Background: an optimization exercise with open tools, aiming at small area. Do not read the settings as production practice. Function was checked by simulation only, so behaviour that the tests miss may differ from the original. The series may have gaps, and a smaller design here may also do less where the tests do not look.

<file path="flow/design.v">
`timescale 1ns/1ps 
module AES_Masked (
  input               io_clk,
  input               io_reset,
  input               io_enable,
  input               io_pt1_valid,
  output reg          io_pt1_ready,
  input      [31:0]   io_pt1_payload,
  input               io_pt2_valid,
  output reg          io_pt2_ready,
  input      [31:0]   io_pt2_payload,
  input               io_key1_valid,
  output reg          io_key1_ready,
  input      [31:0]   io_key1_payload,
  input               io_key2_valid,
  output reg          io_key2_ready,
  input      [31:0]   io_key2_payload,
  input      [27:0]   io_m,
  output reg          io_ct1_valid,
  input               io_ct1_ready,
  output reg [31:0]   io_ct1_payload,
  output reg          io_ct2_valid,
  input               io_ct2_ready,
  output reg [31:0]   io_ct2_payload,
  output reg          io_done
);
  localparam States2_sIdle = 2'd0;
  localparam States2_sInit = 2'd1;
  localparam States2_sRound = 2'd2;
  localparam States2_sDone = 2'd3;
  reg        [7:0]    r_sbox_io_sbIn0;
  reg        [7:0]    r_sbox_io_sbIn1;
  wire       [7:0]    r_addroundkey1_io_b;
  wire       [7:0]    r_addroundkey2_io_b;
  wire       [7:0]    r_sbox_io_sbOut0;
  wire       [7:0]    r_sbox_io_sbOut1;
  wire       [7:0]    r_mixcolumns1_io_mcOut1;
  wire       [7:0]    r_mixcolumns1_io_mcOut2;
  wire       [7:0]    r_mixcolumns1_io_mcOut3;
  wire       [7:0]    r_mixcolumns1_io_mcOut4;
  wire       [7:0]    r_mixcolumns2_io_mcOut1;
  wire       [7:0]    r_mixcolumns2_io_mcOut2;
  wire       [7:0]    r_mixcolumns2_io_mcOut3;
  wire       [7:0]    r_mixcolumns2_io_mcOut4;
  wire       [3:0]    _zz_r_round_valueNext;
  wire       [0:0]    _zz_r_round_valueNext_1;
  wire       [1:0]    _zz_r_control1_valueNext;
  wire       [0:0]    _zz_r_control1_valueNext_1;
  wire       [1:0]    _zz_r_control2_valueNext;
  wire       [0:0]    _zz_r_control2_valueNext_1;
  wire       [4:0]    _zz_r_control_valueNext;
  wire       [0:0]    _zz_r_control_valueNext_1;
  wire       [7:0]    _zz_r_roundConstant;
  reg        [7:0]    _zz_io_ct1_payload;
  wire       [1:0]    _zz_io_ct1_payload_1;
  reg        [7:0]    _zz_io_ct1_payload_2;
  wire       [1:0]    _zz_io_ct1_payload_3;
  reg        [7:0]    _zz_io_ct1_payload_4;
  wire       [1:0]    _zz_io_ct1_payload_5;
  reg        [7:0]    _zz_io_ct1_payload_6;
  wire       [1:0]    _zz_io_ct1_payload_7;
  reg        [7:0]    _zz_io_ct2_payload;
  wire       [1:0]    _zz_io_ct2_payload_1;
  reg        [7:0]    _zz_io_ct2_payload_2;
  wire       [1:0]    _zz_io_ct2_payload_3;
  reg        [7:0]    _zz_io_ct2_payload_4;
  wire       [1:0]    _zz_io_ct2_payload_5;
  reg        [7:0]    _zz_io_ct2_payload_6;
  wire       [1:0]    _zz_io_ct2_payload_7;
  reg        [7:0]    r_stateReg1_0_0;
  reg        [7:0]    r_stateReg1_0_1;
  reg        [7:0]    r_stateReg1_0_2;
  reg        [7:0]    r_stateReg1_0_3;
  reg        [7:0]    r_stateReg1_1_0;
  reg        [7:0]    r_stateReg1_1_1;
  reg        [7:0]    r_stateReg1_1_2;
  reg        [7:0]    r_stateReg1_1_3;
  reg        [7:0]    r_stateReg1_2_0;
  reg        [7:0]    r_stateReg1_2_1;
  reg        [7:0]    r_stateReg1_2_2;
  reg        [7:0]    r_stateReg1_2_3;
  reg        [7:0]    r_stateReg1_3_0;
  reg        [7:0]    r_stateReg1_3_1;
  reg        [7:0]    r_stateReg1_3_2;
  reg        [7:0]    r_stateReg1_3_3;
  reg        [7:0]    r_stateReg2_0_0;
  reg        [7:0]    r_stateReg2_0_1;
  reg        [7:0]    r_stateReg2_0_2;
  reg        [7:0]    r_stateReg2_0_3;
  reg        [7:0]    r_stateReg2_1_0;
  reg        [7:0]    r_stateReg2_1_1;
  reg        [7:0]    r_stateReg2_1_2;
  reg        [7:0]    r_stateReg2_1_3;
  reg        [7:0]    r_stateReg2_2_0;
  reg        [7:0]    r_stateReg2_2_1;
  reg        [7:0]    r_stateReg2_2_2;
  reg        [7:0]    r_stateReg2_2_3;
  reg        [7:0]    r_stateReg2_3_0;
  reg        [7:0]    r_stateReg2_3_1;
  reg        [7:0]    r_stateReg2_3_2;
  reg        [7:0]    r_stateReg2_3_3;
  reg        [7:0]    r_keyReg1_0_0;
  reg        [7:0]    r_keyReg1_0_1;
  reg        [7:0]    r_keyReg1_0_2;
  reg        [7:0]    r_keyReg1_0_3;
  reg        [7:0]    r_keyReg1_1_0;
  reg        [7:0]    r_keyReg1_1_1;
  reg        [7:0]    r_keyReg1_1_2;
  reg        [7:0]    r_keyReg1_1_3;
  reg        [7:0]    r_keyReg1_2_0;
  reg        [7:0]    r_keyReg1_2_1;
  reg        [7:0]    r_keyReg1_2_2;
  reg        [7:0]    r_keyReg1_2_3;
  reg        [7:0]    r_keyReg1_3_0;
  reg        [7:0]    r_keyReg1_3_1;
  reg        [7:0]    r_keyReg1_3_2;
  reg        [7:0]    r_keyReg1_3_3;
  reg        [7:0]    r_keyReg2_0_0;
  reg        [7:0]    r_keyReg2_0_1;
  reg        [7:0]    r_keyReg2_0_2;
  reg        [7:0]    r_keyReg2_0_3;
  reg        [7:0]    r_keyReg2_1_0;
  reg        [7:0]    r_keyReg2_1_1;
  reg        [7:0]    r_keyReg2_1_2;
  reg        [7:0]    r_keyReg2_1_3;
  reg        [7:0]    r_keyReg2_2_0;
  reg        [7:0]    r_keyReg2_2_1;
  reg        [7:0]    r_keyReg2_2_2;
  reg        [7:0]    r_keyReg2_2_3;
  reg        [7:0]    r_keyReg2_3_0;
  reg        [7:0]    r_keyReg2_3_1;
  reg        [7:0]    r_keyReg2_3_2;
  reg        [7:0]    r_keyReg2_3_3;
  reg        [1:0]    r_fsmState;
  reg                 r_round_willIncrement;
  reg                 r_round_willClear;
  reg        [3:0]    r_round_valueNext;
  reg        [3:0]    r_round_value;
  wire                r_round_willOverflowIfInc;
  wire                r_round_willOverflow;
  reg                 r_control1_willIncrement;
  reg                 r_control1_willClear;
  reg        [1:0]    r_control1_valueNext;
  reg        [1:0]    r_control1_value;
  wire                r_control1_willOverflowIfInc;
  wire                r_control1_willOverflow;
  reg                 r_control2_willIncrement;
  reg                 r_control2_willClear;
  reg        [1:0]    r_control2_valueNext;
  reg        [1:0]    r_control2_value;
  wire                r_control2_willOverflowIfInc;
  wire                r_control2_willOverflow;
  reg                 r_control_willIncrement;
  reg                 r_control_willClear;
  reg        [4:0]    r_control_valueNext;
  reg        [4:0]    r_control_value;
  wire                r_control_willOverflowIfInc;
  wire                r_control_willOverflow;
  reg        [7:0]    r_roundConstant;
  wire                when_AES_Masked_l44;
  reg        [7:0]    r_rc;
  reg                 r_stateRotation;
  reg                 r_shiftRowsRotation;
  reg                 r_mixColumnsRotation;
  reg                 r_keyRotation;
  reg                 r_keyRotation2;
  reg                 r_keySboxRotation;
  reg                 r_keyRCRotation;
  wire                r_finalKeyAdd;
  wire                r_finalRound;
  wire                when_AES_Masked_l83;
  wire                when_AES_Masked_l336;
  wire                io_pt1_fire;
  wire                io_key1_fire;
  wire                io_pt2_fire;
  wire                io_key2_fire;
  wire                when_AES_Masked_l344;
  wire                io_pt1_fire_1;
  wire                io_key1_fire_1;
  wire                when_AES_Masked_l348;
  wire       [3:0]    _zz_1;
  wire       [7:0]    _zz_r_stateReg1_0_0;
  wire       [3:0]    _zz_2;
  wire       [7:0]    _zz_r_stateReg1_1_0;
  wire       [3:0]    _zz_3;
  wire       [7:0]    _zz_r_stateReg1_2_0;
  wire       [3:0]    _zz_4;
  wire       [7:0]    _zz_r_stateReg1_3_0;
  wire       [3:0]    _zz_5;
  wire       [7:0]    _zz_r_keyReg1_0_0;
  wire       [3:0]    _zz_6;
  wire       [7:0]    _zz_r_keyReg1_1_0;
  wire       [3:0]    _zz_7;
  wire       [7:0]    _zz_r_keyReg1_2_0;
  wire       [3:0]    _zz_8;
  wire       [7:0]    _zz_r_keyReg1_3_0;
  wire                io_pt2_fire_1;
  wire                io_key2_fire_1;
  wire                when_AES_Masked_l359;
  wire       [3:0]    _zz_9;
  wire       [7:0]    _zz_r_keyReg2_0_0;
  wire       [3:0]    _zz_10;
  wire       [7:0]    _zz_r_keyReg2_1_0;
  wire       [3:0]    _zz_11;
  wire       [7:0]    _zz_r_keyReg2_2_0;
  wire       [3:0]    _zz_12;
  wire       [7:0]    _zz_r_keyReg2_3_0;
  wire       [3:0]    _zz_13;
  wire       [7:0]    _zz_r_stateReg2_0_0;
  wire       [3:0]    _zz_14;
  wire       [7:0]    _zz_r_stateReg2_1_0;
  wire       [3:0]    _zz_15;
  wire       [7:0]    _zz_r_stateReg2_2_0;
  wire       [3:0]    _zz_16;
  wire       [7:0]    _zz_r_stateReg2_3_0;
  wire                when_AES_Masked_l372;
  wire                when_AES_Masked_l381;
  wire                when_AES_Masked_l383;
  wire                when_AES_Masked_l388;
  wire                when_AES_Masked_l391;
  wire                when_AES_Masked_l394;
  wire                when_AES_Masked_l396;
  wire                when_AES_Masked_l400;
  wire                when_AES_Masked_l403;
  wire                when_AES_Masked_l406;
  wire                when_AES_Masked_l416;
  wire                io_ct1_fire;
  wire                io_ct2_fire;
  wire                when_AES_Masked_l433;
  assign _zz_r_round_valueNext_1 = r_round_willIncrement;
  assign _zz_r_round_valueNext = {3'd0, _zz_r_round_valueNext_1};
  assign _zz_r_control1_valueNext_1 = r_control1_willIncrement;
  assign _zz_r_control1_valueNext = {1'd0, _zz_r_control1_valueNext_1};
  assign _zz_r_control2_valueNext_1 = r_control2_willIncrement;
  assign _zz_r_control2_valueNext = {1'd0, _zz_r_control2_valueNext_1};
  assign _zz_r_control_valueNext_1 = r_control_willIncrement;
  assign _zz_r_control_valueNext = {4'd0, _zz_r_control_valueNext_1};
  assign _zz_r_roundConstant = (r_roundConstant <<< 1);
  assign _zz_io_ct1_payload_1 = r_control1_value[1 : 0];
  assign _zz_io_ct1_payload_3 = r_control1_value[1 : 0];
  assign _zz_io_ct1_payload_5 = r_control1_value[1 : 0];
  assign _zz_io_ct1_payload_7 = r_control1_value[1 : 0];
  assign _zz_io_ct2_payload_1 = r_control2_value[1 : 0];
  assign _zz_io_ct2_payload_3 = r_control2_value[1 : 0];
  assign _zz_io_ct2_payload_5 = r_control2_value[1 : 0];
  assign _zz_io_ct2_payload_7 = r_control2_value[1 : 0];
  AddRoundKey r_addroundkey1 (
    .io_a    (r_stateReg1_0_0[7:0]      ),  
    .io_k    (r_keyReg1_0_0[7:0]        ),  
    .io_b    (r_addroundkey1_io_b[7:0]  )   
  );
  AddRoundKey r_addroundkey2 (
    .io_a    (r_stateReg2_0_0[7:0]      ),  
    .io_k    (r_keyReg2_0_0[7:0]        ),  
    .io_b    (r_addroundkey2_io_b[7:0]  )   
  );
  SBoxMasked r_sbox (
    .io_clk        (io_clk                 ),  
    .io_reset      (io_reset               ),  
    .io_sbIn0      (r_sbox_io_sbIn0[7:0]   ),  
    .io_sbIn1      (r_sbox_io_sbIn1[7:0]   ),  
    .io_m          (io_m[27:0]             ),  
    .io_sbOut0     (r_sbox_io_sbOut0[7:0]  ),  
    .io_sbOut1     (r_sbox_io_sbOut1[7:0]  ),  
    .io_clk_1      (io_clk                 ),  
    .io_reset_1    (io_reset               )   
  );
  MixColumns r_mixcolumns1 (
    .io_mcIn1     (r_stateReg1_0_0[7:0]          ),  
    .io_mcIn2     (r_stateReg1_1_0[7:0]          ),  
    .io_mcIn3     (r_stateReg1_2_0[7:0]          ),  
    .io_mcIn4     (r_stateReg1_3_0[7:0]          ),  
    .io_mcOut1    (r_mixcolumns1_io_mcOut1[7:0]  ),  
    .io_mcOut2    (r_mixcolumns1_io_mcOut2[7:0]  ),  
    .io_mcOut3    (r_mixcolumns1_io_mcOut3[7:0]  ),  
    .io_mcOut4    (r_mixcolumns1_io_mcOut4[7:0]  )   
  );
  MixColumns r_mixcolumns2 (
    .io_mcIn1     (r_stateReg2_0_0[7:0]          ),  
    .io_mcIn2     (r_stateReg2_1_0[7:0]          ),  
    .io_mcIn3     (r_stateReg2_2_0[7:0]          ),  
    .io_mcIn4     (r_stateReg2_3_0[7:0]          ),  
    .io_mcOut1    (r_mixcolumns2_io_mcOut1[7:0]  ),  
    .io_mcOut2    (r_mixcolumns2_io_mcOut2[7:0]  ),  
    .io_mcOut3    (r_mixcolumns2_io_mcOut3[7:0]  ),  
    .io_mcOut4    (r_mixcolumns2_io_mcOut4[7:0]  )   
  );
  always @(*) begin
    case(_zz_io_ct1_payload_1)
      2'b00 : begin
        _zz_io_ct1_payload = r_stateReg1_0_0;
      end
      2'b01 : begin
        _zz_io_ct1_payload = r_stateReg1_0_1;
      end
      2'b10 : begin
        _zz_io_ct1_payload = r_stateReg1_0_2;
      end
      default : begin
        _zz_io_ct1_payload = r_stateReg1_0_3;
      end
    endcase
  end
  always @(*) begin
    case(_zz_io_ct1_payload_3)
      2'b00 : begin
        _zz_io_ct1_payload_2 = r_stateReg1_1_0;
      end
      2'b01 : begin
        _zz_io_ct1_payload_2 = r_stateReg1_1_1;
      end
      2'b10 : begin
        _zz_io_ct1_payload_2 = r_stateReg1_1_2;
      end
      default : begin
        _zz_io_ct1_payload_2 = r_stateReg1_1_3;
      end
    endcase
  end
  always @(*) begin
    case(_zz_io_ct1_payload_5)
      2'b00 : begin
        _zz_io_ct1_payload_4 = r_stateReg1_2_0;
      end
      2'b01 : begin
        _zz_io_ct1_payload_4 = r_stateReg1_2_1;
      end
      2'b10 : begin
        _zz_io_ct1_payload_4 = r_stateReg1_2_2;
      end
      default : begin
        _zz_io_ct1_payload_4 = r_stateReg1_2_3;
      end
    endcase
  end
  always @(*) begin
    case(_zz_io_ct1_payload_7)
      2'b00 : begin
        _zz_io_ct1_payload_6 = r_stateReg1_3_0;
      end
      2'b01 : begin
        _zz_io_ct1_payload_6 = r_stateReg1_3_1;
      end
      2'b10 : begin
        _zz_io_ct1_payload_6 = r_stateReg1_3_2;
      end
      default : begin
        _zz_io_ct1_payload_6 = r_stateReg1_3_3;
      end
    endcase
  end
  always @(*) begin
    case(_zz_io_ct2_payload_1)
      2'b00 : begin
        _zz_io_ct2_payload = r_stateReg2_0_0;
      end
      2'b01 : begin
        _zz_io_ct2_payload = r_stateReg2_0_1;
      end
      2'b10 : begin
        _zz_io_ct2_payload = r_stateReg2_0_2;
      end
      default : begin
        _zz_io_ct2_payload = r_stateReg2_0_3;
      end
    endcase
  end
  always @(*) begin
    case(_zz_io_ct2_payload_3)
      2'b00 : begin
        _zz_io_ct2_payload_2 = r_stateReg2_1_0;
      end
      2'b01 : begin
        _zz_io_ct2_payload_2 = r_stateReg2_1_1;
      end
      2'b10 : begin
        _zz_io_ct2_payload_2 = r_stateReg2_1_2;
      end
      default : begin
        _zz_io_ct2_payload_2 = r_stateReg2_1_3;
      end
    endcase
  end
  always @(*) begin
    case(_zz_io_ct2_payload_5)
      2'b00 : begin
        _zz_io_ct2_payload_4 = r_stateReg2_2_0;
      end
      2'b01 : begin
        _zz_io_ct2_payload_4 = r_stateReg2_2_1;
      end
      2'b10 : begin
        _zz_io_ct2_payload_4 = r_stateReg2_2_2;
      end
      default : begin
        _zz_io_ct2_payload_4 = r_stateReg2_2_3;
      end
    endcase
  end
  always @(*) begin
    case(_zz_io_ct2_payload_7)
      2'b00 : begin
        _zz_io_ct2_payload_6 = r_stateReg2_3_0;
      end
      2'b01 : begin
        _zz_io_ct2_payload_6 = r_stateReg2_3_1;
      end
      2'b10 : begin
        _zz_io_ct2_payload_6 = r_stateReg2_3_2;
      end
      default : begin
        _zz_io_ct2_payload_6 = r_stateReg2_3_3;
      end
    endcase
  end
  always @(*) begin
    r_round_willIncrement = 1'b0;
    if(r_control_willOverflow) begin
      r_round_willIncrement = 1'b1;
    end
  end
  always @(*) begin
    r_round_willClear = 1'b0;
    case(r_fsmState)
      States2_sIdle : begin
        r_round_willClear = 1'b1;
      end
      States2_sInit : begin
      end
      States2_sRound : begin
      end
      default : begin
      end
    endcase
  end
  assign r_round_willOverflowIfInc = (r_round_value == 4'b1011);
  assign r_round_willOverflow = (r_round_willOverflowIfInc && r_round_willIncrement);
  always @(*) begin
    if(r_round_willOverflow) begin
      r_round_valueNext = 4'b0001;
    end else begin
      r_round_valueNext = (r_round_value + _zz_r_round_valueNext);
    end
    if(r_round_willClear) begin
      r_round_valueNext = 4'b0001;
    end
  end
  always @(*) begin
    r_control1_willIncrement = 1'b0;
    case(r_fsmState)
      States2_sIdle : begin
      end
      States2_sInit : begin
        if(when_AES_Masked_l348) begin
          r_control1_willIncrement = 1'b1;
        end
      end
      States2_sRound : begin
      end
      default : begin
        if(io_ct1_fire) begin
          r_control1_willIncrement = 1'b1;
        end
      end
    endcase
  end
  always @(*) begin
    r_control1_willClear = 1'b0;
    case(r_fsmState)
      States2_sIdle : begin
        r_control1_willClear = 1'b1;
      end
      States2_sInit : begin
      end
      States2_sRound : begin
      end
      default : begin
      end
    endcase
  end
  assign r_control1_willOverflowIfInc = (r_control1_value == 2'b11);
  assign r_control1_willOverflow = (r_control1_willOverflowIfInc && r_control1_willIncrement);
  always @(*) begin
    r_control1_valueNext = (r_control1_value + _zz_r_control1_valueNext);
    if(r_control1_willClear) begin
      r_control1_valueNext = 2'b00;
    end
  end
  always @(*) begin
    r_control2_willIncrement = 1'b0;
    case(r_fsmState)
      States2_sIdle : begin
      end
      States2_sInit : begin
        if(when_AES_Masked_l359) begin
          r_control2_willIncrement = 1'b1;
        end
      end
      States2_sRound : begin
      end
      default : begin
        if(!io_ct1_fire) begin
          if(io_ct2_fire) begin
            r_control2_willIncrement = 1'b1;
          end
        end
      end
    endcase
  end
  always @(*) begin
    r_control2_willClear = 1'b0;
    case(r_fsmState)
      States2_sIdle : begin
        r_control2_willClear = 1'b1;
      end
      States2_sInit : begin
      end
      States2_sRound : begin
      end
      default : begin
      end
    endcase
  end
  assign r_control2_willOverflowIfInc = (r_control2_value == 2'b11);
  assign r_control2_willOverflow = (r_control2_willOverflowIfInc && r_control2_willIncrement);
  always @(*) begin
    r_control2_valueNext = (r_control2_value + _zz_r_control2_valueNext);
    if(r_control2_willClear) begin
      r_control2_valueNext = 2'b00;
    end
  end
  always @(*) begin
    r_control_willIncrement = 1'b0;
    case(r_fsmState)
      States2_sIdle : begin
      end
      States2_sInit : begin
        if(when_AES_Masked_l344) begin
          r_control_willIncrement = 1'b1;
        end
      end
      States2_sRound : begin
        r_control_willIncrement = 1'b1;
      end
      default : begin
        if(io_ct1_fire) begin
          r_control_willIncrement = 1'b1;
        end else begin
          if(io_ct2_fire) begin
            r_control_willIncrement = 1'b1;
          end
        end
      end
    endcase
  end
  always @(*) begin
    r_control_willClear = 1'b0;
    case(r_fsmState)
      States2_sIdle : begin
        r_control_willClear = 1'b1;
      end
      States2_sInit : begin
        if(when_AES_Masked_l372) begin
          r_control_willClear = 1'b1;
        end
      end
      States2_sRound : begin
        if(when_AES_Masked_l381) begin
          if(when_AES_Masked_l383) begin
            r_control_willClear = 1'b1;
          end
        end
      end
      default : begin
      end
    endcase
  end
  assign r_control_willOverflowIfInc = (r_control_value == 5'h18);
  assign r_control_willOverflow = (r_control_willOverflowIfInc && r_control_willIncrement);
  always @(*) begin
    if(r_control_willOverflow) begin
      r_control_valueNext = 5'h0;
    end else begin
      r_control_valueNext = (r_control_value + _zz_r_control_valueNext);
    end
    if(r_control_willClear) begin
      r_control_valueNext = 5'h0;
    end
  end
  assign when_AES_Masked_l44 = (r_roundConstant < 8'h80);
  always @(*) begin
    r_rc = 8'h0;
    case(r_fsmState)
      States2_sIdle : begin
      end
      States2_sInit : begin
      end
      States2_sRound : begin
        if(when_AES_Masked_l403) begin
          r_rc = r_roundConstant;
        end
      end
      default : begin
      end
    endcase
  end
  always @(*) begin
    r_stateRotation = 1'b0;
    case(r_fsmState)
      States2_sIdle : begin
      end
      States2_sInit : begin
      end
      States2_sRound : begin
        if(when_AES_Masked_l381) begin
          r_stateRotation = 1'b1;
        end
      end
      default : begin
      end
    endcase
  end
  always @(*) begin
    r_shiftRowsRotation = 1'b0;
    case(r_fsmState)
      States2_sIdle : begin
      end
      States2_sInit : begin
      end
      States2_sRound : begin
        if(when_AES_Masked_l388) begin
          r_shiftRowsRotation = 1'b1;
        end
      end
      default : begin
      end
    endcase
  end
  always @(*) begin
    r_mixColumnsRotation = 1'b0;
    case(r_fsmState)
      States2_sIdle : begin
      end
      States2_sInit : begin
      end
      States2_sRound : begin
        if(when_AES_Masked_l391) begin
          r_mixColumnsRotation = 1'b1;
        end
      end
      default : begin
      end
    endcase
  end
  always @(*) begin
    r_keyRotation = 1'b0;
    case(r_fsmState)
      States2_sIdle : begin
      end
      States2_sInit : begin
      end
      States2_sRound : begin
        if(when_AES_Masked_l394) begin
          r_keyRotation = 1'b1;
        end
      end
      default : begin
      end
    endcase
  end
  always @(*) begin
    r_keyRotation2 = 1'b0;
    case(r_fsmState)
      States2_sIdle : begin
      end
      States2_sInit : begin
      end
      States2_sRound : begin
        if(when_AES_Masked_l394) begin
          if(when_AES_Masked_l396) begin
            r_keyRotation2 = 1'b1;
          end
        end
      end
      default : begin
      end
    endcase
  end
  always @(*) begin
    r_keySboxRotation = 1'b0;
    case(r_fsmState)
      States2_sIdle : begin
      end
      States2_sInit : begin
      end
      States2_sRound : begin
        if(when_AES_Masked_l400) begin
          r_keySboxRotation = 1'b1;
        end
      end
      default : begin
      end
    endcase
  end
  always @(*) begin
    r_keyRCRotation = 1'b0;
    case(r_fsmState)
      States2_sIdle : begin
      end
      States2_sInit : begin
      end
      States2_sRound : begin
        if(when_AES_Masked_l406) begin
          r_keyRCRotation = 1'b1;
        end
      end
      default : begin
      end
    endcase
  end
  assign r_finalKeyAdd = (r_round_value == 4'b1011);
  assign r_finalRound = (r_round_value == 4'b1010);
  assign when_AES_Masked_l83 = (r_control_value < 5'h10);
  always @(*) begin
    if(when_AES_Masked_l83) begin
      r_sbox_io_sbIn0 = r_addroundkey1_io_b;
    end else begin
      r_sbox_io_sbIn0 = r_keyReg1_1_3;
    end
  end
  always @(*) begin
    if(when_AES_Masked_l83) begin
      r_sbox_io_sbIn1 = r_addroundkey2_io_b;
    end else begin
      r_sbox_io_sbIn1 = r_keyReg2_1_3;
    end
  end
  always @(*) begin
    io_pt1_ready = 1'b0;
    case(r_fsmState)
      States2_sIdle : begin
      end
      States2_sInit : begin
        if(when_AES_Masked_l336) begin
          io_pt1_ready = 1'b1;
        end
      end
      States2_sRound : begin
      end
      default : begin
      end
    endcase
  end
  always @(*) begin
    io_pt2_ready = 1'b0;
    case(r_fsmState)
      States2_sIdle : begin
      end
      States2_sInit : begin
        if(!when_AES_Masked_l336) begin
          io_pt2_ready = 1'b1;
        end
      end
      States2_sRound : begin
      end
      default : begin
      end
    endcase
  end
  always @(*) begin
    io_key1_ready = 1'b0;
    case(r_fsmState)
      States2_sIdle : begin
      end
      States2_sInit : begin
        if(when_AES_Masked_l336) begin
          io_key1_ready = 1'b1;
        end
      end
      States2_sRound : begin
      end
      default : begin
      end
    endcase
  end
  always @(*) begin
    io_key2_ready = 1'b0;
    case(r_fsmState)
      States2_sIdle : begin
      end
      States2_sInit : begin
        if(!when_AES_Masked_l336) begin
          io_key2_ready = 1'b1;
        end
      end
      States2_sRound : begin
      end
      default : begin
      end
    endcase
  end
  always @(*) begin
    io_ct1_valid = 1'b0;
    case(r_fsmState)
      States2_sIdle : begin
      end
      States2_sInit : begin
      end
      States2_sRound : begin
      end
      default : begin
        if(when_AES_Masked_l416) begin
          io_ct1_valid = 1'b1;
        end
      end
    endcase
  end
  always @(*) begin
    io_ct2_valid = 1'b0;
    case(r_fsmState)
      States2_sIdle : begin
      end
      States2_sInit : begin
      end
      States2_sRound : begin
      end
      default : begin
        if(!when_AES_Masked_l416) begin
          io_ct2_valid = 1'b1;
        end
      end
    endcase
  end
  always @(*) begin
    io_ct1_payload = 32'h0;
    case(r_fsmState)
      States2_sIdle : begin
      end
      States2_sInit : begin
      end
      States2_sRound : begin
      end
      default : begin
        if(io_ct1_fire) begin
          io_ct1_payload = {{{_zz_io_ct1_payload,_zz_io_ct1_payload_2},_zz_io_ct1_payload_4},_zz_io_ct1_payload_6};
        end
      end
    endcase
  end
  always @(*) begin
    io_ct2_payload = 32'h0;
    case(r_fsmState)
      States2_sIdle : begin
      end
      States2_sInit : begin
      end
      States2_sRound : begin
      end
      default : begin
        if(!io_ct1_fire) begin
          if(io_ct2_fire) begin
            io_ct2_payload = {{{_zz_io_ct2_payload,_zz_io_ct2_payload_2},_zz_io_ct2_payload_4},_zz_io_ct2_payload_6};
          end
        end
      end
    endcase
  end
  always @(*) begin
    io_done = 1'b0;
    case(r_fsmState)
      States2_sIdle : begin
      end
      States2_sInit : begin
      end
      States2_sRound : begin
      end
      default : begin
        io_done = 1'b1;
      end
    endcase
  end
  assign when_AES_Masked_l336 = (r_control_value < 5'h04);
  assign io_pt1_fire = (io_pt1_valid && io_pt1_ready);
  assign io_key1_fire = (io_key1_valid && io_key1_ready);
  assign io_pt2_fire = (io_pt2_valid && io_pt2_ready);
  assign io_key2_fire = (io_key2_valid && io_key2_ready);
  assign when_AES_Masked_l344 = ((io_pt1_fire && io_key1_fire) || (io_pt2_fire && io_key2_fire));
  assign io_pt1_fire_1 = (io_pt1_valid && io_pt1_ready);
  assign io_key1_fire_1 = (io_key1_valid && io_key1_ready);
  assign when_AES_Masked_l348 = (io_pt1_fire_1 && io_key1_fire_1);
  assign _zz_1 = ({3'd0,1'b1} <<< r_control1_value[1 : 0]);
  assign _zz_r_stateReg1_0_0 = io_pt1_payload[31 : 24];
  assign _zz_2 = ({3'd0,1'b1} <<< r_control1_value[1 : 0]);
  assign _zz_r_stateReg1_1_0 = io_pt1_payload[23 : 16];
  assign _zz_3 = ({3'd0,1'b1} <<< r_control1_value[1 : 0]);
  assign _zz_r_stateReg1_2_0 = io_pt1_payload[15 : 8];
  assign _zz_4 = ({3'd0,1'b1} <<< r_control1_value[1 : 0]);
  assign _zz_r_stateReg1_3_0 = io_pt1_payload[7 : 0];
  assign _zz_5 = ({3'd0,1'b1} <<< r_control1_value[1 : 0]);
  assign _zz_r_keyReg1_0_0 = io_key1_payload[31 : 24];
  assign _zz_6 = ({3'd0,1'b1} <<< r_control1_value[1 : 0]);
  assign _zz_r_keyReg1_1_0 = io_key1_payload[23 : 16];
  assign _zz_7 = ({3'd0,1'b1} <<< r_control1_value[1 : 0]);
  assign _zz_r_keyReg1_2_0 = io_key1_payload[15 : 8];
  assign _zz_8 = ({3'd0,1'b1} <<< r_control1_value[1 : 0]);
  assign _zz_r_keyReg1_3_0 = io_key1_payload[7 : 0];
  assign io_pt2_fire_1 = (io_pt2_valid && io_pt2_ready);
  assign io_key2_fire_1 = (io_key2_valid && io_key2_ready);
  assign when_AES_Masked_l359 = (io_pt2_fire_1 && io_key2_fire_1);
  assign _zz_9 = ({3'd0,1'b1} <<< r_control2_value[1 : 0]);
  assign _zz_r_keyReg2_0_0 = io_key2_payload[31 : 24];
  assign _zz_10 = ({3'd0,1'b1} <<< r_control2_value[1 : 0]);
  assign _zz_r_keyReg2_1_0 = io_key2_payload[23 : 16];
  assign _zz_11 = ({3'd0,1'b1} <<< r_control2_value[1 : 0]);
  assign _zz_r_keyReg2_2_0 = io_key2_payload[15 : 8];
  assign _zz_12 = ({3'd0,1'b1} <<< r_control2_value[1 : 0]);
  assign _zz_r_keyReg2_3_0 = io_key2_payload[7 : 0];
  assign _zz_13 = ({3'd0,1'b1} <<< r_control2_value[1 : 0]);
  assign _zz_r_stateReg2_0_0 = io_pt2_payload[31 : 24];
  assign _zz_14 = ({3'd0,1'b1} <<< r_control2_value[1 : 0]);
  assign _zz_r_stateReg2_1_0 = io_pt2_payload[23 : 16];
  assign _zz_15 = ({3'd0,1'b1} <<< r_control2_value[1 : 0]);
  assign _zz_r_stateReg2_2_0 = io_pt2_payload[15 : 8];
  assign _zz_16 = ({3'd0,1'b1} <<< r_control2_value[1 : 0]);
  assign _zz_r_stateReg2_3_0 = io_pt2_payload[7 : 0];
  assign when_AES_Masked_l372 = (r_control_value == 5'h07);
  assign when_AES_Masked_l381 = (r_control_value < 5'h14);
  assign when_AES_Masked_l383 = ((r_control_value == 5'h0f) && (r_round_value == 4'b1011));
  assign when_AES_Masked_l388 = (r_control_value == 5'h14);
  assign when_AES_Masked_l391 = (5'h14 < r_control_value);
  assign when_AES_Masked_l394 = (r_control_value < 5'h10);
  assign when_AES_Masked_l396 = ((r_control_value < 5'h0c) && (4'b0001 < r_round_value));
  assign when_AES_Masked_l400 = ((5'h10 <= r_control_value) && (r_control_value < 5'h14));
  assign when_AES_Masked_l403 = (r_control_value == 5'h14);
  assign when_AES_Masked_l406 = ((5'h14 <= r_control_value) && (r_control_value < 5'h18));
  assign when_AES_Masked_l416 = (r_control_value < 5'h04);
  assign io_ct1_fire = (io_ct1_valid && io_ct1_ready);
  assign io_ct2_fire = (io_ct2_valid && io_ct2_ready);
  assign when_AES_Masked_l433 = (r_control_value == 5'h08);
  always @(posedge io_clk or posedge io_reset) begin
    if(io_reset) begin
      r_stateReg1_0_0 <= 8'h0;
      r_stateReg1_0_1 <= 8'h0;
      r_stateReg1_0_2 <= 8'h0;
      r_stateReg1_0_3 <= 8'h0;
      r_stateReg1_1_0 <= 8'h0;
      r_stateReg1_1_1 <= 8'h0;
      r_stateReg1_1_2 <= 8'h0;
      r_stateReg1_1_3 <= 8'h0;
      r_stateReg1_2_0 <= 8'h0;
      r_stateReg1_2_1 <= 8'h0;
      r_stateReg1_2_2 <= 8'h0;
      r_stateReg1_2_3 <= 8'h0;
      r_stateReg1_3_0 <= 8'h0;
      r_stateReg1_3_1 <= 8'h0;
      r_stateReg1_3_2 <= 8'h0;
      r_stateReg1_3_3 <= 8'h0;
      r_stateReg2_0_0 <= 8'h0;
      r_stateReg2_0_1 <= 8'h0;
      r_stateReg2_0_2 <= 8'h0;
      r_stateReg2_0_3 <= 8'h0;
      r_stateReg2_1_0 <= 8'h0;
      r_stateReg2_1_1 <= 8'h0;
      r_stateReg2_1_2 <= 8'h0;
      r_stateReg2_1_3 <= 8'h0;
      r_stateReg2_2_0 <= 8'h0;
      r_stateReg2_2_1 <= 8'h0;
      r_stateReg2_2_2 <= 8'h0;
      r_stateReg2_2_3 <= 8'h0;
      r_stateReg2_3_0 <= 8'h0;
      r_stateReg2_3_1 <= 8'h0;
      r_stateReg2_3_2 <= 8'h0;
      r_stateReg2_3_3 <= 8'h0;
      r_keyReg1_0_0 <= 8'h0;
      r_keyReg1_0_1 <= 8'h0;
      r_keyReg1_0_2 <= 8'h0;
      r_keyReg1_0_3 <= 8'h0;
      r_keyReg1_1_0 <= 8'h0;
      r_keyReg1_1_1 <= 8'h0;
      r_keyReg1_1_2 <= 8'h0;
      r_keyReg1_1_3 <= 8'h0;
      r_keyReg1_2_0 <= 8'h0;
      r_keyReg1_2_1 <= 8'h0;
      r_keyReg1_2_2 <= 8'h0;
      r_keyReg1_2_3 <= 8'h0;
      r_keyReg1_3_0 <= 8'h0;
      r_keyReg1_3_1 <= 8'h0;
      r_keyReg1_3_2 <= 8'h0;
      r_keyReg1_3_3 <= 8'h0;
      r_keyReg2_0_0 <= 8'h0;
      r_keyReg2_0_1 <= 8'h0;
      r_keyReg2_0_2 <= 8'h0;
      r_keyReg2_0_3 <= 8'h0;
      r_keyReg2_1_0 <= 8'h0;
      r_keyReg2_1_1 <= 8'h0;
      r_keyReg2_1_2 <= 8'h0;
      r_keyReg2_1_3 <= 8'h0;
      r_keyReg2_2_0 <= 8'h0;
      r_keyReg2_2_1 <= 8'h0;
      r_keyReg2_2_2 <= 8'h0;
      r_keyReg2_2_3 <= 8'h0;
      r_keyReg2_3_0 <= 8'h0;
      r_keyReg2_3_1 <= 8'h0;
      r_keyReg2_3_2 <= 8'h0;
      r_keyReg2_3_3 <= 8'h0;
      r_fsmState <= States2_sIdle;
      r_round_value <= 4'b0001;
      r_control1_value <= 2'b00;
      r_control2_value <= 2'b00;
      r_control_value <= 5'h0;
      r_roundConstant <= 8'h01;
    end else begin
      r_round_value <= r_round_valueNext;
      r_control1_value <= r_control1_valueNext;
      r_control2_value <= r_control2_valueNext;
      r_control_value <= r_control_valueNext;
      if(r_control_willOverflow) begin
        if(when_AES_Masked_l44) begin
          r_roundConstant <= (r_roundConstant <<< 1);
        end else begin
          r_roundConstant <= (_zz_r_roundConstant ^ 8'h1b);
        end
      end
      if(r_stateRotation) begin
        r_stateReg1_0_0 <= r_stateReg1_1_0;
        r_stateReg1_1_0 <= r_stateReg1_2_0;
        r_stateReg1_2_0 <= r_stateReg1_3_0;
        r_stateReg1_3_0 <= r_stateReg1_0_1;
        r_stateReg1_0_1 <= r_stateReg1_1_1;
        r_stateReg1_1_1 <= r_stateReg1_2_1;
        r_stateReg1_2_1 <= r_stateReg1_3_1;
        r_stateReg1_3_1 <= r_stateReg1_0_2;
        r_stateReg1_0_2 <= r_stateReg1_1_2;
        r_stateReg1_1_2 <= r_stateReg1_2_2;
        r_stateReg1_2_2 <= r_stateReg1_3_2;
        r_stateReg1_3_2 <= r_stateReg1_0_3;
        r_stateReg1_0_3 <= r_stateReg1_1_3;
        r_stateReg1_1_3 <= r_stateReg1_2_3;
        r_stateReg1_2_3 <= r_stateReg1_3_3;
        r_stateReg1_3_3 <= r_sbox_io_sbOut0;
        if(r_finalKeyAdd) begin
          r_stateReg1_3_3 <= r_addroundkey1_io_b;
        end
        r_stateReg2_0_0 <= r_stateReg2_1_0;
        r_stateReg2_1_0 <= r_stateReg2_2_0;
        r_stateReg2_2_0 <= r_stateReg2_3_0;
        r_stateReg2_3_0 <= r_stateReg2_0_1;
        r_stateReg2_0_1 <= r_stateReg2_1_1;
        r_stateReg2_1_1 <= r_stateReg2_2_1;
        r_stateReg2_2_1 <= r_stateReg2_3_1;
        r_stateReg2_3_1 <= r_stateReg2_0_2;
        r_stateReg2_0_2 <= r_stateReg2_1_2;
        r_stateReg2_1_2 <= r_stateReg2_2_2;
        r_stateReg2_2_2 <= r_stateReg2_3_2;
        r_stateReg2_3_2 <= r_stateReg2_0_3;
        r_stateReg2_0_3 <= r_stateReg2_1_3;
        r_stateReg2_1_3 <= r_stateReg2_2_3;
        r_stateReg2_2_3 <= r_stateReg2_3_3;
        r_stateReg2_3_3 <= r_sbox_io_sbOut1;
        if(r_finalKeyAdd) begin
          r_stateReg2_3_3 <= r_addroundkey2_io_b;
        end
      end else begin
        if(r_shiftRowsRotation) begin
          r_stateReg1_0_0 <= r_stateReg1_0_0;
          r_stateReg1_0_1 <= r_stateReg1_0_1;
          r_stateReg1_0_2 <= r_stateReg1_0_2;
          r_stateReg1_0_3 <= r_stateReg1_0_3;
          r_stateReg1_1_0 <= r_stateReg1_1_1;
          r_stateReg1_1_1 <= r_stateReg1_1_2;
          r_stateReg1_1_2 <= r_stateReg1_1_3;
          r_stateReg1_1_3 <= r_stateReg1_1_0;
          r_stateReg1_2_0 <= r_stateReg1_2_2;
          r_stateReg1_2_1 <= r_stateReg1_2_3;
          r_stateReg1_2_2 <= r_stateReg1_2_0;
          r_stateReg1_2_3 <= r_stateReg1_2_1;
          r_stateReg1_3_0 <= r_stateReg1_3_3;
          r_stateReg1_3_1 <= r_stateReg1_3_0;
          r_stateReg1_3_2 <= r_stateReg1_3_1;
          r_stateReg1_3_3 <= r_stateReg1_3_2;
          r_stateReg2_0_0 <= r_stateReg2_0_0;
          r_stateReg2_0_1 <= r_stateReg2_0_1;
          r_stateReg2_0_2 <= r_stateReg2_0_2;
          r_stateReg2_0_3 <= r_stateReg2_0_3;
          r_stateReg2_1_0 <= r_stateReg2_1_1;
          r_stateReg2_1_1 <= r_stateReg2_1_2;
          r_stateReg2_1_2 <= r_stateReg2_1_3;
          r_stateReg2_1_3 <= r_stateReg2_1_0;
          r_stateReg2_2_0 <= r_stateReg2_2_2;
          r_stateReg2_2_1 <= r_stateReg2_2_3;
          r_stateReg2_2_2 <= r_stateReg2_2_0;
          r_stateReg2_2_3 <= r_stateReg2_2_1;
          r_stateReg2_3_0 <= r_stateReg2_3_3;
          r_stateReg2_3_1 <= r_stateReg2_3_0;
          r_stateReg2_3_2 <= r_stateReg2_3_1;
          r_stateReg2_3_3 <= r_stateReg2_3_2;
        end else begin
          if(r_mixColumnsRotation) begin
            r_stateReg1_0_0 <= r_stateReg1_0_1;
            r_stateReg1_1_0 <= r_stateReg1_1_1;
            r_stateReg1_2_0 <= r_stateReg1_2_1;
            r_stateReg1_3_0 <= r_stateReg1_3_1;
            r_stateReg1_0_1 <= r_stateReg1_0_2;
            r_stateReg1_1_1 <= r_stateReg1_1_2;
            r_stateReg1_2_1 <= r_stateReg1_2_2;
            r_stateReg1_3_1 <= r_stateReg1_3_2;
            r_stateReg1_0_2 <= r_stateReg1_0_3;
            r_stateReg1_1_2 <= r_stateReg1_1_3;
            r_stateReg1_2_2 <= r_stateReg1_2_3;
            r_stateReg1_3_2 <= r_stateReg1_3_3;
            r_stateReg1_0_3 <= r_mixcolumns1_io_mcOut1;
            r_stateReg1_1_3 <= r_mixcolumns1_io_mcOut2;
            r_stateReg1_2_3 <= r_mixcolumns1_io_mcOut3;
            r_stateReg1_3_3 <= r_mixcolumns1_io_mcOut4;
            if(r_finalRound) begin
              r_stateReg1_0_3 <= r_stateReg1_0_0;
              r_stateReg1_1_3 <= r_stateReg1_1_0;
              r_stateReg1_2_3 <= r_stateReg1_2_0;
              r_stateReg1_3_3 <= r_stateReg1_3_0;
            end
            r_stateReg2_0_0 <= r_stateReg2_0_1;
            r_stateReg2_1_0 <= r_stateReg2_1_1;
            r_stateReg2_2_0 <= r_stateReg2_2_1;
            r_stateReg2_3_0 <= r_stateReg2_3_1;
            r_stateReg2_0_1 <= r_stateReg2_0_2;
            r_stateReg2_1_1 <= r_stateReg2_1_2;
            r_stateReg2_2_1 <= r_stateReg2_2_2;
            r_stateReg2_3_1 <= r_stateReg2_3_2;
            r_stateReg2_0_2 <= r_stateReg2_0_3;
            r_stateReg2_1_2 <= r_stateReg2_1_3;
            r_stateReg2_2_2 <= r_stateReg2_2_3;
            r_stateReg2_3_2 <= r_stateReg2_3_3;
            r_stateReg2_0_3 <= r_mixcolumns2_io_mcOut1;
            r_stateReg2_1_3 <= r_mixcolumns2_io_mcOut2;
            r_stateReg2_2_3 <= r_mixcolumns2_io_mcOut3;
            r_stateReg2_3_3 <= r_mixcolumns2_io_mcOut4;
            if(r_finalRound) begin
              r_stateReg2_0_3 <= r_stateReg2_0_0;
              r_stateReg2_1_3 <= r_stateReg2_1_0;
              r_stateReg2_2_3 <= r_stateReg2_2_0;
              r_stateReg2_3_3 <= r_stateReg2_3_0;
            end
          end
        end
      end
      if(r_keyRotation) begin
        r_keyReg1_0_0 <= r_keyReg1_1_0;
        r_keyReg1_1_0 <= r_keyReg1_2_0;
        r_keyReg1_2_0 <= r_keyReg1_3_0;
        r_keyReg1_0_1 <= r_keyReg1_1_1;
        r_keyReg1_1_1 <= r_keyReg1_2_1;
        r_keyReg1_2_1 <= r_keyReg1_3_1;
        r_keyReg1_0_2 <= r_keyReg1_1_2;
        r_keyReg1_1_2 <= r_keyReg1_2_2;
        r_keyReg1_2_2 <= r_keyReg1_3_2;
        r_keyReg1_0_3 <= r_keyReg1_1_3;
        r_keyReg1_1_3 <= r_keyReg1_2_3;
        r_keyReg1_2_3 <= r_keyReg1_3_3;
        r_keyReg1_3_0 <= r_keyReg1_0_1;
        r_keyReg1_3_1 <= r_keyReg1_0_2;
        r_keyReg1_3_2 <= r_keyReg1_0_3;
        r_keyReg1_3_3 <= r_keyReg1_0_0;
        r_keyReg2_0_0 <= r_keyReg2_1_0;
        r_keyReg2_1_0 <= r_keyReg2_2_0;
        r_keyReg2_2_0 <= r_keyReg2_3_0;
        r_keyReg2_0_1 <= r_keyReg2_1_1;
        r_keyReg2_1_1 <= r_keyReg2_2_1;
        r_keyReg2_2_1 <= r_keyReg2_3_1;
        r_keyReg2_0_2 <= r_keyReg2_1_2;
        r_keyReg2_1_2 <= r_keyReg2_2_2;
        r_keyReg2_2_2 <= r_keyReg2_3_2;
        r_keyReg2_0_3 <= r_keyReg2_1_3;
        r_keyReg2_1_3 <= r_keyReg2_2_3;
        r_keyReg2_2_3 <= r_keyReg2_3_3;
        r_keyReg2_3_0 <= r_keyReg2_0_1;
        r_keyReg2_3_1 <= r_keyReg2_0_2;
        r_keyReg2_3_2 <= r_keyReg2_0_3;
        r_keyReg2_3_3 <= r_keyReg2_0_0;
        if(r_keyRotation2) begin
          r_keyReg1_3_0 <= (r_keyReg1_0_0 ^ r_keyReg1_0_1);
          r_keyReg1_3_1 <= r_keyReg1_0_2;
          r_keyReg1_3_2 <= r_keyReg1_0_3;
          r_keyReg1_3_3 <= r_keyReg1_0_0;
          r_keyReg2_3_0 <= (r_keyReg2_0_0 ^ r_keyReg2_0_1);
          r_keyReg2_3_1 <= r_keyReg2_0_2;
          r_keyReg2_3_2 <= r_keyReg2_0_3;
          r_keyReg2_3_3 <= r_keyReg2_0_0;
        end
      end else begin
        if(r_keySboxRotation) begin
          r_keyReg1_1_3 <= r_keyReg1_2_3;
          r_keyReg1_2_3 <= r_keyReg1_3_3;
          r_keyReg1_3_3 <= r_keyReg1_0_3;
          r_keyReg1_0_3 <= r_keyReg1_1_3;
          r_keyReg2_1_3 <= r_keyReg2_2_3;
          r_keyReg2_2_3 <= r_keyReg2_3_3;
          r_keyReg2_3_3 <= r_keyReg2_0_3;
          r_keyReg2_0_3 <= r_keyReg2_1_3;
        end else begin
          if(r_keyRCRotation) begin
            r_keyReg1_0_0 <= r_keyReg1_1_0;
            r_keyReg1_1_0 <= r_keyReg1_2_0;
            r_keyReg1_2_0 <= r_keyReg1_3_0;
            r_keyReg1_3_0 <= ((r_sbox_io_sbOut0 ^ r_keyReg1_0_0) ^ r_rc);
            r_keyReg2_0_0 <= r_keyReg2_1_0;
            r_keyReg2_1_0 <= r_keyReg2_2_0;
            r_keyReg2_2_0 <= r_keyReg2_3_0;
            r_keyReg2_3_0 <= (r_sbox_io_sbOut1 ^ r_keyReg2_0_0);
          end
        end
      end
      case(r_fsmState)
        States2_sIdle : begin
          r_fsmState <= States2_sIdle;
          r_stateReg1_0_0 <= 8'h0;
          r_stateReg1_0_1 <= 8'h0;
          r_stateReg1_0_2 <= 8'h0;
          r_stateReg1_0_3 <= 8'h0;
          r_stateReg1_1_0 <= 8'h0;
          r_stateReg1_1_1 <= 8'h0;
          r_stateReg1_1_2 <= 8'h0;
          r_stateReg1_1_3 <= 8'h0;
          r_stateReg1_2_0 <= 8'h0;
          r_stateReg1_2_1 <= 8'h0;
          r_stateReg1_2_2 <= 8'h0;
          r_stateReg1_2_3 <= 8'h0;
          r_stateReg1_3_0 <= 8'h0;
          r_stateReg1_3_1 <= 8'h0;
          r_stateReg1_3_2 <= 8'h0;
          r_stateReg1_3_3 <= 8'h0;
          r_stateReg2_0_0 <= 8'h0;
          r_stateReg2_0_1 <= 8'h0;
          r_stateReg2_0_2 <= 8'h0;
          r_stateReg2_0_3 <= 8'h0;
          r_stateReg2_1_0 <= 8'h0;
          r_stateReg2_1_1 <= 8'h0;
          r_stateReg2_1_2 <= 8'h0;
          r_stateReg2_1_3 <= 8'h0;
          r_stateReg2_2_0 <= 8'h0;
          r_stateReg2_2_1 <= 8'h0;
          r_stateReg2_2_2 <= 8'h0;
          r_stateReg2_2_3 <= 8'h0;
          r_stateReg2_3_0 <= 8'h0;
          r_stateReg2_3_1 <= 8'h0;
          r_stateReg2_3_2 <= 8'h0;
          r_stateReg2_3_3 <= 8'h0;
          r_keyReg1_0_0 <= 8'h0;
          r_keyReg1_0_1 <= 8'h0;
          r_keyReg1_0_2 <= 8'h0;
          r_keyReg1_0_3 <= 8'h0;
          r_keyReg1_1_0 <= 8'h0;
          r_keyReg1_1_1 <= 8'h0;
          r_keyReg1_1_2 <= 8'h0;
          r_keyReg1_1_3 <= 8'h0;
          r_keyReg1_2_0 <= 8'h0;
          r_keyReg1_2_1 <= 8'h0;
          r_keyReg1_2_2 <= 8'h0;
          r_keyReg1_2_3 <= 8'h0;
          r_keyReg1_3_0 <= 8'h0;
          r_keyReg1_3_1 <= 8'h0;
          r_keyReg1_3_2 <= 8'h0;
          r_keyReg1_3_3 <= 8'h0;
          r_keyReg2_0_0 <= 8'h0;
          r_keyReg2_0_1 <= 8'h0;
          r_keyReg2_0_2 <= 8'h0;
          r_keyReg2_0_3 <= 8'h0;
          r_keyReg2_1_0 <= 8'h0;
          r_keyReg2_1_1 <= 8'h0;
          r_keyReg2_1_2 <= 8'h0;
          r_keyReg2_1_3 <= 8'h0;
          r_keyReg2_2_0 <= 8'h0;
          r_keyReg2_2_1 <= 8'h0;
          r_keyReg2_2_2 <= 8'h0;
          r_keyReg2_2_3 <= 8'h0;
          r_keyReg2_3_0 <= 8'h0;
          r_keyReg2_3_1 <= 8'h0;
          r_keyReg2_3_2 <= 8'h0;
          r_keyReg2_3_3 <= 8'h0;
          r_roundConstant <= 8'h01;
          if(io_enable) begin
            r_fsmState <= States2_sInit;
          end
        end
        States2_sInit : begin
          r_fsmState <= States2_sInit;
          if(when_AES_Masked_l348) begin
            if(_zz_1[0]) begin
              r_stateReg1_0_0 <= _zz_r_stateReg1_0_0;
            end
            if(_zz_1[1]) begin
              r_stateReg1_0_1 <= _zz_r_stateReg1_0_0;
            end
            if(_zz_1[2]) begin
              r_stateReg1_0_2 <= _zz_r_stateReg1_0_0;
            end
            if(_zz_1[3]) begin
              r_stateReg1_0_3 <= _zz_r_stateReg1_0_0;
            end
            if(_zz_2[0]) begin
              r_stateReg1_1_0 <= _zz_r_stateReg1_1_0;
            end
            if(_zz_2[1]) begin
              r_stateReg1_1_1 <= _zz_r_stateReg1_1_0;
            end
            if(_zz_2[2]) begin
              r_stateReg1_1_2 <= _zz_r_stateReg1_1_0;
            end
            if(_zz_2[3]) begin
              r_stateReg1_1_3 <= _zz_r_stateReg1_1_0;
            end
            if(_zz_3[0]) begin
              r_stateReg1_2_0 <= _zz_r_stateReg1_2_0;
            end
            if(_zz_3[1]) begin
              r_stateReg1_2_1 <= _zz_r_stateReg1_2_0;
            end
            if(_zz_3[2]) begin
              r_stateReg1_2_2 <= _zz_r_stateReg1_2_0;
            end
            if(_zz_3[3]) begin
              r_stateReg1_2_3 <= _zz_r_stateReg1_2_0;
            end
            if(_zz_4[0]) begin
              r_stateReg1_3_0 <= _zz_r_stateReg1_3_0;
            end
            if(_zz_4[1]) begin
              r_stateReg1_3_1 <= _zz_r_stateReg1_3_0;
            end
            if(_zz_4[2]) begin
              r_stateReg1_3_2 <= _zz_r_stateReg1_3_0;
            end
            if(_zz_4[3]) begin
              r_stateReg1_3_3 <= _zz_r_stateReg1_3_0;
            end
            if(_zz_5[0]) begin
              r_keyReg1_0_0 <= _zz_r_keyReg1_0_0;
            end
            if(_zz_5[1]) begin
              r_keyReg1_0_1 <= _zz_r_keyReg1_0_0;
            end
            if(_zz_5[2]) begin
              r_keyReg1_0_2 <= _zz_r_keyReg1_0_0;
            end
            if(_zz_5[3]) begin
              r_keyReg1_0_3 <= _zz_r_keyReg1_0_0;
            end
            if(_zz_6[0]) begin
              r_keyReg1_1_0 <= _zz_r_keyReg1_1_0;
            end
            if(_zz_6[1]) begin
              r_keyReg1_1_1 <= _zz_r_keyReg1_1_0;
            end
            if(_zz_6[2]) begin
              r_keyReg1_1_2 <= _zz_r_keyReg1_1_0;
            end
            if(_zz_6[3]) begin
              r_keyReg1_1_3 <= _zz_r_keyReg1_1_0;
            end
            if(_zz_7[0]) begin
              r_keyReg1_2_0 <= _zz_r_keyReg1_2_0;
            end
            if(_zz_7[1]) begin
              r_keyReg1_2_1 <= _zz_r_keyReg1_2_0;
            end
            if(_zz_7[2]) begin
              r_keyReg1_2_2 <= _zz_r_keyReg1_2_0;
            end
            if(_zz_7[3]) begin
              r_keyReg1_2_3 <= _zz_r_keyReg1_2_0;
            end
            if(_zz_8[0]) begin
              r_keyReg1_3_0 <= _zz_r_keyReg1_3_0;
            end
            if(_zz_8[1]) begin
              r_keyReg1_3_1 <= _zz_r_keyReg1_3_0;
            end
            if(_zz_8[2]) begin
              r_keyReg1_3_2 <= _zz_r_keyReg1_3_0;
            end
            if(_zz_8[3]) begin
              r_keyReg1_3_3 <= _zz_r_keyReg1_3_0;
            end
          end
          if(when_AES_Masked_l359) begin
            if(_zz_9[0]) begin
              r_keyReg2_0_0 <= _zz_r_keyReg2_0_0;
            end
            if(_zz_9[1]) begin
              r_keyReg2_0_1 <= _zz_r_keyReg2_0_0;
            end
            if(_zz_9[2]) begin
              r_keyReg2_0_2 <= _zz_r_keyReg2_0_0;
            end
            if(_zz_9[3]) begin
              r_keyReg2_0_3 <= _zz_r_keyReg2_0_0;
            end
            if(_zz_10[0]) begin
              r_keyReg2_1_0 <= _zz_r_keyReg2_1_0;
            end
            if(_zz_10[1]) begin
              r_keyReg2_1_1 <= _zz_r_keyReg2_1_0;
            end
            if(_zz_10[2]) begin
              r_keyReg2_1_2 <= _zz_r_keyReg2_1_0;
            end
            if(_zz_10[3]) begin
              r_keyReg2_1_3 <= _zz_r_keyReg2_1_0;
            end
            if(_zz_11[0]) begin
              r_keyReg2_2_0 <= _zz_r_keyReg2_2_0;
            end
            if(_zz_11[1]) begin
              r_keyReg2_2_1 <= _zz_r_keyReg2_2_0;
            end
            if(_zz_11[2]) begin
              r_keyReg2_2_2 <= _zz_r_keyReg2_2_0;
            end
            if(_zz_11[3]) begin
              r_keyReg2_2_3 <= _zz_r_keyReg2_2_0;
            end
            if(_zz_12[0]) begin
              r_keyReg2_3_0 <= _zz_r_keyReg2_3_0;
            end
            if(_zz_12[1]) begin
              r_keyReg2_3_1 <= _zz_r_keyReg2_3_0;
            end
            if(_zz_12[2]) begin
              r_keyReg2_3_2 <= _zz_r_keyReg2_3_0;
            end
            if(_zz_12[3]) begin
              r_keyReg2_3_3 <= _zz_r_keyReg2_3_0;
            end
            if(_zz_13[0]) begin
              r_stateReg2_0_0 <= _zz_r_stateReg2_0_0;
            end
            if(_zz_13[1]) begin
              r_stateReg2_0_1 <= _zz_r_stateReg2_0_0;
            end
            if(_zz_13[2]) begin
              r_stateReg2_0_2 <= _zz_r_stateReg2_0_0;
            end
            if(_zz_13[3]) begin
              r_stateReg2_0_3 <= _zz_r_stateReg2_0_0;
            end
            if(_zz_14[0]) begin
              r_stateReg2_1_0 <= _zz_r_stateReg2_1_0;
            end
            if(_zz_14[1]) begin
              r_stateReg2_1_1 <= _zz_r_stateReg2_1_0;
            end
            if(_zz_14[2]) begin
              r_stateReg2_1_2 <= _zz_r_stateReg2_1_0;
            end
            if(_zz_14[3]) begin
              r_stateReg2_1_3 <= _zz_r_stateReg2_1_0;
            end
            if(_zz_15[0]) begin
              r_stateReg2_2_0 <= _zz_r_stateReg2_2_0;
            end
            if(_zz_15[1]) begin
              r_stateReg2_2_1 <= _zz_r_stateReg2_2_0;
            end
            if(_zz_15[2]) begin
              r_stateReg2_2_2 <= _zz_r_stateReg2_2_0;
            end
            if(_zz_15[3]) begin
              r_stateReg2_2_3 <= _zz_r_stateReg2_2_0;
            end
            if(_zz_16[0]) begin
              r_stateReg2_3_0 <= _zz_r_stateReg2_3_0;
            end
            if(_zz_16[1]) begin
              r_stateReg2_3_1 <= _zz_r_stateReg2_3_0;
            end
            if(_zz_16[2]) begin
              r_stateReg2_3_2 <= _zz_r_stateReg2_3_0;
            end
            if(_zz_16[3]) begin
              r_stateReg2_3_3 <= _zz_r_stateReg2_3_0;
            end
          end
          if(when_AES_Masked_l372) begin
            r_fsmState <= States2_sRound;
          end
        end
        States2_sRound : begin
          r_fsmState <= States2_sRound;
          if(when_AES_Masked_l381) begin
            if(when_AES_Masked_l383) begin
              r_fsmState <= States2_sDone;
            end
          end
        end
        default : begin
          r_fsmState <= States2_sDone;
          if(when_AES_Masked_l433) begin
            r_fsmState <= States2_sIdle;
          end
        end
      endcase
    end
  end
endmodule
module MixColumns (
  input      [7:0]    io_mcIn1,
  input      [7:0]    io_mcIn2,
  input      [7:0]    io_mcIn3,
  input      [7:0]    io_mcIn4,
  output     [7:0]    io_mcOut1,
  output     [7:0]    io_mcOut2,
  output     [7:0]    io_mcOut3,
  output     [7:0]    io_mcOut4
);
  wire       [8:0]    _zz__zz_io_mcOut1;
  wire       [8:0]    _zz__zz_io_mcOut1_1;
  wire       [8:0]    _zz__zz_io_mcOut2;
  wire       [8:0]    _zz__zz_io_mcOut2_1;
  wire       [8:0]    _zz__zz_io_mcOut3;
  wire       [8:0]    _zz__zz_io_mcOut3_1;
  wire       [8:0]    _zz__zz_io_mcOut4;
  wire       [8:0]    _zz__zz_io_mcOut4_1;
  wire       [7:0]    a1;
  wire       [7:0]    a2;
  wire       [7:0]    a3;
  wire       [7:0]    a0;
  reg        [8:0]    _zz_io_mcOut1;
  wire                when_MixColumns_l26;
  reg        [8:0]    _zz_io_mcOut1_1;
  wire                when_MixColumns_l26_1;
  reg        [8:0]    _zz_io_mcOut2;
  wire                when_MixColumns_l26_2;
  reg        [8:0]    _zz_io_mcOut2_1;
  wire                when_MixColumns_l26_3;
  reg        [8:0]    _zz_io_mcOut3;
  wire                when_MixColumns_l26_4;
  reg        [8:0]    _zz_io_mcOut3_1;
  wire                when_MixColumns_l26_5;
  reg        [8:0]    _zz_io_mcOut4;
  wire                when_MixColumns_l26_6;
  reg        [8:0]    _zz_io_mcOut4_1;
  wire                when_MixColumns_l26_7;
  assign _zz__zz_io_mcOut1 = ({1'd0,a0} <<< 1);
  assign _zz__zz_io_mcOut1_1 = ({1'd0,a1} <<< 1);
  assign _zz__zz_io_mcOut2 = ({1'd0,a1} <<< 1);
  assign _zz__zz_io_mcOut2_1 = ({1'd0,a2} <<< 1);
  assign _zz__zz_io_mcOut3 = ({1'd0,a2} <<< 1);
  assign _zz__zz_io_mcOut3_1 = ({1'd0,a3} <<< 1);
  assign _zz__zz_io_mcOut4 = ({1'd0,a0} <<< 1);
  assign _zz__zz_io_mcOut4_1 = ({1'd0,a3} <<< 1);
  assign a0 = io_mcIn1;
  assign a1 = io_mcIn2;
  assign a2 = io_mcIn3;
  assign a3 = io_mcIn4;
  assign when_MixColumns_l26 = a0[7];
  always @(*) begin
    if(when_MixColumns_l26) begin
      _zz_io_mcOut1 = (_zz__zz_io_mcOut1 ^ 9'h11b);
    end else begin
      _zz_io_mcOut1 = ({1'd0,a0} <<< 1);
    end
  end
  assign when_MixColumns_l26_1 = a1[7];
  always @(*) begin
    if(when_MixColumns_l26_1) begin
      _zz_io_mcOut1_1 = (_zz__zz_io_mcOut1_1 ^ 9'h11b);
    end else begin
      _zz_io_mcOut1_1 = ({1'd0,a1} <<< 1);
    end
  end
  assign io_mcOut1 = (((_zz_io_mcOut1[7 : 0] ^ (_zz_io_mcOut1_1[7 : 0] ^ a1)) ^ a2) ^ a3);
  assign when_MixColumns_l26_2 = a1[7];
  always @(*) begin
    if(when_MixColumns_l26_2) begin
      _zz_io_mcOut2 = (_zz__zz_io_mcOut2 ^ 9'h11b);
    end else begin
      _zz_io_mcOut2 = ({1'd0,a1} <<< 1);
    end
  end
  assign when_MixColumns_l26_3 = a2[7];
  always @(*) begin
    if(when_MixColumns_l26_3) begin
      _zz_io_mcOut2_1 = (_zz__zz_io_mcOut2_1 ^ 9'h11b);
    end else begin
      _zz_io_mcOut2_1 = ({1'd0,a2} <<< 1);
    end
  end
  assign io_mcOut2 = (((a0 ^ _zz_io_mcOut2[7 : 0]) ^ (_zz_io_mcOut2_1[7 : 0] ^ a2)) ^ a3);
  assign when_MixColumns_l26_4 = a2[7];
  always @(*) begin
    if(when_MixColumns_l26_4) begin
      _zz_io_mcOut3 = (_zz__zz_io_mcOut3 ^ 9'h11b);
    end else begin
      _zz_io_mcOut3 = ({1'd0,a2} <<< 1);
    end
  end
  assign when_MixColumns_l26_5 = a3[7];
  always @(*) begin
    if(when_MixColumns_l26_5) begin
      _zz_io_mcOut3_1 = (_zz__zz_io_mcOut3_1 ^ 9'h11b);
    end else begin
      _zz_io_mcOut3_1 = ({1'd0,a3} <<< 1);
    end
  end
  assign io_mcOut3 = (((a0 ^ a1) ^ _zz_io_mcOut3[7 : 0]) ^ (_zz_io_mcOut3_1[7 : 0] ^ a3));
  assign when_MixColumns_l26_6 = a0[7];
  always @(*) begin
    if(when_MixColumns_l26_6) begin
      _zz_io_mcOut4 = (_zz__zz_io_mcOut4 ^ 9'h11b);
    end else begin
      _zz_io_mcOut4 = ({1'd0,a0} <<< 1);
    end
  end
  assign when_MixColumns_l26_7 = a3[7];
  always @(*) begin
    if(when_MixColumns_l26_7) begin
      _zz_io_mcOut4_1 = (_zz__zz_io_mcOut4_1 ^ 9'h11b);
    end else begin
      _zz_io_mcOut4_1 = ({1'd0,a3} <<< 1);
    end
  end
  assign io_mcOut4 = ((((_zz_io_mcOut4[7 : 0] ^ a0) ^ a1) ^ a2) ^ _zz_io_mcOut4_1[7 : 0]);
endmodule
module SBoxMasked (
  input               io_clk,
  input               io_reset,
  input      [7:0]    io_sbIn0,
  input      [7:0]    io_sbIn1,
  input      [27:0]   io_m,
  output     [7:0]    io_sbOut0,
  output     [7:0]    io_sbOut1,
  input               io_clk_1,
  input               io_reset_1
);
  wire       [7:0]    convert0_io_output;
  wire       [7:0]    convert1_io_output;
  wire       [7:0]    convert2_io_output;
  wire       [7:0]    convert3_io_output;
  wire       [7:0]    inv_io_z_0;
  wire       [7:0]    inv_io_z_1;
  reg                 dummy;
  NewBasis convert0 (
    .io_input        (io_sbIn0[7:0]            ),  
    .io_direction    (1'b0                     ),  
    .io_output       (convert0_io_output[7:0]  ),  
    .io_clk          (io_clk_1                 ),  
    .io_reset        (io_reset_1               )   
  );
  NewBasis convert1 (
    .io_input        (io_sbIn1[7:0]            ),  
    .io_direction    (1'b0                     ),  
    .io_output       (convert1_io_output[7:0]  ),  
    .io_clk          (io_clk_1                 ),  
    .io_reset        (io_reset_1               )   
  );
  NewBasis convert2 (
    .io_input        (inv_io_z_0[7:0]          ),  
    .io_direction    (1'b1                     ),  
    .io_output       (convert2_io_output[7:0]  ),  
    .io_clk          (io_clk_1                 ),  
    .io_reset        (io_reset_1               )   
  );
  NewBasis convert3 (
    .io_input        (inv_io_z_1[7:0]          ),  
    .io_direction    (1'b1                     ),  
    .io_output       (convert3_io_output[7:0]  ),  
    .io_clk          (io_clk_1                 ),  
    .io_reset        (io_reset_1               )   
  );
  G256Inv2Shares5Stages inv (
    .io_clk      (io_clk                   ),  
    .io_reset    (io_reset                 ),  
    .io_x_0      (convert0_io_output[7:0]  ),  
    .io_x_1      (convert1_io_output[7:0]  ),  
    .io_m        (io_m[27:0]               ),  
    .io_z_0      (inv_io_z_0[7:0]          ),  
    .io_z_1      (inv_io_z_1[7:0]          )   
  );
  assign io_sbOut0 = (convert2_io_output ^ 8'h63);
  assign io_sbOut1 = convert3_io_output;
endmodule
module AddRoundKey (
  input      [7:0]    io_a,
  input      [7:0]    io_k,
  output     [7:0]    io_b
);
  assign io_b = (io_a ^ io_k);
endmodule
module G256Inv2Shares5Stages (
  input               io_clk,
  input               io_reset,
  input      [7:0]    io_x_0,
  input      [7:0]    io_x_1,
  input      [27:0]   io_m,
  output     [7:0]    io_z_0,
  output     [7:0]    io_z_1
);
  wire       [7:0]    r_mul1_io_m;
  wire       [3:0]    r_mul2_io_m;
  wire       [3:0]    r_mul3_io_m;
  wire       [3:0]    r_inv_io_x_0;
  wire       [3:0]    r_inv_io_x_1;
  wire       [11:0]   r_inv_io_m;
  wire       [3:0]    g16SqSc_2_io_t;
  wire       [3:0]    g16SqSc_3_io_t;
  wire       [3:0]    r_mul1_io_z_0;
  wire       [3:0]    r_mul1_io_z_1;
  wire       [3:0]    r_mul2_io_z_0;
  wire       [3:0]    r_mul2_io_z_1;
  wire       [3:0]    r_mul3_io_z_0;
  wire       [3:0]    r_mul3_io_z_1;
  wire       [3:0]    r_inv_io_z_0;
  wire       [3:0]    r_inv_io_z_1;
  wire       [3:0]    g16SqSc_2_io_x;
  wire       [3:0]    g16SqSc_3_io_x;
  wire       [3:0]    r_a_0;
  wire       [3:0]    r_a_1;
  wire       [3:0]    r_b_0;
  wire       [3:0]    r_b_1;
  wire       [3:0]    r_d_0;
  wire       [3:0]    r_d_1;
  wire       [3:0]    r_e_0;
  wire       [3:0]    r_e_1;
  wire       [3:0]    r_f_0;
  wire       [3:0]    r_f_1;
  wire       [3:0]    r_p_0;
  wire       [3:0]    r_p_1;
  wire       [3:0]    r_q_0;
  wire       [3:0]    r_q_1;
  reg        [3:0]    r_a1_0;
  reg        [3:0]    r_a1_1;
  reg        [3:0]    r_a2_0;
  reg        [3:0]    r_a2_1;
  reg        [3:0]    r_a3_0;
  reg        [3:0]    r_a3_1;
  reg        [3:0]    r_b1_0;
  reg        [3:0]    r_b1_1;
  reg        [3:0]    r_b2_0;
  reg        [3:0]    r_b2_1;
  reg        [3:0]    r_b3_0;
  reg        [3:0]    r_b3_1;
  reg        [3:0]    r_c_0;
  reg        [3:0]    r_c_1;
  G16Mul2SharesDepMul r_mul1 (
    .io_clk        (io_clk              ),  
    .io_reset      (io_reset            ),  
    .io_x_0        (r_a_0[3:0]          ),  
    .io_x_1        (r_a_1[3:0]          ),  
    .io_y_0        (r_b_0[3:0]          ),  
    .io_y_1        (r_b_1[3:0]          ),  
    .io_m          (r_mul1_io_m[7:0]    ),  
    .io_z_0        (r_mul1_io_z_0[3:0]  ),  
    .io_z_1        (r_mul1_io_z_1[3:0]  ),  
    .io_clk_1      (io_clk              ),  
    .io_reset_1    (io_reset            )   
  );
  G16Mul2SharesIndepMul r_mul2 (
    .io_clk      (io_clk              ),  
    .io_reset    (io_reset            ),  
    .io_x_0      (r_b3_0[3:0]         ),  
    .io_x_1      (r_b3_1[3:0]         ),  
    .io_y_0      (r_f_0[3:0]          ),  
    .io_y_1      (r_f_1[3:0]          ),  
    .io_m        (r_mul2_io_m[3:0]    ),  
    .io_z_0      (r_mul2_io_z_0[3:0]  ),  
    .io_z_1      (r_mul2_io_z_1[3:0]  )   
  );
  G16Mul2SharesIndepMul r_mul3 (
    .io_clk      (io_clk              ),  
    .io_reset    (io_reset            ),  
    .io_x_0      (r_a3_0[3:0]         ),  
    .io_x_1      (r_a3_1[3:0]         ),  
    .io_y_0      (r_f_0[3:0]          ),  
    .io_y_1      (r_f_1[3:0]          ),  
    .io_m        (r_mul3_io_m[3:0]    ),  
    .io_z_0      (r_mul3_io_z_0[3:0]  ),  
    .io_z_1      (r_mul3_io_z_1[3:0]  )   
  );
  G16Inv2SharesDep r_inv (
    .io_clk        (io_clk             ),  
    .io_reset      (io_reset           ),  
    .io_x_0        (r_inv_io_x_0[3:0]  ),  
    .io_x_1        (r_inv_io_x_1[3:0]  ),  
    .io_m          (r_inv_io_m[11:0]   ),  
    .io_z_0        (r_inv_io_z_0[3:0]  ),  
    .io_z_1        (r_inv_io_z_1[3:0]  ),  
    .io_clk_1      (io_clk             ),  
    .io_reset_1    (io_reset           )   
  );
  G16SqSc g16SqSc_2 (
    .io_t    (g16SqSc_2_io_t[3:0]  ),  
    .io_x    (g16SqSc_2_io_x[3:0]  )   
  );
  G16SqSc g16SqSc_3 (
    .io_t    (g16SqSc_3_io_t[3:0]  ),  
    .io_x    (g16SqSc_3_io_x[3:0]  )   
  );
  assign r_a_0 = io_x_0[7 : 4];
  assign r_b_0 = io_x_0[3 : 0];
  assign r_a_1 = io_x_1[7 : 4];
  assign r_b_1 = io_x_1[3 : 0];
  assign g16SqSc_2_io_t = (r_a_0 ^ r_b_0);
  assign g16SqSc_3_io_t = (r_a_1 ^ r_b_1);
  assign r_mul1_io_m = io_m[27 : 20];
  assign r_d_0 = r_mul1_io_z_0;
  assign r_d_1 = r_mul1_io_z_1;
  assign r_inv_io_x_0 = (r_c_0 ^ r_d_0);
  assign r_inv_io_x_1 = (r_c_1 ^ r_d_1);
  assign r_inv_io_m = io_m[19 : 8];
  assign r_f_0 = r_inv_io_z_0;
  assign r_f_1 = r_inv_io_z_1;
  assign r_mul2_io_m = io_m[7 : 4];
  assign r_p_0 = r_mul2_io_z_0;
  assign r_p_1 = r_mul2_io_z_1;
  assign r_mul3_io_m = io_m[3 : 0];
  assign r_q_0 = r_mul3_io_z_0;
  assign r_q_1 = r_mul3_io_z_1;
  assign io_z_0 = {r_p_0,r_q_0};
  assign io_z_1 = {r_p_1,r_q_1};
  always @(posedge io_clk or posedge io_reset) begin
    if(io_reset) begin
      r_a1_0 <= 4'b0000;
      r_a1_1 <= 4'b0000;
      r_a2_0 <= 4'b0000;
      r_a2_1 <= 4'b0000;
      r_a3_0 <= 4'b0000;
      r_a3_1 <= 4'b0000;
      r_b1_0 <= 4'b0000;
      r_b1_1 <= 4'b0000;
      r_b2_0 <= 4'b0000;
      r_b2_1 <= 4'b0000;
      r_b3_0 <= 4'b0000;
      r_b3_1 <= 4'b0000;
      r_c_0 <= 4'b0000;
      r_c_1 <= 4'b0000;
    end else begin
      r_a1_0 <= r_a_0;
      r_a2_0 <= r_a1_0;
      r_a3_0 <= r_a2_0;
      r_b1_0 <= r_b_0;
      r_b2_0 <= r_b1_0;
      r_b3_0 <= r_b2_0;
      r_a1_1 <= r_a_1;
      r_a2_1 <= r_a1_1;
      r_a3_1 <= r_a2_1;
      r_b1_1 <= r_b_1;
      r_b2_1 <= r_b1_1;
      r_b3_1 <= r_b2_1;
      r_c_0 <= g16SqSc_2_io_x;
      r_c_1 <= g16SqSc_3_io_x;
    end
  end
endmodule
module NewBasis (
  input      [7:0]    io_input,
  input               io_direction,
  output reg [7:0]    io_output,
  input               io_clk,
  input               io_reset
);
  wire                dummy;
  wire       [7:0]    a;
  reg        [7:0]    b;
  reg        [7:0]    c;
  wire                when_NewBasis_l35;
  assign dummy = 1'b0;
  assign a = io_input;
  always @(*) begin
    b[7] = (((((a[7] ^ a[6]) ^ a[5]) ^ a[2]) ^ a[1]) ^ a[0]);
    b[6] = (((a[6] ^ a[5]) ^ a[4]) ^ a[0]);
    b[5] = (((a[6] ^ a[5]) ^ a[1]) ^ a[0]);
    b[4] = (((a[7] ^ a[6]) ^ a[5]) ^ a[0]);
    b[3] = ((((a[7] ^ a[4]) ^ a[3]) ^ a[1]) ^ a[0]);
    b[2] = a[0];
    b[1] = ((a[6] ^ a[5]) ^ a[0]);
    b[0] = ((((a[6] ^ a[3]) ^ a[2]) ^ a[1]) ^ a[0]);
  end
  always @(*) begin
    c[7] = (a[5] ^ a[3]);
    c[6] = (a[7] ^ a[3]);
    c[5] = (a[6] ^ a[0]);
    c[4] = ((a[7] ^ a[5]) ^ a[3]);
    c[3] = ((((a[7] ^ a[6]) ^ a[5]) ^ a[4]) ^ a[3]);
    c[2] = ((((a[6] ^ a[5]) ^ a[3]) ^ a[2]) ^ a[0]);
    c[1] = ((a[5] ^ a[4]) ^ a[1]);
    c[0] = ((a[6] ^ a[4]) ^ a[1]);
  end
  assign when_NewBasis_l35 = (! io_direction);
  always @(*) begin
    if(when_NewBasis_l35) begin
      io_output = b;
    end else begin
      io_output = c;
    end
  end
endmodule
module G16SqSc (
  input      [3:0]    io_t,
  output     [3:0]    io_x
);
  wire       [1:0]    square1_io_t;
  wire       [1:0]    square1_io_x;
  wire       [1:0]    square2_io_x;
  wire       [1:0]    scale_io_x;
  wire       [1:0]    a;
  wire       [1:0]    b;
  wire       [1:0]    c;
  wire       [1:0]    p;
  wire       [1:0]    q;
  G4Sq square1 (
    .io_t    (square1_io_t[1:0]  ),  
    .io_x    (square1_io_x[1:0]  )   
  );
  G4Sq square2 (
    .io_t    (b[1:0]             ),  
    .io_x    (square2_io_x[1:0]  )   
  );
  G4ScaleN2 scale (
    .io_t    (c[1:0]           ),  
    .io_x    (scale_io_x[1:0]  )   
  );
  assign square1_io_t = (a ^ b);
  assign p = square1_io_x;
  assign c = square2_io_x;
  assign q = scale_io_x;
  assign a = io_t[3 : 2];
  assign b = io_t[1 : 0];
  assign io_x = {p,q};
endmodule
module G16Inv2SharesDep (
  input               io_clk,
  input               io_reset,
  input      [3:0]    io_x_0,
  input      [3:0]    io_x_1,
  input      [11:0]   io_m,
  output     [3:0]    io_z_0,
  output     [3:0]    io_z_1,
  input               io_clk_1,
  input               io_reset_1
);
  wire       [3:0]    g4Mul2SharesDepMul_3_io_m;
  wire       [3:0]    g4Mul2SharesDepMul_4_io_m;
  wire       [3:0]    g4Mul2SharesDepMul_5_io_m;
  wire       [1:0]    g4Sq_8_io_t;
  wire       [1:0]    g4Sq_9_io_t;
  wire       [1:0]    g4Sq_10_io_t;
  wire       [1:0]    g4Sq_11_io_t;
  wire       [1:0]    g4Mul2SharesDepMul_3_io_z_0;
  wire       [1:0]    g4Mul2SharesDepMul_3_io_z_1;
  wire       [1:0]    g4Mul2SharesDepMul_4_io_z_0;
  wire       [1:0]    g4Mul2SharesDepMul_4_io_z_1;
  wire       [1:0]    g4Mul2SharesDepMul_5_io_z_0;
  wire       [1:0]    g4Mul2SharesDepMul_5_io_z_1;
  wire       [1:0]    g4Sq_8_io_x;
  wire       [1:0]    g4ScaleN_16_io_x;
  wire       [1:0]    g4Sq_9_io_x;
  wire       [1:0]    g4Sq_10_io_x;
  wire       [1:0]    g4ScaleN_17_io_x;
  wire       [1:0]    g4Sq_11_io_x;
  wire       [1:0]    _zz_io_x_0;
  wire       [1:0]    _zz_io_x_1;
  wire       [1:0]    _zz_io_y_0;
  wire       [1:0]    _zz_io_y_1;
  wire       [1:0]    _zz_io_y_0_1;
  wire       [1:0]    _zz_io_y_1_1;
  reg        [1:0]    _zz_io_t;
  reg        [1:0]    _zz_io_t_1;
  reg        [1:0]    _zz_io_x_0_1;
  reg        [1:0]    _zz_io_x_1_1;
  reg        [1:0]    _zz_io_x_0_2;
  reg        [1:0]    _zz_io_x_1_2;
  G4Mul2SharesDepMul g4Mul2SharesDepMul_3 (
    .io_clk        (io_clk                            ),  
    .io_reset      (io_reset                          ),  
    .io_x_0        (_zz_io_x_0[1:0]                   ),  
    .io_x_1        (_zz_io_x_1[1:0]                   ),  
    .io_y_0        (_zz_io_y_0[1:0]                   ),  
    .io_y_1        (_zz_io_y_1[1:0]                   ),  
    .io_m          (g4Mul2SharesDepMul_3_io_m[3:0]    ),  
    .io_z_0        (g4Mul2SharesDepMul_3_io_z_0[1:0]  ),  
    .io_z_1        (g4Mul2SharesDepMul_3_io_z_1[1:0]  ),  
    .io_clk_1      (io_clk_1                          ),  
    .io_reset_1    (io_reset_1                        )   
  );
  G4Mul2SharesDepMul g4Mul2SharesDepMul_4 (
    .io_clk        (io_clk                            ),  
    .io_reset      (io_reset                          ),  
    .io_x_0        (_zz_io_x_0_2[1:0]                 ),  
    .io_x_1        (_zz_io_x_1_2[1:0]                 ),  
    .io_y_0        (_zz_io_y_0_1[1:0]                 ),  
    .io_y_1        (_zz_io_y_1_1[1:0]                 ),  
    .io_m          (g4Mul2SharesDepMul_4_io_m[3:0]    ),  
    .io_z_0        (g4Mul2SharesDepMul_4_io_z_0[1:0]  ),  
    .io_z_1        (g4Mul2SharesDepMul_4_io_z_1[1:0]  ),  
    .io_clk_1      (io_clk_1                          ),  
    .io_reset_1    (io_reset_1                        )   
  );
  G4Mul2SharesDepMul g4Mul2SharesDepMul_5 (
    .io_clk        (io_clk                            ),  
    .io_reset      (io_reset                          ),  
    .io_x_0        (_zz_io_x_0_1[1:0]                 ),  
    .io_x_1        (_zz_io_x_1_1[1:0]                 ),  
    .io_y_0        (_zz_io_y_0_1[1:0]                 ),  
    .io_y_1        (_zz_io_y_1_1[1:0]                 ),  
    .io_m          (g4Mul2SharesDepMul_5_io_m[3:0]    ),  
    .io_z_0        (g4Mul2SharesDepMul_5_io_z_0[1:0]  ),  
    .io_z_1        (g4Mul2SharesDepMul_5_io_z_1[1:0]  ),  
    .io_clk_1      (io_clk_1                          ),  
    .io_reset_1    (io_reset_1                        )   
  );
  G4Sq g4Sq_8 (
    .io_t    (g4Sq_8_io_t[1:0]  ),  
    .io_x    (g4Sq_8_io_x[1:0]  )   
  );
  G4ScaleN g4ScaleN_16 (
    .io_t    (g4Sq_8_io_x[1:0]       ),  
    .io_x    (g4ScaleN_16_io_x[1:0]  )   
  );
  G4Sq g4Sq_9 (
    .io_t    (g4Sq_9_io_t[1:0]  ),  
    .io_x    (g4Sq_9_io_x[1:0]  )   
  );
  G4Sq g4Sq_10 (
    .io_t    (g4Sq_10_io_t[1:0]  ),  
    .io_x    (g4Sq_10_io_x[1:0]  )   
  );
  G4ScaleN g4ScaleN_17 (
    .io_t    (g4Sq_10_io_x[1:0]      ),  
    .io_x    (g4ScaleN_17_io_x[1:0]  )   
  );
  G4Sq g4Sq_11 (
    .io_t    (g4Sq_11_io_t[1:0]  ),  
    .io_x    (g4Sq_11_io_x[1:0]  )   
  );
  assign _zz_io_x_0 = io_x_0[3 : 2];
  assign _zz_io_y_0 = io_x_0[1 : 0];
  assign g4Sq_8_io_t = (_zz_io_x_0 ^ _zz_io_y_0);
  assign g4Sq_9_io_t = (_zz_io_t ^ g4Mul2SharesDepMul_3_io_z_0);
  assign _zz_io_y_0_1 = g4Sq_9_io_x;
  assign _zz_io_x_1 = io_x_1[3 : 2];
  assign _zz_io_y_1 = io_x_1[1 : 0];
  assign g4Sq_10_io_t = (_zz_io_x_1 ^ _zz_io_y_1);
  assign g4Sq_11_io_t = (_zz_io_t_1 ^ g4Mul2SharesDepMul_3_io_z_1);
  assign _zz_io_y_1_1 = g4Sq_11_io_x;
  assign g4Mul2SharesDepMul_3_io_m = io_m[11 : 8];
  assign g4Mul2SharesDepMul_4_io_m = io_m[7 : 4];
  assign g4Mul2SharesDepMul_5_io_m = io_m[3 : 0];
  assign io_z_0 = {g4Mul2SharesDepMul_4_io_z_0,g4Mul2SharesDepMul_5_io_z_0};
  assign io_z_1 = {g4Mul2SharesDepMul_4_io_z_1,g4Mul2SharesDepMul_5_io_z_1};
  always @(posedge io_clk_1 or posedge io_reset_1) begin
    if(io_reset_1) begin
      _zz_io_t <= 2'b00;
      _zz_io_t_1 <= 2'b00;
      _zz_io_x_0_1 <= 2'b00;
      _zz_io_x_1_1 <= 2'b00;
      _zz_io_x_0_2 <= 2'b00;
      _zz_io_x_1_2 <= 2'b00;
    end else begin
      _zz_io_x_0_1 <= _zz_io_x_0;
      _zz_io_x_0_2 <= _zz_io_y_0;
      _zz_io_t <= g4ScaleN_16_io_x;
      _zz_io_x_1_1 <= _zz_io_x_1;
      _zz_io_x_1_2 <= _zz_io_y_1;
      _zz_io_t_1 <= g4ScaleN_17_io_x;
    end
  end
endmodule
module G16Mul2SharesIndepMul (
  input               io_clk,
  input               io_reset,
  input      [3:0]    io_x_0,
  input      [3:0]    io_x_1,
  input      [3:0]    io_y_0,
  input      [3:0]    io_y_1,
  input      [3:0]    io_m,
  output     [3:0]    io_z_0,
  output     [3:0]    io_z_1
);
  wire       [3:0]    r_mul1_io_x;
  wire       [3:0]    r_mul2_io_x;
  wire       [3:0]    r_mul3_io_x;
  wire       [3:0]    r_mul4_io_x;
  reg        [3:0]    r_r0;
  reg        [3:0]    r_r1;
  reg        [3:0]    r_r2;
  reg        [3:0]    r_r3;
  G16Mul r_mul1 (
    .io_a    (io_x_0[3:0]       ),  
    .io_b    (io_y_0[3:0]       ),  
    .io_x    (r_mul1_io_x[3:0]  )   
  );
  G16Mul r_mul2 (
    .io_a    (io_x_0[3:0]       ),  
    .io_b    (io_y_1[3:0]       ),  
    .io_x    (r_mul2_io_x[3:0]  )   
  );
  G16Mul r_mul3 (
    .io_a    (io_x_1[3:0]       ),  
    .io_b    (io_y_0[3:0]       ),  
    .io_x    (r_mul3_io_x[3:0]  )   
  );
  G16Mul r_mul4 (
    .io_a    (io_x_1[3:0]       ),  
    .io_b    (io_y_1[3:0]       ),  
    .io_x    (r_mul4_io_x[3:0]  )   
  );
  assign io_z_0 = (r_r0 ^ r_r1);
  assign io_z_1 = (r_r2 ^ r_r3);
  always @(posedge io_clk or posedge io_reset) begin
    if(io_reset) begin
      r_r0 <= 4'b0000;
      r_r1 <= 4'b0000;
      r_r2 <= 4'b0000;
      r_r3 <= 4'b0000;
    end else begin
      r_r0 <= r_mul1_io_x;
      r_r1 <= (r_mul2_io_x ^ io_m);
      r_r2 <= (r_mul3_io_x ^ io_m);
      r_r3 <= r_mul4_io_x;
    end
  end
endmodule
module G16Mul2SharesDepMul (
  input               io_clk,
  input               io_reset,
  input      [3:0]    io_x_0,
  input      [3:0]    io_x_1,
  input      [3:0]    io_y_0,
  input      [3:0]    io_y_1,
  input      [7:0]    io_m,
  output     [3:0]    io_z_0,
  output     [3:0]    io_z_1,
  input               io_clk_1,
  input               io_reset_1
);
  wire       [3:0]    g16Mul_18_io_b;
  wire       [3:0]    g16Mul_19_io_b;
  wire       [3:0]    g16Mul_14_io_x;
  wire       [3:0]    g16Mul_15_io_x;
  wire       [3:0]    g16Mul_16_io_x;
  wire       [3:0]    g16Mul_17_io_x;
  wire       [3:0]    g16Mul_18_io_x;
  wire       [3:0]    g16Mul_19_io_x;
  reg        [3:0]    _zz_io_b;
  reg        [3:0]    _zz_io_b_1;
  reg        [3:0]    _zz_io_z_0;
  reg        [3:0]    _zz_io_z_1;
  reg        [3:0]    _zz_io_a;
  reg        [3:0]    _zz_io_a_1;
  reg        [3:0]    _zz_io_b_2;
  reg        [3:0]    _zz_io_b_3;
  G16Mul g16Mul_14 (
    .io_a    (_zz_io_a[3:0]        ),  
    .io_b    (_zz_io_b[3:0]        ),  
    .io_x    (g16Mul_14_io_x[3:0]  )   
  );
  G16Mul g16Mul_15 (
    .io_a    (_zz_io_a_1[3:0]      ),  
    .io_b    (_zz_io_b_1[3:0]      ),  
    .io_x    (g16Mul_15_io_x[3:0]  )   
  );
  G16Mul g16Mul_16 (
    .io_a    (_zz_io_a[3:0]        ),  
    .io_b    (_zz_io_b_2[3:0]      ),  
    .io_x    (g16Mul_16_io_x[3:0]  )   
  );
  G16Mul g16Mul_17 (
    .io_a    (_zz_io_a_1[3:0]      ),  
    .io_b    (_zz_io_b_3[3:0]      ),  
    .io_x    (g16Mul_17_io_x[3:0]  )   
  );
  G16Mul g16Mul_18 (
    .io_a    (io_x_0[3:0]          ),  
    .io_b    (g16Mul_18_io_b[3:0]  ),  
    .io_x    (g16Mul_18_io_x[3:0]  )   
  );
  G16Mul g16Mul_19 (
    .io_a    (io_x_1[3:0]          ),  
    .io_b    (g16Mul_19_io_b[3:0]  ),  
    .io_x    (g16Mul_19_io_x[3:0]  )   
  );
  assign io_z_0 = ((g16Mul_16_io_x ^ g16Mul_14_io_x) ^ _zz_io_z_0);
  assign io_z_1 = ((g16Mul_17_io_x ^ g16Mul_15_io_x) ^ _zz_io_z_1);
  assign g16Mul_18_io_b = io_m[7 : 4];
  assign g16Mul_19_io_b = io_m[7 : 4];
  always @(posedge io_clk_1 or posedge io_reset_1) begin
    if(io_reset_1) begin
      _zz_io_b <= 4'b0000;
      _zz_io_b_1 <= 4'b0000;
      _zz_io_z_0 <= 4'b0000;
      _zz_io_z_1 <= 4'b0000;
      _zz_io_a <= 4'b0000;
      _zz_io_a_1 <= 4'b0000;
      _zz_io_b_2 <= 4'b0000;
      _zz_io_b_3 <= 4'b0000;
    end else begin
      _zz_io_a <= io_x_0;
      _zz_io_a_1 <= io_x_1;
      _zz_io_b_2 <= io_y_0;
      _zz_io_b_3 <= io_y_1;
      _zz_io_b <= (io_y_1 ^ io_m[7 : 4]);
      _zz_io_b_1 <= (io_y_0 ^ io_m[7 : 4]);
      _zz_io_z_0 <= (g16Mul_18_io_x ^ io_m[3 : 0]);
      _zz_io_z_1 <= (g16Mul_19_io_x ^ io_m[3 : 0]);
    end
  end
endmodule
module G4ScaleN2 (
  input      [1:0]    io_t,
  output     [1:0]    io_x
);
  assign io_x = {(io_t[1] ^ io_t[0]),io_t[1]};
endmodule
module G4Sq (
  input      [1:0]    io_t,
  output     [1:0]    io_x
);
  assign io_x = {io_t[0],io_t[1]};
endmodule
module G4Mul2SharesDepMul (
  input               io_clk,
  input               io_reset,
  input      [1:0]    io_x_0,
  input      [1:0]    io_x_1,
  input      [1:0]    io_y_0,
  input      [1:0]    io_y_1,
  input      [3:0]    io_m,
  output     [1:0]    io_z_0,
  output     [1:0]    io_z_1,
  input               io_clk_1,
  input               io_reset_1
);
  wire       [1:0]    g4Mul_64_io_b;
  wire       [1:0]    g4Mul_65_io_b;
  wire       [1:0]    g4Mul_60_io_x;
  wire       [1:0]    g4Mul_61_io_x;
  wire       [1:0]    g4Mul_62_io_x;
  wire       [1:0]    g4Mul_63_io_x;
  wire       [1:0]    g4Mul_64_io_x;
  wire       [1:0]    g4Mul_65_io_x;
  reg        [1:0]    _zz_io_b;
  reg        [1:0]    _zz_io_b_1;
  reg        [1:0]    _zz_io_z_0;
  reg        [1:0]    _zz_io_z_1;
  reg        [1:0]    _zz_io_a;
  reg        [1:0]    _zz_io_a_1;
  reg        [1:0]    _zz_io_b_2;
  reg        [1:0]    _zz_io_b_3;
  G4Mul g4Mul_60 (
    .io_a    (_zz_io_a[1:0]       ),  
    .io_b    (_zz_io_b[1:0]       ),  
    .io_x    (g4Mul_60_io_x[1:0]  )   
  );
  G4Mul g4Mul_61 (
    .io_a    (_zz_io_a_1[1:0]     ),  
    .io_b    (_zz_io_b_1[1:0]     ),  
    .io_x    (g4Mul_61_io_x[1:0]  )   
  );
  G4Mul g4Mul_62 (
    .io_a    (_zz_io_a[1:0]       ),  
    .io_b    (_zz_io_b_2[1:0]     ),  
    .io_x    (g4Mul_62_io_x[1:0]  )   
  );
  G4Mul g4Mul_63 (
    .io_a    (_zz_io_a_1[1:0]     ),  
    .io_b    (_zz_io_b_3[1:0]     ),  
    .io_x    (g4Mul_63_io_x[1:0]  )   
  );
  G4Mul g4Mul_64 (
    .io_a    (io_x_0[1:0]         ),  
    .io_b    (g4Mul_64_io_b[1:0]  ),  
    .io_x    (g4Mul_64_io_x[1:0]  )   
  );
  G4Mul g4Mul_65 (
    .io_a    (io_x_1[1:0]         ),  
    .io_b    (g4Mul_65_io_b[1:0]  ),  
    .io_x    (g4Mul_65_io_x[1:0]  )   
  );
  assign io_z_0 = ((g4Mul_62_io_x ^ g4Mul_60_io_x) ^ _zz_io_z_0);
  assign io_z_1 = ((g4Mul_63_io_x ^ g4Mul_61_io_x) ^ _zz_io_z_1);
  assign g4Mul_64_io_b = io_m[3 : 2];
  assign g4Mul_65_io_b = io_m[3 : 2];
  always @(posedge io_clk_1 or posedge io_reset_1) begin
    if(io_reset_1) begin
      _zz_io_b <= 2'b00;
      _zz_io_b_1 <= 2'b00;
      _zz_io_z_0 <= 2'b00;
      _zz_io_z_1 <= 2'b00;
      _zz_io_a <= 2'b00;
      _zz_io_a_1 <= 2'b00;
      _zz_io_b_2 <= 2'b00;
      _zz_io_b_3 <= 2'b00;
    end else begin
      _zz_io_a <= io_x_0;
      _zz_io_a_1 <= io_x_1;
      _zz_io_b_2 <= io_y_0;
      _zz_io_b_3 <= io_y_1;
      _zz_io_b <= (io_y_1 ^ io_m[3 : 2]);
      _zz_io_b_1 <= (io_y_0 ^ io_m[3 : 2]);
      _zz_io_z_0 <= (g4Mul_64_io_x ^ io_m[1 : 0]);
      _zz_io_z_1 <= (g4Mul_65_io_x ^ io_m[1 : 0]);
    end
  end
endmodule
module G16Mul (
  input      [3:0]    io_a,
  input      [3:0]    io_b,
  output     [3:0]    io_x
);
  wire       [1:0]    mul1_io_a;
  wire       [1:0]    mul1_io_b;
  wire       [1:0]    mul1_io_x;
  wire       [1:0]    mul2_io_x;
  wire       [1:0]    mul3_io_x;
  wire       [1:0]    scale_io_x;
  wire       [1:0]    a;
  wire       [1:0]    b;
  wire       [1:0]    c;
  wire       [1:0]    d;
  wire       [1:0]    e;
  wire       [1:0]    f;
  wire       [1:0]    p;
  wire       [1:0]    q;
  G4Mul mul1 (
    .io_a    (mul1_io_a[1:0]  ),  
    .io_b    (mul1_io_b[1:0]  ),  
    .io_x    (mul1_io_x[1:0]  )   
  );
  G4Mul mul2 (
    .io_a    (a[1:0]          ),  
    .io_b    (c[1:0]          ),  
    .io_x    (mul2_io_x[1:0]  )   
  );
  G4Mul mul3 (
    .io_a    (b[1:0]          ),  
    .io_b    (d[1:0]          ),  
    .io_x    (mul3_io_x[1:0]  )   
  );
  G4ScaleN scale (
    .io_t    (e[1:0]           ),  
    .io_x    (scale_io_x[1:0]  )   
  );
  assign mul1_io_a = (a ^ b);
  assign mul1_io_b = (c ^ d);
  assign e = mul1_io_x;
  assign f = scale_io_x;
  assign p = (mul2_io_x ^ f);
  assign q = (mul3_io_x ^ f);
  assign a = io_a[3 : 2];
  assign b = io_a[1 : 0];
  assign c = io_b[3 : 2];
  assign d = io_b[1 : 0];
  assign io_x = {p,q};
endmodule
module G4ScaleN (
  input      [1:0]    io_t,
  output     [1:0]    io_x
);
  assign io_x = {io_t[0],(io_t[1] ^ io_t[0])};
endmodule
module G4Mul (
  input      [1:0]    io_a,
  input      [1:0]    io_b,
  output     [1:0]    io_x
);
  wire       [0:0]    a;
  wire       [0:0]    b;
  wire       [0:0]    c;
  wire       [0:0]    d;
  wire       [0:0]    e;
  wire       [0:0]    p;
  wire       [0:0]    q;
  assign a = io_a[1];
  assign b = io_a[0];
  assign c = io_b[1];
  assign d = io_b[0];
  assign e = ((a ^ b) & (c ^ d));
  assign p = ((a & c) ^ e);
  assign q = ((b & d) ^ e);
  assign io_x = {p,q};
endmodule
</file>
<file path="flow/run.sh">
#!/bin/bash
# synth_recipe.tcl (not shown) runs the flow's synth.tcl, then flattens the netlist and writes it again
# the make line also repeats each setting of config.mk as NAME=value (left out here)
make -C /OpenROAD-flow-scripts/flow DESIGN_CONFIG=/design/flow/config.mk WORK_HOME=/design/flow/orfs CLKGATE_MAP_FILE= SYNTH_SCRIPT=/design/flow/synth_recipe.tcl finish
</file>
<file path="flow/constraint.sdc">
create_clock -name core_clock -period 6.0 [get_ports {io_clk}]
set_input_delay 1.2000 -clock core_clock [delete_from_list [all_inputs] [get_ports {io_clk}]]
set_output_delay 1.2000 -clock core_clock [all_outputs]
set_load 0.01 [all_outputs]
</file>
<file path="flow/config.mk">
export PLATFORM = sky130hd
export DESIGN_NAME = AES_Masked
export DESIGN_NICKNAME = AES_Masked
export VERILOG_FILES = /design/flow/design.v
export SDC_FILE = /design/flow/constraint.sdc
export NUM_CORES = 4
export LEC_CHECK = 0
export CAP_MARGIN = 20
export CORE_MARGIN = 2
export CORE_UTILIZATION = 40
export SLEW_MARGIN = 20
</file>
==> summary.md, run 1 <==
| Metric | Value |
|---|---|
| Avg Inst Size Synth | `about 8.6 µm²` |
| Wl on met1 | `roughly 63000 µm` |
| Simple-gate share of the synthesized area | `14.7%` |
| Type of origin of the critical path | `register` |
| CORE AREA | `roughly 110000 µm²` |
| Main combinational cell family by area after synthesis | `compound AO/OA/AOI/OAI gates` |
| Most numerous cell types in the synthesized netlist | `nand2_1 (868), dfrtp_1 (685), o21ai_0 (523)` |
| Cells after synthesis | `around 5.0k` |
| Clk_skew | `30.3 ps` |
| Met2 Use GR | `between 40% and 50%` |
| Fraction of area in multi-input gates | `49.0%` |
| Largest cell class | `multi-input gates` |
| Outcome | `complete, no violations` |
| Largest net degree at the start of global routing | `235` |
| # clk buffers | `around 110` |
| CP peak stage delay | `roughly 870 ps` |
| Num rows | `between 100 and 150` |
| Final min period | `4600 ps` |
| Synth Warn # | `8` |
| Vias | `37.3k` |
| Depth of the most critical reg-to-reg path | `7` |
| Most frequent cells in the layout | `nand2_1 (867), dfrtp_1 (680), o21ai_0 (523), a21oi_1 (490), xnor2_1 (375)` |
| Final hold vios | `0` |
| Number of diodes | `3` |
| Mux cell area share after synthesis | `a little under a tenth` |
| Seq_cells | `slightly below 700` |
| Reg2reg end | `r_stateReg2_1_1[6]` |
| Post-route cell area | `49000 µm²` |
| CTS tree | `done` |
| Hold Path Origin | `r_sbox.inv.r_b2_1[3]` |
| Compound-cell area share of the yosys netlist | `18.4%` |
| Met3 global-route usage | `4.07%` |
| Vias per cell | `5.85` |
| Worst EP required | `around 4800 ps` |
| Die Span Y | `331 µm` |
| Ranking of synthesized cells by area | `dfrtp_1 (40%), xnor2_1 (7.7%), nand2_1 (7.6%)` |
| Chip Width | `between 300 and 400 µm` |
| Crit end category | `output pin` |
| Number of global-route vias before repair | `36.0k` |
| # clock sinks | `just under 700` |
| Main synth FF type | `dfrtp_1` |
| Final worst setup slack | `around 1400 ps` |
| PostCTS Resize Cnt | `0` |
| # IOs | `around 240` |
| Slew Limit Headroom | `22.8%` |
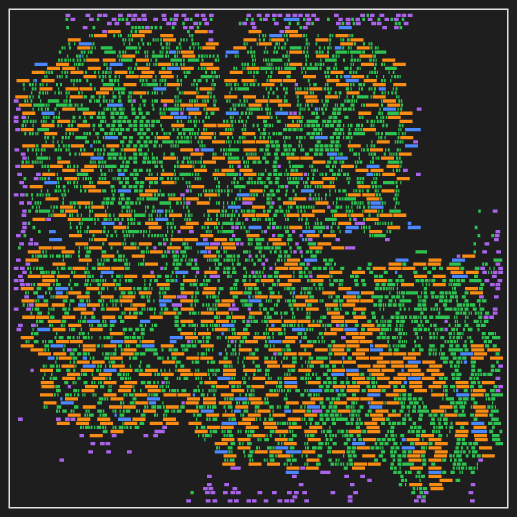
(run_1/cell_classes.png)
(1.5 px per µm)
[other buffers and delay cells] purple | cells: 312 | share of their area: 6.5%
[clock drivers and dummy loads] blue | cells: 150 | share of their area: 6.0%
[all other logic] green | cells: 3826 | share of their area: 51%
[flip-flops] orange | cells: 687 | share of their area: 36%

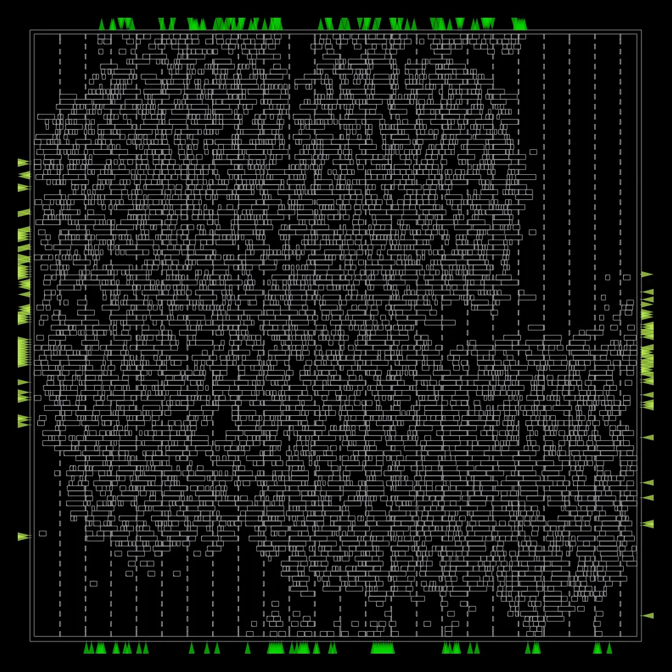
(run_1/final_placement.png)
# Taps: 1403
fraction of area in registers: 35.1%

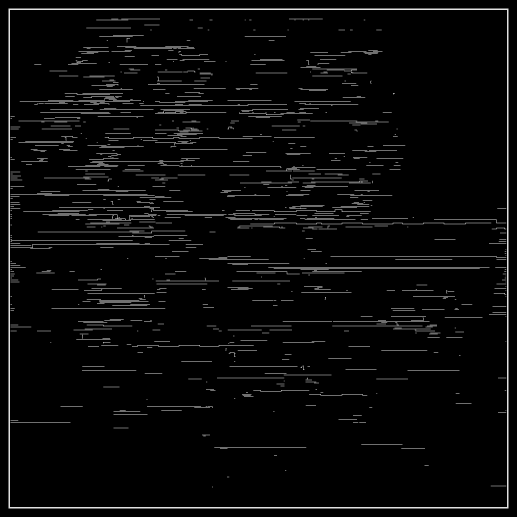
(run_1/met3.png)
(1.5 px per µm)
wire length on this layer: 9980 µm
longest straight run: 147 µm
main direction: horizontal
nets with wire on the layer: 488

## Run 2: files that changed since run 1, shown whole
==> flow/design.v <==
`timescale 1ns/1ps
module AES_Masked (
  input               io_clk,
  input               io_reset,
  input               io_enable,
  input               io_pt1_valid,
  output              io_pt1_ready,
  input      [31:0]   io_pt1_payload,
  input               io_pt2_valid,
  output              io_pt2_ready,
  input      [31:0]   io_pt2_payload,
  input               io_key1_valid,
  output              io_key1_ready,
  input      [31:0]   io_key1_payload,
  input               io_key2_valid,
  output              io_key2_ready,
  input      [31:0]   io_key2_payload,
  input      [27:0]   io_m,
  output              io_ct1_valid,
  input               io_ct1_ready,
  output     [31:0]   io_ct1_payload,
  output              io_ct2_valid,
  input               io_ct2_ready,
  output     [31:0]   io_ct2_payload,
  output              io_done
);
  localparam S_IDLE = 2'd0;
  localparam S_INIT = 2'd1;
  localparam S_ROUND = 2'd2;
  localparam S_DONE = 2'd3;
  reg  [1:0] fsm;
  reg  [4:0] cnt;
  reg  [3:0] round;
  reg  [127:0] st1, st2, ky1, ky2;
  wire idle  = (fsm == S_IDLE);
  wire init  = (fsm == S_INIT);
  wire rnd   = (fsm == S_ROUND);
  wire done  = (fsm == S_DONE);
  wire lo4   = (cnt < 5'd4);
  assign io_pt1_ready  = init & lo4;
  assign io_key1_ready = init & lo4;
  assign io_pt2_ready  = init & ~lo4;
  assign io_key2_ready = init & ~lo4;
  assign io_ct1_valid  = done & lo4;
  assign io_ct2_valid  = done & ~lo4;
  assign io_done       = done;
  wire take1 = init & lo4 & io_pt1_valid & io_key1_valid;
  wire take2 = init & ~lo4 & io_pt2_valid & io_key2_valid;
  wire last  = (cnt == 5'd7);
  wire ct1_fire = done & lo4 & io_ct1_ready;
  wire ct2_fire = done & ~lo4 & io_ct2_ready;
  assign io_ct1_payload = {st1[7:0], st1[15:8], st1[23:16], st1[31:24]} & {32{ct1_fire}};
  assign io_ct2_payload = {st2[7:0], st2[15:8], st2[23:16], st2[31:24]} & {32{ct2_fire}};
  wire c_lt16 = (cnt < 5'd16);
  wire c_lt20 = (cnt < 5'd20);
  wire c_eq20 = (cnt == 5'd20);
  wire c_lt24 = (cnt < 5'd24);
  wire fka    = (round == 4'd11);    
  wire fin    = (round == 4'd10);    
  wire ph_ch  = rnd & c_lt20;              
  wire ph_sr  = rnd & c_eq20;              
  wire ph_mx  = rnd & ~c_lt20 & ~c_eq20;   
  wire k_ch   = rnd & c_lt16;              
  wire k_sb   = rnd & ~c_lt16 & c_lt20;    
  wire k_rc   = rnd & ~c_lt20 & c_lt24;    
  wire k_x    = k_ch & (cnt < 5'd12) & (round > 4'd1);
  wire ld1    = take1;
  wire ld2    = take2 | (init & last);
  reg short;
  always @(posedge io_clk) if (init & last) short <= ~take2;
  wire dr2 = ct2_fire | (short & ct1_fire & (cnt != 5'd3));
  always @(posedge io_clk or posedge io_reset) begin
    if (io_reset) begin
      fsm   <= S_IDLE;
      cnt   <= 5'd0;
      round <= 4'd1;
    end else begin
      case (fsm)
        S_IDLE: begin
          cnt   <= 5'd0;
          round <= 4'd1;
          if (io_enable) fsm <= S_INIT;
        end
        S_INIT: begin
          if (last) begin
            cnt <= 5'd0;
            fsm <= S_ROUND;
          end else if (take1 | take2) begin
            cnt <= cnt + 5'd1;
          end
        end
        S_ROUND: begin
          if (cnt == 5'd24) begin
            cnt   <= 5'd0;
            round <= round + 4'd1;
          end else if (fka & (cnt == 5'd15)) begin
            cnt <= 5'd0;
            fsm <= S_DONE;
          end else begin
            cnt <= cnt + 5'd1;
          end
        end
        default: begin
          if (cnt == 5'd8) fsm <= S_IDLE;
          if (ct1_fire | ct2_fire) cnt <= cnt + 5'd1;
        end
      endcase
    end
  end
  reg [7:0] rcon;
  always @(*) begin
    case (round)
      4'd1: rcon = 8'h01;
      4'd2: rcon = 8'h02;
      4'd3: rcon = 8'h04;
      4'd4: rcon = 8'h08;
      4'd5: rcon = 8'h10;
      4'd6: rcon = 8'h20;
      4'd7: rcon = 8'h40;
      4'd8: rcon = 8'h80;
      4'd9: rcon = 8'h1b;
      default: rcon = 8'h36;
    endcase
  end
  wire [7:0] rc = c_eq20 ? rcon : 8'h00;
  wire [7:0] ark1 = st1[7:0] ^ ky1[7:0];
  wire [7:0] ark2 = st2[7:0] ^ ky2[7:0];
  wire [7:0] sb_in1 = c_lt16 ? ark1 : ky1[111:104];
  wire [7:0] sb_in2 = c_lt16 ? ark2 : ky2[111:104];
  wire [7:0] sb_out1, sb_out2;
  SBoxMasked sbox (
    .io_clk   (io_clk),
    .io_sbIn0 (sb_in1),
    .io_sbIn1 (sb_in2),
    .io_m     (io_m),
    .io_sbOut0(sb_out1),
    .io_sbOut1(sb_out2)
  );
  wire [31:0] mc1, mc2;
  MixColumns mix1 (.a(st1[31:0]), .b(mc1));
  MixColumns mix2 (.a(st2[31:0]), .b(mc2));
  wire [127:0] st1_n, st2_n, ky1_n, ky2_n;
  StateNext sn1 (
    .s(st1), .tail(fka ? ark1 : sb_out1), .mc(mc1),
    .pl({io_pt1_payload[7:0], io_pt1_payload[15:8], io_pt1_payload[23:16], io_pt1_payload[31:24]}),
    .ph_ch(ph_ch), .ph_sr(ph_sr), .ph_mx(ph_mx), .fin(fin),
    .ld(ld1), .ldv(take1), .dr(ct1_fire), .n(st1_n));
  StateNext sn2 (
    .s(st2), .tail(fka ? ark2 : sb_out2), .mc(mc2),
    .pl({io_pt2_payload[7:0], io_pt2_payload[15:8], io_pt2_payload[23:16], io_pt2_payload[31:24]}),
    .ph_ch(ph_ch), .ph_sr(ph_sr), .ph_mx(ph_mx), .fin(fin),
    .ld(ld2), .ldv(take2), .dr(dr2), .n(st2_n));
  KeyNext kn1 (
    .k(ky1), .sb(sb_out1 ^ rc),
    .pl({io_key1_payload[7:0], io_key1_payload[15:8], io_key1_payload[23:16], io_key1_payload[31:24]}),
    .k_ch(k_ch), .k_sb(k_sb), .k_rc(k_rc), .k_x(k_x),
    .ld(ld1), .ldv(take1), .n(ky1_n));
  KeyNext kn2 (
    .k(ky2), .sb(sb_out2),
    .pl({io_key2_payload[7:0], io_key2_payload[15:8], io_key2_payload[23:16], io_key2_payload[31:24]}),
    .k_ch(k_ch), .k_sb(k_sb), .k_rc(k_rc), .k_x(k_x),
    .ld(ld2), .ldv(take2), .n(ky2_n));
  always @(posedge io_clk) begin
    st1 <= st1_n;
    st2 <= st2_n;
    ky1 <= ky1_n;
    ky2 <= ky2_n;
  end
endmodule
module StateNext (
  input  [127:0] s,
  input  [7:0]   tail,
  input  [31:0]  mc,
  input  [31:0]  pl,
  input          ph_ch,
  input          ph_sr,
  input          ph_mx,
  input          fin,
  input          ld,
  input          ldv,
  input          dr,
  output [127:0] n
);
  wire cs    = ld | ph_mx | dr;    
  wire hold  = ~(ph_ch | ph_sr | cs);
  wire y_pl  = ld & ldv;
  wire y_mc  = ph_mx & ~fin;
  wire y_rot = (ph_mx & fin) | dr;
  genvar i;
  generate
    for (i = 0; i < 16; i = i + 1) begin : g
      localparam integer R = i % 4;
      localparam integer C = i / 4;
      wire [7:0] q  = s[8*i +: 8];
      wire [7:0] ch = (i == 15) ? tail : s[8*((i + 1) % 16) +: 8];
      wire [7:0] y;
      if (C == 3) begin : c3
        assign y = ({8{y_pl}} & pl[8*R +: 8]) | ({8{y_mc}} & mc[8*R +: 8]) |
                   ({8{y_rot | (ph_sr & (R == 1))}} & s[8*R +: 8]);
      end else begin : cx
        assign y = s[8*(i + 4) +: 8];
      end
      if (R == 0) begin : r0
        assign n[8*i +: 8] = ({8{ph_ch}} & ch) | ({8{cs}} & y) | ({8{hold | ph_sr}} & q);
      end else if (R == 1) begin : r1
        assign n[8*i +: 8] = ({8{ph_ch}} & ch) | ({8{cs | ph_sr}} & y) | ({8{hold}} & q);
      end else begin : r23
        wire [7:0] sr = s[8*(4*((C + R) % 4) + R) +: 8];
        assign n[8*i +: 8] = ({8{ph_ch}} & ch) | ({8{ph_sr}} & sr) | ({8{cs}} & y) |
                             ({8{hold}} & q);
      end
    end
  endgenerate
endmodule
module KeyNext (
  input  [127:0] k,
  input  [7:0]   sb,
  input  [31:0]  pl,
  input          k_ch,
  input          k_sb,
  input          k_rc,
  input          k_x,
  input          ld,
  input          ldv,
  output [127:0] n
);
  wire hold = ~(k_ch | k_sb | k_rc | ld);
  wire y_pl = ld & ldv;
  genvar i;
  generate
    for (i = 0; i < 16; i = i + 1) begin : g
      wire [7:0] q = k[8*i +: 8];
      wire [7:0] y = (i >= 12) ? ({8{y_pl}} & pl[8*(i - 12) +: 8]) : k[8*(i + 4) +: 8];
      if (i < 3) begin : c0
        assign n[8*i +: 8] = ({8{k_ch | k_rc}} & k[8*(i + 1) +: 8]) | ({8{ld}} & y) |
                             ({8{hold | k_sb}} & q);
      end else if (i == 3) begin : r3c0
        assign n[8*i +: 8] = ({8{k_ch}} & (k[39:32] ^ ({8{k_x}} & k[7:0]))) |
                             ({8{k_rc}} & (sb ^ k[7:0])) | ({8{ld}} & y) |
                             ({8{hold | k_sb}} & q);
      end else if (i < 12) begin : mid
        assign n[8*i +: 8] = ({8{k_ch}} & k[8*(i + 1) +: 8]) | ({8{ld}} & y) |
                             ({8{hold | k_sb | k_rc}} & q);
      end else if (i < 15) begin : c3
        assign n[8*i +: 8] = ({8{k_ch | k_sb}} & k[8*(i + 1) +: 8]) | ({8{ld}} & y) |
                             ({8{hold | k_rc}} & q);
      end else begin : r3c3
        assign n[8*i +: 8] = ({8{k_ch}} & k[7:0]) | ({8{k_sb}} & k[103:96]) | ({8{ld}} & y) |
                             ({8{hold | k_rc}} & q);
      end
    end
  endgenerate
endmodule
module MixColumns (
  input  [31:0] a,
  output [31:0] b
);
  wire [7:0] a0 = a[7:0], a1 = a[15:8], a2 = a[23:16], a3 = a[31:24];
  wire [7:0] s01 = a0 ^ a1, s12 = a1 ^ a2, s23 = a2 ^ a3, s30 = a3 ^ a0;
  wire [7:0] t = s01 ^ s23;
  function [7:0] xt(input [7:0] v);
    xt = {v[6:0], 1'b0} ^ (v[7] ? 8'h1b : 8'h00);
  endfunction
  assign b[7:0]   = a0 ^ t ^ xt(s01);
  assign b[15:8]  = a1 ^ t ^ xt(s12);
  assign b[23:16] = a2 ^ t ^ xt(s23);
  assign b[31:24] = a3 ^ t ^ xt(s30);
endmodule
module SBoxMasked (
  input          io_clk,
  input  [7:0]   io_sbIn0,
  input  [7:0]   io_sbIn1,
  input  [27:0]  io_m,
  output [7:0]   io_sbOut0,
  output [7:0]   io_sbOut1
);
  function [1:0] g4mul(input [1:0] x, input [1:0] y);
    reg e;
    begin
      e = (x[1] ^ x[0]) & (y[1] ^ y[0]);
      g4mul = {(x[1] & y[1]) ^ e, (x[0] & y[0]) ^ e};
    end
  endfunction
  function [1:0] g4scn(input [1:0] t);
    g4scn = {t[0], t[1] ^ t[0]};
  endfunction
  function [1:0] g4scn2(input [1:0] t);
    g4scn2 = {t[1] ^ t[0], t[1]};
  endfunction
  function [1:0] g4sq(input [1:0] t);
    g4sq = {t[0], t[1]};
  endfunction
  function [3:0] g16mul(input [3:0] x, input [3:0] y);
    reg [1:0] f;
    begin
      f = g4scn(g4mul(x[3:2] ^ x[1:0], y[3:2] ^ y[1:0]));
      g16mul = {g4mul(x[3:2], y[3:2]) ^ f, g4mul(x[1:0], y[1:0]) ^ f};
    end
  endfunction
  function [3:0] g16sqsc(input [3:0] t);
    g16sqsc = {g4sq(t[3:2] ^ t[1:0]), g4scn2(g4sq(t[1:0]))};
  endfunction
  function [7:0] nb(input [7:0] a);
    nb = {a[7] ^ a[6] ^ a[5] ^ a[2] ^ a[1] ^ a[0],
          a[6] ^ a[5] ^ a[4] ^ a[0],
          a[6] ^ a[5] ^ a[1] ^ a[0],
          a[7] ^ a[6] ^ a[5] ^ a[0],
          a[7] ^ a[4] ^ a[3] ^ a[1] ^ a[0],
          a[0],
          a[6] ^ a[5] ^ a[0],
          a[6] ^ a[3] ^ a[2] ^ a[1] ^ a[0]};
  endfunction
  function [7:0] nbi(input [7:0] a);
    nbi = {a[5] ^ a[3],
           a[7] ^ a[3],
           a[6] ^ a[0],
           a[7] ^ a[5] ^ a[3],
           a[7] ^ a[6] ^ a[5] ^ a[4] ^ a[3],
           a[6] ^ a[5] ^ a[3] ^ a[2] ^ a[0],
           a[5] ^ a[4] ^ a[1],
           a[6] ^ a[4] ^ a[1]};
  endfunction
  wire [7:0] x0 = nb(io_sbIn0);
  wire [7:0] x1 = nb(io_sbIn1);
  wire [3:0] mh1 = io_m[27:24];
  wire [3:0] ml1 = io_m[23:20];
  reg  [3:0] a1_0, a1_1, b1_0, b1_1, bs1, w1_0, w1_1;
  wire [3:0] X0 = w1_0 ^ g16mul(a1_0, bs1);
  wire [3:0] X1 = w1_1 ^ g16mul(a1_1, bs1);
  wire [1:0] mh2 = io_m[19:18];
  wire [1:0] ml2 = io_m[17:16];
  reg  [3:0] a2_0, a2_1, b2_0, b2_1;
  reg  [1:0] p2_0, p2_1, q2_0, q2_1, qs2, u2_0, u2_1;
  wire [1:0] e0 = g4sq(u2_0 ^ g4mul(p2_0, qs2));
  wire [1:0] e1 = g4sq(u2_1 ^ g4mul(p2_1, qs2));
  wire [1:0] mh4 = io_m[15:14];
  wire [1:0] ml4 = io_m[13:12];
  wire [1:0] mh5 = io_m[11:10];
  wire [1:0] ml5 = io_m[9:8];
  reg  [3:0] a3_0, a3_1, b3_0, b3_1;
  reg  [1:0] q3_0, q3_1, p3_0, p3_1, es4, es5, z4_0, z4_1, z5_0, z5_1;
  wire [3:0] f0 = {g4mul(q3_0, es4) ^ z4_0, g4mul(p3_0, es5) ^ z5_0};
  wire [3:0] f1 = {g4mul(q3_1, es4) ^ z4_1, g4mul(p3_1, es5) ^ z5_1};
  reg  [3:0] r0, r1, r2, r3, r4, r5, r6, r7;
  always @(posedge io_clk) begin
    a1_0 <= x0[7:4];
    a1_1 <= x1[7:4];
    b1_0 <= x0[3:0];
    b1_1 <= x1[3:0];
    bs1  <= x0[3:0] ^ x1[3:0] ^ mh1;
    w1_0 <= g16sqsc(x0[7:4] ^ x0[3:0]) ^ g16mul(x0[7:4], mh1) ^ ml1;
    w1_1 <= g16sqsc(x1[7:4] ^ x1[3:0]) ^ g16mul(x1[7:4], mh1) ^ ml1;
    a2_0 <= a1_0;
    a2_1 <= a1_1;
    b2_0 <= b1_0;
    b2_1 <= b1_1;
    p2_0 <= X0[3:2];
    p2_1 <= X1[3:2];
    q2_0 <= X0[1:0];
    q2_1 <= X1[1:0];
    qs2  <= X0[1:0] ^ X1[1:0] ^ mh2;
    u2_0 <= g4scn(g4sq(X0[3:2] ^ X0[1:0])) ^ g4mul(X0[3:2], mh2) ^ ml2;
    u2_1 <= g4scn(g4sq(X1[3:2] ^ X1[1:0])) ^ g4mul(X1[3:2], mh2) ^ ml2;
    a3_0 <= a2_0;
    a3_1 <= a2_1;
    b3_0 <= b2_0;
    b3_1 <= b2_1;
    q3_0 <= q2_0;
    q3_1 <= q2_1;
    p3_0 <= p2_0;
    p3_1 <= p2_1;
    es4  <= e0 ^ e1 ^ mh4;
    es5  <= e0 ^ e1 ^ mh5;
    z4_0 <= g4mul(q2_0, mh4) ^ ml4;
    z4_1 <= g4mul(q2_1, mh4) ^ ml4;
    z5_0 <= g4mul(p2_0, mh5) ^ ml5;
    z5_1 <= g4mul(p2_1, mh5) ^ ml5;
    r0 <= g16mul(b3_0, f0);
    r1 <= g16mul(b3_0, f1) ^ io_m[7:4];
    r2 <= g16mul(b3_1, f0) ^ io_m[7:4];
    r3 <= g16mul(b3_1, f1);
    r4 <= g16mul(a3_0, f0);
    r5 <= g16mul(a3_0, f1) ^ io_m[3:0];
    r6 <= g16mul(a3_1, f0) ^ io_m[3:0];
    r7 <= g16mul(a3_1, f1);
  end
  assign io_sbOut0 = nbi({r0 ^ r1, r4 ^ r5}) ^ 8'h63;
  assign io_sbOut1 = nbi({r2 ^ r3, r6 ^ r7});
endmodule
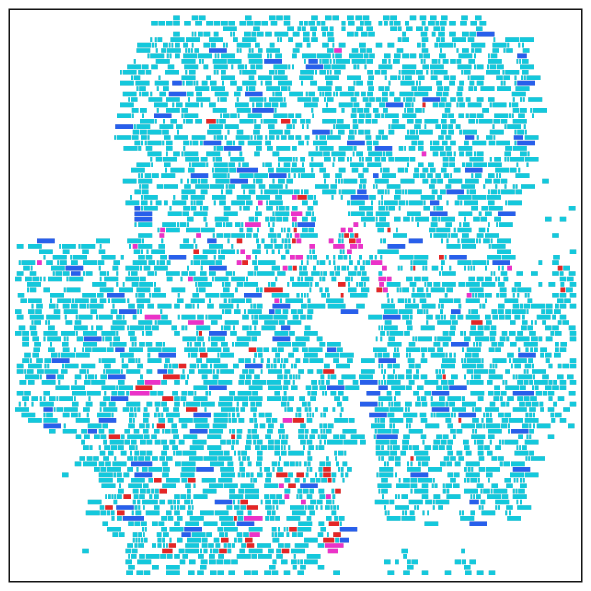
(run_2/drive_strength.png)
(2 px per µm)
[drive 3 to 4] magenta | cells: 53 | share: 1.5%
[drive 1 or less] cyan | cells: 3300 | share: 94%
[drive 6 and up] blue | cells: 109 | share: 3.1%
[drive 2] red | cells: 66 | share: 1.9%
final worst setup slack: 1490 ps
post-route cell area: 36900 µm²
Area Growth Syn to Fin: 16.6%

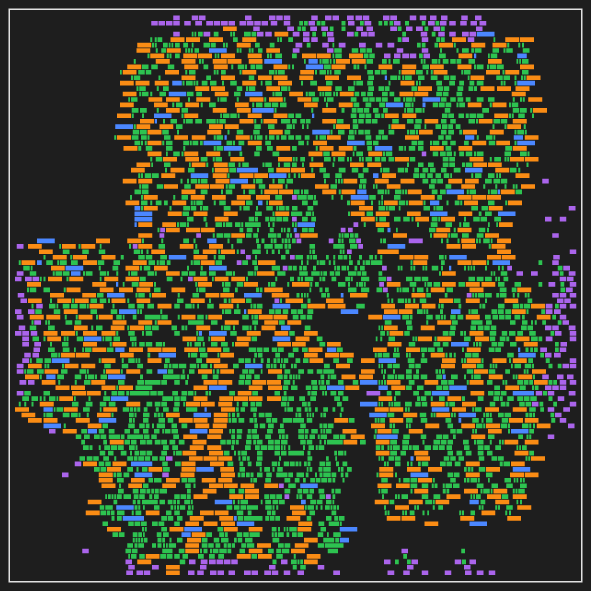
(run_2/cell_classes.png)
(2 px per µm)
[other buffers and delay cells] purple | cells: 269 | share of their area: 7.4%
[clock drivers and dummy loads] blue | cells: 130 | share of their area: 7.1%
[flip-flops] orange | cells: 650 | share of their area: 37%
[all other logic] green | cells: 2479 | share of their area: 49%

==> summary.md, run 2 <==
| Metric | Value |
|---|---|
| Seq_cells | `650 (was 687)` |
| PostCTS Resize Cnt | `0 (unchanged)` |
| # clk buffers | `110 (was 113)` |
| Depth of the most critical reg-to-reg path | `9 (was 7)` |
| Number of global-route vias before repair | `24.2k (was 36.0k)` |
| Largest cell class | `multi-input gates (unchanged)` |
| Reg2reg end | `ky1[84] (was r_stateReg2_1_1[6])` |
| Fraction of area in registers | `35.4% (was 35.1%)` |
| Ranking of synthesized cells by area | `dfxtp_1 (40%), a222oi_1 (14%), xnor2_1 (10%) (was dfrtp_1 (40%), xnor2_1 (7.7%), nand2_1 (7.6%))` |
| CP peak stage delay | `910 ps (was 870 ps)` |
| Most numerous cell types in the synthesized netlist | `dfxtp_1 (638), nand2_1 (452), a222oi_1 (443) (was nand2_1 (868), dfrtp_1 (685), o21ai_0 (523))` |
| Main combinational cell family by area after synthesis | `compound AO/OA/AOI/OAI gates (unchanged)` |
| Wl on met1 | `42300 µm (was 63300 µm)` |
| Clk_skew | `15.0 ps (was 30.3 ps)` |
| Largest net degree at the start of global routing | `124 (was 235)` |
| Mux cell area share after synthesis | `2.21% (was 9.42%)` |
| Final hold vios | `0 (unchanged)` |
| CORE AREA | `78700 µm² (was 107000 µm²)` |
| Worst EP required | `4800 ps (about the same)` |
| Vias per cell | `5.77 (was 5.85)` |
| # Taps | `1050 (was 1403)` |
| Hold Path Origin | `sbox.b2_1[1] (was r_sbox.inv.r_b2_1[3])` |
| Num rows | `103 (was 120)` |
| Number of diodes | `2 (was 3)` |
| Outcome | `complete, no violations (unchanged)` |
| Final min period | `4510 ps (was 4600 ps)` |
| Avg Inst Size Synth | `9.19 µm² (was 8.65 µm²)` |
| Slew Limit Headroom | `31.9% (was 22.8%)` |
| Crit end category | `output pin (unchanged)` |
==> run 3: changes to the inputs <==
==> flow/flow/run.sh (new file) <==
#!/bin/bash
# Layout flow: the standard ORFS flow (standard.sh) with smaller port
# buffers and a lighter clock tree. Each step's full output goes to the ORFS
# logs under orfs/logs/; make's own output goes to flow_make.log here.
set -euo pipefail
cd "$(dirname "$0")/.."
bash standard.sh \
  "BUFFER_PORTS_ARGS=-buffer_cell sky130_fd_sc_hd__buf_1" \
  "CTS_ARGS=-sink_clustering_enable -repair_clock_nets -dont_use_dummy_load -buf_list {sky130_fd_sc_hd__clkbuf_4 sky130_fd_sc_hd__clkbuf_8} -sink_clustering_size 20 -sink_clustering_max_diameter 60" \
  finish > flow_make.log 2>&1
==> flow/standard.sh (new file) <==
#!/bin/bash
# synth_recipe.tcl (not shown) runs the flow's synth.tcl, then flattens the netlist and writes it again
# the make line also repeats each setting of config.mk as NAME=value (left out here)
make -C /OpenROAD-flow-scripts/flow DESIGN_CONFIG=/design/flow/config.mk WORK_HOME=/design/flow/orfs CLKGATE_MAP_FILE= SYNTH_SCRIPT=/design/flow/synth_recipe.tcl "${@:-finish}"
removed: flow/run.sh
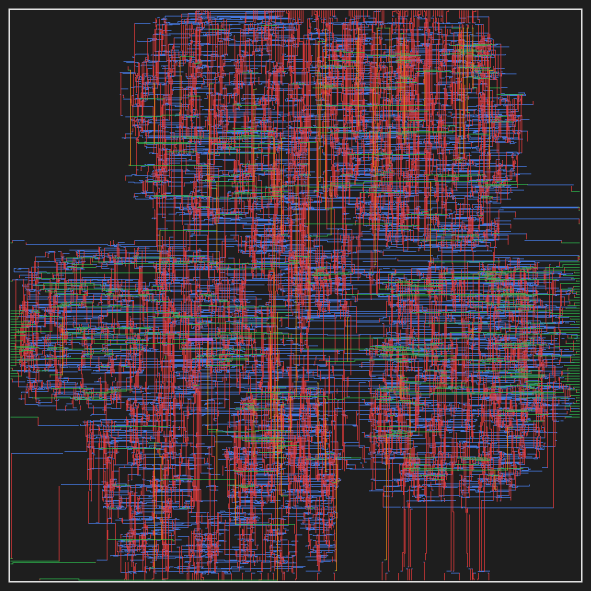
(run_3/metal_stack.png)
(2 px per µm)
[met1] blue | wire length: 41.6 mm
[met4] orange | wire length: 2400 µm
[met5] purple | wire length: 11.0 µm
[met3] green | wire length: 6830 µm
[met2] red | wire length: 42.6 mm
Vias: 26.2k
DRT Wirelength: 93400 µm
total global-route track usage: 21.8%
mean routed wirelength per cell: 20.7 µm

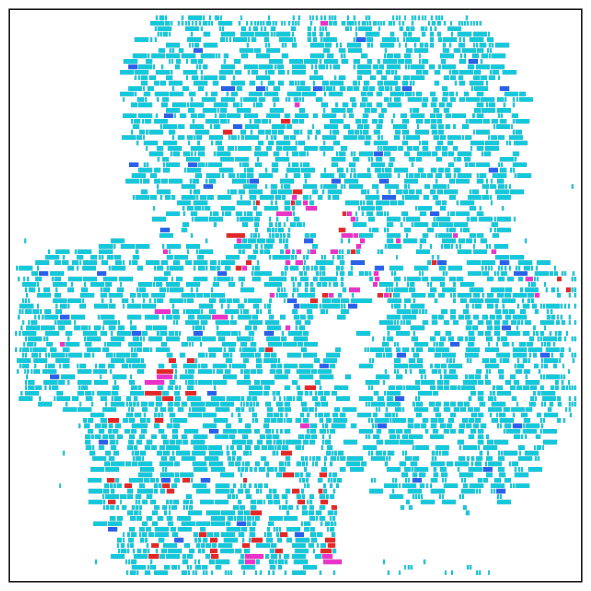
(run_3/drive_strength.png)
(2 px per µm)
[drive 2] red | cells: 57 | share: 1.7%
[drive 6 and up] blue | cells: 59 | share: 1.7%
[drive 3 to 4] magenta | cells: 44 | share: 1.3%
[drive 1 or less] cyan | cells: 3288 | share: 95%
final worst setup slack: 1720 ps
bufs w/o clock: 265
post-route cell area: 33700 µm²

==> summary.md, run 3 <==
| Metric | Value |
|---|---|
| Outcome | `complete, no violations (unchanged)` |
| Reg2reg end | `st2[123] (was ky1[84])` |
| Register area | `13100 µm² (unchanged)` |
| CTS tree | `done (unchanged)` |
| Final min period | `4280 ps (was 4510 ps)` |
| Area of the die | `81500 µm² (unchanged)` |
| Main combinational cell family by area after synthesis | `compound AO/OA/AOI/OAI gates (unchanged)` |
| PostCTS Resize Cnt | `0 (unchanged)` |
| Type of origin of the critical path | `register (unchanged)` |
| DRT iter0 DRCs | `4710 (was 4335)` |
| Slew Limit Headroom | `29.1% (was 31.9%)` |
| Num rows | `103 (unchanged)` |
| Synth Warn # | `3 (unchanged)` |
| Most frequent cells in the layout | `dfxtp_1 (638), nand2_1 (451), a222oi_1 (443), xnor2_1 (367), inv_1 (298) (unchanged)` |
| Worst-Margin Slew | `1060 ps (was 1020 ps)` |
| Compound-cell area share of the yosys netlist | `22.5% (unchanged)` |
| Depth of the most critical reg-to-reg path | `13 (was 9)` |
| Final hold vios | `0 (unchanged)` |
| Cells after synthesis | `3446 (unchanged)` |
| Met3 global-route usage | `3.08% (was 3.44%)` |
| Most numerous cell types in the synthesized netlist | `dfxtp_1 (638), nand2_1 (452), a222oi_1 (443) (unchanged)` |
| Mux cell area share after synthesis | `2.21% (unchanged)` |
| # IOs | `236 (unchanged)` |
| CP peak stage delay | `830 ps (was 910 ps)` |
| Crit end category | `register (was output pin)` |
| Main synth FF type | `dfxtp_1 (unchanged)` |
| Worst EP required | `6520 ps (was 4800 ps)` |
| # Taps | `1050 (unchanged)` |
| Die Span Y | `285 µm (unchanged)` |
| Number of global-route vias before repair | `23.9k (was 24.2k)` |
| # clk buffers | `54 (was 110)` |
| Met2 Use GR | `34.8% (was 35.4%)` |
| CORE AREA | `78700 µm² (unchanged)` |
| Ranking of synthesized cells by area | `dfxtp_1 (40%), a222oi_1 (14%), xnor2_1 (10%) (unchanged)` |
| Area Growth Syn to Fin | `6.33% (was 16.6%)` |
| Fraction of area in multi-input gates | `48.3% (was 44.0%)` |
| Hold Path Origin | `sbox.a2_0[2] (was sbox.b2_1[1])` |
| Fraction of area in registers | `38.8% (was 35.4%)` |
| Simple-gate share of the synthesized area | `9.98% (unchanged)` |
| Largest cell class | `multi-input gates (unchanged)` |
| Number of diodes | `3 (was 2)` |
| Total gr overflow | `0 (unchanged)` |
| Avg Inst Size Synth | `9.19 µm² (unchanged)` |
| Wl on met1 | `41600 µm (was 42300 µm)` |
| Chip Width | `285 µm (unchanged)` |
==> run 4: changes to the inputs <==
==> flow/flow/run.sh (replaced) <==
#!/bin/bash
# Layout flow: the standard ORFS flow (standard.sh) with three changes:
#  - synthesis is the standard flow's own script except that ABC maps for area
#    (flow/synth.tcl, flow/area.abc); registers are untouched,
#  - port buffers are the smallest buffer cell,
#  - a lighter clock tree (smaller buffers, no dummy loads).
# Each step's full output goes to the ORFS logs under orfs/logs/; make's own
# output goes to flow_make.log here.
set -euo pipefail
cd "$(dirname "$0")/.."
export MY_ABC_SCRIPT="$PWD/flow/area.abc"
bash standard.sh \
  "SYNTH_SCRIPT=$PWD/flow/synth.tcl" \
  "BUFFER_PORTS_ARGS=-buffer_cell sky130_fd_sc_hd__buf_1" \
  "CTS_ARGS=-sink_clustering_enable -repair_clock_nets -dont_use_dummy_load -buf_list {sky130_fd_sc_hd__clkbuf_8} -sink_clustering_size 16 -sink_clustering_max_diameter 45" \
  finish > flow_make.log 2>&1
==> flow/flow/area.abc (new file) <==
&get -n
&st
&dch
&nf -R 1000
&put
==> flow/flow/synth.tcl (new file) <==
# synth_recipe.tcl (the standard synthesis) with one change: ABC maps the
# combinational logic with an area-oriented script (flow/area.abc).
proc synth {args} { yosys synth -nofsm -noshare {*}$args }
proc abc {args} {
  set i [lsearch -exact $args -script]
  if { $i >= 0 } {
    set args [lreplace $args [expr {$i + 1}] [expr {$i + 1}] $::env(MY_ABC_SCRIPT)]
  }
  yosys abc {*}$args
}
source $::env(SCRIPTS_DIR)/synth.tcl
# left out here: clear keep_hierarchy, flatten, clean up, hide names made inside functions, write 1_2_yosys.v
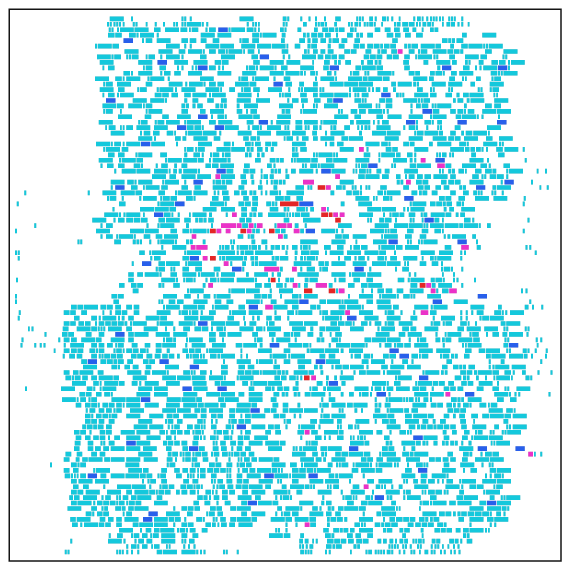
(run_4/drive_strength.png)
(2 px per µm)
[drive 3 to 4] magenta | cells: 48 | share: 1.4%
[drive 6 and up] blue | cells: 80 | share: 2.3%
[drive 2] red | cells: 14 | share: 0.41%
[drive 1 or less] cyan | cells: 3278 | share: 96%
final worst setup slack: 1290 ps
post-route cell area: 33000 µm²
bufs w/o clock: 270
Area Growth Syn to Fin: 12.2%

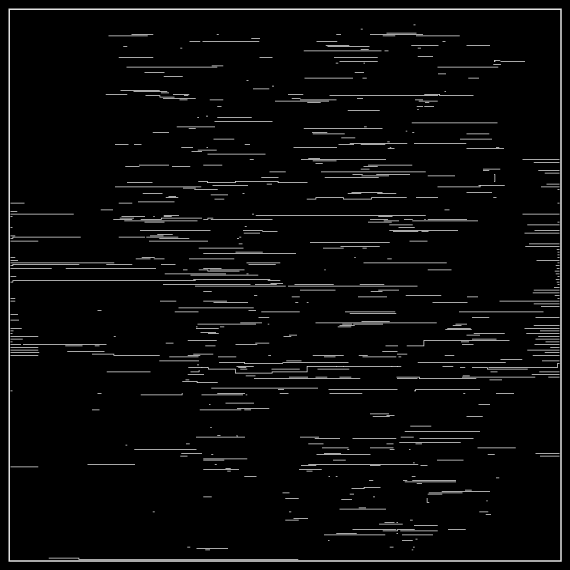
(run_4/met3.png)
(2 px per µm)
longest straight run: 110 µm
nets with wire on the layer: 354
main direction: horizontal
share of all routed wire: 7.5%
DRT Wirelength: 90600 µm
Vias: 25.4k
met3 global-route usage: 4.22%

==> summary.md, run 4 <==
| Metric | Value |
|---|---|
| Total global-route track usage | `23.0% (was 21.8%)` |
| Num rows | `99 (was 103)` |
| Mean routed wirelength per cell | `20.7 µm (about the same)` |
| Outcome | `complete, no violations (unchanged)` |
| Synth Warn # | `3 (unchanged)` |
| Depth of the most critical reg-to-reg path | `8 (was 13)` |
| Hold Path Origin | `sbox.b1_0[1] (was sbox.a2_0[2])` |
| Cells after synthesis | `3073 (was 3446)` |
| Die Span Y | `275 µm (was 285 µm)` |
| CP peak stage delay | `930 ps (was 830 ps)` |
| # IOs | `236 (unchanged)` |
| Wl on met1 | `41400 µm (was 41600 µm)` |
| # clock sinks | `650 (unchanged)` |
| Mux cell area share after synthesis | `0.0681% (was 2.21%)` |
| Clk_skew | `75.5 ps (was 79.1 ps)` |
| Area of the die | `75700 µm² (was 81500 µm²)` |
| Seq_cells | `650 (unchanged)` |
| Hold WC Path Type | `reg -> reg (unchanged)` |
| Worst EP required | `4800 ps (was 6520 ps)` |
| CORE AREA | `72800 µm² (was 78700 µm²)` |
| CTS tree | `done (unchanged)` |
| Vias per cell | `5.79 (was 5.82)` |
| # clk buffers | `79 (was 54)` |
| Most numerous cell types in the synthesized netlist | `dfxtp_1 (638), nand2_1 (502), xnor2_1 (418) (was dfxtp_1 (638), nand2_1 (452), a222oi_1 (443))` |
| Largest net degree at the start of global routing | `182 (was 149)` |
| Worst-Margin Slew | `1100 ps (was 1060 ps)` |
| Post-synth EDFFs | `1 (unchanged)` |
| Largest cell class | `multi-input gates (unchanged)` |
| Slew Limit Headroom | `26.8% (was 29.1%)` |
| PostCTS Resize Cnt | `0 (unchanged)` |
| Number of diodes | `3 (unchanged)` |
| Main combinational cell family by area after synthesis | `compound AO/OA/AOI/OAI gates (unchanged)` |
| Simple-gate share of the synthesized area | `10.7% (was 9.98%)` |
| Most frequent cells in the layout | `dfxtp_1 (638), nand2_1 (501), xnor2_1 (418), a222oi_1 (405), clkinv_1 (291) (was dfxtp_1 (638), nand2_1 (451), a222oi_1 (443), xnor2_1 (367), inv_1 (298))` |
| Compound-cell area share of the yosys netlist | `21.8% (was 22.5%)` |
| Fraction of area in registers | `39.7% (was 38.8%)` |
| Type of origin of the critical path | `register (unchanged)` |
| Final hold vios | `0 (unchanged)` |
| Crit path max-delay cell type | `nor3_1 (was dfrtp_1)` |
| Final min period | `4710 ps (was 4280 ps)` |
| Chip Width | `275 µm (was 285 µm)` |
| Avg Inst Size Synth | `9.56 µm² (was 9.19 µm²)` |
| # Taps | `959 (was 1050)` |
| Fraction of area in multi-input gates | `46.6% (was 48.3%)` |
| Register area | `13100 µm² (unchanged)` |
| Reg2reg end | `cnt[4] (was st2[123])` |
| Crit end category | `output pin (was register)` |
==> run 5: changes to the inputs <==
--- a/flow/flow/run.sh
+++ b/flow/flow/run.sh
@@ -12,5 +12,5 @@
 bash standard.sh \
   "SYNTH_SCRIPT=$PWD/flow/synth.tcl" \
   "BUFFER_PORTS_ARGS=-buffer_cell sky130_fd_sc_hd__buf_1" \
-  "CTS_ARGS=-sink_clustering_enable -repair_clock_nets -dont_use_dummy_load -buf_list {sky130_fd_sc_hd__clkbuf_8} -sink_clustering_size 16 -sink_clustering_max_diameter 45" \
+  "CTS_ARGS=-sink_clustering_enable -repair_clock_nets -dont_use_dummy_load -buf_list {sky130_fd_sc_hd__clkbuf_8} -sink_clustering_size 20 -sink_clustering_max_diameter 50" \
   finish > flow_make.log 2>&1
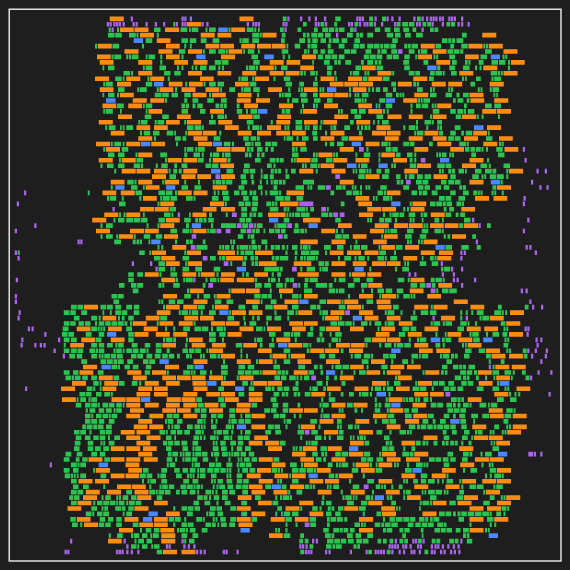
(run_5/cell_classes.png)
(2 px per µm)
[other buffers and delay cells] purple | cells: 270 | share of their area: 3.7%
[flip-flops] orange | cells: 650 | share of their area: 41%
[cells driving clock nets] blue | cells: 61 | share of their area: 2.7%
[all other logic] green | cells: 2421 | share of their area: 52%
fraction of area in registers: 40.0%
CORE AREA: 72800 µm²

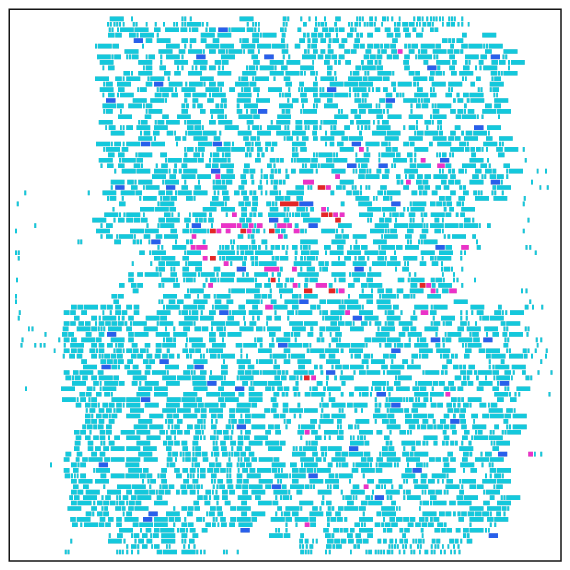
(run_5/drive_strength.png)
(2 px per µm)
post-route cell area: 32700 µm²
final worst setup slack: 1240 ps
Area Growth Syn to Fin: 11.4%

==> summary.md, run 5 <==
| Metric | Value |
|---|---|
| Outcome | `complete, no violations (unchanged)` |
| Num rows | `99 (unchanged)` |
| CP peak stage delay | `970 ps (was 930 ps)` |
| # Taps | `959 (unchanged)` |
| Ranking of synthesized cells by area | `dfxtp_1 (43%), a222oi_1 (14%), xnor2_1 (12%) (unchanged)` |
| Depth of the most critical reg-to-reg path | `11 (was 8)` |
| Total global-route track usage | `22.8% (was 23.0%)` |
| Crit path max-delay cell type | `o21ai_0 (was nor3_1)` |
| Seq_cells | `650 (unchanged)` |
| Number of global-route vias before repair | `23.0k (was 23.2k)` |
| Reg2reg end | `sbox.w1_1[2] (was cnt[4])` |
| Clk_skew | `67.1 ps (was 75.5 ps)` |
| Main synth FF type | `dfxtp_1 (unchanged)` |
| Most frequent cells in the layout | `dfxtp_1 (638), nand2_1 (501), xnor2_1 (418), a222oi_1 (405), clkinv_1 (291) (unchanged)` |
| Slew Limit Headroom | `26.5% (was 26.8%)` |
| Hold Path Origin | `sbox.b1_0[1] (unchanged)` |
| Register area | `13100 µm² (unchanged)` |
| Number of diodes | `1 (was 3)` |
| Die Span Y | `275 µm (unchanged)` |
| Mux cell area share after synthesis | `0.0681% (unchanged)` |
| Worst-Margin Slew | `1100 ps (about the same)` |
| Largest net degree at the start of global routing | `182 (unchanged)` |
| Most numerous cell types in the synthesized netlist | `dfxtp_1 (638), nand2_1 (502), xnor2_1 (418) (unchanged)` |
| Mean routed wirelength per cell | `20.6 µm (was 20.7 µm)` |
| Synth Warn # | `3 (unchanged)` |
==> run 6: changes to the inputs <==
--- a/flow/flow/run.sh
+++ b/flow/flow/run.sh
@@ -12,5 +12,5 @@
 bash standard.sh \
   "SYNTH_SCRIPT=$PWD/flow/synth.tcl" \
   "BUFFER_PORTS_ARGS=-buffer_cell sky130_fd_sc_hd__buf_1" \
-  "CTS_ARGS=-sink_clustering_enable -repair_clock_nets -dont_use_dummy_load -buf_list {sky130_fd_sc_hd__clkbuf_8} -sink_clustering_size 20 -sink_clustering_max_diameter 50" \
+  "CTS_ARGS=-sink_clustering_enable -repair_clock_nets -dont_use_dummy_load -buf_list {sky130_fd_sc_hd__clkbuf_8} -sink_clustering_size 24 -sink_clustering_max_diameter 55" \
   finish > flow_make.log 2>&1
==> flow/flow/area.abc (replaced) <==
&get -n
&st
&dch -f
&nf -R 1000 -C 32 -F 8 -p -a
&put
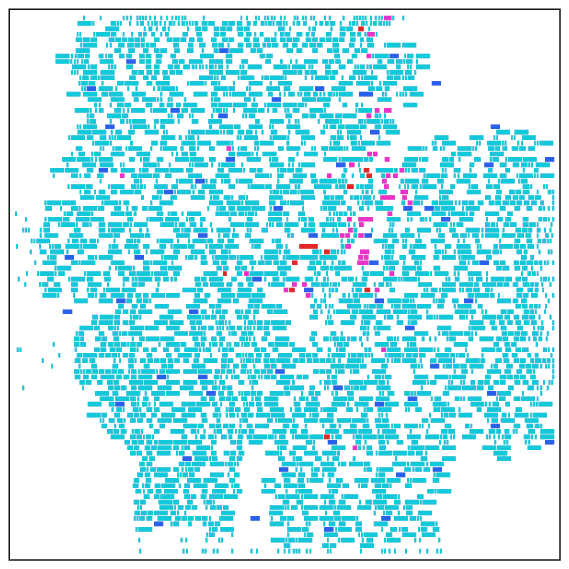
(run_6/drive_strength.png)
(2 px per µm)
[drive 3 to 4] magenta | cells: 44 | share: 1.3%
[drive 1 or less] cyan | cells: 3228 | share: 97%
[drive 6 and up] blue | cells: 60 | share: 1.8%
[drive 2] red | cells: 11 | share: 0.33%
Area Growth Syn to Fin: 11.1%
post-route cell area: 32600 µm²
final worst setup slack: 1530 ps

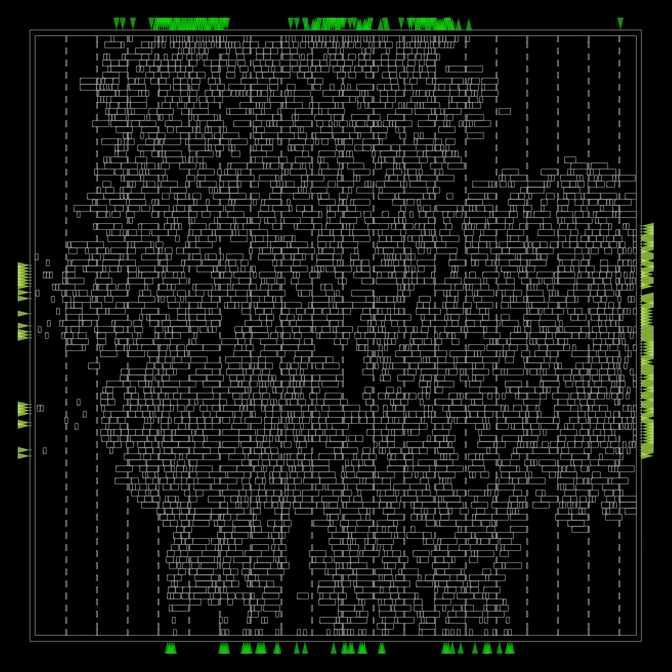
(run_6/final_placement.png)
num rows: 99
Layout fillers: 7015

==> summary.md, run 6 <==
| Metric | Value |
|---|---|
| Die Span Y | `275 µm (about the same)` |
| Worst-Margin Slew | `1110 ps (was 1100 ps)` |
| Slew Limit Headroom | `23.8% (was 26.5%)` |
| Area of the die | `75400 µm² (was 75700 µm²)` |
| Wl on met1 | `37000 µm (was 40800 µm)` |
| Most numerous cell types in the synthesized netlist | `dfxtp_1 (638), nand2_1 (539), xnor2_1 (489) (was dfxtp_1 (638), nand2_1 (502), xnor2_1 (418))` |
| Register area | `13100 µm² (unchanged)` |
| Clk_skew | `117 ps (was 67.1 ps)` |
| Vias | `24.7k (was 25.3k)` |
| CORE AREA | `72700 µm² (was 72800 µm²)` |
| Synth Warn # | `3 (unchanged)` |
| # Taps | `959 (unchanged)` |
| Largest net degree at the start of global routing | `110 (was 182)` |
| Most frequent cells in the layout | `dfxtp_1 (638), nand2_1 (538), xnor2_1 (489), a222oi_1 (487), clkinv_1 (290) (was dfxtp_1 (638), nand2_1 (501), xnor2_1 (418), a222oi_1 (405), clkinv_1 (291))` |
| Seq_cells | `650 (unchanged)` |
| Reg2reg end | `st1[113] (was sbox.w1_1[2])` |
| DRT Wirelength | `83000 µm (was 89900 µm)` |
| Total gr overflow | `0 (unchanged)` |
| Post-synth EDFFs | `1 (unchanged)` |
| Hold WC Path Type | `reg -> reg (unchanged)` |
| Final hold vios | `0 (unchanged)` |
| Depth of the most critical reg-to-reg path | `12 (was 11)` |
| Vias per cell | `5.74 (was 5.80)` |
| Number of diodes | `2 (was 1)` |
| Main synth FF type | `dfxtp_1 (unchanged)` |
| PostCTS Resize Cnt | `0 (unchanged)` |
| Met2 Use GR | `33.2% (was 35.1%)` |
| Cells after synthesis | `3017 (was 3073)` |
| Crit end category | `register (unchanged)` |
| CP peak stage delay | `720 ps (was 970 ps)` |
| Bufs w/o clock | `270 (unchanged)` |
| Outcome | `complete, no violations (unchanged)` |
| Type of origin of the critical path | `register (unchanged)` |
| Chip Width | `275 µm (about the same)` |
| Total global-route track usage | `21.0% (was 22.8%)` |
| Fraction of area in multi-input gates | `46.8% (was 46.9%)` |
| First-pass GRT wire length | `129000 µm (was 137000 µm)` |
| Largest cell class | `multi-input gates (unchanged)` |
==> run 7: changes to the inputs <==
--- a/flow/design.v
+++ b/flow/design.v
@@ -235,8 +235,8 @@
         assign n[8*i +: 8] = ({8{k_ch | k_rc}} & k[8*(i + 1) +: 8]) | ({8{ld}} & y) |
                              ({8{hold | k_sb}} & q);
       end else if (i == 3) begin : r3c0
-        assign n[8*i +: 8] = ({8{k_ch}} & (k[39:32] ^ ({8{k_x}} & k[7:0]))) |
-                             ({8{k_rc}} & (sb ^ k[7:0])) | ({8{ld}} & y) |
+        assign n[8*i +: 8] = ((({8{k_ch}} & k[39:32]) | ({8{k_rc}} & sb)) ^
+                              ({8{k_x | k_rc}} & k[7:0])) | ({8{ld}} & y) |
                              ({8{hold | k_sb}} & q);
       end else if (i < 12) begin : mid
         assign n[8*i +: 8] = ({8{k_ch}} & k[8*(i + 1) +: 8]) | ({8{ld}} & y) |
--- a/flow/flow/run.sh
+++ b/flow/flow/run.sh
@@ -12,5 +12,5 @@
 bash standard.sh \
   "SYNTH_SCRIPT=$PWD/flow/synth.tcl" \
   "BUFFER_PORTS_ARGS=-buffer_cell sky130_fd_sc_hd__buf_1" \
-  "CTS_ARGS=-sink_clustering_enable -repair_clock_nets -dont_use_dummy_load -buf_list {sky130_fd_sc_hd__clkbuf_8} -sink_clustering_size 24 -sink_clustering_max_diameter 55" \
+  "CTS_ARGS=-sink_clustering_enable -repair_clock_nets -dont_use_dummy_load -buf_list {sky130_fd_sc_hd__clkbuf_8} -sink_clustering_size 20 -sink_clustering_max_diameter 50" \
   finish > flow_make.log 2>&1
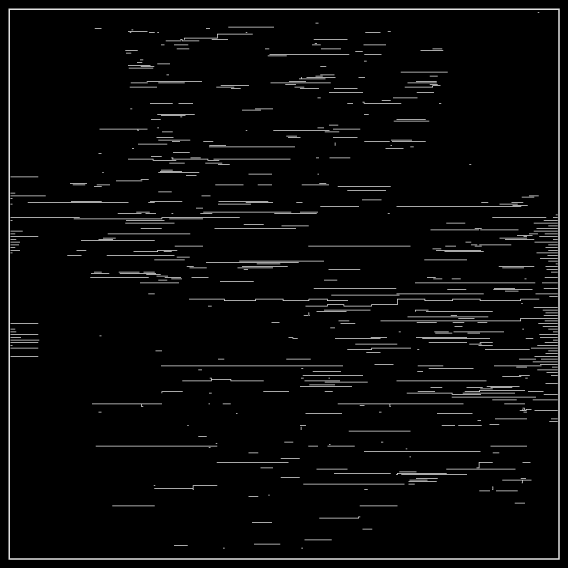
(run_7/met3.png)
(2 px per µm)
longest straight run: 90.6 µm
share of all routed wire: 6.9%
wire length on this layer: 5860 µm
main direction: horizontal
nets with wire on the layer: 312
DRT Wirelength: 84600 µm
Vias: 24.8k
met3 global-route usage: 3.43%

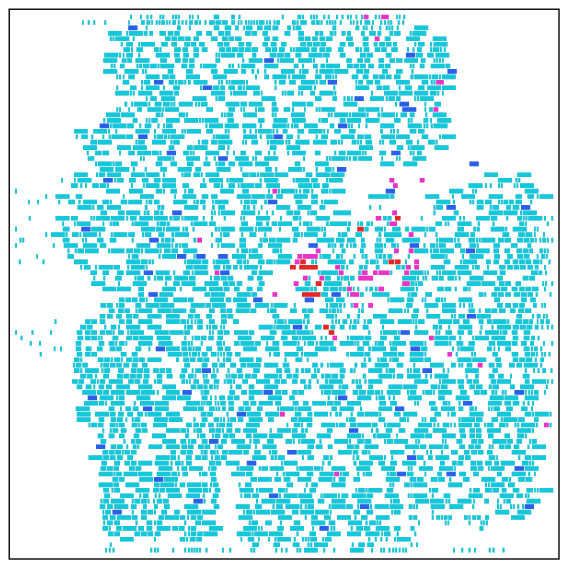
(run_7/drive_strength.png)
(2 px per µm)
Area Growth Syn to Fin: 11.8%
final worst setup slack: 1890 ps
post-route cell area: 32600 µm²
bufs w/o clock: 273

==> summary.md, run 7 <==
| Metric | Value |
|---|---|
| Main synth FF type | `dfxtp_1 (unchanged)` |
| Mux cell area share after synthesis | `0.171% (was 0.273%)` |
| Outcome | `complete, no violations (unchanged)` |
| PostCTS Resize Cnt | `0 (unchanged)` |
| # clock sinks | `650 (unchanged)` |
| Layout fillers | `7172 (was 7015)` |
| # IOs | `236 (unchanged)` |
| Chip Width | `274 µm (was 275 µm)` |
| Final min period | `4110 ps (was 4470 ps)` |
| Met2 Use GR | `34.6% (was 33.2%)` |
| Clk_skew | `104 ps (was 117 ps)` |
| Wl on met1 | `37500 µm (was 37000 µm)` |
| Fraction of area in multi-input gates | `46.3% (was 46.8%)` |
| Crit end category | `register (unchanged)` |
| Worst EP required | `6500 ps (was 6550 ps)` |
| Post-synth EDFFs | `1 (unchanged)` |
| Area of the die | `75200 µm² (was 75400 µm²)` |
| Avg Inst Size Synth | `9.67 µm² (was 9.71 µm²)` |
| Largest cell class | `multi-input gates (unchanged)` |
| Total global-route track usage | `21.8% (was 21.0%)` |
| Ranking of synthesized cells by area | `dfxtp_1 (44%), a222oi_1 (16%), xnor2_1 (14%) (was dfxtp_1 (44%), a222oi_1 (17%), xnor2_1 (15%))` |
| Num rows | `99 (unchanged)` |

==> screenshots <==
Cells colored by class.
(2 px per µm)
shot_01.png
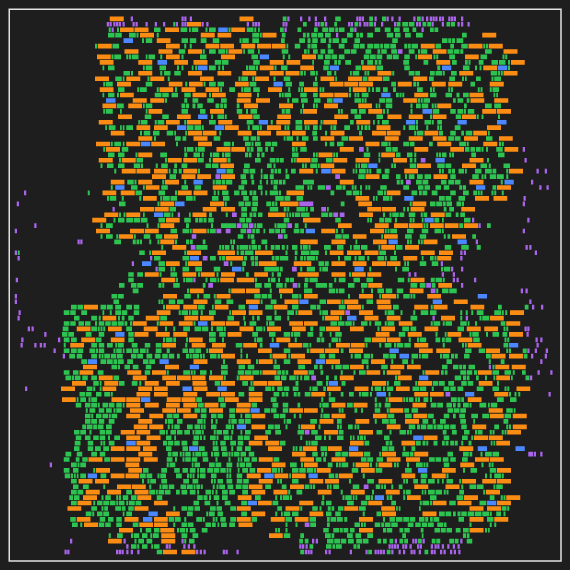
shot_02.png
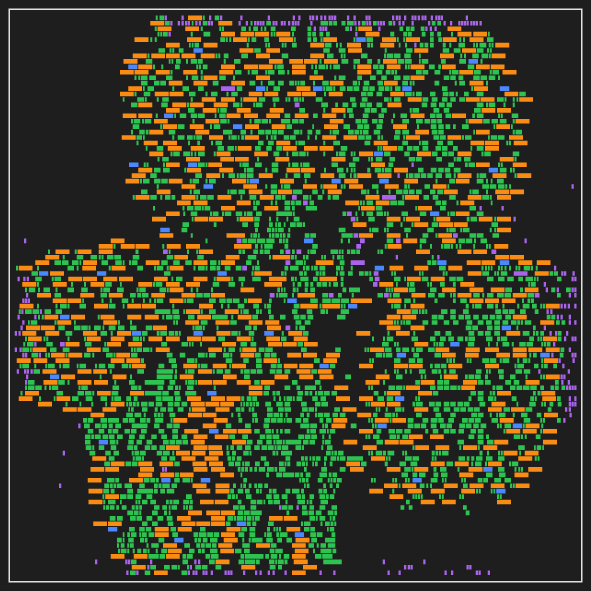
shot_03.png
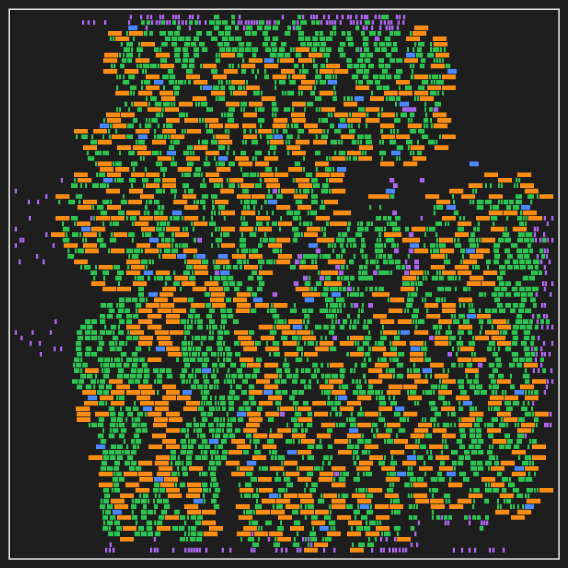
shot_04.png
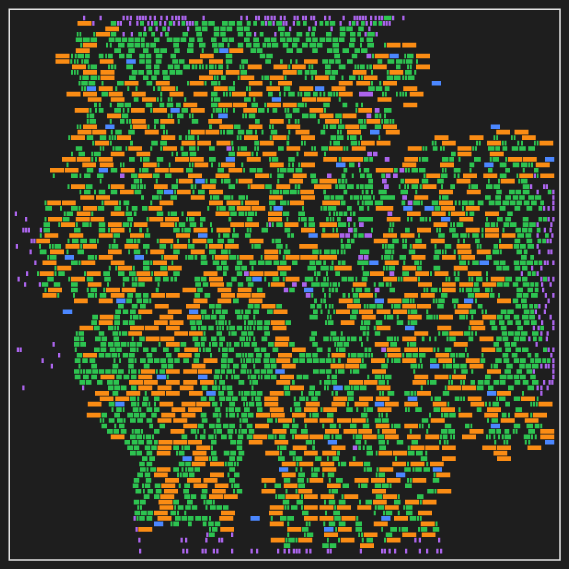
run 6: shot_04.png
run 3: shot_02.png
run 4: shot_01.png
run 7: shot_03.png


==> layout pictures side by side <==
Signal wires by layer.
panel A
(2 px per µm)
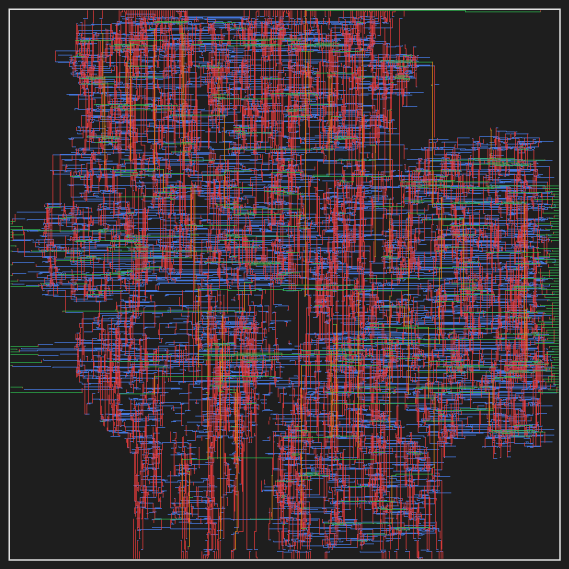
panel B
(2 px per µm)
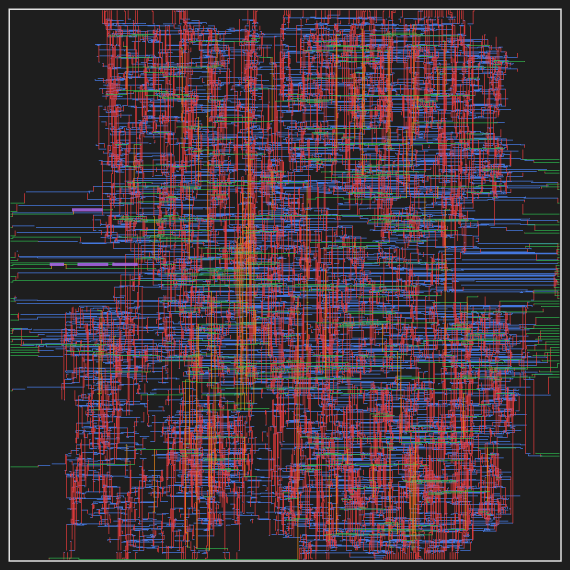
panel C
(2 px per µm)
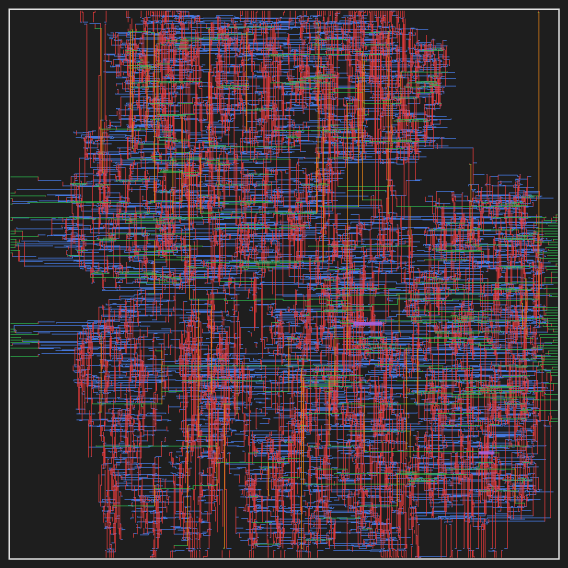
panel D
(2 px per µm)
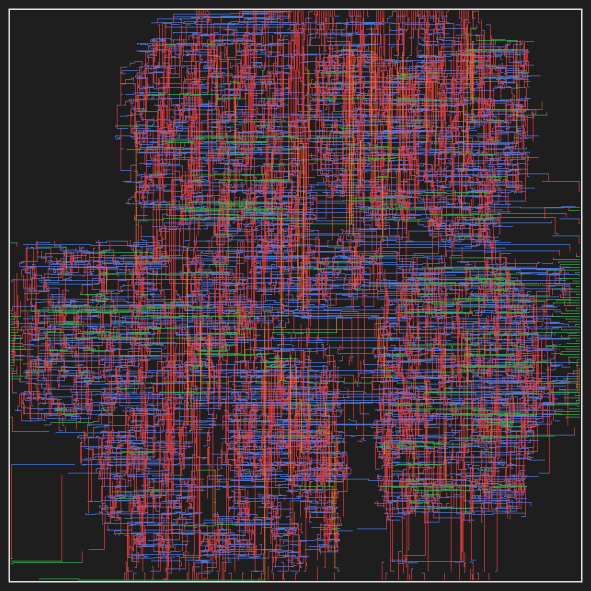
panel E
(1.5 px per µm)
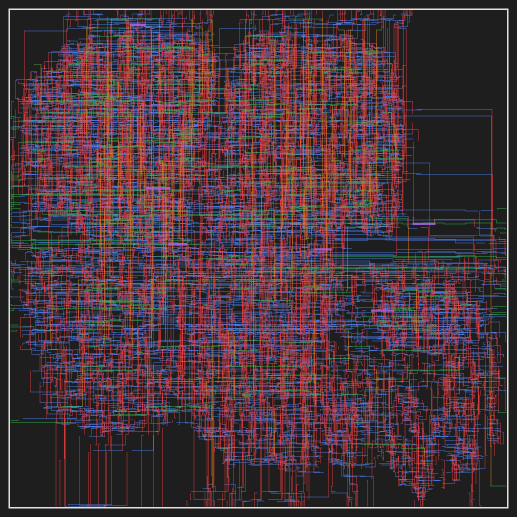
- panel D = run 2
- panel A = run 6
- panel E = run 1
- panel C = run 7
- panel B = run 4
Of these, most wire: panel E

afterwards: timing with drivers on the ports:
No port has a modelled driver above. Below, the same layouts with a new extraction and two added sets of constraints. Step 1, drivers: a clkbuf_16 drives io_clk and a buf_2 each remaining input, both assumed. Step 2, shift: input delay + t, output delay - t, t = (earliest + latest rising clock arrival at the registers) / 2. This alone moves slack from input paths to output paths. Slacks: no drivers / after step 1 / after step 2; pairs: no drivers / after step 1.
run | t (ns) | setup slack, ns | hold slack, ns | worst setup path after step 2 | worst slew at a driven data input, ns
run 1 | 0.756 | 1.404 / 1.322 / 1.736 | 0.347 / 0.347 / 0.347 | input to output | 0.17
run 2 | 0.676 | 1.488 / 1.428 / 1.569 | 0.324 / 0.324 / 0.324 | input to register | 0.07
run 3 | 0.726 | 1.720 / 1.720 / 1.720 | 0.303 / 0.303 / 0.303 | register to register | 0.09
run 4 | 0.716 | 1.286 / 1.226 / 1.322 | 0.300 / 0.300 / 0.300 | register to register | 0.10
run 5 | 0.744 | 1.241 / 1.189 / 1.241 | 0.303 / 0.303 / 0.303 | register to register | 0.10
run 6 | 0.733 | 1.530 / 1.518 / 1.530 | 0.324 / 0.324 / 0.324 | register to register | 0.10
run 7 | 0.724 | 1.891 / 1.891 / 1.891 | 0.323 / 0.323 / 0.323 | register to register | 0.12
After both steps setup and hold are still met in every run listed.
